Context: an optimization exercise on an open-source flow, tuned for small area and a short achievable clock period. The choices shown serve that exercise and are no tape-out recipe.
RTL that was checked went through simulation tests only; none was proved equivalent to the original.
Not every run is shown, and edits may drop behaviour that the tests do not exercise.
No functional check of the RTL was part of run 2.
Power is estimated from default activity; no workload was simulated.

### I/O nets highlighted, run 1

Scale: 1 px per um.
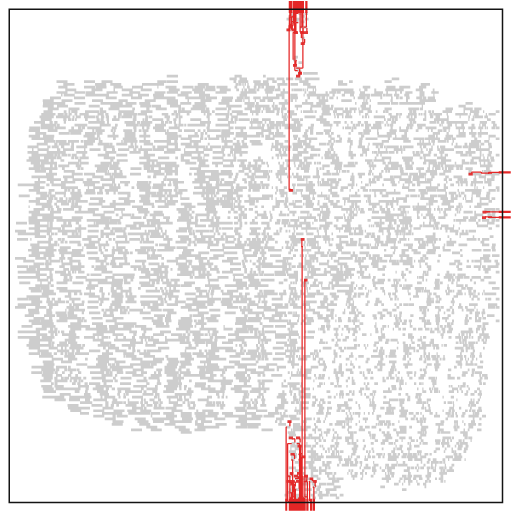
### Clock wiring as the flow saved it, run 1

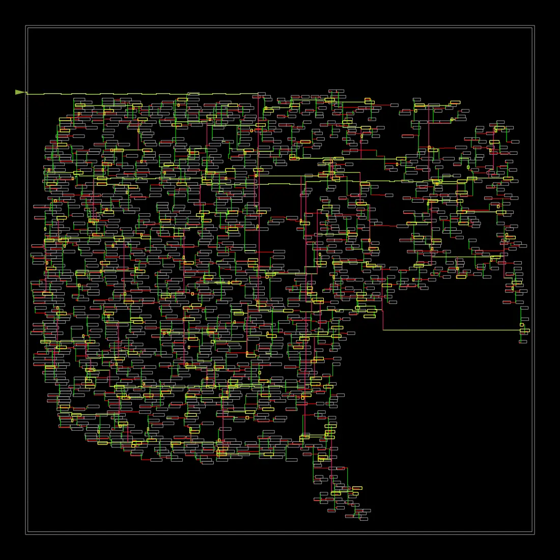
### Floorplan with the power grid, run 1

Scale: 1 px per um. Pins as bars on the die edge. Tap cells in grey.
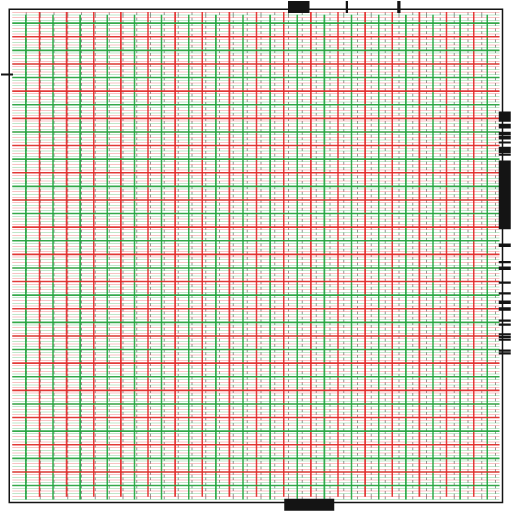
==> design.v <==
module PC (
    output reg [31:0] pc_out,
    input [31:0] pc_in,
    input clk, LE, reset
);
    always @(posedge clk) begin
        if (reset) begin
            pc_out  <= 32'b0;
        end
        else begin
            if(LE) begin
                pc_out <= pc_in;
            end
        end
    end
endmodule
module CONTROL_UNIT_MUX (
    output reg[22:0] out_id_signal,
    input[22:0] in_id_signal,
    input wire nop_signal
);
    always @(*) begin
        if (nop_signal) begin
            out_id_signal = 23'b0;
        end
        else begin
            out_id_signal = in_id_signal;
        end
    end
endmodule
module CONTROL_UNIT (
    output reg[22:0] id_signal,
    input[31:0] instruction
);
    reg[1:0] ID_source_registers; 
    reg[3:0] ID_ALU_op;
    reg ID_load_instr;
    reg ID_RF_enable;
    reg ID_S2;
    reg ID_S1;
    reg ID_S0;
    reg[2:0] ID_branchType;
    reg[1:0] ID_Size;
    reg ID_E;
    reg ID_SE;
    reg ID_RW;
    reg ID_dataMemAddressInput;
    reg ID_AUIPC;
    reg ID_JALR;
    reg ID_JAL;
    always@(instruction) begin
        ID_source_registers = 0;
        ID_ALU_op = 0;
        ID_load_instr = 0;
        ID_RF_enable = 0;
        ID_S2 = 0;
        ID_S1 = 0;
        ID_S0 = 0;
        ID_branchType = 0;
        ID_Size = 0;
        ID_E = 0;
        ID_SE = 0;
        ID_RW = 0;
        ID_dataMemAddressInput = 0;
        ID_AUIPC = 0;
        ID_JALR = 0;
        ID_JAL = 0;
        case (instruction[6:0])
            7'b0010011: begin
                            if(instruction[14:12] == 3'b000) begin
                                    ID_load_instr = 0;
                                    ID_ALU_op = 4'b0010;     
                                    ID_RF_enable = 1;        
                                    ID_S2 = 0;
                                    ID_S1 = 0;
                                    ID_S0 = 1;
                                    ID_source_registers = 2'b01;
                            end
                            else if(instruction[14:12] == 3'b010) begin
                                    ID_load_instr = 0;
                                    ID_ALU_op = 4'b1000;     
                                    ID_RF_enable = 1;        
                                    ID_S2 = 0;
                                    ID_S1 = 0;
                                    ID_S0 = 1;
                                    ID_source_registers = 2'b01;
                            end
                            else if(instruction[14:12] == 3'b011) begin
                                    ID_load_instr = 0;
                                    ID_ALU_op = 4'b1001;     
                                    ID_RF_enable = 1;        
                                    ID_S2 = 0;
                                    ID_S1 = 0;
                                    ID_S0 = 1;
                                    ID_source_registers = 2'b01;
                            end
                            else if(instruction[14:12] == 3'b111) begin
                                    ID_load_instr = 0;
                                    ID_ALU_op = 4'b1010;     
                                    ID_RF_enable = 1;        
                                    ID_S2 = 0;
                                    ID_S1 = 0;
                                    ID_S0 = 1;
                                    ID_source_registers = 2'b01;
                            end
                            else if(instruction[14:12] == 3'b110) begin
                                    ID_load_instr = 0;
                                    ID_ALU_op = 4'b1011;     
                                    ID_RF_enable = 1;        
                                    ID_S2 = 0;
                                    ID_S1 = 0;
                                    ID_S0 = 1;
                                    ID_source_registers = 2'b01;
                            end
                            else if(instruction[14:12] == 3'b100) begin
                                    ID_load_instr = 0;
                                    ID_ALU_op = 4'b1100;     
                                    ID_RF_enable = 1;        
                                    ID_S2 = 0;
                                    ID_S1 = 0;
                                    ID_S0 = 1;
                                    ID_source_registers = 2'b01;
                            end
                            else if(instruction[14:12] == 3'b100) begin
                                    ID_load_instr = 0;
                                    ID_ALU_op = 4'b0101;     
                                    ID_RF_enable = 1;        
                                    ID_S2 = 0;
                                    ID_S1 = 0;
                                    ID_S0 = 1;
                                    ID_source_registers = 2'b01;
                            end
                            else if(instruction[14:12] == 3'b101 && instruction[31:25] == 7'b0000000) begin
                                    ID_load_instr = 0;
                                    ID_ALU_op = 4'b0110;     
                                    ID_RF_enable = 1;        
                                    ID_S2 = 0;
                                    ID_S1 = 0;
                                    ID_S0 = 1;
                                    ID_source_registers = 2'b01;
                            end
                            else if(instruction[14:12] == 3'b101 && instruction[31:25] == 7'b0100000) begin
                                    ID_load_instr = 0;
                                    ID_ALU_op = 4'b0111;     
                                    ID_RF_enable = 1;        
                                    ID_S2 = 0;
                                    ID_S1 = 0;
                                    ID_S0 = 1;
                                    ID_source_registers = 2'b01;
                            end
                        end
            7'b0110111: begin
                            ID_S2 = 0;
                            ID_S1 = 1;
                            ID_S0 = 1;
                            ID_ALU_op = 4'b0000;    
                            ID_RF_enable = 1;        
                            ID_source_registers = 2'b00;
                        end
            7'b0010111: begin
                            ID_S2 = 0;
                            ID_S1 = 1;
                            ID_S0 = 1;
                            ID_ALU_op = 4'b0010;    
                            ID_RF_enable = 1;        
                            ID_source_registers = 2'b00;
                            ID_AUIPC = 1;
                        end
            7'b0110011: begin
                            if(instruction[14:12] == 3'b000 && instruction[31:25] == 7'b0000000) begin
                                ID_load_instr = 0;
                                ID_ALU_op = 4'b0010;     
                                ID_RF_enable = 1;        
                                ID_S2 = 0;
                                ID_S1 = 0;
                                ID_S0 = 0;
                                ID_source_registers = 2'b10;
                            end
                            else if(instruction[14:12] == 3'b000 && instruction[31:25] == 7'b0100000) begin
                                ID_load_instr = 0;
                                ID_ALU_op = 4'b0011;     
                                ID_RF_enable = 1;        
                                ID_S2 = 0;
                                ID_S1 = 0;
                                ID_S0 = 0;
                                ID_source_registers = 2'b10;
                            end
                            else if(instruction[14:12] == 3'b010) begin
                                ID_load_instr = 0;
                                ID_ALU_op = 4'b1000;     
                                ID_RF_enable = 1;        
                                ID_S2 = 0;
                                ID_S1 = 0;
                                ID_S0 = 0;
                                ID_source_registers = 2'b10;
                            end
                            else if(instruction[14:12] == 3'b011) begin
                                ID_load_instr = 0;
                                ID_ALU_op = 4'b1001;     
                                ID_RF_enable = 1;        
                                ID_S2 = 0;
                                ID_S1 = 0;
                                ID_S0 = 0;
                                ID_source_registers = 2'b10;
                            end
                            else if(instruction[14:12] == 3'b111) begin
                                ID_load_instr = 0;
                                ID_ALU_op = 4'b1010;     
                                ID_RF_enable = 1;        
                                ID_S2 = 0;
                                ID_S1 = 0;
                                ID_S0 = 0;
                                ID_source_registers = 2'b10;
                            end
                            else if(instruction[14:12] == 3'b110) begin
                                ID_load_instr = 0;
                                ID_ALU_op = 4'b1011;     
                                ID_RF_enable = 1;        
                                ID_S2 = 0;
                                ID_S1 = 0;
                                ID_S0 = 0;
                                ID_source_registers = 2'b10;
                            end
                            else if(instruction[14:12] == 3'b100) begin
                                ID_load_instr = 0;
                                ID_ALU_op = 4'b1100;     
                                ID_RF_enable = 1;        
                                ID_S2 = 0;
                                ID_S1 = 0;
                                ID_S0 = 0;
                                ID_source_registers = 2'b10;
                            end
                            else if(instruction[14:12] == 3'b001) begin
                                ID_load_instr = 0;
                                ID_ALU_op = 4'b0101;     
                                ID_RF_enable = 1;        
                                ID_S2 = 0;
                                ID_S1 = 0;
                                ID_S0 = 0;
                                ID_source_registers = 2'b10;
                            end
                            else if(instruction[14:12] == 3'b101 && instruction[31:25] == 7'b0000000) begin
                                ID_load_instr = 0;
                                ID_ALU_op = 4'b0110;     
                                ID_RF_enable = 1;        
                                ID_S2 = 0;
                                ID_S1 = 0;
                                ID_S0 = 0;
                                ID_source_registers = 2'b10;
                            end
                            else if(instruction[14:12] == 3'b101 && instruction[31:25] == 7'b0100000) begin
                                ID_load_instr = 0;
                                ID_ALU_op = 4'b0111;     
                                ID_RF_enable = 1;        
                                ID_S2 = 0;
                                ID_S1 = 0;
                                ID_S0 = 0;
                                ID_source_registers = 2'b10;
                            end
                        end
            7'b0000011: begin
                            if(instruction[14:12] == 3'b010) begin
                                ID_load_instr = 1;           
                                ID_RF_enable = 1;            
                                ID_Size  = 2'b10;             
                                ID_SE = 0;          
                                ID_E = 1;      
                                ID_S2 = 0;
                                ID_S1 = 0;
                                ID_S0 = 1;
                                ID_ALU_op = 4'b0010;
                                ID_source_registers = 2'b01;
                            end
                            else if(instruction[14:12] == 3'b001) begin
                                ID_load_instr = 1;           
                                ID_RF_enable = 1;            
                                ID_Size  = 2'b01;             
                                ID_SE = 1;          
                                ID_E = 1;      
                                ID_S2 = 0;
                                ID_S1 = 0;
                                ID_S0 = 1;
                                ID_ALU_op = 4'b0010;
                                ID_source_registers = 2'b01;
                            end
                            else if(instruction[14:12] == 3'b101) begin
                                ID_load_instr = 1;           
                                ID_RF_enable = 1;            
                                ID_Size  = 2'b01;             
                                ID_SE = 0;          
                                ID_E = 1;      
                                ID_S2 = 0;
                                ID_S1 = 0;
                                ID_S0 = 1;
                                ID_ALU_op = 4'b0010;
                                ID_source_registers = 2'b01;
                            end
                            else if(instruction[14:12] == 3'b000) begin
                                ID_load_instr = 1;           
                                ID_RF_enable = 1;            
                                ID_Size  = 2'b00;             
                                ID_SE = 1;          
                                ID_E = 1;      
                                ID_S2 = 0;
                                ID_S1 = 0;
                                ID_S0 = 1;
                                ID_ALU_op = 4'b0010;
                                ID_source_registers = 2'b01;
                            end
                            else if(instruction[14:12] == 3'b100) begin
                                ID_load_instr = 1;           
                                ID_RF_enable = 1;            
                                ID_Size  = 2'b00;             
                                ID_SE = 0;          
                                ID_E = 1;      
                                ID_S2 = 0;
                                ID_S1 = 0;
                                ID_S0 = 1;
                                ID_ALU_op = 4'b0010;
                                ID_source_registers = 2'b01;
                            end
                        end
            7'b0100011: begin
                            if(instruction[14:12] == 3'b010) begin
                                ID_load_instr = 0;                 
                                ID_Size = 2'b10;             
                                ID_SE = 0;         
                                ID_E = 1;      
                                ID_RW = 1;
                                ID_S2 = 0;
                                ID_S1 = 1;
                                ID_S0 = 0;
                                ID_ALU_op = 4'b0010;
                                ID_source_registers = 2'b10;
                            end
                            else if(instruction[14:12] == 3'b001) begin
                                ID_load_instr = 0;                 
                                ID_Size = 2'b01;             
                                ID_SE = 0;         
                                ID_E = 1;      
                                ID_RW = 1;
                                ID_S2 = 0;
                                ID_S1 = 1;
                                ID_S0 = 0;
                                ID_ALU_op = 4'b0010;
                                ID_source_registers = 2'b01;
                            end
                            else if(instruction[14:12] == 3'b000) begin
                                ID_load_instr = 0;                 
                                ID_Size = 2'b00;             
                                ID_SE = 0;         
                                ID_E = 1;      
                                ID_RW = 1;
                                ID_S2 = 0;
                                ID_S1 = 1;
                                ID_S0 = 0;
                                ID_ALU_op = 4'b0010;
                                ID_source_registers = 2'b10;
                            end
                        end
            7'b1100011: begin
                            if(instruction[14:12] == 3'b000) begin
                                ID_ALU_op = 4'b0011;
                                ID_RF_enable = 0;                    
                                ID_branchType = 3'b010;                
                                ID_source_registers = 2'b10;
                            end
                            else begin
                                    ID_ALU_op = 4'b0011;
                                    ID_RF_enable = 0; 
                                    ID_branchType = instruction[14:12];  
                                    ID_source_registers = 2'b10;
                                end
                        end
            7'b1101111: begin
                            ID_load_instr = 0;
                            ID_RF_enable = 1;
                            ID_JAL = 1;
                            ID_dataMemAddressInput = 1;
                            ID_source_registers = 2'b00;
                        end
            7'b1100111: begin
                            ID_ALU_op = 4'b0100;
                            ID_load_instr = 0;
                            ID_RF_enable = 1;
                            ID_JALR = 1;
                            ID_dataMemAddressInput = 1;
                            ID_source_registers = 2'b01;
                            ID_S2 = 0;
                            ID_S1 = 0;
                            ID_S0 = 1;
                        end
        endcase
        id_signal = {
                    ID_source_registers,      
                    ID_ALU_op,                  
                    ID_load_instr,                
                    ID_RF_enable,                 
                    ID_S2,                        
                    ID_S1,                        
                    ID_S0,                        
                    ID_branchType,                
                    ID_Size,                      
                    ID_E,                         
                    ID_SE,                        
                    ID_RW,                       
                    ID_dataMemAddressInput,       
                    ID_AUIPC,                     
                    ID_JALR,                      
                    ID_JAL };                     
    end
endmodule
module PC_ADDER (
    output reg[31:0] adder_out,
    input[31:0] adder_in
);
    always @(adder_in) begin
        adder_out = adder_in + 32'b100;
    end
endmodule
module ALU(
    output reg [31:0] Out,
    output reg Z,
    output reg N,
    output reg C,
    output reg V,
    input [31:0] A,
    input [31:0] B,
    input [3:0] Op
);
reg [32:0] temp;  
always @(A, B, Op)
begin
    temp = {1'b1, A} - {1'b0, B};
    Z = (temp[31:0] == 32'b0);
    N = temp[31];
    C = ~temp[32];
    V = (A[31] ^ B[31]) & (A[31] ^ temp[31]);
    Out = 32'b0;
    case (Op)
        4'b0000: Out = B;
        4'b0001: Out = B+4;
        4'b0010: Out = A+B;
        4'b0011:
        begin
            Out = A - B;
            temp = {1'b1, A} - {1'b0, B};
            Out = temp[31:0];
            if (Out == 32'b0) Z = 1;  
            else Z = 0;
            N = Out[31];  
            C = ~temp[32];
            V = (A[31] ^ B[31]) & (A[31] ^ Out[31]);
        end
        4'b0100: Out = (A + B) & 32'b11111111111111111111111111111110; 
        4'b0101: Out = A << B[4:0]; 
        4'b0110: Out = A >> B[4:0];  
        4'b0111: Out = $signed(A) >>> B[4:0];  
        4'b1000:
            begin
            temp = {1'b1, A} - {1'b0, B};
            Out = temp[31:0];
            if (Out == 32'b0) Z = 1;  
            else Z = 0;
            N = Out[31];  
            C = ~temp[32];
            V = (A[31] ^ B[31]) & (A[31] ^ Out[31]);
            if(~(N)&V) Out =1;
            else Out =0;
        end
        4'b1001:
        begin
            temp = {1'b1, A} - {1'b0, B};
            Out = temp[31:0];
            if (Out == 32'b0) Z = 1;  
            else Z = 0;
            N = Out[31];  
            C = ~temp[32];
            V = (A[31] ^ B[31]) & (A[31] ^ Out[31]);
            if(C == 1) Out =1;
            else Out =0;
        end
        4'b1010: Out = A&B;
        4'b1011: Out = A|B;
        4'b1100: Out = A ^ B;
    endcase
end
endmodule
module SecondOperandHandler(
    output reg [31:0] N, 
    input [31:0] PB, 
    input [2:0] Si,
    input [11:0] imm12_I,
    input [11:0] imm12_S,
    input [19:0] imm20,
    input [31:0] PC
);
always @(PB, Si, imm12_I, imm12_S, imm20, PC)
begin
    case(Si)
        3'b000: N = PB; 
        3'b001: N = {{20{imm12_I[11]}}, imm12_I};
        3'b010: N = {{20{imm12_S[11]}}, imm12_S};
        3'b011:  N = {imm20,  12'b0}; 
        3'b100: N = PC;
        default: N = 32'b0;
    endcase
end
endmodule
module PIPELINE_IF_ID (
    output reg [31:0] instruction_out,
    output reg [31:0] pc_out,
    output reg [31:0] id_pc_plus4,
    input[31:0] instruction, pc, if_pc_plus4,
    input reset, clk, load_enable, hazard_reset
);
    always@(posedge clk) begin
       if(reset || hazard_reset) begin
            instruction_out <= 32'b0;
            pc_out          <= 32'b0;
            id_pc_plus4     <= 32'b0;
        end
       else if (load_enable) begin
            instruction_out <= instruction;
            pc_out          <= pc;
            id_pc_plus4     <= if_pc_plus4;
       end
    end
endmodule
module PIPELINE_ID_EX (
    output reg[22:0] EX_CONTROL_SIGNAL,
    output reg[31:0] EX_INSTRUCTION,
    output reg[31:0] PA, PB,
    output reg[4:0] RW, 
    output reg[31:0] PC,  
    output reg[31:0] ex_pc_plus4,      
    output reg[31:0] TA,         
    input[22:0] ID_CONTROL_SIGNAL,
    input[31:0] ID_INSTRUCTION,
    input[31:0] PA_OUT, PB_OUT,
    input[4:0] RW_DATA,
    input[31:0] PC_DATA,
    input[31:0] id_pc_plus4,
    input[31:0] TA_DATA,
    input wire reset, clk, hazard_reset
);
    always@(posedge clk) begin
       if(reset || hazard_reset) begin
            EX_CONTROL_SIGNAL   <= 23'b0;
            EX_INSTRUCTION      <= 32'b0;
            PA                  <= 32'b0;  
            PB                  <= 32'b0;
            RW                  <= 5'b0;
            PC                  <= 32'b0;
            ex_pc_plus4         <= 32'b0;
       end
       else begin
            EX_CONTROL_SIGNAL   <= ID_CONTROL_SIGNAL;
            EX_INSTRUCTION      <= ID_INSTRUCTION;
            PA                  <= PA_OUT;
            PB                  <= PB_OUT;
            RW                  <= RW_DATA;
            PC                  <= PC_DATA;
            ex_pc_plus4         <= id_pc_plus4;
            TA                  <= TA_DATA;
       end    
    end
endmodule
module PIPELINE_EX_MEM (
    output reg[22:0] MEM_CONTROL_SIGNAL,
    output reg[31:0] PB,
    output reg[4:0] RW,
    output reg[31:0] ALU_RESULT,
    input[22:0] EX_CONTROL_SIGNAL,
    input[31:0] PB_DATA,
    input[4:0] RW_DATA,
    input[31:0] ALU_RESULT_DATA,
    input reset, clk 
);
    always@(posedge clk) begin
        if(reset) begin
            MEM_CONTROL_SIGNAL  <= 23'b0;
            PB                  <= 32'b0;
            RW                  <= 5'b0;
            ALU_RESULT          <= 32'b0;
        end
        else begin
            MEM_CONTROL_SIGNAL  <= EX_CONTROL_SIGNAL;
            PB                  <= PB_DATA;
            RW                  <= RW_DATA;
            ALU_RESULT          <= ALU_RESULT_DATA;
        end
    end
endmodule
module PIPELINE_MEM_WB (
    output reg[22:0] WB_CONTROL_SIGNAL,
    output reg[4:0] RW,
    output reg[31:0] PW,
    input[22:0] MEM_CONTROL_SIGNAL,
    input[4:0] RW_DATA,
    input[31:0] PW_DATA,
    input reset, clk
);
    always@(posedge clk) begin
        if(reset) begin
            WB_CONTROL_SIGNAL   <= 23'b0;
            RW                  <= 5'b0;
            PW                  <= 32'b0;    
        end
        else begin
            WB_CONTROL_SIGNAL   <= MEM_CONTROL_SIGNAL;
            RW                  <= RW_DATA;
            PW                  <= PW_DATA;
        end
    end
endmodule
module multiPlexer(
    output reg [31:0] P, 
    input [31:0] R0,R1,R2,R3,R4,R5,R6,R7,R8,R9,R10,R11,R12,
                R13,R14,R15,R16,R17,R18,R19,R20,R21,R22,R23,
                R24,R25,R26,R27,R28,R29,R30,R31,
    input [4:0] S
    );
always @ (*)
    begin
        case (S)
            5'b00000: P = R0;
            5'b00001: P = R1;  
            5'b00010: P = R2;
            5'b00011: P = R3;
            5'b00100: P = R4;
            5'b00101: P = R5;
            5'b00110: P = R6;
            5'b00111: P = R7;
            5'b01000: P = R8;
            5'b01001: P = R9;
            5'b01010: P = R10;
            5'b01011: P = R11;
            5'b01100: P = R12;
            5'b01101: P = R13;
            5'b01110: P = R14;
            5'b01111: P = R15;
            5'b10000: P = R16;
            5'b10001: P = R17;
            5'b10010: P = R18;
            5'b10011: P = R19;
            5'b10100: P = R20;
            5'b10101: P = R21;
            5'b10110: P = R22;
            5'b10111: P = R23;
            5'b11000: P = R24;
            5'b11001: P = R25;
            5'b11010: P = R26;
            5'b11011: P = R27;
            5'b11100: P = R28;
            5'b11101: P = R29;
            5'b11110: P = R30;
            5'b11111: P = R31;
        endcase 
    end
endmodule 
module binaryDecoder (
        output reg [31:0] O, input [4:0] D, input E
);
        always @ (*) begin 
                if(E == 0)
                        O =  32'b00000000000000000000000000000000;
                else   
                    begin
                        case (D)
                                5'b00000: O = 32'b00000000000000000000000000000001;
                                5'b00001: O = 32'b00000000000000000000000000000010;  
                                5'b00010: O = 32'b00000000000000000000000000000100;
                                5'b00011: O = 32'b00000000000000000000000000001000;
                                5'b00100: O = 32'b00000000000000000000000000010000;
                                5'b00101: O = 32'b00000000000000000000000000100000;
                                5'b00110: O = 32'b00000000000000000000000001000000;
                                5'b00111: O = 32'b00000000000000000000000010000000;
                                5'b01000: O = 32'b00000000000000000000000100000000;
                                5'b01001: O = 32'b00000000000000000000001000000000;
                                5'b01010: O = 32'b00000000000000000000010000000000;
                                5'b01011: O = 32'b00000000000000000000100000000000;
                                5'b01100: O = 32'b00000000000000000001000000000000;
                                5'b01101: O = 32'b00000000000000000010000000000000;
                                5'b01110: O = 32'b00000000000000000100000000000000;
                                5'b01111: O = 32'b00000000000000001000000000000000;
                                5'b10000: O = 32'b00000000000000010000000000000000;
                                5'b10001: O = 32'b00000000000000100000000000000000;
                                5'b10010: O = 32'b00000000000001000000000000000000;
                                5'b10011: O = 32'b00000000000010000000000000000000;
                                5'b10100: O = 32'b00000000000100000000000000000000;
                                5'b10101: O = 32'b00000000001000000000000000000000;
                                5'b10110: O = 32'b00000000010000000000000000000000;
                                5'b10111: O = 32'b00000000100000000000000000000000;
                                5'b11000: O = 32'b00000001000000000000000000000000;
                                5'b11001: O = 32'b00000010000000000000000000000000;
                                5'b11010: O = 32'b00000100000000000000000000000000;
                                5'b11011: O = 32'b00001000000000000000000000000000;
                                5'b11100: O = 32'b00010000000000000000000000000000;
                                5'b11101: O = 32'b00100000000000000000000000000000;
                                5'b11110: O = 32'b01000000000000000000000000000000;
                                5'b11111: O = 32'b10000000000000000000000000000000;
                        endcase 
                end
        end
endmodule
module register32 (
    output reg [31:0] Qs,
    input clk, Ld, 
    input [31:0] Ds
);
    reg[31:0] PW;
    always @  (posedge clk)  
        if(Ld) begin
            PW <= Ds;       
            Qs <= Ds;
        end
endmodule
module RegisterFile (output [31:0] PA, PB, input [31:0] PW, input [4:0] RA, RB, RW, input Clk, LE);
    wire [31:0] Qs0,Qs1,Qs2,Qs3,Qs4,Qs5,Qs6,Qs7,Qs8,Qs9,Qs10,Qs11,Qs12,Qs13,Qs14,Qs15,Qs16,Qs17,Qs18,Qs19,Qs20,Qs21,Qs22,Qs23,Qs24,Qs25,Qs26,Qs27,Qs28,Qs29,Qs30,Qs31;
    wire [31:0] O;
    binaryDecoder BD1 (O,RW,LE);
    register32 R0 (Qs0,Clk,O[0] ,PW);
    register32 R1 (Qs1,Clk,O[1] ,PW);
    register32 R2 (Qs2,Clk,O[2] ,PW);
    register32 R3 (Qs3,Clk,O[3] ,PW);
    register32 R4 (Qs4,Clk,O[4] ,PW);
    register32 R5 (Qs5,Clk,O[5] ,PW);
    register32 R6 (Qs6,Clk,O[6] ,PW);
    register32 R7 (Qs7,Clk,O[7] ,PW);
    register32 R8 (Qs8,Clk,O[8] ,PW);
    register32 R9 (Qs9,Clk,O[9] ,PW);
    register32 R10 (Qs10,Clk,O[10] ,PW);
    register32 R11 (Qs11,Clk,O[11] ,PW);
    register32 R12 (Qs12,Clk,O[12] ,PW);
    register32 R13 (Qs13,Clk,O[13] ,PW);
    register32 R14 (Qs14,Clk,O[14] ,PW);
    register32 R15 (Qs15,Clk,O[15] ,PW);
    register32 R16 (Qs16,Clk,O[16] ,PW);
    register32 R17 (Qs17,Clk,O[17] ,PW);
    register32 R18 (Qs18,Clk,O[18] ,PW);
    register32 R19 (Qs19,Clk,O[19] ,PW);
    register32 R20 (Qs20,Clk,O[20] ,PW);
    register32 R21 (Qs21,Clk,O[21] ,PW);
    register32 R22 (Qs22,Clk,O[22] ,PW);
    register32 R23 (Qs23,Clk,O[23] ,PW);
    register32 R24 (Qs24,Clk,O[24] ,PW);
    register32 R25 (Qs25,Clk,O[25] ,PW);
    register32 R26 (Qs26,Clk,O[26] ,PW);
    register32 R27 (Qs27,Clk,O[27] ,PW);
    register32 R28 (Qs28,Clk,O[28] ,PW);
    register32 R29 (Qs29,Clk,O[29] ,PW);
    register32 R30 (Qs30,Clk,O[30] ,PW);
    register32 R31 (Qs31,Clk,O[31] ,PW);
    multiPlexer mpPA (PA, 32'h00000000,Qs1,Qs2,Qs3,Qs4,Qs5,Qs6,Qs7,Qs8,Qs9,Qs10,Qs11,Qs12,Qs13,Qs14,Qs15,
        Qs16,Qs17,Qs18,Qs19,Qs20,Qs21,Qs22,Qs23,Qs24,Qs25,Qs26,Qs27,Qs28,Qs29,Qs30,Qs31, RA);
    multiPlexer mpPB (PB, 32'h00000000,Qs1,Qs2,Qs3,Qs4,Qs5,Qs6,Qs7,Qs8,Qs9,Qs10,Qs11,Qs12,Qs13,Qs14,Qs15,
        Qs16,Qs17,Qs18,Qs19,Qs20,Qs21,Qs22,Qs23,Qs24,Qs25,Qs26,Qs27,Qs28,Qs29,Qs30,Qs31, RB);
endmodule 
module PA_MUX(
    output reg [31:0] pa_out,
    input wire [1:0] pa_selector,
    input wire [31:0] Ex_Rd, Mem_Rd, Wb_Rd, pa_in
);
    always @(*) begin
        case (pa_selector)
            2'b00: pa_out = pa_in;
            2'b01: pa_out = Ex_Rd;
            2'b10: pa_out = Mem_Rd;
            2'b11: pa_out = Wb_Rd;
        endcase
    end
endmodule
module PB_MUX(
    output reg [31:0] pb_out,
    input wire [1:0] pb_selector,
    input wire [31:0] Ex_Rd, Mem_Rd, Wb_Rd, pb_in
);
    always @(*) begin
        case (pb_selector)
            2'b00: pb_out = pb_in;
            2'b01: pb_out = Ex_Rd;
            2'b10: pb_out = Mem_Rd;
            2'b11: pb_out = Wb_Rd;
        endcase
    end
endmodule
module Concatenate_imm12_s(
    output reg [11:0] conc_result,
    input wire [6:0] value_one,
    input wire [4:0] value_two
);
    always @(*) begin
        conc_result = {value_one, value_two};
    end
endmodule
module GEN_MUX(
    output reg[31:0] selected,
    input wire[31:0] option_one, option_two,
    input wire signal
);
    always @(*) begin
        if(signal) selected <=option_two;
        else 
        selected <=option_one;
    end
endmodule
module PW_SELECTOR(
    output reg[31:0] pw_in,
    input wire[31:0] alu_out, ram_out,
    input wire load_instr
    );
    always @(*) begin
        if (load_instr) begin
            pw_in = ram_out;
        end
        else pw_in = alu_out;
    end
endmodule
module CONDITION_HANDLER(
    output reg control_hazard,
    input Z,
    input N,
    input C,
    input V,
    input wire[2:0] branch_type
);
    always @(*) begin
        if (branch_type == 3'b000) begin
            control_hazard <= 1'b0;
        end
        else if ((branch_type == 3'b010) && (Z == 1'b1)) begin
            control_hazard <= 1'b1;
        end
        else if ((branch_type == 3'b001) && (Z == 1'b0)) begin
            control_hazard <= 1'b1;
        end
        else if ((branch_type == 3'b100) && (Z == 1'b0) && (N == 1'b1)) begin
            control_hazard <= 1'b1;
        end
        else if ((branch_type == 3'b101) && ((Z == 1'b1) || (N == 1'b0))) begin
            control_hazard <= 1'b1;
        end
        else if ((branch_type == 3'b110) && (Z == 1'b0) && (N == 1'b1)) begin
            control_hazard <= 1'b1;
        end
        else if (branch_type == 3'b111 && ((Z == 1'b1) || (N == 1'b0))) begin
                control_hazard <= 1'b1;
        end
            else control_hazard <= 1'b0;
    end 
endmodule
module LOGIC_BOX(
    output reg [2:0] decision_output,
    output reg if_id_reset, 
    output reg id_ex_reset,
    input cond_hand_out,
    input wire Jal,
    input wire JalR
    );
    always @(*) begin
        decision_output = 3'b000;
        if_id_reset = 0;
        id_ex_reset = 0;
        if (cond_hand_out) begin
            decision_output = 3'b001;  
            if_id_reset = 1;
            id_ex_reset = 1;
        end
        else if (Jal == 1'b1) begin
            decision_output = 3'b010;  
            if_id_reset = 1;
            id_ex_reset = 0;
        end
        else if (JalR == 1'b1) begin
            decision_output = 3'b011;  
            if_id_reset = 1;
            id_ex_reset = 1;
        end 
    end
endmodule
module IF_MUX(
    output reg[31:0] pc_in,
    input wire[31:0] ex_TA,
    input wire[31:0] ex_alu,
    input wire[31:0] id_TA,
    input wire[31:0] adder_out,
    input [2:0] decision_output
    );
    always @(*) begin
        if (decision_output == 3'b001) begin
            pc_in = ex_TA;
        end
        else if (decision_output == 3'b010) begin
            pc_in = id_TA;
        end
        else if (decision_output == 3'b011) begin
            pc_in = ex_alu;
        end
        else pc_in = adder_out;
    end
endmodule
module HAZARD_FORWARDING_UNIT (
    output reg[1:0] pa_selector, pb_selector,
    output reg load_enable, pc_enable, nop_signal,  
    input wire[4:0] ex_destination, mem_destination, wb_destination,
    input wire[4:0] id_rs1, id_rs2,
    input wire ex_rf_enable, mem_rf_enable, wb_rf_enable, ex_load_instruction,
    input wire[1:0] source_registers_signal
);
    reg[1:0] pa_selector_val;
    reg[1:0] pb_selector_val;
    reg load_enable_val;
    reg pc_enable_val;
    reg nop_signal_val;
    always @(*) begin
            pa_selector_val = 2'b00;
            pb_selector_val = 2'b00;
            load_enable_val = 1'b1;
            pc_enable_val = 1'b1;
            nop_signal_val = 1'b0;
        case (source_registers_signal)
        2'b00: begin  
            if (ex_load_instruction && (id_rs1 == ex_destination || id_rs2 == ex_destination)) begin
                load_enable_val = 1'b0;
                pc_enable_val = 1'b0;
                nop_signal_val = 1'b1;
            end
        end
        2'b01: begin  
            if (ex_load_instruction && (id_rs1 == ex_destination)) begin
                load_enable_val = 1'b0;
                pc_enable_val = 1'b0;
                nop_signal_val = 1'b1;
            end 
            else begin
                if (ex_rf_enable && (id_rs1 == ex_destination))
                    pa_selector_val = 2'b01;
                else if (mem_rf_enable && (id_rs1 == mem_destination))
                    pa_selector_val = 2'b10;
                else if (wb_rf_enable && (id_rs1 == wb_destination))
                    pa_selector_val = 2'b11;
                else
                    pa_selector_val = 2'b00;
            end
        end
        2'b10: begin  
            if (ex_load_instruction && (id_rs1 == ex_destination || id_rs2 == ex_destination)) begin
                load_enable_val = 1'b0;
                pc_enable_val = 1'b0;
                nop_signal_val = 1'b1;
            end 
            else begin
                if (ex_rf_enable && (id_rs1 == ex_destination))
                    pa_selector_val = 2'b01;
                else if (mem_rf_enable && (id_rs1 == mem_destination))
                    pa_selector_val = 2'b10;
                else if (wb_rf_enable && (id_rs1 == wb_destination))
                    pa_selector_val = 2'b11;
                else
                    pa_selector_val = 2'b00;
                if (ex_rf_enable && (id_rs2 == ex_destination))
                    pb_selector_val = 2'b01;
                else if (mem_rf_enable && (id_rs2 == mem_destination))
                    pb_selector_val = 2'b10;
                else if (wb_rf_enable && (id_rs2 == wb_destination))
                    pb_selector_val = 2'b11;
                else
                    pb_selector_val = 2'b00;
            end
        end
    endcase
    pa_selector <= pa_selector_val;
    pb_selector <= pb_selector_val;
    load_enable <= load_enable_val;
    pc_enable <= pc_enable_val; 
    nop_signal <= nop_signal_val;
    end
endmodule
module IMM_HANDLER(
    output reg [31:0] imm_out,
    input wire Jal,
    input wire[31:0] instr
    );
    always @(*) begin
        if (Jal) begin
            imm_out = {{12{instr[31]}}, instr[31], instr[19:12], instr[20], instr[30:21], 1'b0};
        end
        else begin
            imm_out = {{19{instr[31]}}, instr[31], instr[7], instr[30:25], instr[11:8], 1'b0};
        end
    end
endmodule
module ADDER(
    output reg [31:0] addition,
    input wire [31:0] value_one,
    input wire [31:0] value_two
);
    always @(*) begin
        addition = value_one + value_two;
    end
endmodule
module Concatenate_si(
    output reg [2:0] conc_result,
    input wire value_one,
    input wire value_two,
    input wire value_three
);
    always @(*) begin
        conc_result = {value_one, value_two, value_three};
    end
endmodule
module riscv_ppu (
    input             clk,
    input             reset,
    output [31:0]     imem_addr,
    input  [31:0]     imem_data,
    output            dmem_en,
    output            dmem_rw,
    output            dmem_se,
    output [1:0]      dmem_size,
    output [31:0]     dmem_addr,
    output [31:0]     dmem_wdata,
    input  [31:0]     dmem_rdata
);
    wire [31:0] adder_out, pc_out, if_instruction_out;
    wire [31:0] id_instruction_out;
    wire [22:0] id_control_signal, id_control_signal_mux;
    wire [22:0] ex_control_signal;
    wire [22:0] mem_control_signal;
    wire [22:0] wb_control_signal;
    wire [31:0] id_pa, id_pb, id_pa_mux, id_pb_mux;
    wire [31:0] ex_second_operand, ex_alu;
    wire Z, N, C, V;
    wire nop_signal, load_enable, pc_enable;
    wire [31:0] alu_A_input;
    wire [31:0] alu_mux_output;
    wire [1:0] pa_selector, pb_selector;
    wire [31:0] mem_pb, mem_alu;
    wire [4:0]  mem_rw;
    wire [31:0] mem_ram, mem_pw;
    wire [11:0] imm12_s;
    wire [31:0] wb_pw;
    wire [4:0]  wb_rw;
    wire if_id_reset_hazard;
    wire id_ex_reset_hazard;
    wire cond_hand_out;
    wire [2:0] decision_output;
    wire [31:0] pc_in;
    wire [31:0] id_TA, ex_TA;
    wire [31:0] imm_handler_out;
    wire [31:0] ex_instruction, ex_pa, ex_pb;
    wire [4:0]  ex_rw;
    wire [31:0] id_pc, ex_pc;
    wire [2:0]  si;
    wire [31:0] id_pc_plus4, ex_pc_plus4;
    CONTROL_UNIT my_ctrl_unit (id_control_signal, id_instruction_out);
    CONTROL_UNIT_MUX my_ctrl_mux (id_control_signal_mux, id_control_signal, nop_signal);
    HAZARD_FORWARDING_UNIT my_forwarding_unit (pa_selector, pb_selector, load_enable, pc_enable, nop_signal,
        ex_rw, mem_rw, wb_rw, id_instruction_out[19:15], id_instruction_out[24:20],
        ex_control_signal[15], mem_control_signal[15], wb_control_signal[15], ex_control_signal[16],
        id_control_signal[22:21]);
    IF_MUX my_if_mux (pc_in, ex_TA, ex_alu, id_TA, adder_out, decision_output);
    PC my_pc (pc_out, pc_in, clk, load_enable, reset);
    PC_ADDER my_pc_adder (adder_out, pc_out);
    assign imem_addr = pc_out;
    assign if_instruction_out = imem_data;
    PIPELINE_IF_ID my_if_id (id_instruction_out, id_pc, id_pc_plus4, if_instruction_out, pc_out, adder_out,
        reset, clk, load_enable, if_id_reset_hazard);
    RegisterFile my_reg_file (id_pa, id_pb, wb_pw, id_instruction_out[19:15], id_instruction_out[24:20],
        wb_rw, clk, wb_control_signal[15]);
    PA_MUX my_pa_mux (id_pa_mux, pa_selector, ex_alu, mem_pw, wb_pw, id_pa);
    PB_MUX my_pb_mux (id_pb_mux, pb_selector, ex_alu, mem_pw, wb_pw, id_pb);
    IMM_HANDLER my_imm_hanlder (imm_handler_out, id_control_signal_mux[0], id_instruction_out[31:0]);
    ADDER my_TA_adder (id_TA, imm_handler_out, id_pc);
    PIPELINE_ID_EX my_id_ex (ex_control_signal, ex_instruction, ex_pa, ex_pb, ex_rw, ex_pc, ex_pc_plus4, ex_TA,
        id_control_signal_mux, id_instruction_out, id_pa_mux, id_pb_mux, id_instruction_out[11:7], id_pc,
        id_pc_plus4, id_TA, reset, clk, id_ex_reset_hazard);
    Concatenate_imm12_s my_imm12_s_conc (imm12_s, ex_instruction[31:25], ex_instruction[11:7]);
    Concatenate_si my_si (si, ex_control_signal[14], ex_control_signal[13], ex_control_signal[12]);
    SecondOperandHandler my_second_operand (ex_second_operand, ex_pb, si, ex_instruction[31:20], imm12_s,
        ex_instruction[31:12], ex_pc);
    GEN_MUX my_alu_A_input (alu_A_input, ex_pa, ex_pc, ex_control_signal[2]);
    ALU my_alu (ex_alu, Z, N, C, V, alu_A_input, ex_second_operand, ex_control_signal[20:17]);
    CONDITION_HANDLER my_condition_handler (cond_hand_out, Z, N, C, V, ex_control_signal[11:9]);
    GEN_MUX my_alu_mux (alu_mux_output, ex_alu, ex_pc_plus4, ex_control_signal[3]);
    LOGIC_BOX my_logic_box (decision_output, if_id_reset_hazard, id_ex_reset_hazard, cond_hand_out,
        id_control_signal_mux[0], ex_control_signal[1]);
    PIPELINE_EX_MEM my_ex_mem (mem_control_signal, mem_pb, mem_rw, mem_alu, ex_control_signal, ex_pb, ex_rw,
        alu_mux_output, reset, clk);
    assign dmem_en    = mem_control_signal[6];
    assign dmem_rw    = mem_control_signal[4];
    assign dmem_se    = mem_control_signal[5];
    assign dmem_size  = mem_control_signal[8:7];
    assign dmem_addr  = mem_alu;
    assign dmem_wdata = mem_pb;
    assign mem_ram    = dmem_rdata;
    PW_SELECTOR my_mem_mux (mem_pw, mem_alu, mem_ram, mem_control_signal[16]);
    PIPELINE_MEM_WB my_mem_wb (wb_control_signal, wb_rw, wb_pw, mem_control_signal, mem_rw, mem_pw, reset, clk);
endmodule
==> run.sh <==
#!/bin/bash
# synth_recipe.tcl (not shown) runs the flow's synth.tcl, then flattens the netlist and writes it again
# the make line also repeats each setting of config.mk as NAME=value (left out here)
make -C /OpenROAD-flow-scripts/flow DESIGN_CONFIG=/design/flow/config.mk WORK_HOME=/design/flow/orfs CLKGATE_MAP_FILE= SYNTH_SCRIPT=/design/flow/synth_recipe.tcl finish
==> config.mk <==
export PLATFORM = sky130hd
export DESIGN_NAME = riscv_ppu
export DESIGN_NICKNAME = riscv_ppu
export VERILOG_FILES = /design/flow/design.v
export SDC_FILE = /design/flow/constraint.sdc
export NUM_CORES = 4
export LEC_CHECK = 0
export CAP_MARGIN = 20
export CORE_MARGIN = 2
export CORE_UTILIZATION = 30
export PLACE_DENSITY = 0.5
export SLEW_MARGIN = 20
==> constraint.sdc <==
create_clock -name core_clock -period 9.0 [get_ports {clk}]
set_input_delay 1.8000 -clock core_clock [delete_from_list [all_inputs] [get_ports {clk}]]
set_output_delay 1.8000 -clock core_clock [all_outputs]
set_load 0.01 [all_outputs]
==> notes.md, run 1 <==
status=timing/DRC/antenna clean; syn_area_per_cell=11.1 sq um; CP bufs+invs=4; ys flop type=edfxtp_1; wire length on met1=between 100 and 150 mm; Post-synth EDFFs=~1000; Initial DRC Count=11700; WP data arrival=approximately 8.2 ns; fmax=~130 MHz; RSZ-0062 raised after global routing=false; complex-gate fraction of the synthesized area=0.217; DR WL met2=167 mm; met1 GRT Util=0.394; Top Family by Delay on Critical Path=simple AND/OR/NAND/NOR gates; clock skew=about 0.076 ns; footprint of the multi-input gates=between 0.03 and 0.04 sq mm; commonest cells in the synthesized netlist=edfxtp_1, nor2_1, dfxtp_1, a22oi_1, clkbuf_1; crit end category=flip-flop; Layout area overhead=16.4%; Non-clk bufs=between 400 and 500; HPWL after DPL=251 mm; CP Max Fanout=72; Final min period=~7.7 ns; largest power group=registers; NetSw=0.00489 W; simple-gate area share of the yosys netlist=0.117; Final period util=0.859; Max Slew Vio Count=0; mapped cell area=0.0714 sq mm; switching fraction of total power=0.296; met2 Resource Use GR=0.463; power share of the clock group=0.395; n_diodes=18; Finished Layout Cells=between 9000 and 10000; Mapped Cells=roughly 6500; clock buffer count=around 210; post-synthesis sequential area ratio=0.554; total grt overflow=0; fraction of area in multi-input gates=0.363; # IOs=~170; syn nets=6655; number of sequential cells=about 1500; CTS Sinks=1465; # hold bufs at CTS=0
About 'I/O nets highlighted':
Key: red = dmem_rdata [bits 32, direction input, end cells 32, buffers 32, wire 1760 um]

About 'Clock wiring as the flow saved it':
Clock Latency Late Sink: 0.84 ns
clock group total power: 0.00652 W

About 'Floorplan with the power grid':
Key: red = VDD; green = VSS
35 straps on met5. 35 straps on met4.
peak supply drop: 180 uV
Die Wd: 492 um
core area: 0.237 sq mm
Chip Height: 492 um

[run 1: per-stage QoR]
stage	setup WS, ns	hold WS, ns	utilization	area [sq um]
finish	1.27	0.441	0.350	83100
global route	0.849	0.464	0.350	83100
CTS	1.35	0.446	0.350	82900
detailed placement	1.36	0.431	0.328	77900
global placement	1.36	0.432	0.328	77800
floorplan	2.10	0.414	-	71400
[run 1: how the worst max path moves through the flow]
stage,end,startpoint,depth (start not counted),slack (ns)
5_1_grt,my_id_ex.EX_CONTROL_SIGNAL[8],my_id_ex.EX_CONTROL_SIGNAL[12],20,0.85
4_1_cts,my_id_ex.TA[27],my_id_ex.EX_CONTROL_SIGNAL[2],17,1.35
6_report,my_id_ex.TA[14],my_id_ex.EX_CONTROL_SIGNAL[2],18,1.27
2_1_floorplan,my_pc.pc_out[31],my_if_id.instruction_out[1],29,2.10
3_3_place_gp,my_id_ex.TA[29],my_id_ex.EX_CONTROL_SIGNAL[2],17,1.36
3_5_place_dp,my_id_ex.TA[29],my_id_ex.EX_CONTROL_SIGNAL[2],17,1.36
### Cells coloured by class, run 1

Scale: 1 px per um.
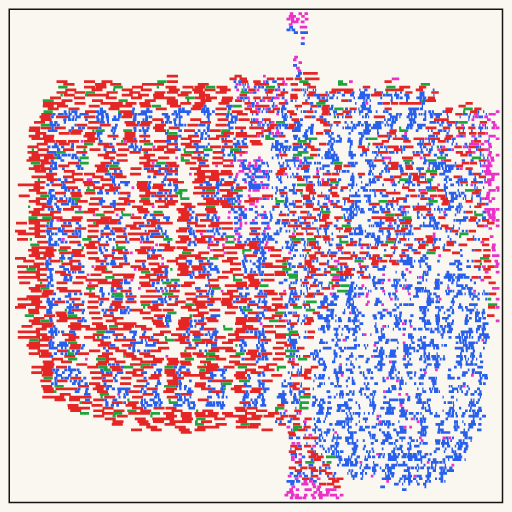

## Run 2: files that changed since run 1, shown whole
==> design.v <==
module riscv_ppu (
    input             clk,
    input             reset,
    output [31:0]     imem_addr,
    input  [31:0]     imem_data,
    output            dmem_en,
    output            dmem_rw,
    output            dmem_se,
    output [1:0]      dmem_size,
    output [31:0]     dmem_addr,
    output [31:0]     dmem_wdata,
    input  [31:0]     dmem_rdata
);
    reg  [31:0] pc;
    reg  [31:0] id_ir;
    reg  [31:0] id_pc;
    reg  [31:0] ex_a;        
    reg  [31:0] ex_b;        
    reg  [31:0] ex_t;        
    reg  [4:0]  ex_rd;
    reg         ex_rf;       
    reg         ex_ld;       
    reg         ex_en;       
    reg         ex_st;       
    reg         ex_se;
    reg  [1:0]  ex_size;
    reg  [2:0]  ex_bt;       
    reg         ex_jalr;
    reg         ex_link;     
    reg         ex_sub;
    reg         ex_sra;
    reg  [2:0]  ex_fn;
    reg  [31:0] mem_res;
    reg  [31:0] mem_sd;
    reg  [4:0]  mem_rd;
    reg         mem_rf, mem_ld, mem_en, mem_st, mem_se;
    reg  [1:0]  mem_size;
    reg  [31:0] wb_pw;
    reg  [4:0]  wb_rd;
    reg         wb_rf;
    reg  [31:0] rf [1:31];
    wire [6:0] op  = id_ir[6:0];
    wire [2:0] f3  = id_ir[14:12];
    wire [6:0] f7  = id_ir[31:25];
    wire [4:0] rs1 = id_ir[19:15];
    wire [4:0] rs2 = id_ir[24:20];
    wire [4:0] rd  = id_ir[11:7];
    wire f7z = (f7 == 7'b0000000);
    wire f7s = (f7 == 7'b0100000);
    wire o_opimm = (op == 7'b0010011);
    wire o_op    = (op == 7'b0110011);
    wire o_lui   = (op == 7'b0110111);
    wire o_auipc = (op == 7'b0010111);
    wire o_load  = (op == 7'b0000011);
    wire o_store = (op == 7'b0100011);
    wire o_br    = (op == 7'b1100011);
    wire o_jal   = (op == 7'b1101111);
    wire o_jalr  = (op == 7'b1100111);
    wire v_opimm = o_opimm & (f3 != 3'b001) & ((f3 != 3'b101) | f7z | f7s);
    wire v_op    = o_op & (((f3 != 3'b000) & (f3 != 3'b101)) | f7z | f7s);
    wire v_load  = o_load & (f3 != 3'b011) & (f3 != 3'b110) & (f3 != 3'b111);
    wire v_store = o_store & (f3[2] == 1'b0) & (f3[1:0] != 2'b11);
    wire is_sh   = o_store & (f3 == 3'b001);
    wire src1 = v_opimm | v_load | is_sh | o_jalr;           
    wire src2 = v_op | (v_store & ~is_sh) | o_br;            
    wire id_rf = v_opimm | v_op | o_lui | o_auipc | v_load | o_jal | o_jalr;
    wire stall = ex_ld & ((rs1 == ex_rd) | (~src1 & (rs2 == ex_rd)));
    wire [31:0] imm_i = {{20{id_ir[31]}}, id_ir[31:20]};
    wire [31:0] imm_s = {{20{id_ir[31]}}, id_ir[31:25], id_ir[11:7]};
    wire [31:0] imm_u = {id_ir[31:12], 12'b0};
    wire [31:0] imm_b = {{20{id_ir[31]}}, id_ir[7], id_ir[30:25], id_ir[11:8], 1'b0};
    wire [31:0] imm_j = {{12{id_ir[31]}}, id_ir[19:12], id_ir[20], id_ir[30:21], 1'b0};
    wire [31:0] id_ta = id_pc + (o_jal ? imm_j : imm_b);
    reg [31:0] rf_a, rf_b;
    integer k;
    always @(*) begin
        rf_a = 32'b0;
        rf_b = 32'b0;
        for (k = 1; k < 32; k = k + 1) begin
            if (rs1 == k) rf_a = rf[k];
            if (rs2 == k) rf_b = rf[k];
        end
    end
    wire [31:0] ex_alu;
    wire [31:0] mem_pw = mem_ld ? dmem_rdata : mem_res;
    wire src12 = src1 | src2;
    wire a_ex  = src12 & ex_rf  & (rs1 == ex_rd);
    wire a_mem = src12 & mem_rf & (rs1 == mem_rd);
    wire a_wb  = src12 & wb_rf  & (rs1 == wb_rd);
    wire b_ex  = src2  & ex_rf  & (rs2 == ex_rd);
    wire b_mem = src2  & mem_rf & (rs2 == mem_rd);
    wire b_wb  = src2  & wb_rf  & (rs2 == wb_rd);
    wire [31:0] fwd_a = a_ex ? ex_alu : a_mem ? mem_pw : a_wb ? wb_pw : rf_a;
    wire [31:0] fwd_b = b_ex ? ex_alu : b_mem ? mem_pw : b_wb ? wb_pw : rf_b;
    wire use_imm_i = o_opimm | o_load | o_jalr;
    wire [31:0] id_a = o_auipc ? id_pc : o_lui ? 32'b0 : fwd_a;
    wire [31:0] id_b = use_imm_i ? imm_i : o_store ? imm_s : (o_lui | o_auipc) ? imm_u : fwd_b;
    wire [31:0] id_t = o_br ? id_ta : fwd_b;
    wire [31:0] b_in = ex_b ^ {32{ex_sub}};
    wire [32:0] sum  = {1'b0, ex_a} + {1'b0, b_in} + {32'b0, ex_sub};
    wire eq   = (ex_a == ex_b);
    wire neg  = sum[31];
    wire slt  = ex_a[31] & ~ex_b[31] & ~sum[31];
    wire sltu = ~sum[32];
    wire        left = (ex_fn == 3'b001);
    reg  [31:0] sh_in, sh_rev;
    integer j;
    always @(*) begin
        for (j = 0; j < 32; j = j + 1) begin
            sh_in[j] = left ? ex_a[31-j] : ex_a[j];
        end
    end
    wire        fill   = ex_sra & ex_a[31] & ~left;
    wire [63:0] sh_ext = {{32{fill}}, sh_in};
    wire [31:0] sh_out = sh_ext >> ex_b[4:0];
    always @(*) begin
        for (j = 0; j < 32; j = j + 1) begin
            sh_rev[j] = sh_out[31-j];
        end
    end
    reg [31:0] alu_r;
    always @(*) begin
        case (ex_fn)
            3'b000: alu_r = sum[31:0];
            3'b001: alu_r = sh_rev;
            3'b010: alu_r = {31'b0, slt};
            3'b011: alu_r = {31'b0, sltu};
            3'b100: alu_r = ex_a ^ ex_b;
            3'b101: alu_r = sh_out;
            3'b110: alu_r = ex_a | ex_b;
            default: alu_r = ex_a & ex_b;
        endcase
    end
    assign ex_alu = alu_r;
    wire cond = ((ex_bt == 3'b010) & eq) |
                ((ex_bt == 3'b001) & ~eq) |
                (ex_bt[2] & ~ex_bt[0] & ~eq & neg) |
                (ex_bt[2] &  ex_bt[0] & (eq | ~neg));
    wire [31:0] pc_in = cond ? ex_t :
                        o_jal ? id_ta :
                        ex_jalr ? {sum[31:1], 1'b0} :
                        pc + 32'd4;
    wire flush_if = cond | (o_jal & ~stall) | ex_jalr;
    wire flush_ex = cond | (ex_jalr & ~o_jal);
    always @(posedge clk) begin
        if (reset)
            pc <= 32'b0;
        else if (!stall)
            pc <= pc_in;
    end
    always @(posedge clk) begin
        if (reset | flush_if) begin
            id_ir[1:0]   <= 2'b0;
            id_ir[19:15] <= 5'b0;
            id_ir[24:20] <= 5'b0;
        end else if (!stall) begin
            id_ir[1:0]   <= imem_data[1:0];
            id_ir[19:15] <= imem_data[19:15];
            id_ir[24:20] <= imem_data[24:20];
        end
        if (!stall) begin
            id_ir[14:2]  <= imem_data[14:2];
            id_ir[31:25] <= imem_data[31:25];
            id_pc        <= pc;
        end
    end
    always @(posedge clk) begin
        if (reset | flush_ex | stall) begin
            ex_rf   <= 1'b0;
            ex_ld   <= 1'b0;
            ex_en   <= 1'b0;
            ex_bt   <= 3'b0;
            ex_jalr <= 1'b0;
        end else begin
            ex_rf   <= id_rf;
            ex_ld   <= v_load;
            ex_en   <= v_load | v_store;
            ex_bt   <= o_br ? ((f3 == 3'b000) ? 3'b010 : f3) : 3'b000;
            ex_jalr <= o_jalr;
        end
        ex_a    <= id_a;
        ex_b    <= id_b;
        ex_t    <= id_t;
        ex_rd   <= rd;
        ex_st   <= o_store;
        ex_se   <= ~f3[2] & ~f3[1];
        ex_size <= f3[1:0];
        ex_link <= o_jal | o_jalr;
        ex_sub  <= o_br | ((v_op | v_opimm) & (f3[2:1] == 2'b01)) | (o_op & (f3 == 3'b000) & f7s);
        ex_sra  <= f7s;
        ex_fn   <= (o_op | o_opimm) ? f3 : 3'b000;
    end
    always @(posedge clk) begin
        if (reset) begin
            mem_rf <= 1'b0;
            mem_en <= 1'b0;
        end else begin
            mem_rf <= ex_rf;
            mem_en <= ex_en;
        end
        mem_res  <= ex_link ? id_pc : ex_alu;
        mem_sd   <= ex_t;
        mem_rd   <= ex_rd;
        mem_ld   <= ex_ld;
        mem_st   <= ex_st;
        mem_se   <= ex_se;
        mem_size <= ex_size;
    end
    always @(posedge clk) begin
        if (reset)
            wb_rf <= 1'b0;
        else
            wb_rf <= mem_rf;
        wb_pw <= mem_pw;
        wb_rd <= mem_rd;
    end
    genvar g;
    generate
        for (g = 1; g < 32; g = g + 1) begin : rfw
            always @(posedge clk)
                if (wb_rf && wb_rd == g)
                    rf[g] <= wb_pw;
        end
    endgenerate
    assign imem_addr  = pc;
    assign dmem_en    = mem_en;
    assign dmem_rw    = mem_st;
    assign dmem_se    = mem_se;
    assign dmem_size  = mem_size;
    assign dmem_addr  = mem_res;
    assign dmem_wdata = mem_sd;
endmodule
==> config.mk <==
export PLATFORM = sky130hd
export DESIGN_NAME = riscv_ppu
export DESIGN_NICKNAME = riscv_ppu
export VERILOG_FILES = /design/flow/design.v
export SDC_FILE = /design/flow/constraint.sdc
export NUM_CORES = 4
export LEC_CHECK = 0
export ABC_CLOCK_PERIOD_IN_PS = 4000
export CAP_MARGIN = 20
export CORE_MARGIN = 2
export CORE_UTILIZATION = 40
export PLACE_DENSITY = 0.6
export SETUP_SLACK_MARGIN = 4.5
export SLEW_MARGIN = 20
### Cells coloured by class, run 2

Scale: 1 px per um.
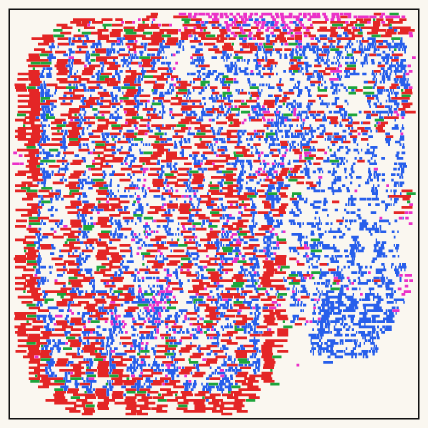
Key: magenta = other buffers and delay cells [cells 491, share of their area 5.8%]; green = clock drivers and dummy loads [cells 268, share of their area 6.6%]; blue = all other logic [cells 4037, share of their area 38%]; red = flip-flops [cells 1320, share of their area 50%]

### Floorplan with the power grid, run 2

Scale: 1 px per um. Pins as bars on the die edge. Tap cells in grey.
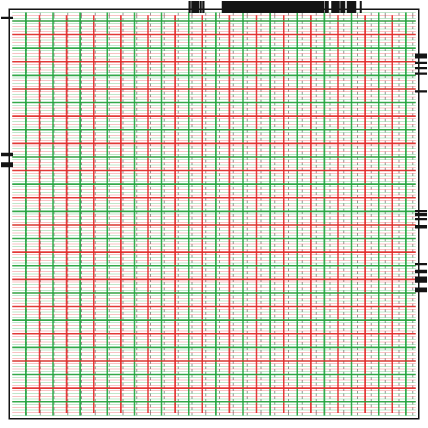
Key: green = VSS; red = VDD
2175 tap cells. 167 signal pins sit on the boundary. 29 straps on met4. The core has 148 rows.
core area: 0.162 sq mm
peak supply drop: 220 uV

==> notes.md, run 2 <==
Clock Latency Late Sink=0.85 ns; syn_area_per_cell=about 11 sq um; post-synthesis sequential area ratio=0.565; XOR/XNOR share of the synthesized area=0.0185; Layout area overhead=18.3%; switching fraction of total power=0.344; Die Wd=408 um; Initial Utilization=0.402; post-route cell area=0.0773 sq mm; HPWL after DPL=273 mm; RSZ-0062 raised after global routing=true; Initial DRC Count=around 13000; Chip Height=around 410 um; largest power group=registers; largest family of logic cells by synthesized area=compound AO/OA/AOI/OAI gates; syn nets=5960; CP bufs+invs=2; Internal=about 0.012 W; Final WS setup=just over 4 ns; Hold WS=about 0.32 ns; total grt overflow=0; Final Util=0.476; clock group total power=between 0.006 and 0.007 W; ys flop type=edfxtp_1; fmax=a little over 200 MHz; NetSw=roughly 0.0064 W; Final period util=0.539; power share of the clock group=0.338; Top Family by Delay on Critical Path=compound AO/OA/AOI/OAI gates; Max Slew Vio Count=0; crit end category=flip-flop; combinational power=~0.0044 W; Finished Layout Cells=between 8000 and 9000; Cell Area, Placed=about 0.071 sq mm; mapped cell area=~0.065 sq mm; complex-gate fraction of the synthesized area=0.216; Post-synth EDFFs=1044; Final min period=roughly 4.9 ns; status=timing/DRC/antenna clean; simple-gate area share of the yosys netlist=0.110; clock skew=between 0.04 and 0.05 ns
### Clock wiring as the flow saved it, run 2

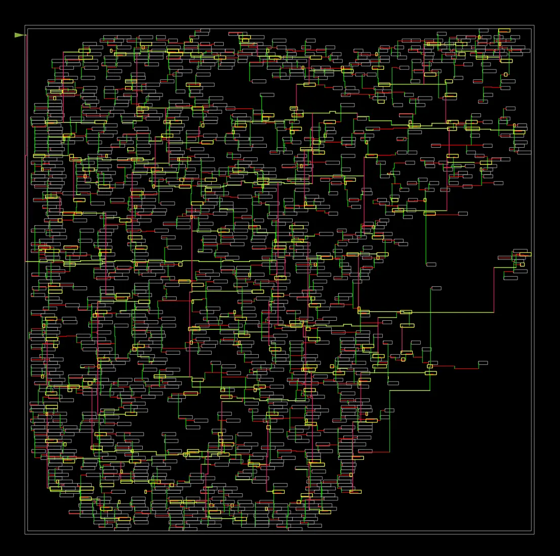
CTS Sinks: 1320
clock buffer count: 179
number of sequential cells: 1320

-- run 2: changes by cell type in the layout (fill, tap and decap cells not counted), sizes merged, moves of 71 or more --
cell	change
o22ai	+111
a221oi	-215
and2	-130
dfxtp	-165
nand2	+71
mux2i	-176
a22oi	+79
a22o	-234
nor2	-113
-- run 2: worst paths after layout --
check / startpoint / endpoint / slack [ns] / cells after the start
max: id_ir[22] / ex_b[22] / 4.15 / 12
min: ex_size[1] / mem_size[1] / 0.32 / 0
max reg2reg: id_ir[22] / ex_b[22] / 4.15 / 12
min reg2reg: ex_size[1] / mem_size[1] / 0.32 / 0
-- run 2: area by class of cell --
class                      count  area [sq um]  share of cell area
antenna                       26          65.1            0.000842
clock buffer                 179          3880              0.0502
clock inverter                89          1040              0.0135
inverter                     119           462             0.00598
multi-input combinational   3918         27800               0.360
sequential                  1320         36900               0.478
tap                         2175          2720              0.0352
timing repair buffer         491          4360              0.0564
-- run 2: metal layers --
layer / vias to the layer above / track usage / share of wire
met2: 6651 / 0.674 / 0.41
met3: 2009 / 0.202 / 0.15
li1: 23500 / - / -
met1: 30700 / 0.533 / 0.32
met4: 42 / 0.392 / 0.12
met5: - / 0.00891 / 0.0014
### Drive-strength map, run 2

Scale: 1.5 px per um.
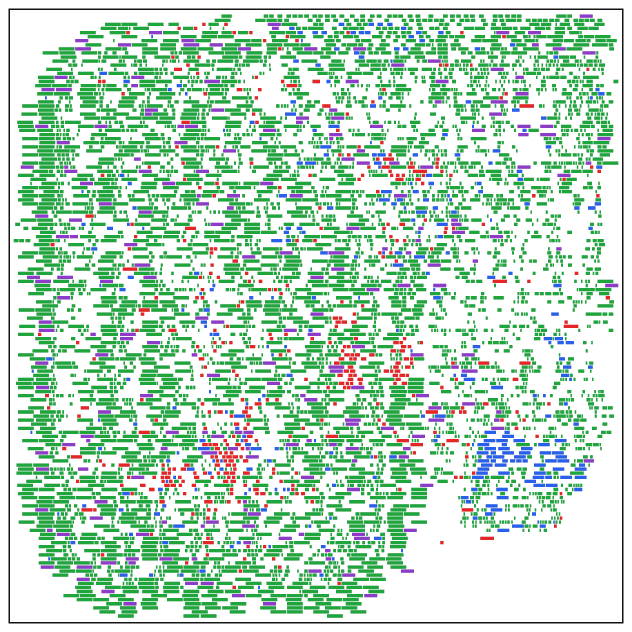

## Run 3: files that changed since run 2, shown whole
==> design.v <==
module riscv_ppu (
    input             clk,
    input             reset,
    output [31:0]     imem_addr,
    input  [31:0]     imem_data,
    output            dmem_en,
    output            dmem_rw,
    output            dmem_se,
    output [1:0]      dmem_size,
    output [31:0]     dmem_addr,
    output [31:0]     dmem_wdata,
    input  [31:0]     dmem_rdata
);
    reg  [31:0] pc;
    reg  [31:0] id_ir;
    reg  [31:0] id_pc;
    reg  [31:0] ex_a;        
    reg  [31:0] ex_b;        
    reg  [31:0] ex_t;        
    reg  [4:0]  ex_rd;
    reg         ex_rf;       
    reg         ex_ld;       
    reg         ex_en;       
    reg         ex_st;       
    reg         ex_se;
    reg  [1:0]  ex_size;
    reg  [2:0]  ex_bt;       
    reg         ex_jalr;
    reg         ex_link;     
    reg         ex_sub;
    reg         ex_sra;
    reg  [2:0]  ex_fn;
    reg         ex_left;     
    reg  [31:0] mem_res;
    reg  [31:0] mem_sd;
    reg  [4:0]  mem_rd;
    reg         mem_rf, mem_ld, mem_en, mem_st, mem_se;
    reg  [1:0]  mem_size;
    reg  [31:0] wb_pw;
    reg  [4:0]  wb_rd;
    reg         wb_rf;
    reg  [31:0] rf [1:31];
    wire [6:0] op  = id_ir[6:0];
    wire [2:0] f3  = id_ir[14:12];
    wire [6:0] f7  = id_ir[31:25];
    wire [4:0] rs1 = id_ir[19:15];
    wire [4:0] rs2 = id_ir[24:20];
    wire [4:0] rd  = id_ir[11:7];
    wire f7z = (f7 == 7'b0000000);
    wire f7s = (f7 == 7'b0100000);
    wire o_opimm = (op == 7'b0010011);
    wire o_op    = (op == 7'b0110011);
    wire o_lui   = (op == 7'b0110111);
    wire o_auipc = (op == 7'b0010111);
    wire o_load  = (op == 7'b0000011);
    wire o_store = (op == 7'b0100011);
    wire o_br    = (op == 7'b1100011);
    wire o_jal   = (op == 7'b1101111);
    wire o_jalr  = (op == 7'b1100111);
    wire v_opimm = o_opimm & (f3 != 3'b001) & ((f3 != 3'b101) | f7z | f7s);
    wire v_op    = o_op & (((f3 != 3'b000) & (f3 != 3'b101)) | f7z | f7s);
    wire v_load  = o_load & (f3 != 3'b011) & (f3 != 3'b110) & (f3 != 3'b111);
    wire v_store = o_store & (f3[2] == 1'b0) & (f3[1:0] != 2'b11);
    wire is_sh   = o_store & (f3 == 3'b001);
    wire src1 = v_opimm | v_load | is_sh | o_jalr;           
    wire src2 = v_op | (v_store & ~is_sh) | o_br;            
    wire id_rf = v_opimm | v_op | o_lui | o_auipc | v_load | o_jal | o_jalr;
    wire stall = ex_ld & ((rs1 == ex_rd) | (~src1 & (rs2 == ex_rd)));
    wire [31:0] imm_i = {{20{id_ir[31]}}, id_ir[31:20]};
    wire [31:0] imm_s = {{20{id_ir[31]}}, id_ir[31:25], id_ir[11:7]};
    wire [31:0] imm_u = {id_ir[31:12], 12'b0};
    wire [31:0] imm_b = {{20{id_ir[31]}}, id_ir[7], id_ir[30:25], id_ir[11:8], 1'b0};
    wire [31:0] imm_j = {{12{id_ir[31]}}, id_ir[19:12], id_ir[20], id_ir[30:21], 1'b0};
    wire [31:0] id_ta = id_pc + (o_jal ? imm_j : imm_b);
    wire [31:0] dec_a = 32'b1 << rs1;
    wire [31:0] dec_b = 32'b1 << rs2;
    wire [31:0] rf_a, rf_b;
    wire [1023:0] rf_q;
    assign rf_q[31:0] = 32'b0;
    genvar gq;
    generate
        for (gq = 1; gq < 32; gq = gq + 1) begin : rfq
            assign rf_q[32*gq +: 32] = rf[gq];
        end
    endgenerate
    rf_read rda (.q(rf_q), .sel(dec_a), .y(rf_a));
    rf_read rdb (.q(rf_q), .sel(dec_b), .y(rf_b));
    wire [31:0] ex_alu;
    wire src12 = src1 | src2;
    wire a_ex  = src12 & ex_rf  & (rs1 == ex_rd);
    wire a_mem = src12 & mem_rf & (rs1 == mem_rd);
    wire a_wb  = src12 & wb_rf  & (rs1 == wb_rd);
    wire b_ex  = src2  & ex_rf  & (rs2 == ex_rd);
    wire b_mem = src2  & mem_rf & (rs2 == mem_rd);
    wire b_wb  = src2  & wb_rf  & (rs2 == wb_rd);
    wire fa_ex  = a_ex;
    wire fa_mem = ~a_ex & a_mem;
    wire fa_wb  = ~a_ex & ~a_mem & a_wb;
    wire fa_rf  = ~a_ex & ~a_mem & ~a_wb;
    wire fb_ex  = b_ex;
    wire fb_mem = ~b_ex & b_mem;
    wire fb_wb  = ~b_ex & ~b_mem & b_wb;
    wire fb_rf  = ~b_ex & ~b_mem & ~b_wb;
    wire use_imm = o_opimm | o_load | o_jalr | o_store | o_lui | o_auipc;
    wire [31:0] imm = o_store ? imm_s : (o_lui | o_auipc) ? imm_u : imm_i;
    wire sa_pc  = o_auipc;
    wire sa_on  = ~o_auipc & ~o_lui;
    wire sa_ex  = sa_on & fa_ex;
    wire sa_mem = sa_on & fa_mem;
    wire sa_wb  = sa_on & fa_wb;
    wire sa_rf  = sa_on & fa_rf;
    wire sb_imm = use_imm;
    wire sb_ex  = ~use_imm & fb_ex;
    wire sb_mem = ~use_imm & fb_mem;
    wire sb_wb  = ~use_imm & fb_wb;
    wire sb_rf  = ~use_imm & fb_rf;
    wire st_ta  = o_br;
    wire st_ex  = ~o_br & fb_ex;
    wire st_mem = ~o_br & fb_mem;
    wire st_wb  = ~o_br & fb_wb;
    wire st_rf  = ~o_br & fb_rf;
    wire mem_pl = mem_ld;    
    wire [31:0] id_a = ({32{sa_ex}} & ex_alu) |
                       ({32{sa_mem & mem_pl}} & dmem_rdata) | ({32{sa_mem & ~mem_pl}} & mem_res) |
                       ({32{sa_wb}} & wb_pw) | ({32{sa_rf}} & rf_a) | ({32{sa_pc}} & id_pc);
    wire [31:0] id_b = ({32{sb_ex}} & ex_alu) |
                       ({32{sb_mem & mem_pl}} & dmem_rdata) | ({32{sb_mem & ~mem_pl}} & mem_res) |
                       ({32{sb_wb}} & wb_pw) | ({32{sb_rf}} & rf_b) | ({32{sb_imm}} & imm);
    wire [31:0] id_t = ({32{st_ex}} & ex_alu) |
                       ({32{st_mem & mem_pl}} & dmem_rdata) | ({32{st_mem & ~mem_pl}} & mem_res) |
                       ({32{st_wb}} & wb_pw) | ({32{st_rf}} & rf_b) | ({32{st_ta}} & id_ta);
    wire [31:0] mem_pw = mem_ld ? dmem_rdata : mem_res;
    wire [31:0] b_in  = ex_b ^ {32{ex_sub}};
    wire [33:0] sum_x = {1'b0, ex_a, 1'b1} + {1'b0, b_in, ex_sub};
    wire [31:0] sum   = sum_x[32:1];
    wire eq   = (ex_a == ex_b);
    wire neg  = sum[31];
    wire slt  = ex_a[31] & ~ex_b[31] & ~sum[31];
    wire sltu = ~sum_x[33];
    reg  [31:0] sh_in, sh_rev;
    integer j;
    always @(*) begin
        for (j = 0; j < 32; j = j + 1) begin
            sh_in[j] = ex_left ? ex_a[31-j] : ex_a[j];
        end
    end
    wire        fill   = ex_sra & ex_a[31];
    wire [32:0] sh_x   = $signed({fill, sh_in}) >>> ex_b[4:0];
    wire [31:0] sh_out = sh_x[31:0];
    always @(*) begin
        for (j = 0; j < 32; j = j + 1) begin
            sh_rev[j] = sh_out[31-j];
        end
    end
    reg [31:0] alu_r;
    always @(*) begin
        case (ex_fn)
            3'b000: alu_r = sum;
            3'b001: alu_r = sh_rev;
            3'b010: alu_r = {31'b0, slt};
            3'b011: alu_r = {31'b0, sltu};
            3'b100: alu_r = ex_a ^ ex_b;
            3'b101: alu_r = sh_out;
            3'b110: alu_r = ex_a | ex_b;
            default: alu_r = ex_a & ex_b;
        endcase
    end
    assign ex_alu = alu_r;
    wire cond = ((ex_bt == 3'b010) & eq) |
                ((ex_bt == 3'b001) & ~eq) |
                (ex_bt[2] & ~ex_bt[0] & ~eq & neg) |
                (ex_bt[2] &  ex_bt[0] & (eq | ~neg));
    wire [31:0] pc_in = cond ? ex_t :
                        o_jal ? id_ta :
                        ex_jalr ? {sum[31:1], 1'b0} :
                        pc + 32'd4;
    wire flush_if = cond | (o_jal & ~stall) | ex_jalr;
    wire flush_ex = cond | (ex_jalr & ~o_jal);
    always @(posedge clk) begin
        if (reset)
            pc <= 32'b0;
        else if (!stall)
            pc <= pc_in;
    end
    always @(posedge clk) begin
        if (reset | flush_if) begin
            id_ir[1:0]   <= 2'b0;
            id_ir[19:15] <= 5'b0;
            id_ir[24:20] <= 5'b0;
        end else if (!stall) begin
            id_ir[1:0]   <= imem_data[1:0];
            id_ir[19:15] <= imem_data[19:15];
            id_ir[24:20] <= imem_data[24:20];
        end
        if (!stall) begin
            id_ir[14:2]  <= imem_data[14:2];
            id_ir[31:25] <= imem_data[31:25];
            id_pc        <= pc;
        end
    end
    always @(posedge clk) begin
        if (reset | flush_ex | stall) begin
            ex_rf   <= 1'b0;
            ex_ld   <= 1'b0;
            ex_en   <= 1'b0;
            ex_bt   <= 3'b0;
            ex_jalr <= 1'b0;
        end else begin
            ex_rf   <= id_rf;
            ex_ld   <= v_load;
            ex_en   <= v_load | v_store;
            ex_bt   <= o_br ? ((f3 == 3'b000) ? 3'b010 : f3) : 3'b000;
            ex_jalr <= o_jalr;
        end
        ex_a    <= id_a;
        ex_b    <= id_b;
        ex_t    <= id_t;
        ex_rd   <= rd;
        ex_st   <= o_store;
        ex_se   <= ~f3[2] & ~f3[1];
        ex_size <= f3[1:0];
        ex_link <= o_jal | o_jalr;
        ex_sub  <= o_br | ((v_op | v_opimm) & (f3[2:1] == 2'b01)) | (o_op & (f3 == 3'b000) & f7s);
        ex_sra  <= f7s & (f3 == 3'b101);
        ex_left <= f3 == 3'b001;
        ex_fn   <= (o_op | o_opimm) ? f3 : 3'b000;
    end
    always @(posedge clk) begin
        if (reset) begin
            mem_rf <= 1'b0;
            mem_en <= 1'b0;
        end else begin
            mem_rf <= ex_rf;
            mem_en <= ex_en;
        end
        mem_res  <= ex_link ? id_pc : ex_alu;
        mem_sd   <= ex_t;
        mem_rd   <= ex_rd;
        mem_ld   <= ex_ld;
        mem_st   <= ex_st;
        mem_se   <= ex_se;
        mem_size <= ex_size;
    end
    always @(posedge clk) begin
        if (reset)
            wb_rf <= 1'b0;
        else
            wb_rf <= mem_rf;
        wb_pw <= mem_pw;
        wb_rd <= mem_rd;
    end
    genvar g;
    generate
        for (g = 1; g < 32; g = g + 1) begin : rfw
            always @(posedge clk)
                if (wb_rf && wb_rd == g)
                    rf[g] <= wb_pw;
        end
    endgenerate
    assign imem_addr  = pc;
    assign dmem_en    = mem_en;
    assign dmem_rw    = mem_st;
    assign dmem_se    = mem_se;
    assign dmem_size  = mem_size;
    assign dmem_addr  = mem_res;
    assign dmem_wdata = mem_sd;
endmodule
module rf_read (
    input  [1023:0] q,
    input  [31:0]   sel,
    output [31:0]   y
);
    genvar b, k;
    generate
        for (b = 0; b < 32; b = b + 1) begin : bits
            wire [10:0] n;
            for (k = 0; k < 10; k = k + 1) begin : g
                rf_aoi3 u (.a(q[32*(3*k+1)+b]), .sa(sel[3*k+1]),
                           .b(q[32*(3*k+2)+b]), .sb(sel[3*k+2]),
                           .c(q[32*(3*k+3)+b]), .sc(sel[3*k+3]), .y(n[k]));
            end
            rf_nand2 u31 (.a(q[32*31+b]), .b(sel[31]), .y(n[10]));
            rf_nand11 uo (.x(n), .y(y[b]));
        end
    endgenerate
endmodule
module rf_aoi3 (input a, input sa, input b, input sb, input c, input sc, output y);
    assign y = ~((a & sa) | (b & sb) | (c & sc));
endmodule
module rf_nand2 (input a, input b, output y);
    assign y = ~(a & b);
endmodule
module rf_nand11 (input [10:0] x, output y);
    assign y = ~&x;
endmodule
==> config.mk <==
export PLATFORM = sky130hd
export DESIGN_NAME = riscv_ppu
export DESIGN_NICKNAME = riscv_ppu
export VERILOG_FILES = /design/flow/design.v
export SDC_FILE = /design/flow/constraint.sdc
export NUM_CORES = 4
export LEC_CHECK = 0
export ABC_CLOCK_PERIOD_IN_PS = 4000
export CAP_MARGIN = 20
export CORE_MARGIN = 2
export CORE_UTILIZATION = 40
export PLACE_DENSITY = 0.6
export SETUP_SLACK_MARGIN = 4.5
export SLEW_MARGIN = 20
export SYNTH_HIERARCHICAL = 1
### Drive-strength map, run 3

Scale: 1.5 px per um.
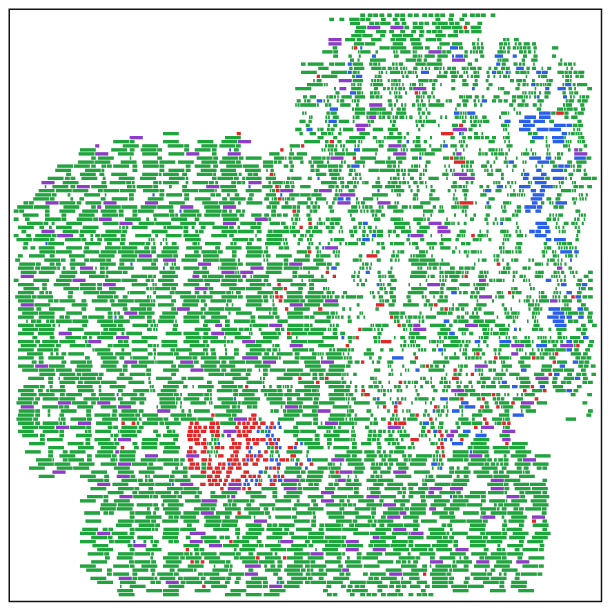
Key: green = drive 1 or less [cells 4404]; blue = drive 2 [cells 218]; red = drive 3 to 4 [cells 258]; purple = drive 6 and up [cells 185]

### Floorplan with the power grid, run 3

Scale: 1 px per um. Pins as bars on the die edge. Tap cells in grey.
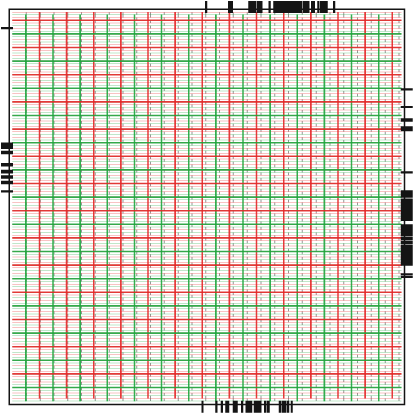
Key: red = VDD; green = VSS
167 signal pins sit on the boundary. 28 straps on met4. The core has 143 rows. 144 met1 rails follow the rows. 2030 tap cells.

==> notes.md, run 3 <==
status=timing/DRC/antenna clean; Chip Height=between 300 and 400 um; Layout area overhead=16.8%; syn nets=between 4000 and 5000; post-route cell area=just over 0.07 sq mm; final setup fails=0; number of cells on the worst reg-to-reg path=10; HPWL after DPL=between 150 and 200 mm; syn_area_per_cell=~13 sq um; core area=around 0.15 sq mm; clk buf depth=3; total grt overflow=0; worst r2r src=id_ir[23]; Initial DRC Count=roughly 12000; slack of the worst reg-to-reg path=about 4.4 ns; Crit Reg-Reg Endpoint=ex_t[1]; Cell Area, Placed=around 0.066 sq mm; WP data arrival=approximately 5.2 ns; Post CTS Setup Buffer Count=1; # hold bufs at CTS=0; clock skew=approximately 0.032 ns; crit end category=flip-flop; Final WS setup=around 4.4 ns; footprint of the multi-input gates=0.0234 sq mm; Initial Utilization=0.402; Clock Latency Late Sink=about 0.80 ns; fmax=approximately 220 MHz; gpl congestion=~1.0; Hold WS=about 0.33 ns; Top reg by flops=rf; sequential cell area=around 0.037 sq mm; Critical Path Source=id_ir[23]; Critical Path Sink=ex_t[1]; WHS Path Cells=0; Finished Layout Cells=7117; Die Wd=~390 um; Mapped Cells=~4700; worst slack, placed=roughly 3.6 ns; Final Util=0.469; Worst Hold End=mem_se; min-delay src=ex_se; CP Max Fanout=18; Max Slew Vio Count=0; mapped cell area=between 0.06 and 0.07 sq mm; Final period util=0.514; first-pass GRT wire length=between 300 and 400 mm; Final min period=4.62 ns; CTS Sinks=1321; TNS Setup=0 ns
### I/O nets highlighted, run 3

Scale: 1 px per um.
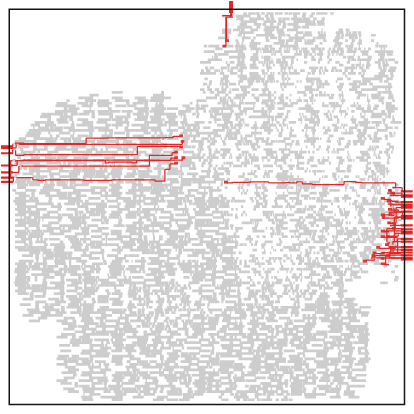
Key: red = dmem_rdata [bits 32, direction input, end cells 32, buffers 32, wire 2170 um]
# IOs: 167
Port Buffers: 166

==> run 3: final cells by class <==
| class | instances | share of cell area |
|---|---|---|
| sequential | 1321 | 0.520 |
| antenna | 22 | 0.000775 |
| timing repair buffer | 348 | 0.0434 |
| inverter | 123 | 0.00652 |
| tap | 2030 | 0.0358 |
| clock buffer | 188 | 0.0558 |
| multi-input combinational | 3015 | 0.329 |
| clock inverter | 70 | 0.00878 |
==> run 3: report_power, final <==
part	internal, W	switching (W)
clock network	0.00329	0.00252
logic	0.00100	0.00272
registers	0.00749	0.000416
total	0.0118	0.00565
==> run 3: worst max-delay path, stage by stage, from the launching register on <==
cell and delay [ns]:
dfxtp_1 0.66, nand2_1 0.57, nor2_4 0.73, buf_4 0.44
a222oi_1 0.19, nand4_1 0.38, or3_1 0.27, mux2i_1 0.20
o22ai_1 0.19, a21oi_1 0.07, a21oi_1 0.69
==> run 3: per-layer routing <==
layer  part of all wire  up-vias  track usage
li1                   -    20500            -
met1               0.35    25300        0.447
met2               0.43     4593        0.524
met3               0.14      858       0.0973
met4              0.073       20        0.205
met5            0.00052        -      0.00708
### Cells coloured by class, run 3

Scale: 1 px per um.
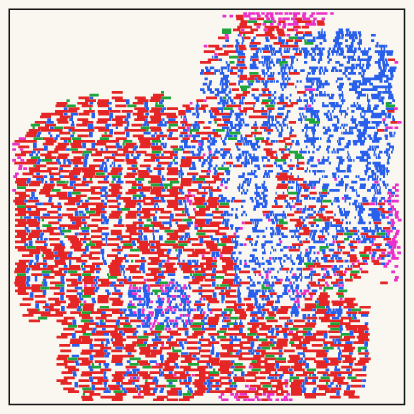

## Run 4: files that changed since run 3, shown whole
==> design.v <==
module riscv_ppu (
    input             clk,
    input             reset,
    output [31:0]     imem_addr,
    input  [31:0]     imem_data,
    output            dmem_en,
    output            dmem_rw,
    output            dmem_se,
    output [1:0]      dmem_size,
    output [31:0]     dmem_addr,
    output [31:0]     dmem_wdata,
    input  [31:0]     dmem_rdata
);
    reg  [31:0] pc;
    reg  [31:0] id_ir;
    reg  [31:0] id_pc;
    reg         id_v;        
    reg  [31:0] ex_a;        
    reg  [31:0] ex_b;        
    reg  [31:0] ex_t;        
    reg  [4:0]  ex_rd;
    reg         ex_rf;       
    reg         ex_ld;       
    reg         ex_en;       
    reg         ex_st;       
    reg         ex_se;
    reg  [1:0]  ex_size;
    reg  [2:0]  ex_bt;       
    reg         ex_jalr;
    reg         ex_link;     
    reg         ex_sub;
    reg         ex_sra;
    reg  [2:0]  ex_fn;
    reg         ex_left;     
    reg  [31:0] mem_res;
    reg  [31:0] mem_sd;
    reg  [4:0]  mem_rd;
    reg         mem_rf, mem_ld, mem_en, mem_st, mem_se;
    reg  [1:0]  mem_size;
    reg  [31:0] wb_pw;
    reg  [4:0]  wb_rd;
    reg         wb_rf;
    reg  [31:0] rf [1:31];
    wire [6:0] op  = id_ir[6:0];
    wire [2:0] f3  = id_ir[14:12];
    wire [6:0] f7  = id_ir[31:25];
    wire [4:0] rs1 = id_ir[19:15];
    wire [4:0] rs2 = id_ir[24:20];
    wire [4:0] rd  = id_ir[11:7];
    wire f7z = (f7 == 7'b0000000);
    wire f7s = (f7 == 7'b0100000);
    wire o_opimm = id_v & (op == 7'b0010011);
    wire o_op    = id_v & (op == 7'b0110011);
    wire o_lui   = id_v & (op == 7'b0110111);
    wire o_auipc = id_v & (op == 7'b0010111);
    wire o_load  = id_v & (op == 7'b0000011);
    wire o_store = id_v & (op == 7'b0100011);
    wire o_br    = id_v & (op == 7'b1100011);
    wire o_jal   = id_v & (op == 7'b1101111);
    wire o_jalr  = id_v & (op == 7'b1100111);
    wire v_opimm = o_opimm & (f3 != 3'b001) & ((f3 != 3'b101) | f7z | f7s);
    wire v_op    = o_op & (((f3 != 3'b000) & (f3 != 3'b101)) | f7z | f7s);
    wire v_load  = o_load & (f3 != 3'b011) & (f3 != 3'b110) & (f3 != 3'b111);
    wire v_store = o_store & (f3[2] == 1'b0) & (f3[1:0] != 2'b11);
    wire is_sh   = o_store & (f3 == 3'b001);
    wire src1 = v_opimm | v_load | is_sh | o_jalr;           
    wire src2 = v_op | (v_store & ~is_sh) | o_br;            
    wire id_rf = v_opimm | v_op | o_lui | o_auipc | v_load | o_jal | o_jalr;
    wire stall = ex_ld & (id_v ? ((rs1 == ex_rd) | (~src1 & (rs2 == ex_rd)))
                               : (ex_rd == 5'd0));
    wire [31:0] imm_i = {{20{id_ir[31]}}, id_ir[31:20]};
    wire [31:0] imm_s = {{20{id_ir[31]}}, id_ir[31:25], id_ir[11:7]};
    wire [31:0] imm_u = {id_ir[31:12], 12'b0};
    wire [31:0] imm_b = {{20{id_ir[31]}}, id_ir[7], id_ir[30:25], id_ir[11:8], 1'b0};
    wire [31:0] imm_j = {{12{id_ir[31]}}, id_ir[19:12], id_ir[20], id_ir[30:21], 1'b0};
    wire [31:0] id_ta = id_pc + (id_ir[3] ? imm_j : imm_b);
    wire [31:0] dec_a = 32'b1 << rs1;
    wire [31:0] dec_b = 32'b1 << rs2;
    wire [31:0] rf_a, rf_b;
    wire [1023:0] rf_q;
    assign rf_q[31:0] = 32'b0;
    genvar gq;
    generate
        for (gq = 1; gq < 32; gq = gq + 1) begin : rfq
            assign rf_q[32*gq +: 32] = rf[gq];
        end
    endgenerate
    rf_read rda (.q(rf_q), .sel(dec_a), .y(rf_a));
    rf_read rdb (.q(rf_q), .sel(dec_b), .y(rf_b));
    wire [31:0] ex_alu;
    wire src12 = src1 | src2;
    wire a_ex  = src12 & ex_rf  & (rs1 == ex_rd);
    wire a_mem = src12 & mem_rf & (rs1 == mem_rd);
    wire a_wb  = src12 & wb_rf  & (rs1 == wb_rd);
    wire b_ex  = src2  & ex_rf  & (rs2 == ex_rd);
    wire b_mem = src2  & mem_rf & (rs2 == mem_rd);
    wire b_wb  = src2  & wb_rf  & (rs2 == wb_rd);
    wire fa_ex  = a_ex;
    wire fa_mem = ~a_ex & a_mem;
    wire fa_wb  = ~a_ex & ~a_mem & a_wb;
    wire fa_rf  = ~a_ex & ~a_mem & ~a_wb;
    wire fb_ex  = b_ex;
    wire fb_mem = ~b_ex & b_mem;
    wire fb_wb  = ~b_ex & ~b_mem & b_wb;
    wire fb_rf  = ~b_ex & ~b_mem & ~b_wb;
    wire use_rs2 = id_ir[5] & ~id_ir[2] & (id_ir[4] | id_ir[6]);
    wire use_imm = ~use_rs2;
    wire is_u    = id_ir[2] & ~id_ir[6];            
    wire [31:0] imm = id_ir[2] ? (id_ir[6] ? imm_i : imm_u) : (id_ir[5] ? imm_s : imm_i);
    wire id_sub = o_br | ((v_op | v_opimm) & (f3[2:1] == 2'b01)) | (o_op & (f3 == 3'b000) & f7s);
    wire sa_pc  = is_u & ~id_ir[5];
    wire sa_on  = ~is_u;
    wire sa_ex  = sa_on & fa_ex;
    wire sa_mem = sa_on & fa_mem;
    wire sa_wb  = sa_on & fa_wb;
    wire sa_rf  = sa_on & fa_rf;
    wire sb_imm = use_imm;
    wire sb_ex  = ~use_imm & fb_ex;
    wire sb_mem = ~use_imm & fb_mem;
    wire sb_wb  = ~use_imm & fb_wb;
    wire sb_rf  = ~use_imm & fb_rf;
    wire st_ta  = o_br;
    wire st_ex  = ~o_br & fb_ex;
    wire st_mem = ~o_br & fb_mem;
    wire st_wb  = ~o_br & fb_wb;
    wire st_rf  = ~o_br & fb_rf;
    wire mem_pl = mem_ld;    
    wire [31:0] id_a = ({32{sa_ex}} & ex_alu) |
                       ({32{sa_mem & mem_pl}} & dmem_rdata) | ({32{sa_mem & ~mem_pl}} & mem_res) |
                       ({32{sa_wb}} & wb_pw) | ({32{sa_rf}} & rf_a) | ({32{sa_pc}} & id_pc);
    wire [31:0] b_oth = ({32{sb_mem & mem_pl}} & dmem_rdata) | ({32{sb_mem & ~mem_pl}} & mem_res) |
                        ({32{sb_wb}} & wb_pw) | ({32{sb_rf}} & rf_b) | ({32{sb_imm}} & imm);
    wire [31:0] id_b = ({32{sb_ex & ~id_sub}} & ex_alu) | ({32{sb_ex & id_sub}} & ~ex_alu) |
                       ({32{~sb_ex}} & (b_oth ^ {32{id_sub}}));
    wire [31:0] id_t = ({32{st_ex}} & ex_alu) |
                       ({32{st_mem & mem_pl}} & dmem_rdata) | ({32{st_mem & ~mem_pl}} & mem_res) |
                       ({32{st_wb}} & wb_pw) | ({32{st_rf}} & rf_b) | ({32{st_ta}} & id_ta);
    wire [31:0] mem_pw = mem_ld ? dmem_rdata : mem_res;
    wire [33:0] sum_x = {1'b0, ex_a, 1'b1} + {1'b0, ex_b, ex_sub};
    wire [31:0] sum   = sum_x[32:1];
    wire eq   = &(ex_a ^ ex_b);           
    wire neg  = sum[31];
    wire slt  = ex_a[31] & ex_b[31] & ~sum[31];
    wire sltu = ~sum_x[33];
    reg  [31:0] sh_in, sh_rev;
    integer j;
    always @(*) begin
        for (j = 0; j < 32; j = j + 1) begin
            sh_in[j] = ex_left ? ex_a[31-j] : ex_a[j];
        end
    end
    wire        fill   = ex_sra & ex_a[31];
    wire [32:0] sh_x   = $signed({fill, sh_in}) >>> ex_b[4:0];
    wire [31:0] sh_out = sh_x[31:0];
    always @(*) begin
        for (j = 0; j < 32; j = j + 1) begin
            sh_rev[j] = sh_out[31-j];
        end
    end
    reg [31:0] alu_r;
    always @(*) begin
        case (ex_fn)
            3'b000: alu_r = sum;
            3'b001: alu_r = sh_rev;
            3'b010: alu_r = {31'b0, slt};
            3'b011: alu_r = {31'b0, sltu};
            3'b100: alu_r = ex_a ^ ex_b;
            3'b101: alu_r = sh_out;
            3'b110: alu_r = ex_a | ex_b;
            default: alu_r = ex_a & ex_b;
        endcase
    end
    assign ex_alu = alu_r;
    wire cond = ((ex_bt == 3'b010) & eq) |
                ((ex_bt == 3'b001) & ~eq) |
                (ex_bt[2] & ~ex_bt[0] & ~eq & neg) |
                (ex_bt[2] &  ex_bt[0] & (eq | ~neg));
    wire [31:0] pc_nb = o_jal ? id_ta : ex_jalr ? {sum[31:1], 1'b0} : pc + 32'd4;
    wire [31:0] pc_in = cond ? ex_t : pc_nb;
    wire flush_if = cond | (o_jal & ~stall) | ex_jalr;
    wire flush_ex = cond | (ex_jalr & ~o_jal);
    always @(posedge clk) begin
        if (reset)
            pc <= 32'b0;
        else if (!stall)
            pc <= pc_in;
    end
    always @(posedge clk) begin
        if (reset | flush_if)
            id_v <= 1'b0;
        else if (!stall)
            id_v <= 1'b1;
        if (!stall) begin
            id_ir <= imem_data;
            id_pc <= pc;
        end
    end
    always @(posedge clk) begin
        if (reset | flush_ex | stall) begin
            ex_rf   <= 1'b0;
            ex_ld   <= 1'b0;
            ex_en   <= 1'b0;
            ex_bt   <= 3'b0;
            ex_jalr <= 1'b0;
        end else begin
            ex_rf   <= id_rf;
            ex_ld   <= v_load;
            ex_en   <= v_load | v_store;
            ex_bt   <= o_br ? ((f3 == 3'b000) ? 3'b010 : f3) : 3'b000;
            ex_jalr <= o_jalr;
        end
        ex_a    <= id_a;
        ex_b    <= id_b;
        ex_t    <= id_t;
        ex_rd   <= rd;
        ex_st   <= o_store;
        ex_se   <= ~f3[2] & ~f3[1];
        ex_size <= f3[1:0];
        ex_link <= o_jal | o_jalr;
        ex_sub  <= id_sub;
        ex_sra  <= f7s & (f3 == 3'b101);
        ex_left <= f3 == 3'b001;
        ex_fn   <= (o_op | o_opimm) ? f3 : 3'b000;
    end
    always @(posedge clk) begin
        if (reset) begin
            mem_rf <= 1'b0;
            mem_en <= 1'b0;
        end else begin
            mem_rf <= ex_rf;
            mem_en <= ex_en;
        end
        mem_res  <= ex_link ? id_pc : ex_alu;
        mem_sd   <= ex_t;
        mem_rd   <= ex_rd;
        mem_ld   <= ex_ld;
        mem_st   <= ex_st;
        mem_se   <= ex_se;
        mem_size <= ex_size;
    end
    always @(posedge clk) begin
        if (reset)
            wb_rf <= 1'b0;
        else
            wb_rf <= mem_rf;
        wb_pw <= mem_pw;
        wb_rd <= mem_rd;
    end
    genvar g;
    generate
        for (g = 1; g < 32; g = g + 1) begin : rfw
            always @(posedge clk)
                if (wb_rf && wb_rd == g)
                    rf[g] <= wb_pw;
        end
    endgenerate
    assign imem_addr  = pc;
    assign dmem_en    = mem_en;
    assign dmem_rw    = mem_st;
    assign dmem_se    = mem_se;
    assign dmem_size  = mem_size;
    assign dmem_addr  = mem_res;
    assign dmem_wdata = mem_sd;
endmodule
module rf_read (
    input  [1023:0] q,
    input  [31:0]   sel,
    output [31:0]   y
);
    genvar b, k;
    generate
        for (b = 0; b < 32; b = b + 1) begin : bits
            wire [10:0] n;
            for (k = 0; k < 10; k = k + 1) begin : g
                rf_aoi3 u (.a(q[32*(3*k+1)+b]), .sa(sel[3*k+1]),
                           .b(q[32*(3*k+2)+b]), .sb(sel[3*k+2]),
                           .c(q[32*(3*k+3)+b]), .sc(sel[3*k+3]), .y(n[k]));
            end
            rf_nand2 u31 (.a(q[32*31+b]), .b(sel[31]), .y(n[10]));
            rf_nand11 uo (.x(n), .y(y[b]));
        end
    endgenerate
endmodule
module rf_aoi3 (input a, input sa, input b, input sb, input c, input sc, output y);
    assign y = ~((a & sa) | (b & sb) | (c & sc));
endmodule
module rf_nand2 (input a, input b, output y);
    assign y = ~(a & b);
endmodule
module rf_nand11 (input [10:0] x, output y);
    assign y = ~&x;
endmodule
==> config.mk <==
export PLATFORM = sky130hd
export DESIGN_NAME = riscv_ppu
export DESIGN_NICKNAME = riscv_ppu
export VERILOG_FILES = /design/flow/design.v
export SDC_FILE = /design/flow/constraint.sdc
export NUM_CORES = 4
export LEC_CHECK = 0
export ABC_CLOCK_PERIOD_IN_PS = 3000
export CAP_MARGIN = 20
export CORE_MARGIN = 2
export CORE_UTILIZATION = 40
export PLACE_DENSITY = 0.6
export SETUP_SLACK_MARGIN = 5
export SLEW_MARGIN = 20
export SYNTH_HIERARCHICAL = 1
### Cells coloured by class, run 4

Scale: 1 px per um.
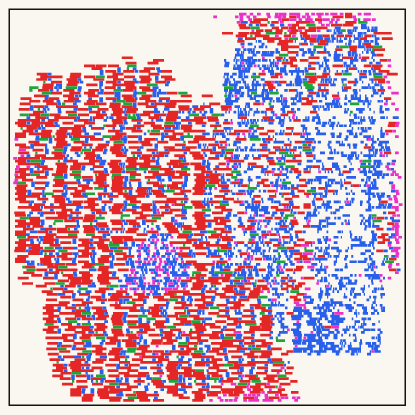
Key: blue = all other logic [cells 3211, share of their area 35%]; magenta = other buffers and delay cells [cells 398, share of their area 5.1%]; green = clock drivers and dummy loads [cells 256, share of their area 6.4%]; red = flip-flops [cells 1322, share of their area 53%]
Std-Cell Rows: 143
post-route cell area: 0.0720 sq mm
core area: 0.152 sq mm
Seq/total area: 0.515
Final Util: 0.475

### Drive-strength map, run 4

Scale: 1.5 px per um.
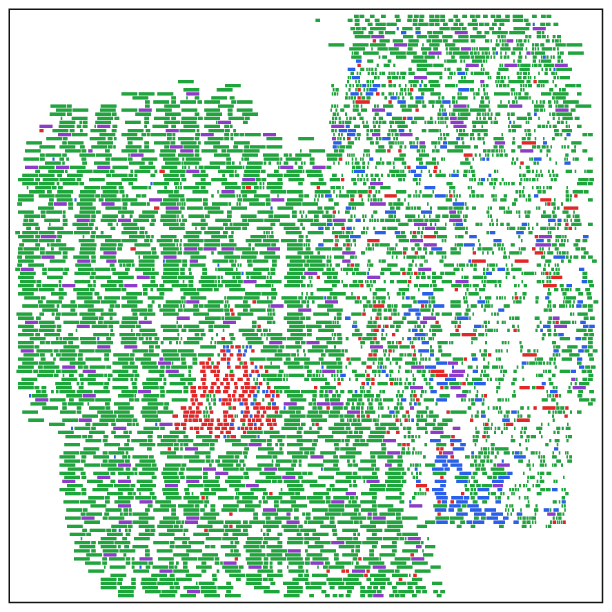
Key: red = drive 3 to 4 [cells 334]; green = drive 1 or less [cells 4405]; blue = drive 2 [cells 261]; purple = drive 6 and up [cells 187]

==> notes.md, run 4 <==
worst r2r src=ex_left; syn_area_per_cell=12.9 sq um; Chip Height=roughly 390 um; CP Max Fanout=43; Initial Utilization=0.402; Crit path top cell by count=a21oi_1; slack of the worst reg-to-reg path=between 4 and 5 ns; # IOs=around 170; Port Buffers=approximately 170; fmax=around 240 MHz; grt peak-use layer=met2; Layout area overhead=18.0%; Mapped Cells=approximately 4700; Final min period=~4.1 ns; slowest cell on the critical path=o221ai_1; final setup fails=0; Top reg by flops=rf; status=timing/DRC/antenna clean; NetSw=approximately 0.0054 W; Internal=about 0.012 W; Max stage delay on crit path=between 0.6 and 0.7 ns; Crit Reg-Reg Endpoint=ex_t[5]; peak supply drop=178 uV; CTS Sinks=1322; total grt overflow=0; first-pass GRT wire length=around 390 mm; Critical Path Sink=ex_t[5]; Cell Area, Placed=about 0.066 sq mm; WP data arrival=between 4 and 5 ns; Post CTS Setup Buffer Count=17; syn nets=4909; largest power group=registers; Final period util=0.461; TNS Setup=0 ns; met1 GRT Util=0.454; number of cells on the worst reg-to-reg path=10; Max Slew Vio Count=0; Sequential Power Share=0.455; worst-path cell chain=buf_4 > nand2b_1 > a31oi_1 > a21oi_1 > o21ai_0 > mux2i_1 > o22ai_1 > o221ai_1 > a21oi_2 > a21oi_1; clock group total power=between 0.005 and 0.006 W; mapped cell area=0.0610 sq mm; Logic pwr share=0.208; CP bufs+invs=1; combinational power=between 0.003 and 0.004 W; clk buf depth=3; switching fraction of total power=0.319
### Clock wiring as the flow saved it, run 4

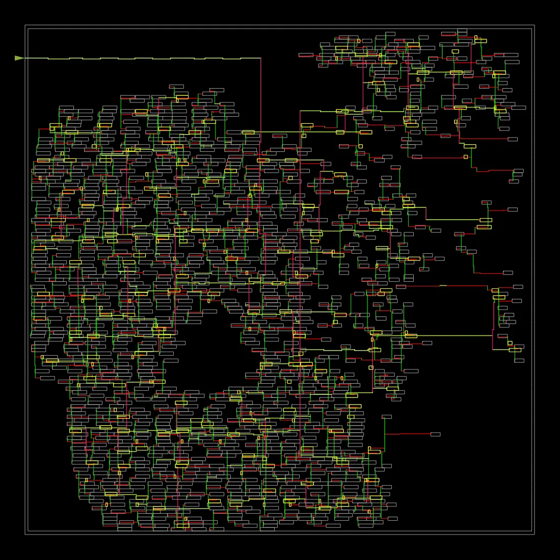
Clock Latency Late Sink: 0.82 ns
clock buffer count: 181
number of buffers created by CTS: 144
clock skew: 0.0405 ns
number of sequential cells: 1322

-- run 4: how the worst min path moves through the flow --
stage | startpoint | end | slack (ns) | cells past startpoint
after floorplan | ex_se | mem_se | 0.31 | 0
after global placement | ex_size[1] | mem_size[1] | 0.31 | 0
after detailed placement | ex_size[1] | mem_size[1] | 0.31 | 0
after CTS | ex_size[1] | mem_size[1] | 0.33 | 0
after global routing | ex_size[1] | mem_size[1] | 0.33 | 0
final | ex_size[1] | mem_size[1] | 0.33 | 0
-- run 4: area by class of cell --
class,count,area (sq um)
fill,13600,79700
sequential,1322,37100
multi-input combinational,3096,23900
clock buffer,181,3890
timing repair buffer,398,3570
tap,2030,2540
clock inverter,75,529
inverter,114,457
antenna,5,12.5
timing repair inverter,1,5.00
-- run 4: through the flow --
step                hold slack, ns  setup slack, ns  power (W)  utilization
finish                       0.326             4.85     0.0169        0.475
global route                 0.332             4.93     0.0172        0.474
CTS                          0.325             4.98     0.0167        0.471
detailed placement           0.312             3.50     0.0110        0.438
global placement             0.313             3.64     0.0110        0.438
floorplan                    0.310             5.06    0.00915            -
-- run 4: metal layers --
metal	wire length [um]	up-vias
met2	124000	4499
met5	191	-
li1	-	20800
met3	38900	772
met4	23500	28
met1	101000	25600
### I/O nets highlighted, run 4

Scale: 1 px per um.
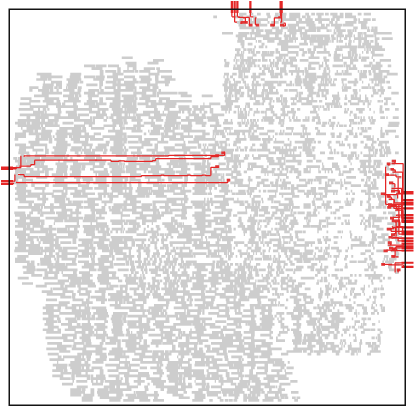

--- run 5 (diff from run 4) ---
--- a/design.v
+++ b/design.v
@@ -85,8 +85,11 @@
             assign rf_q[32*gq +: 32] = rf[gq];
         end
     endgenerate
-    rf_read rda (.q(rf_q), .sel(dec_a), .y(rf_a));
-    rf_read rdb (.q(rf_q), .sel(dec_b), .y(rf_b));
+    wire [31:0] rf_a_n, rf_b_n;
+    rf_read rda (.q(rf_q), .sel(dec_a), .y_n(rf_a_n));
+    rf_read rdb (.q(rf_q), .sel(dec_b), .y_n(rf_b_n));
+    assign rf_a = ~rf_a_n;
+    assign rf_b = ~rf_b_n;
     wire [31:0] ex_alu;
     wire src12 = src1 | src2;
     wire a_ex  = src12 & ex_rf  & (rs1 == ex_rd);
@@ -265,7 +268,7 @@
 module rf_read (
     input  [1023:0] q,
     input  [31:0]   sel,
-    output [31:0]   y
+    output [31:0]   y_n      
 );
     genvar b, k;
     generate
@@ -277,7 +280,11 @@
                            .c(q[32*(3*k+3)+b]), .sc(sel[3*k+3]), .y(n[k]));
             end
             rf_nand2 u31 (.a(q[32*31+b]), .b(sel[31]), .y(n[10]));
-            rf_nand11 uo (.x(n), .y(y[b]));
+            wire [2:0] m;
+            rf_nand4 uo0 (.a(n[0]), .b(n[1]), .c(n[2]), .d(n[3]), .y(m[0]));
+            rf_nand4 uo1 (.a(n[4]), .b(n[5]), .c(n[6]), .d(n[7]), .y(m[1]));
+            rf_nand3 uo2 (.a(n[8]), .b(n[9]), .c(n[10]), .y(m[2]));
+            rf_nor3  uo3 (.a(m[0]), .b(m[1]), .c(m[2]), .y(y_n[b]));
         end
     endgenerate
 endmodule
@@ -287,6 +294,12 @@
 module rf_nand2 (input a, input b, output y);
     assign y = ~(a & b);
 endmodule
-module rf_nand11 (input [10:0] x, output y);
-    assign y = ~&x;
-endmodule
+module rf_nand4 (input a, input b, input c, input d, output y);
+    assign y = ~(a & b & c & d);
+endmodule
+module rf_nand3 (input a, input b, input c, output y);
+    assign y = ~(a & b & c);
+endmodule
+module rf_nor3 (input a, input b, input c, output y);
+    assign y = ~(a | b | c);
+endmodule
==> flow/run.sh (new file) <==
#!/bin/bash
# Own layout flow: the standard ORFS flow (standard.sh, with the standard
# synthesis unchanged) with two resizer settings changed:
#  - ports buffered with buf_2 instead of the default delay-cell buffer.
# The clock period and I/O constraints are the design's (constraint.sdc is
# not touched). The flow's output goes to standard_flow.log; ORFS writes each
# step's log under orfs/logs/.
set -euo pipefail
MARGIN=6.0
bash standard.sh SETUP_SLACK_MARGIN=$MARGIN \
    "BUFFER_PORTS_ARGS=-buffer_cell sky130_fd_sc_hd__buf_2" \
    finish > standard_flow.log 2>&1
==> standard.sh (new file) <==
#!/bin/bash
# synth_recipe.tcl (not shown) runs the flow's synth.tcl, then flattens the netlist and writes it again
# the make line also repeats each setting of config.mk as NAME=value (left out here)
make -C /OpenROAD-flow-scripts/flow DESIGN_CONFIG=/design/flow/config.mk WORK_HOME=/design/flow/orfs CLKGATE_MAP_FILE= SYNTH_SCRIPT=/design/flow/synth_recipe.tcl "${@:-finish}"
--- a/config.mk
+++ b/config.mk
@@ -9,7 +9,8 @@
 export CAP_MARGIN = 20
 export CORE_MARGIN = 2
 export CORE_UTILIZATION = 40
+export CTS_CLUSTER_DIAMETER = 100
+export CTS_CLUSTER_SIZE = 20
 export PLACE_DENSITY = 0.6
-export SETUP_SLACK_MARGIN = 5
 export SLEW_MARGIN = 20
 export SYNTH_HIERARCHICAL = 1
removed: run.sh
### I/O nets highlighted, run 5

Scale: 1 px per um.
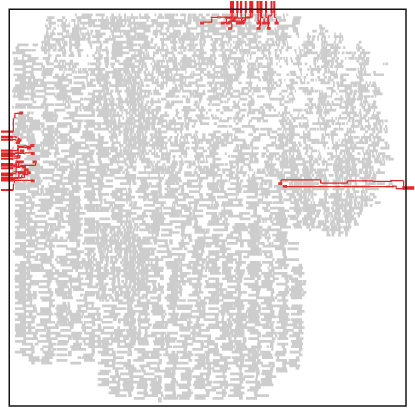

### Cells coloured by class, run 5

Scale: 1 px per um.
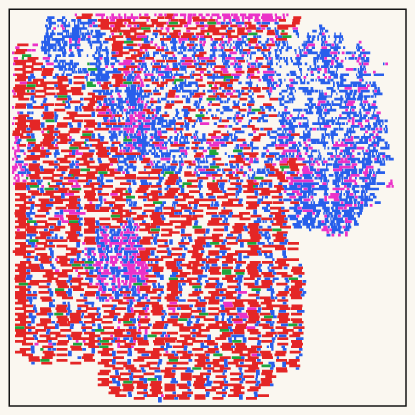
post-route cell area: 0.0783 sq mm
Final Util: 0.515
Seq/total area: 0.478
core area: 0.152 sq mm

==> notes.md, run 5 <==
wire length on met1=around 110 mm; clk buf depth=3; # hold bufs at CTS=0; slowest cell on the critical path=a222oi_1; HPWL after DPL=~190 mm; grt peak-use layer=met2; DR WL met3=48.4 mm; met3 global-route usage=0.132; Crit path top cell by count=buf_6; footprint of the multi-input gates=0.0273 sq mm; worst slack, placed=a little under 4 ns; Port Buffers=between 150 and 200; Worst Hold End=mem_size[0]; WP data arrival=4.40 ns; Layout fillers=approximately 13000; crit end category=flip-flop; RSZ-0062 raised after global routing=true; Tot Pwr=around 0.016 W; Crit Reg-Reg Endpoint=ex_t[5]; CP bufs+invs=5; status=timing/DRC/antenna clean; highest metal used=met5; Initial Utilization=0.403; Logic pwr share=0.285; WHS Path Cells=0; worst r2r src=id_ir[24]; Post CTS Setup Buffer Count=about 250; DR WL met2=around 130 mm; Sequential Power Share=0.486; Initial DRC Count=13100; syn_area_per_cell=12.9 sq um; fmax=258 MHz; Max Slew Vio Count=0; Final min period=3.87 ns; first-pass GRT wire length=roughly 400 mm; Chip Height=~400 um; slack of the worst reg-to-reg path=a little over 5 ns; Internal=between 0.01 and 0.015 W; switching fraction of total power=0.335
### Clock wiring as the flow saved it, run 5

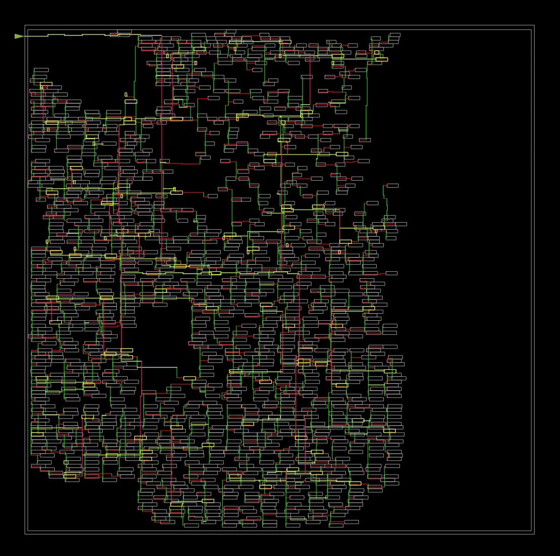
clock group total power: 0.00365 W
number of buffers created by CTS: 76
Clock Latency Late Sink: 0.72 ns
clock skew: 0.0443 ns
clock buffer count: 102

==> run 5: cell count changes in the layout (fill, tap and decap cells not counted), sizes merged, moves of 14 or more <==
cell,delta
a21oi,+32
clkdlybuf4s50,-166
mux2,+14
nand2,-33
clkinv,-55
mux2i,-43
a22oi,+14
nor3,+67
buf,+564
or3,-62
clkbuf,-59
==> run 5: area by class of cell <==
cell class | instances | share of cell area
antenna | 14 | 0.000448
tap | 2030 | 0.0325
timing repair buffer | 824 | 0.105
clock buffer | 102 | 0.0266
inverter | 130 | 0.00727
clock inverter | 6 | 0.000863
multi-input combinational | 3073 | 0.349
sequential | 1322 | 0.478
==> run 5: worst max path at each step <==
stage | from | to | slack [ns] | depth (start not counted)
floorplan | ex_b[1] | pc[28] | 5.76 | 17
global placement | ex_b[0] | ex_t[24] | 3.93 | 11
detailed placement | ex_b[0] | ex_t[24] | 3.90 | 11
CTS | id_ir[24] | ex_t[24] | 5.53 | 13
global route | id_ir[24] | ex_t[5] | 5.30 | 13
finish | id_ir[24] | ex_t[5] | 5.13 | 13
### Floorplan with the power grid, run 5

Scale: 1 px per um. Pins as bars on the die edge. Tap cells in grey.
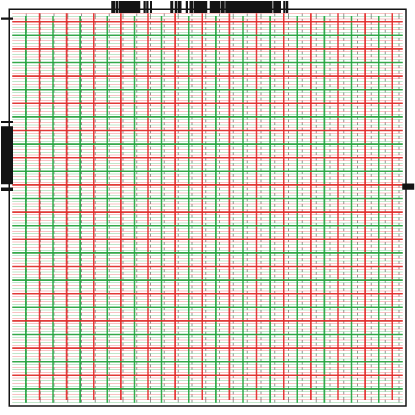

--- run 6 (diff from run 5) ---
--- a/flow/run.sh
+++ b/flow/run.sh
@@ -6,7 +6,7 @@
 # not touched). The flow's output goes to standard_flow.log; ORFS writes each
 # step's log under orfs/logs/.
 set -euo pipefail
-MARGIN=6.0
+MARGIN=5.5
 bash standard.sh SETUP_SLACK_MARGIN=$MARGIN \
     "BUFFER_PORTS_ARGS=-buffer_cell sky130_fd_sc_hd__buf_2" \
     finish > standard_flow.log 2>&1
### Floorplan with the power grid, run 6

Scale: 1 px per um. Pins as bars on the die edge. Tap cells in grey.
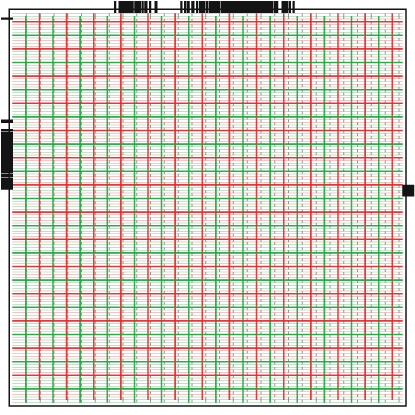
Chip Height: 395 um
peak supply drop: 248 uV
Die Wd: 395 um

### Clock wiring as the flow saved it, run 6

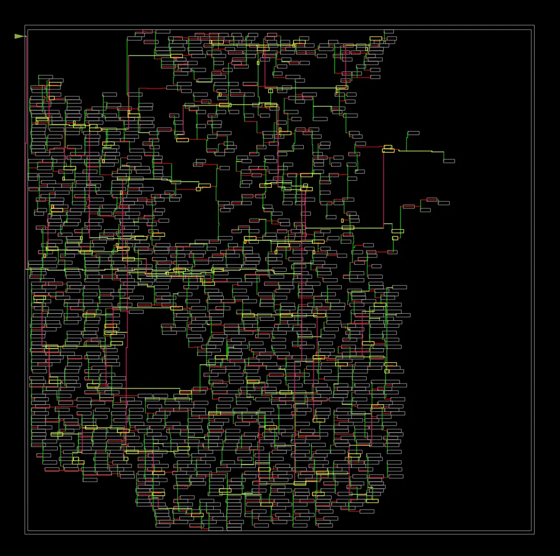
clock buffer count: 103
CTS Sinks: 1322
clock skew: 0.0472 ns

### I/O nets highlighted, run 6

Scale: 1 px per um.
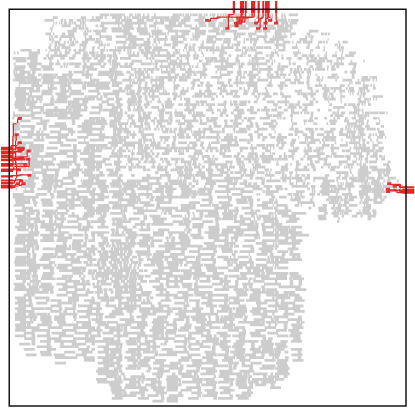
Key: red = dmem_rdata [bits 32, direction input, end cells 32, buffers 32, wire 641 um]

==> notes.md, run 6 <==
TNS Setup=0 ns; met2 Resource Use GR=0.497; ClkCell Share=0.0306; Layout fillers=between 10000 and 15000; clk slew on worst S/H paths=0.08 ns; sequential cell area=around 0.037 sq mm; # IOs=about 170; inverter count=~130; worst slack, placed=about 3.4 ns; HPWL after DPL=between 150 and 200 mm; TAP cells=roughly 2000; number of sequential cells=roughly 1300; WL/cell=39.8 um; met3 global-route usage=0.118; Largest area class, layout=registers; Initial DRC Count=~13000; Finished Layout Cells=around 7000; mapped cell area=0.0612 sq mm; status=timing/DRC/antenna clean; grt peak-use layer=met2; WP data arrival=about 4.5 ns; Layout area overhead=17.3%; crit end category=flip-flop; post-route cell area=0.0718 sq mm; Final Util=0.473; drt drc=0; Final min period=between 3 and 4 ns; footprint of the multi-input gates=~0.025 sq mm; fmax=approximately 250 MHz; final setup fails=0; Seq/total area=0.518; initial antenna violation count=16; Final period util=0.440; Initial Utilization=0.403; CP Max Fanout=32; #MultiIn Comb=between 3000 and 4000; Clock Latency Late Sink=between 0.7 and 0.8 ns; gpl congestion=about 1.1; met1 GRT Util=0.465; share of post-route cells with drive strength above 1=0.232; syn_area_per_cell=between 10 and 15 sq um; number of buffers created by CTS=78; n_diodes=4; syn nets=4895; fraction of area in multi-input gates=0.349; Mapped Cells=approximately 4700; Max Slew Vio Count=0; Cell Area, Placed=between 0.06 and 0.07 sq mm; Non-clk bufs=a little over 500; Port Buffers=between 150 and 200; buffering overhead=0.0596; Std-Cell Rows=between 100 and 150; RSZ-0062 raised after global routing=true; core area=around 0.15 sq mm; Tightest Pin Transition=between 1 and 1.5 ns; total grt overflow=0; Top reg by flops=rf; Tot Pwr=about 0.015 W; Final WS setup=approximately 5.0 ns
[run 6: worst paths after layout]
check           endpoint  slack (ns)  cells after the start  startpoint
min          mem_size[0]        0.33                      0  ex_size[0]
max             ex_t[23]        5.04                     10   id_ir[24]
max reg2reg     ex_t[23]        5.04                     10   id_ir[24]
min reg2reg  mem_size[0]        0.33                      0  ex_size[0]
[run 6: worst max-delay path, cell delays in order, from the launching register on]
cell and delay [ns]:
edfxtp_1 0.42, buf_12 0.18, or3b_4 0.31, nor2_4 0.06, buf_8 0.19, a222oi_1 0.42, nand4_1 0.51, nor3_2 0.40
a21oi_2 0.15, a222oi_1 0.96, o21ai_1 0.16
[run 6: what timing repair did]
action                     CTS  global route
gates resized for setup    269           245
hold buffers                 0             0
setup endpoints to repair  214           193
cloned                       6            11
pin swaps                   48            85
buffers inserted            60            93
[run 6: where the power goes]
part           internal (W)  switching, W
Combinational       0.00105       0.00259
Sequential          0.00738      0.000398
Clock               0.00165       0.00206
[run 6: per-layer routing]
layer  up-vias  wire, um  share of wire
met1     26200    103000           0.36
met3       806     46300           0.16
met4        22     18200          0.064
met2      4809    119000           0.41
met5         -       368         0.0013
li1      20900         -              -
### Drive-strength map, run 6

Scale: 1.5 px per um.
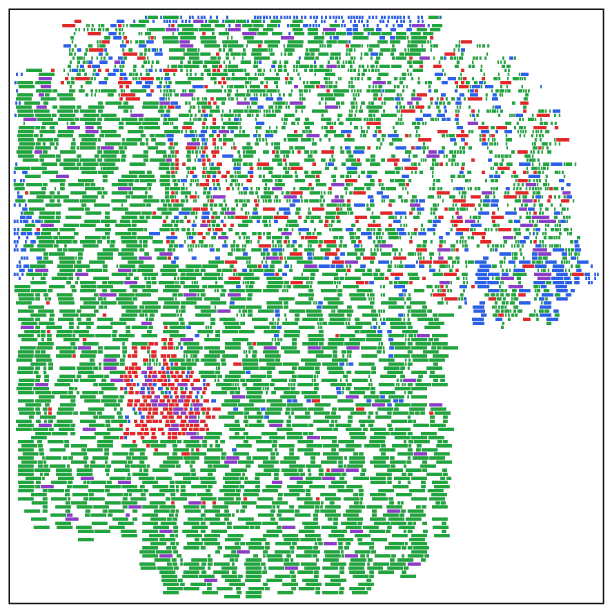

--- run 7 (diff from run 6) ---
--- a/design.v
+++ b/design.v
@@ -30,7 +30,9 @@
     reg         ex_link;     
     reg         ex_sub;
     reg         ex_sra;
-    reg  [2:0]  ex_fn;
+    reg         ex_s_sum, ex_s_sll, ex_s_slt, ex_s_sltu;    
+    reg         ex_s_xor, ex_s_sr, ex_s_or, ex_s_and;
+    reg         ex_tfwd;     
     reg         ex_left;     
     reg  [31:0] mem_res;
     reg  [31:0] mem_sd;
@@ -85,11 +87,11 @@
             assign rf_q[32*gq +: 32] = rf[gq];
         end
     endgenerate
-    wire [31:0] rf_a_n, rf_b_n;
-    rf_read rda (.q(rf_q), .sel(dec_a), .y_n(rf_a_n));
-    rf_read rdb (.q(rf_q), .sel(dec_b), .y_n(rf_b_n));
-    assign rf_a = ~rf_a_n;
-    assign rf_b = ~rf_b_n;
+    wire [95:0] rf_a_p, rf_b_p;
+    rf_read rda (.q(rf_q), .sel(dec_a), .p(rf_a_p));
+    rf_read rdb (.q(rf_q), .sel(dec_b), .p(rf_b_p));
+    assign rf_a = rf_a_p[31:0] | rf_a_p[63:32] | rf_a_p[95:64];
+    assign rf_b = rf_b_p[31:0] | rf_b_p[63:32] | rf_b_p[95:64];
     wire [31:0] ex_alu;
     wire src12 = src1 | src2;
     wire a_ex  = src12 & ex_rf  & (rs1 == ex_rd);
@@ -135,8 +137,7 @@
                         ({32{sb_wb}} & wb_pw) | ({32{sb_rf}} & rf_b) | ({32{sb_imm}} & imm);
     wire [31:0] id_b = ({32{sb_ex & ~id_sub}} & ex_alu) | ({32{sb_ex & id_sub}} & ~ex_alu) |
                        ({32{~sb_ex}} & (b_oth ^ {32{id_sub}}));
-    wire [31:0] id_t = ({32{st_ex}} & ex_alu) |
-                       ({32{st_mem & mem_pl}} & dmem_rdata) | ({32{st_mem & ~mem_pl}} & mem_res) |
+    wire [31:0] id_t = ({32{st_mem & mem_pl}} & dmem_rdata) | ({32{st_mem & ~mem_pl}} & mem_res) |
                        ({32{st_wb}} & wb_pw) | ({32{st_rf}} & rf_b) | ({32{st_ta}} & id_ta);
     wire [31:0] mem_pw = mem_ld ? dmem_rdata : mem_res;
     wire [33:0] sum_x = {1'b0, ex_a, 1'b1} + {1'b0, ex_b, ex_sub};
@@ -160,20 +161,13 @@
             sh_rev[j] = sh_out[31-j];
         end
     end
-    reg [31:0] alu_r;
-    always @(*) begin
-        case (ex_fn)
-            3'b000: alu_r = sum;
-            3'b001: alu_r = sh_rev;
-            3'b010: alu_r = {31'b0, slt};
-            3'b011: alu_r = {31'b0, sltu};
-            3'b100: alu_r = ex_a ^ ex_b;
-            3'b101: alu_r = sh_out;
-            3'b110: alu_r = ex_a | ex_b;
-            default: alu_r = ex_a & ex_b;
-        endcase
-    end
-    assign ex_alu = alu_r;
+    assign ex_alu = ({32{ex_s_sum}} & sum) |
+                    ({32{ex_s_sll}} & sh_rev) |
+                    ({32{ex_s_sr}}  & sh_out) |
+                    ({32{ex_s_xor}} & (ex_a ^ ex_b)) |
+                    ({32{ex_s_or}}  & (ex_a | ex_b)) |
+                    ({32{ex_s_and}} & (ex_a & ex_b)) |
+                    {31'b0, (ex_s_slt & slt) | (ex_s_sltu & sltu)};
     wire cond = ((ex_bt == 3'b010) & eq) |
                 ((ex_bt == 3'b001) & ~eq) |
                 (ex_bt[2] & ~ex_bt[0] & ~eq & neg) |
@@ -186,7 +180,7 @@
         if (reset)
             pc <= 32'b0;
         else if (!stall)
-            pc <= pc_in;
+            pc <= {pc_in[31:1], 1'b0};    
     end
     always @(posedge clk) begin
         if (reset | flush_if)
@@ -223,7 +217,15 @@
         ex_sub  <= id_sub;
         ex_sra  <= f7s & (f3 == 3'b101);
         ex_left <= f3 == 3'b001;
-        ex_fn   <= (o_op | o_opimm) ? f3 : 3'b000;
+        ex_s_sum  <= ~(o_op | o_opimm) | (f3 == 3'b000);
+        ex_s_sll  <= (o_op | o_opimm) & (f3 == 3'b001);
+        ex_s_slt  <= (o_op | o_opimm) & (f3 == 3'b010);
+        ex_s_sltu <= (o_op | o_opimm) & (f3 == 3'b011);
+        ex_s_xor  <= (o_op | o_opimm) & (f3 == 3'b100);
+        ex_s_sr   <= (o_op | o_opimm) & (f3 == 3'b101);
+        ex_s_or   <= (o_op | o_opimm) & (f3 == 3'b110);
+        ex_s_and  <= (o_op | o_opimm) & (f3 == 3'b111);
+        ex_tfwd   <= st_ex;
     end
     always @(posedge clk) begin
         if (reset) begin
@@ -234,7 +236,7 @@
             mem_en <= ex_en;
         end
         mem_res  <= ex_link ? id_pc : ex_alu;
-        mem_sd   <= ex_t;
+        mem_sd   <= ex_tfwd ? mem_res : ex_t;
         mem_rd   <= ex_rd;
         mem_ld   <= ex_ld;
         mem_st   <= ex_st;
@@ -268,7 +270,7 @@
 module rf_read (
     input  [1023:0] q,
     input  [31:0]   sel,
-    output [31:0]   y_n      
+    output [95:0]   p        
 );
     genvar b, k;
     generate
@@ -280,11 +282,9 @@
                            .c(q[32*(3*k+3)+b]), .sc(sel[3*k+3]), .y(n[k]));
             end
             rf_nand2 u31 (.a(q[32*31+b]), .b(sel[31]), .y(n[10]));
-            wire [2:0] m;
-            rf_nand4 uo0 (.a(n[0]), .b(n[1]), .c(n[2]), .d(n[3]), .y(m[0]));
-            rf_nand4 uo1 (.a(n[4]), .b(n[5]), .c(n[6]), .d(n[7]), .y(m[1]));
-            rf_nand3 uo2 (.a(n[8]), .b(n[9]), .c(n[10]), .y(m[2]));
-            rf_nor3  uo3 (.a(m[0]), .b(m[1]), .c(m[2]), .y(y_n[b]));
+            rf_nand4 uo0 (.a(n[0]), .b(n[1]), .c(n[2]), .d(n[3]), .y(p[b]));
+            rf_nand4 uo1 (.a(n[4]), .b(n[5]), .c(n[6]), .d(n[7]), .y(p[32+b]));
+            rf_nand3 uo2 (.a(n[8]), .b(n[9]), .c(n[10]), .y(p[64+b]));
         end
     endgenerate
 endmodule
@@ -300,6 +300,3 @@
 module rf_nand3 (input a, input b, input c, output y);
     assign y = ~(a & b & c);
 endmodule
-module rf_nor3 (input a, input b, input c, output y);
-    assign y = ~(a | b | c);
-endmodule
### Drive-strength map, run 7

Scale: 1.5 px per um.
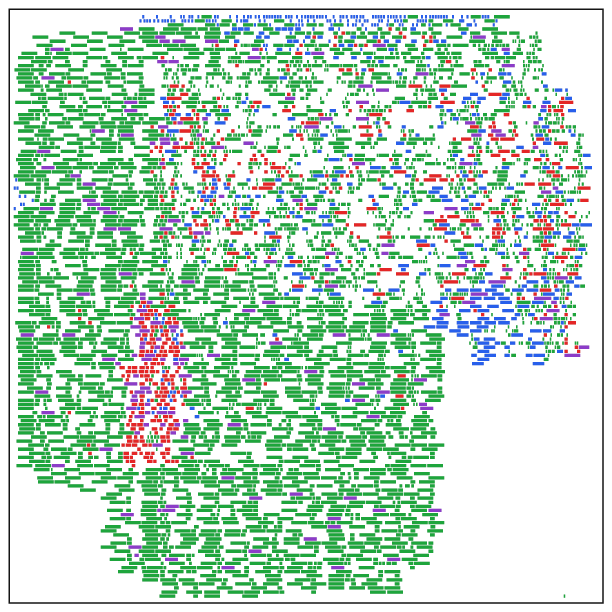
Non-clk bufs: 601
Final WS setup: 5.33 ns

### I/O nets highlighted, run 7

Scale: 1 px per um.
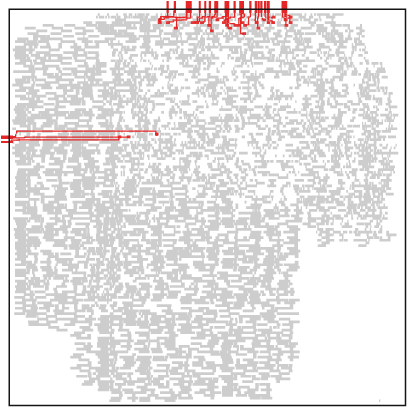
Key: red = dmem_rdata [bits 32, direction input, end cells 32, buffers 32, wire 937 um]

==> notes.md, run 7 <==
Critical Path Sink=ex_b[30]; Tot Pwr=approximately 0.015 W; grt peak-use layer=met2; Mapped Cells=around 4700; slowest cell on the critical path=nand4_1; Hold WS=around 0.30 ns; WL/cell=between 30 and 40 um; power share of the clock group=0.249; worst slack, placed=roughly 4.0 ns; sequential cell area=0.0372 sq mm; share of post-route cells with drive strength above 1=0.245; Die Wd=~400 um; met3 global-route usage=0.101; Top reg by flops=rf; Finished Layout Cells=7234; Internal=0.0102 W; DR WL met3=between 30 and 40 mm; Tightest Pin Transition=about 1.3 ns; Final period util=0.408; Crit Reg-Reg Endpoint=ex_b[30]; status=timing/DRC/antenna clean; P_seq=just under 0.008 W; WHS Path Cells=0; CP Depth=14; DR WL met2=roughly 120 mm; Final Util=0.480; Worst Hold End=mem_size[0]; mapped cell area=0.0611 sq mm; switching fraction of total power=0.331; gpl congestion=1.03; Sequential Power Share=0.517; worst-path cell chain=buf_12 > nand2b_4 > buf_4 > nor2_2 > buf_6 > a222oi_1 > nand4_1 > nor3_2 > nor3_1 > a21oi_1 > o31ai_2 > a211oi_2 > a31oi_1 > xor2_1; # IOs=167; Port Buffers=between 150 and 200; Cell Area, Placed=about 0.066 sq mm; largest power group=registers
### Clock wiring as the flow saved it, run 7

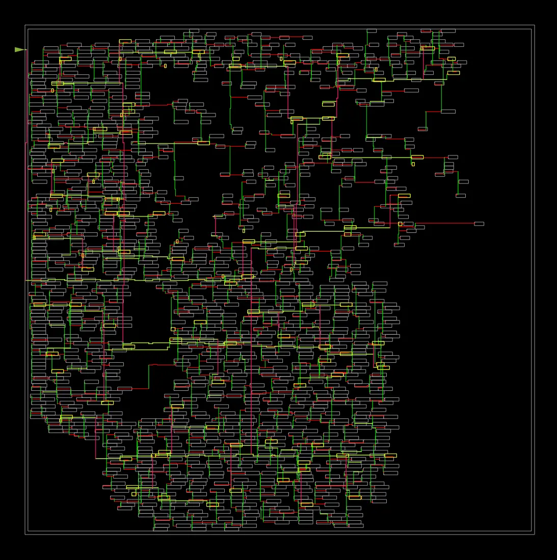
Clock Latency Late Sink: 0.76 ns
clock group total power: 0.00381 W
number of buffers created by CTS: 78
clock skew: 0.0592 ns
CTS Sinks: 1326

## run 7: cell types whose count changed in the layout (fill, tap and decap cells not counted), sizes merged, moves of 12 or more
| cell | previous run | this run |
|---|---|---|
| xor2 | 50 | 77 |
| o31ai | 8 | 31 |
| nand3 | 119 | 137 |
| a21oi | 232 | 143 |
| a22oi | 29 | 17 |
| buf | 504 | 588 |
| a221oi | 27 | 54 |
| nor3b | 6 | 18 |
| xnor2 | 96 | 74 |
| a222oi | 680 | 650 |
| nand2 | 318 | 289 |
## run 7: worst reg2reg max path, cell delays in order, from the launching register on
cell and delay, ns:
edfxtp_1 0.38, buf_12 0.18, nand2b_4 0.21, buf_4 0.12, nor2_2 0.03, buf_6 0.21, a222oi_1 0.50, nand4_1 0.48
nor3_2 0.36, nor3_1 0.07, a21oi_1 0.16, o31ai_2 0.12, a211oi_2 0.46, a31oi_1 0.11, xor2_1 0.19
## run 7: layout make-up
cell class | count | share of cell area
multi-input combinational | 3012 | 0.345
clock buffer | 110 | 0.0302
sequential | 1326 | 0.511
tap | 2030 | 0.0349
timing repair buffer | 601 | 0.0692
antenna | 5 | 0.000172
inverter | 141 | 0.00791
timing repair inverter | 1 | 0.000155
clock inverter | 8 | 0.00126
### Floorplan with the power grid, run 7

Scale: 1 px per um. Pins as bars on the die edge. Tap cells in grey.
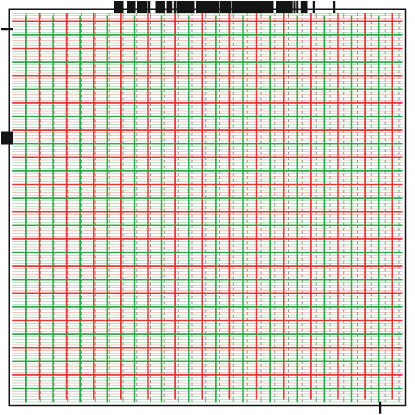

--- run 8 (diff from run 7) ---
--- a/design.v
+++ b/design.v
@@ -15,6 +15,8 @@
     reg  [31:0] id_ir;
     reg  [31:0] id_pc;
     reg         id_v;        
+    reg  [31:1] id_dec_a;    
+    reg  [31:1] id_dec_b;    
     reg  [31:0] ex_a;        
     reg  [31:0] ex_b;        
     reg  [31:0] ex_t;        
@@ -76,8 +78,8 @@
     wire [31:0] imm_b = {{20{id_ir[31]}}, id_ir[7], id_ir[30:25], id_ir[11:8], 1'b0};
     wire [31:0] imm_j = {{12{id_ir[31]}}, id_ir[19:12], id_ir[20], id_ir[30:21], 1'b0};
     wire [31:0] id_ta = id_pc + (id_ir[3] ? imm_j : imm_b);
-    wire [31:0] dec_a = 32'b1 << rs1;
-    wire [31:0] dec_b = 32'b1 << rs2;
+    wire [31:0] dec_a = {id_dec_a, 1'b0};
+    wire [31:0] dec_b = {id_dec_b, 1'b0};
     wire [31:0] rf_a, rf_b;
     wire [1023:0] rf_q;
     assign rf_q[31:0] = 32'b0;
@@ -176,6 +178,8 @@
     wire [31:0] pc_in = cond ? ex_t : pc_nb;
     wire flush_if = cond | (o_jal & ~stall) | ex_jalr;
     wire flush_ex = cond | (ex_jalr & ~o_jal);
+    wire [31:0] if_dec_a = 32'b1 << imem_data[19:15];
+    wire [31:0] if_dec_b = 32'b1 << imem_data[24:20];
     always @(posedge clk) begin
         if (reset)
             pc <= 32'b0;
@@ -188,8 +192,10 @@
         else if (!stall)
             id_v <= 1'b1;
         if (!stall) begin
-            id_ir <= imem_data;
-            id_pc <= pc;
+            id_ir    <= imem_data;
+            id_pc    <= pc;
+            id_dec_a <= if_dec_a[31:1];
+            id_dec_b <= if_dec_b[31:1];
         end
     end
     always @(posedge clk) begin
### Floorplan with the power grid, run 8

Scale: 1 px per um. Pins as bars on the die edge. Tap cells in grey.
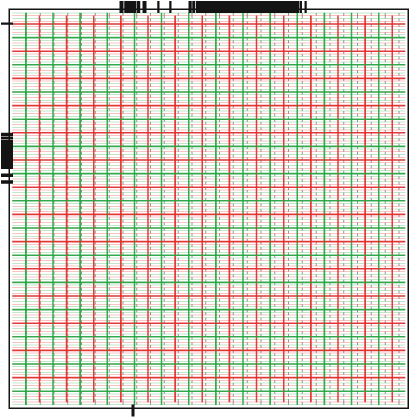
Key: red = VDD; green = VSS
28 straps on met5. 145 met1 rails follow the rows.
Die Wd: 398 um
Chip Height: 398 um

### I/O nets highlighted, run 8

Scale: 1 px per um.
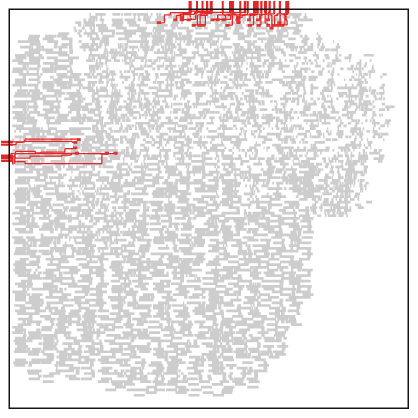
Key: red = dmem_rdata [bits 32, direction input, end cells 32, buffers 32, wire 1140 um]

### Drive-strength map, run 8

Scale: 1.5 px per um.
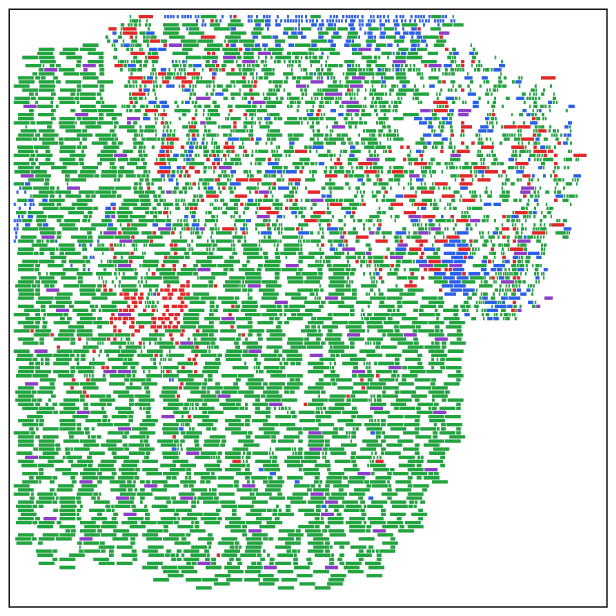
Layout area overhead: 14.8%
post-route cell area: 0.0711 sq mm
Final WS setup: 5.36 ns

==> notes.md, run 8 <==
ClkCell Share=0.0318; drt drc=0; simple-gate area share of the yosys netlist=0.0827; Top reg by flops=rf; TNS Setup=0 ns; clock buffer count=108; min-delay src=ex_size[1]; Final min period=about 3.6 ns; peak supply drop=between 200 and 250 uV; final setup fails=0; number of cells on the worst reg-to-reg path=9; Mapped Cells=4644; number of sequential cells=between 1000 and 1500; switching fraction of total power=0.325; crit end category=flip-flop; Layout fillers=approximately 14000; syn_area_per_cell=roughly 13 sq um; Logic pwr share=0.225; Initial Utilization=0.403; XOR/XNOR share of the synthesized area=0.0212; share of post-route cells with drive strength above 1=0.190; Critical Path Source=id_dec_b[10]; status=timing/DRC/antenna clean; PostCTS Resize Cnt=180; post-synthesis sequential area ratio=0.629
run 8: metal layers:
layer | part of all wire | routed length (um) | GRT usage | up-vias
met3 | 0.16 | 45200 | 0.122 | 837
met4 | 0.063 | 17700 | 0.179 | 30
met2 | 0.42 | 119000 | 0.495 | 4697
li1 | - | - | - | 20300
met1 | 0.35 | 99400 | 0.446 | 25400
met5 | 0.0012 | 332 | 0.00696 | -
run 8: worst max-delay path, stage by stage, from the launching register on:
cell and delay [ns]:
edfxtp_1 0.51, buf_4 0.37, a222oi_1 0.47, nand4_1 0.37
nor3_1 1.00, nand2_1 0.10, o21ai_0 0.17, o21ai_0 0.20
o21ai_0 0.15, xnor2_1 0.13
run 8: power groups by stage:
| stage | clock network, W | logic (W) | registers, W |
|---|---|---|---|
| detailed placement | 0 | 0.00298 | 0.00820 |
| CTS | 0.00389 | 0.00312 | 0.00805 |
| global route | 0.00409 | 0.00352 | 0.00807 |
| global placement | 0 | 0.00297 | 0.00820 |
| floorplan | 0 | 0.00111 | 0.00837 |
| finish | 0.00388 | 0.00347 | 0.00808 |
### Cells coloured by class, run 8

Scale: 1 px per um.
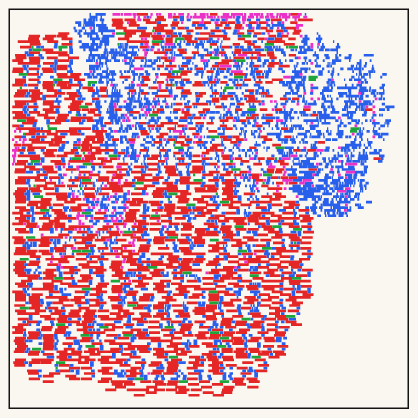

--- run 9 (diff from run 8) ---
--- a/flow/run.sh
+++ b/flow/run.sh
@@ -6,7 +6,7 @@
 # not touched). The flow's output goes to standard_flow.log; ORFS writes each
 # step's log under orfs/logs/.
 set -euo pipefail
-MARGIN=5.5
+MARGIN=5.7
 bash standard.sh SETUP_SLACK_MARGIN=$MARGIN \
     "BUFFER_PORTS_ARGS=-buffer_cell sky130_fd_sc_hd__buf_2" \
     finish > standard_flow.log 2>&1
--- a/config.mk
+++ b/config.mk
@@ -10,7 +10,7 @@
 export CORE_MARGIN = 2
 export CORE_UTILIZATION = 40
 export CTS_CLUSTER_DIAMETER = 100
-export CTS_CLUSTER_SIZE = 20
+export CTS_CLUSTER_SIZE = 24
 export PLACE_DENSITY = 0.6
 export SLEW_MARGIN = 20
 export SYNTH_HIERARCHICAL = 1
### Cells coloured by class, run 9

Scale: 1 px per um.
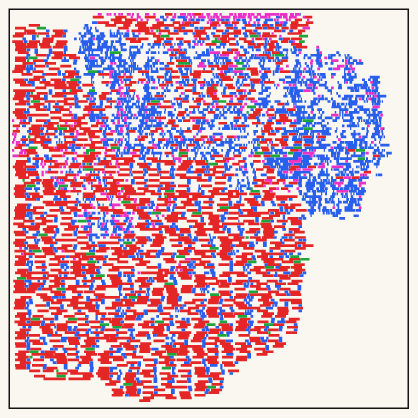
Key: blue = all other logic [cells 3060, share of their area 35%]; red = flip-flops [cells 1388, share of their area 56%]; magenta = other buffers and delay cells [cells 513, share of their area 5.6%]; green = clock drivers and dummy loads [cells 107, share of their area 3.0%]
post-route cell area: 0.0724 sq mm
Std-Cell Rows: 144
core area: 0.154 sq mm

### Floorplan with the power grid, run 9

Scale: 1 px per um. Pins as bars on the die edge. Tap cells in grey.
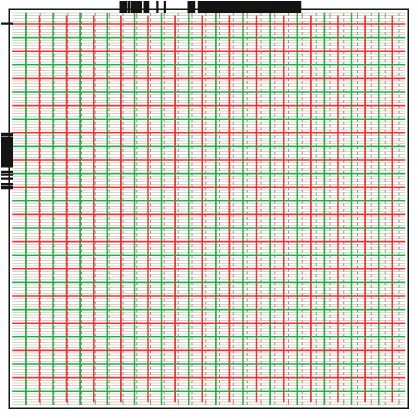
Key: red = VDD; green = VSS
28 straps on met5. 2044 tap cells. The core has 144 rows. 28 straps on met4.
peak supply drop: 209 uV

==> notes.md, run 9 <==
status=timing/DRC/antenna clean; Critical Path Sink=ex_a[2]; Tightest Pin Transition=about 1.3 ns; fmax=288 MHz; clk slew on worst S/H paths=approximately 0.1 ns; Initial DRC Count=about 12000; CTS Sinks=roughly 1400; HPWL after DPL=between 150 and 200 mm; Max stage delay on crit path=0.81 ns; share of post-route cells with drive strength above 1=0.229; Mapped Cells=approximately 4600; clock skew=approximately 0.054 ns; RSZ-0062 raised after global routing=true; largest family of logic cells by synthesized area=compound AO/OA/AOI/OAI gates; syn nets=about 4800; simple-gate area share of the yosys netlist=0.0827; CP bufs+invs=1; worst r2r src=id_ir[14]; slowest cell on the critical path=a222oi_1; worst slack, placed=between 4 and 5 ns; number of cells on the worst reg-to-reg path=9; Post CTS Setup Buffer Count=between 100 and 150; total grt overflow=0; # hold bufs at CTS=0; Layout fillers=roughly 14000; final setup fails=0; syn_area_per_cell=roughly 13 sq um; crit end category=flip-flop; Internal=between 0.01 and 0.015 W; clock group total power=0.00370 W; Die Wd=just under 400 um; slack of the worst reg-to-reg path=approximately 5.5 ns; Critical Path Source=id_ir[14]; Final min period=3.47 ns; Post-synth EDFFs=around 1100; mapped cell area=a little over 0.06 sq mm; largest power group=registers; Top reg by flops=rf; # IOs=about 170; drt drc=0; Initial Utilization=0.403; WL/cell=roughly 39 um; Sequential Power Share=0.518; gpl congestion=1.06; complex-gate fraction of the synthesized area=0.186; NetSw=approximately 0.0051 W; Crit Reg-Reg Endpoint=ex_a[2]; XOR/XNOR share of the synthesized area=0.0212; Max Slew Vio Count=0; worst-path cell chain=nand2_1 > a211oi_1 > o41ai_2 > a22oi_2 > nand2_2 > and4_1 > buf_4 > a222oi_1 > nand3_1; WP data arrival=4.02 ns; Logic pwr share=0.244; WHS Path Cells=0; Chip Height=~400 um; clk buf depth=3; switching fraction of total power=0.331
### Drive-strength map, run 9

Scale: 1.5 px per um.
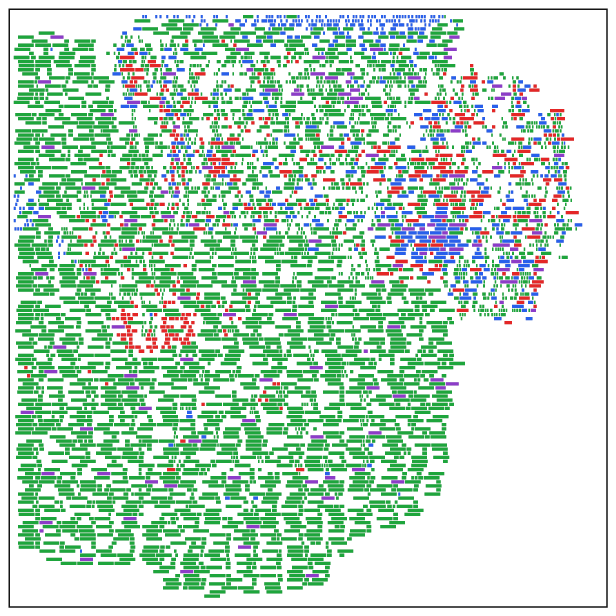
Key: blue = drive 2 [cells 557]; green = drive 1 or less [cells 3906]; purple = drive 6 and up [cells 130]; red = drive 3 to 4 [cells 475]
Non-clk bufs: 513
Layout area overhead: 16.8%
Final WS setup: 5.53 ns

run 9: changes by cell type in the layout (fill, tap and decap cells not counted), sizes merged:
cell / change
inv: +2
clkinvlp: -1
clkbuf: -17
clkinv: +4
diode: -1
clkdlybuf4s18: -1
bufbuf: +2
nand2: +1
buf: +69
run 9: through the flow:
step           instance area [sq um]  utilization  power, W  std cells
2_1_floorplan                  62000            -   0.00949       4644
3_3_place_gp                   66100        0.430    0.0112       6825
3_5_place_dp                   66100        0.430    0.0112       6826
4_1_cts                        70800        0.460    0.0151       7047
5_1_grt                        72300        0.470    0.0157       7113
6_report                       72400        0.470    0.0155       7120
run 9: cell type report:
cell class,instances,area (sq um),share of cell area
sequential,1388,39100,0.540
tap,2044,2560,0.0353
multi-input combinational,2937,24200,0.334
inverter,123,498,0.00688
clock inverter,15,209,0.00289
timing repair buffer,513,3920,0.0541
antenna,8,20.0,0.000277
clock buffer,92,1880,0.0259
run 9: per-layer routing:
metal | routed length, um | global-route usage | vias to the layer above
met5 | 130 | 0 | -
met3 | 44400 | 0.123 | 816
met1 | 98800 | 0.438 | 25700
li1 | - | - | 20500
met2 | 117000 | 0.490 | 4613
met4 | 16800 | 0.164 | 20
### I/O nets highlighted, run 9

Scale: 1 px per um.
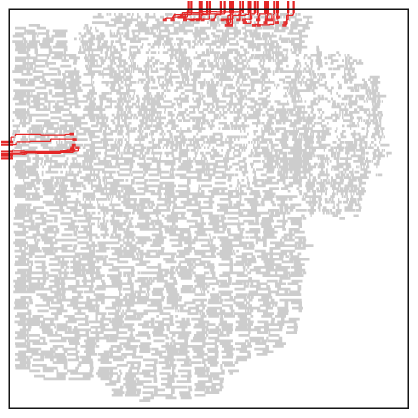

--- run 10 (diff from run 9) ---
--- a/flow/run.sh
+++ b/flow/run.sh
@@ -6,7 +6,7 @@
 # not touched). The flow's output goes to standard_flow.log; ORFS writes each
 # step's log under orfs/logs/.
 set -euo pipefail
-MARGIN=5.7
+MARGIN=5.5
 bash standard.sh SETUP_SLACK_MARGIN=$MARGIN \
     "BUFFER_PORTS_ARGS=-buffer_cell sky130_fd_sc_hd__buf_2" \
     finish > standard_flow.log 2>&1
### I/O nets highlighted, run 10

Scale: 1 px per um.
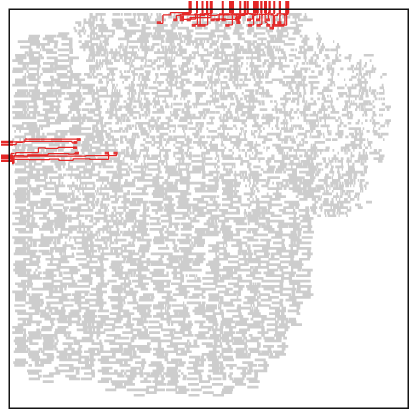
Key: red = dmem_rdata [bits 32, direction input, end cells 32, buffers 32, wire 1140 um]

### Cells coloured by class, run 10

Scale: 1 px per um.
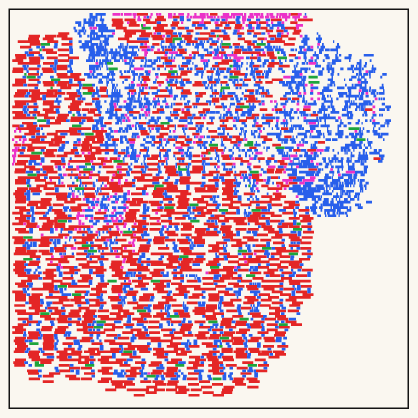
post-route cell area: 0.0708 sq mm
Final Util: 0.460
Seq/total area: 0.552

==> notes.md, run 10 <==
status=timing/DRC/antenna clean; highest metal used=met5; Layout area overhead=14.2%; HPWL after DPL=182 mm; peak supply drop=roughly 170 uV; # IOs=around 170; NetSw=around 0.005 W; largest family of logic cells by synthesized area=compound AO/OA/AOI/OAI gates; worst-path cell chain=buf_4 > a222oi_1 > nand4_1 > nor3_1 > nand2_1 > o21ai_0 > o21ai_0 > o21ai_1 > xnor2_1; Internal=approximately 0.010 W; CP Max Fanout=31; Mapped Cells=4644; DR WL met3=45.4 mm; grt peak-use layer=met2; Final min period=between 3 and 4 ns; initial antenna violation count=31; Final period util=0.410; placed cells=just under 7000; RSZ-0062 raised after global routing=true; Hold WS=about 0.34 ns; Initial DRC Count=between 10000 and 15000; clk slew on worst S/H paths=0.11 ns; Tightest Pin Transition=1.30 ns; PostCTS Resize Cnt=195; drt drc=0; simple-gate area share of the yosys netlist=0.0827; largest power group=registers; total grt overflow=0; final setup fails=0; Top reg by flops=rf; CP bufs+invs=1; core area=~0.15 sq mm; Initial Utilization=0.403; fmax=271 MHz; commonest cells in the synthesized netlist=edfxtp_1, a222oi_1, nand2_1, dfxtp_1, nor2_1; Post-synth EDFFs=1117; gpl congestion=1.03; Die Wd=398 um; Max Slew Vio Count=0; ys flop type=edfxtp_1; syn nets=4807; met1 GRT Util=0.443; TNS Setup=0 ns; Crit path top cell by count=o21ai_0; P_seq=between 0.008 and 0.009 W; Std-Cell Rows=between 100 and 150; # hold bufs at CTS=0; crit end category=flip-flop; clock group total power=between 0.003 and 0.004 W; clk buf depth=3; Chip Height=~400 um; Logic pwr share=0.229; combinational power=about 0.0035 W; Sequential Power Share=0.532; WL/cell=39.8 um; share of post-route cells with drive strength above 1=0.190; power share of the clock group=0.240; DR WL met2=approximately 120 mm
### Clock wiring as the flow saved it, run 10

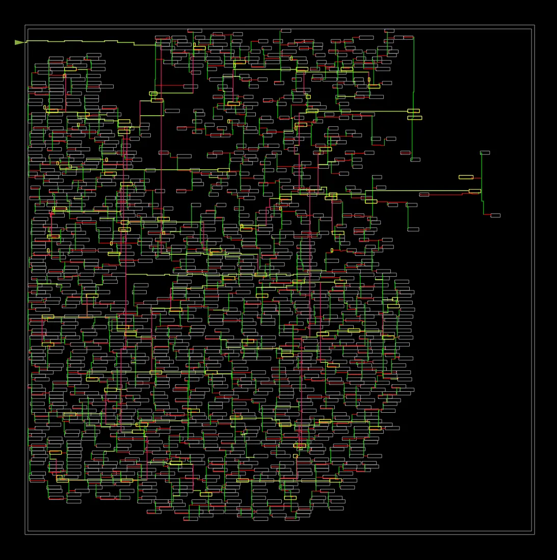
clock skew: 0.0369 ns
number of buffers created by CTS: 70
number of sequential cells: 1388
Clock Latency Late Sink: 0.73 ns

==> run 10: cell counts after synthesis <==
Identical to the previous run, type by type.
==> run 10: area by class of cell <==
| cell class | instances | area (sq um) |
|---|---|---|
| Timing Repair Buffer | 440 | 3250 |
| Inverter | 123 | 493 |
| Antenna cell | 8 | 20.0 |
| Sequential cell | 1388 | 39100 |
| Fill cell | 13700 | 83100 |
| Clock inverter | 9 | 149 |
| Timing Repair inverter | 1 | 7.51 |
| Clock buffer | 90 | 1850 |
| Multi-Input combinational cell | 2936 | 23400 |
| Tap cell | 2044 | 2560 |
==> run 10: worst paths after layout <==
path / startpoint / to / slack (ns) / cells after the start
setup / recovery: id_dec_b[10] / ex_b[17] / 5.31 / 9
hold / removal: ex_size[1] / mem_size[1] / 0.34 / 0
setup reg to reg: id_dec_b[10] / ex_b[17] / 5.31 / 9
hold reg to reg: ex_size[1] / mem_size[1] / 0.34 / 0
==> run 10: through the flow <==
stage	instance area, sq um	power (W)
floorplan	62000	0.00948
global placement	66200	0.0112
detailed placement	66200	0.0112
CTS	69500	0.0148
global route	70700	0.0154
finish	70800	0.0152
### Drive-strength map, run 10

Scale: 1.5 px per um.
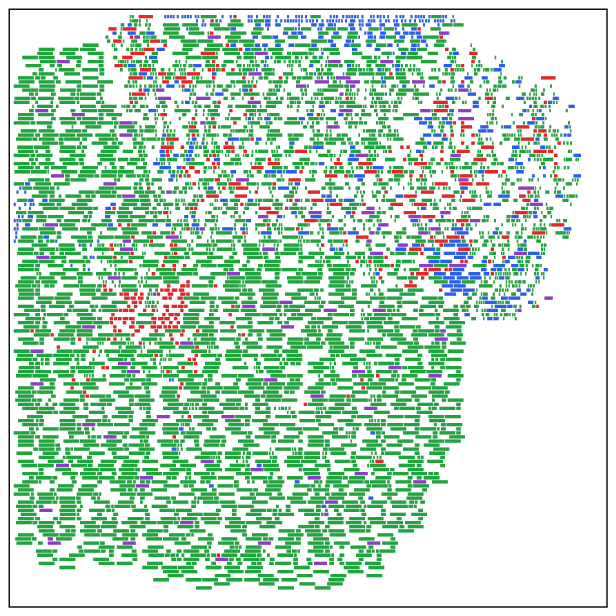

--- run 11 (diff from run 10) ---
--- a/flow/run.sh
+++ b/flow/run.sh
@@ -6,7 +6,7 @@
 # not touched). The flow's output goes to standard_flow.log; ORFS writes each
 # step's log under orfs/logs/.
 set -euo pipefail
-MARGIN=5.5
+MARGIN=5.9
 bash standard.sh SETUP_SLACK_MARGIN=$MARGIN \
     "BUFFER_PORTS_ARGS=-buffer_cell sky130_fd_sc_hd__buf_2" \
     finish > standard_flow.log 2>&1
--- a/config.mk
+++ b/config.mk
@@ -10,7 +10,7 @@
 export CORE_MARGIN = 2
 export CORE_UTILIZATION = 40
 export CTS_CLUSTER_DIAMETER = 100
-export CTS_CLUSTER_SIZE = 24
+export CTS_CLUSTER_SIZE = 20
 export PLACE_DENSITY = 0.6
 export SLEW_MARGIN = 20
 export SYNTH_HIERARCHICAL = 1
### Drive-strength map, run 11

Scale: 1.5 px per um.
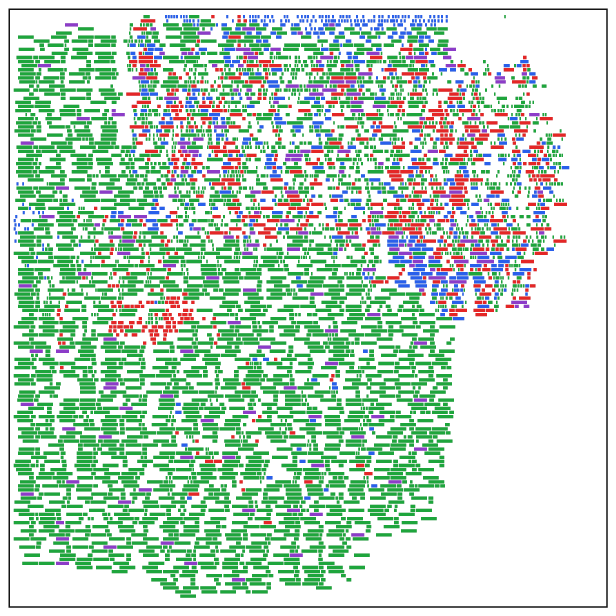
Non-clk bufs: 596
post-route cell area: 0.0747 sq mm
Layout area overhead: 20.6%
Final WS setup: 5.54 ns

### Clock wiring as the flow saved it, run 11

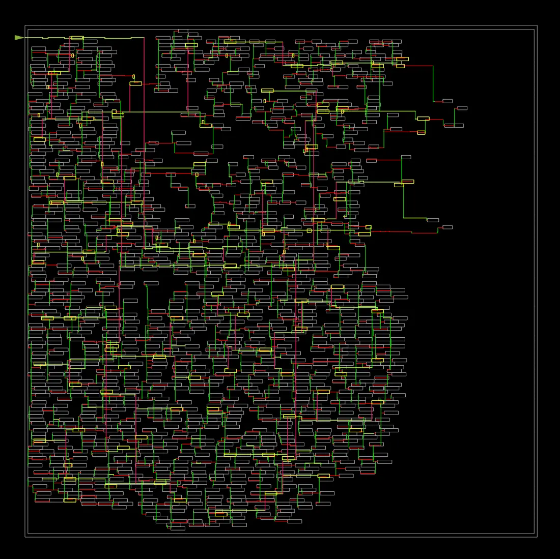
clock buffer count: 109
Clock Latency Late Sink: 0.75 ns

### Cells coloured by class, run 11

Scale: 1 px per um.
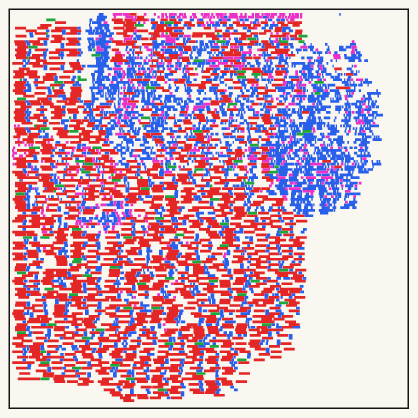
Key: blue = all other logic [cells 3063, share of their area 36%]; red = flip-flops [cells 1388, share of their area 54%]; green = clock drivers and dummy loads [cells 117, share of their area 3.2%]; magenta = other buffers and delay cells [cells 596, share of their area 6.8%]
Final Util: 0.485
Seq/total area: 0.526

==> notes.md, run 11 <==
status=timing/DRC/antenna clean; Initial DRC Count=around 13000; Layout fillers=around 13000; inverter count=roughly 120; TAP cells=around 2000; final setup fails=0; Post-synth EDFFs=approximately 1100; DR WL met3=47.9 mm; clk slew on worst S/H paths=roughly 0.10 ns; CP Depth=11; Max Slew Vio Count=0; met3 global-route usage=0.139; sequential cell area=between 0.03 and 0.04 sq mm; commonest cells in the synthesized netlist=edfxtp_1, a222oi_1, nand2_1, dfxtp_1, nor2_1; Tot Pwr=about 0.016 W; buffering overhead=0.0655; share of post-route cells with drive strength above 1=0.272; clk buf depth=3; clock skew=about 0.054 ns; peak supply drop=around 180 uV; Initial Utilization=0.403; Max stage delay on crit path=0.62 ns; Std-Cell Rows=around 140; highest metal used=met5; first-pass GRT wire length=about 390 mm; Die Wd=around 400 um; CP bufs+invs=0; post-synthesis sequential area ratio=0.629; slowest cell on the critical path=edfxtp_1; Chip Height=approximately 400 um; worst r2r src=id_pc[9]; Post CTS Setup Buffer Count=178; met2 Resource Use GR=0.500; Top reg by flops=rf; CTS Sinks=~1400; Final period util=0.385; n_diodes=10; number of cells on the worst reg-to-reg path=11; footprint of the multi-input gates=around 0.025 sq mm; ys flop type=edfxtp_1; PostCTS Resize Cnt=a little under 600
run 11: report_power, final:
part	internal (W)	switching (W)
clock network	0.00175	0.00220
logic	0.00127	0.00275
registers	0.00776	0.000299
run 11: kinds of logic (layout without fill, tap and decap cells):
family                   Yosys count  in the layout  synth area share
flip-flops                      1388           1388             0.629
adder cells (fa/ha/maj)           97             97            0.0198
other                              1             11         0.0000605
multiplexers                     193            193            0.0412
XOR/XNOR                         150            150            0.0212
AND/OR/NAND/NOR                 1095           1098            0.0827
buffers and inverters            320            837            0.0203
AO/OA/AOI/OAI                   1400           1400             0.186
run 11: per-stage QoR:
| step | area [sq um] | worst slack, ns | cells | util | hold slack (ns) |
|---|---|---|---|---|---|
| floorplan | 62200 | 5.87 | 4644 | - | 0.310 |
| global placement | 66200 | 3.90 | 6824 | 0.430 | 0.314 |
| detailed placement | 66200 | 3.81 | 6824 | 0.430 | 0.319 |
| CTS | 72600 | 5.63 | 7137 | 0.472 | 0.339 |
| global route | 74700 | 5.54 | 7210 | 0.485 | 0.340 |
| finish | 74700 | 5.54 | 7218 | 0.485 | 0.336 |
### I/O nets highlighted, run 11

Scale: 1 px per um.
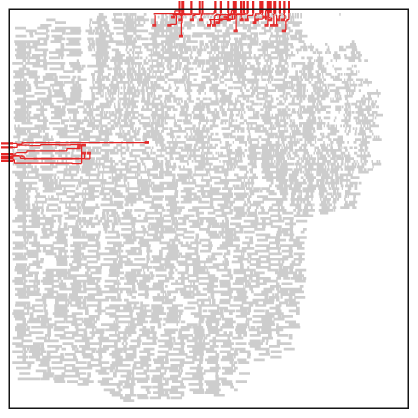

--- run 12 (diff from run 11) ---
--- a/flow/run.sh
+++ b/flow/run.sh
@@ -6,7 +6,7 @@
 # not touched). The flow's output goes to standard_flow.log; ORFS writes each
 # step's log under orfs/logs/.
 set -euo pipefail
-MARGIN=5.9
+MARGIN=5.7
 bash standard.sh SETUP_SLACK_MARGIN=$MARGIN \
     "BUFFER_PORTS_ARGS=-buffer_cell sky130_fd_sc_hd__buf_2" \
     finish > standard_flow.log 2>&1
--- a/config.mk
+++ b/config.mk
@@ -10,7 +10,7 @@
 export CORE_MARGIN = 2
 export CORE_UTILIZATION = 40
 export CTS_CLUSTER_DIAMETER = 100
-export CTS_CLUSTER_SIZE = 20
+export CTS_CLUSTER_SIZE = 22
 export PLACE_DENSITY = 0.6
 export SLEW_MARGIN = 20
 export SYNTH_HIERARCHICAL = 1
### I/O nets highlighted, run 12

Scale: 1 px per um.
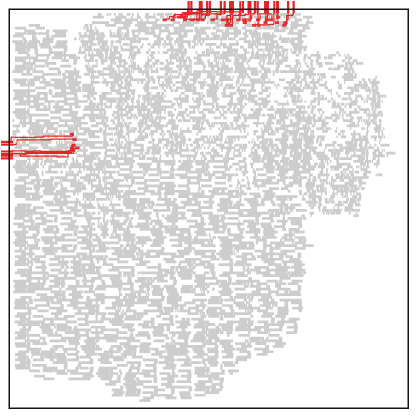
Key: red = dmem_rdata [bits 32, direction input, end cells 32, buffers 32, wire 1000 um]
Port Buffers: 165

### Drive-strength map, run 12

Scale: 1.5 px per um.
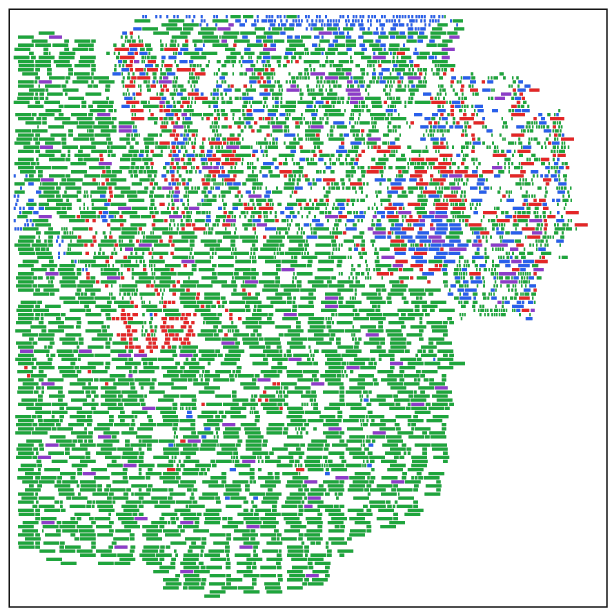
Final WS setup: 5.46 ns
Layout area overhead: 16.9%
post-route cell area: 0.0724 sq mm
Non-clk bufs: 509

### Clock wiring as the flow saved it, run 12

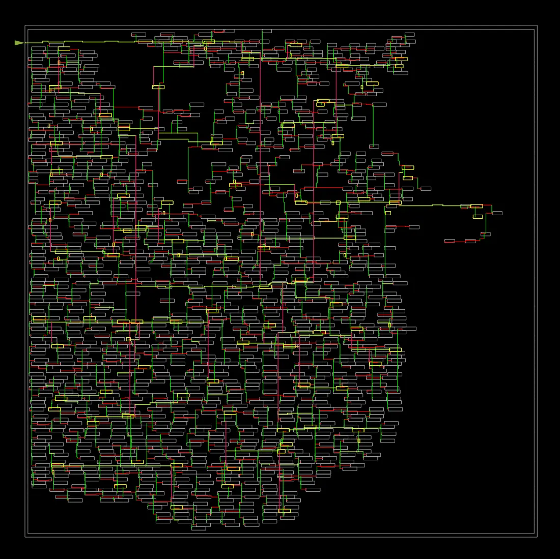
number of buffers created by CTS: 75
Clock Latency Late Sink: 0.74 ns
clock group total power: 0.00372 W

==> notes.md, run 12 <==
initial antenna violation count=22; total grt overflow=0; footprint of the multi-input gates=about 0.024 sq mm; post-synthesis sequential area ratio=0.629; Layout fillers=about 14000; CP Max Fanout=24; Initial DRC Count=approximately 12000; NetSw=0.00508 W; placed cells=around 6800; core area=roughly 0.15 sq mm; HPWL after DPL=180 mm; status=timing/DRC/antenna clean; Logic pwr share=0.241; Die Wd=around 400 um; Sequential Power Share=0.519; simple-gate area share of the yosys netlist=0.0827; Final Util=0.470; peak supply drop=220 uV; sequential cell area=around 0.04 sq mm; clk buf depth=3; CP bufs+invs=1; Mapped Cells=~4600; clock skew=around 0.057 ns; Adder-Cell Fraction of Synth Area=0.0198; # hold bufs at CTS=0; Post-synth EDFFs=roughly 1100; combinational power=between 0.003 and 0.004 W; Hold WS=0.325 ns; worst-path cell chain=buf_4 > a222oi_1 > nand4_1 > nor3_1 > nand2_1 > o21ai_1 > o21ai_0 > o21ai_1 > xnor2_1; commonest cells in the synthesized netlist=edfxtp_1, a222oi_1, nand2_1, dfxtp_1, nor2_1; Top reg by flops=rf; Cell Area, Placed=about 0.066 sq mm; slowest cell on the critical path=nand4_1; Tot Pwr=about 0.015 W
==> run 12: cell counts after synthesis <==
No cell type changed its count.
==> run 12: routing by layer <==
| layer | wire length, um | up-vias | GRT usage |
|---|---|---|---|
| met5 | 76 | - | 0.00151 |
| met2 | 117000 | 4714 | 0.489 |
| met3 | 44600 | 814 | 0.115 |
| met1 | 97900 | 25900 | 0.439 |
| li1 | - | 20500 | - |
| met4 | 17200 | 12 | 0.164 |
==> run 12: cell type report <==
| type | instances | share of cell area |
|---|---|---|
| Clock inverter | 11 | 0.00197 |
| Antenna cell | 15 | 0.000519 |
| Tap cell | 2044 | 0.0353 |
| Multi-Input combinational cell | 2937 | 0.334 |
| Clock buffer | 100 | 0.0275 |
| Sequential cell | 1388 | 0.540 |
| Inverter | 123 | 0.00688 |
| Timing Repair Buffer | 509 | 0.0538 |
==> run 12: final timing paths <==
path,startpoint,end,cells after the start
min,ex_st,mem_st,0
min reg2reg,ex_st,mem_st,0
max reg2reg,id_dec_b[18],ex_b[19],9
max,id_dec_b[18],ex_b[19],9
==> run 12: timing repair <==
item,in CTS,in global routing
pin swaps,49,122
hold endpoints to repair,0,0
cloned,6,8
setup endpoints to repair,292,243
gates resized for setup,347,236
setup buffers,77,84

==> layout pictures side by side <==
Clock wiring as the flow saved it.
Plate I
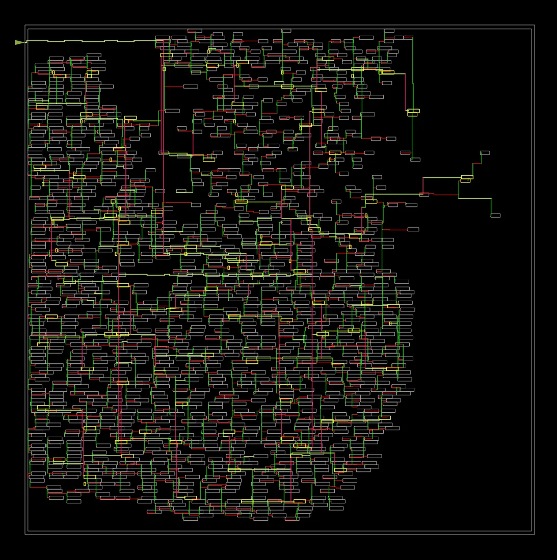
Plate II
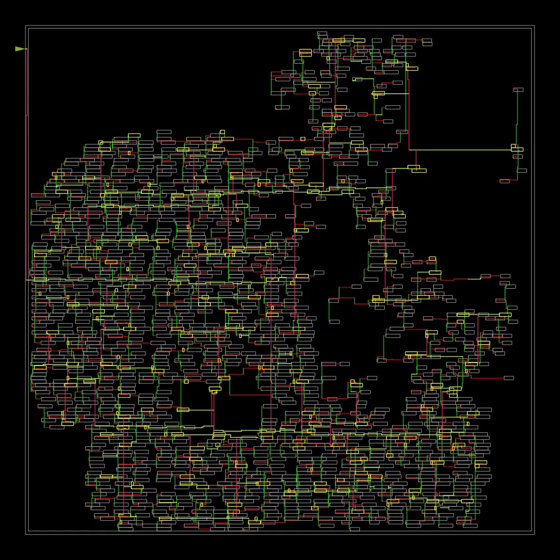
- most clock buffers: Plate II
| picture | from |
|---|---|
| Plate I | run 8 |
| Plate II | run 3 |

## what the ideal ports hide
In the flow no input, the clock included, has a driving cell. The finished layouts below were timed again as built, in two steps. Step 1: set_driving_cell puts a clkbuf_16 on clk and a buf_2 on each other input, an assumption about the parent block. Step 2 also shifts input and output timing later by t, the mid clock arrival at the registers, as if the neighbouring blocks saw the same clock. a / b / c = ideal ports / drivers / drivers and shift; a / b = the first two.
run	t (ns)	slack for setup (ns)	worst slew at a driven data input, ns	pins driven straight from the clock port
run 1	0.897	1.270 / 1.270 / 1.270	0.07	1
run 2	0.913	4.149 / 4.149 / 4.149	0.08	1
run 3	0.853	4.378 / 4.378 / 4.378	0.05	1
run 4	0.877	4.851 / 4.851 / 4.851	0.06	1
run 5	0.776	5.127 / 5.127 / 5.127	0.09	1
run 6	0.788	5.036 / 5.036 / 5.036	0.08	1
run 7	0.798	5.331 / 5.331 / 5.064	0.06	1
run 8	0.788	5.356 / 5.356 / 5.106	0.15	1
run 9	0.806	5.532 / 5.532 / 4.985	0.08	1
run 10	0.791	5.312 / 5.312 / 5.074	0.15	1
run 11	0.807	5.537 / 5.537 / 5.089	0.09	1
run 12	0.797	5.461 / 5.461 / 4.883	0.08	1
After both steps setup and hold are still met in every run listed. The setup slack of run 12, which loses most, moves by 0.000 ns with the drivers and by -0.578 ns with both steps.
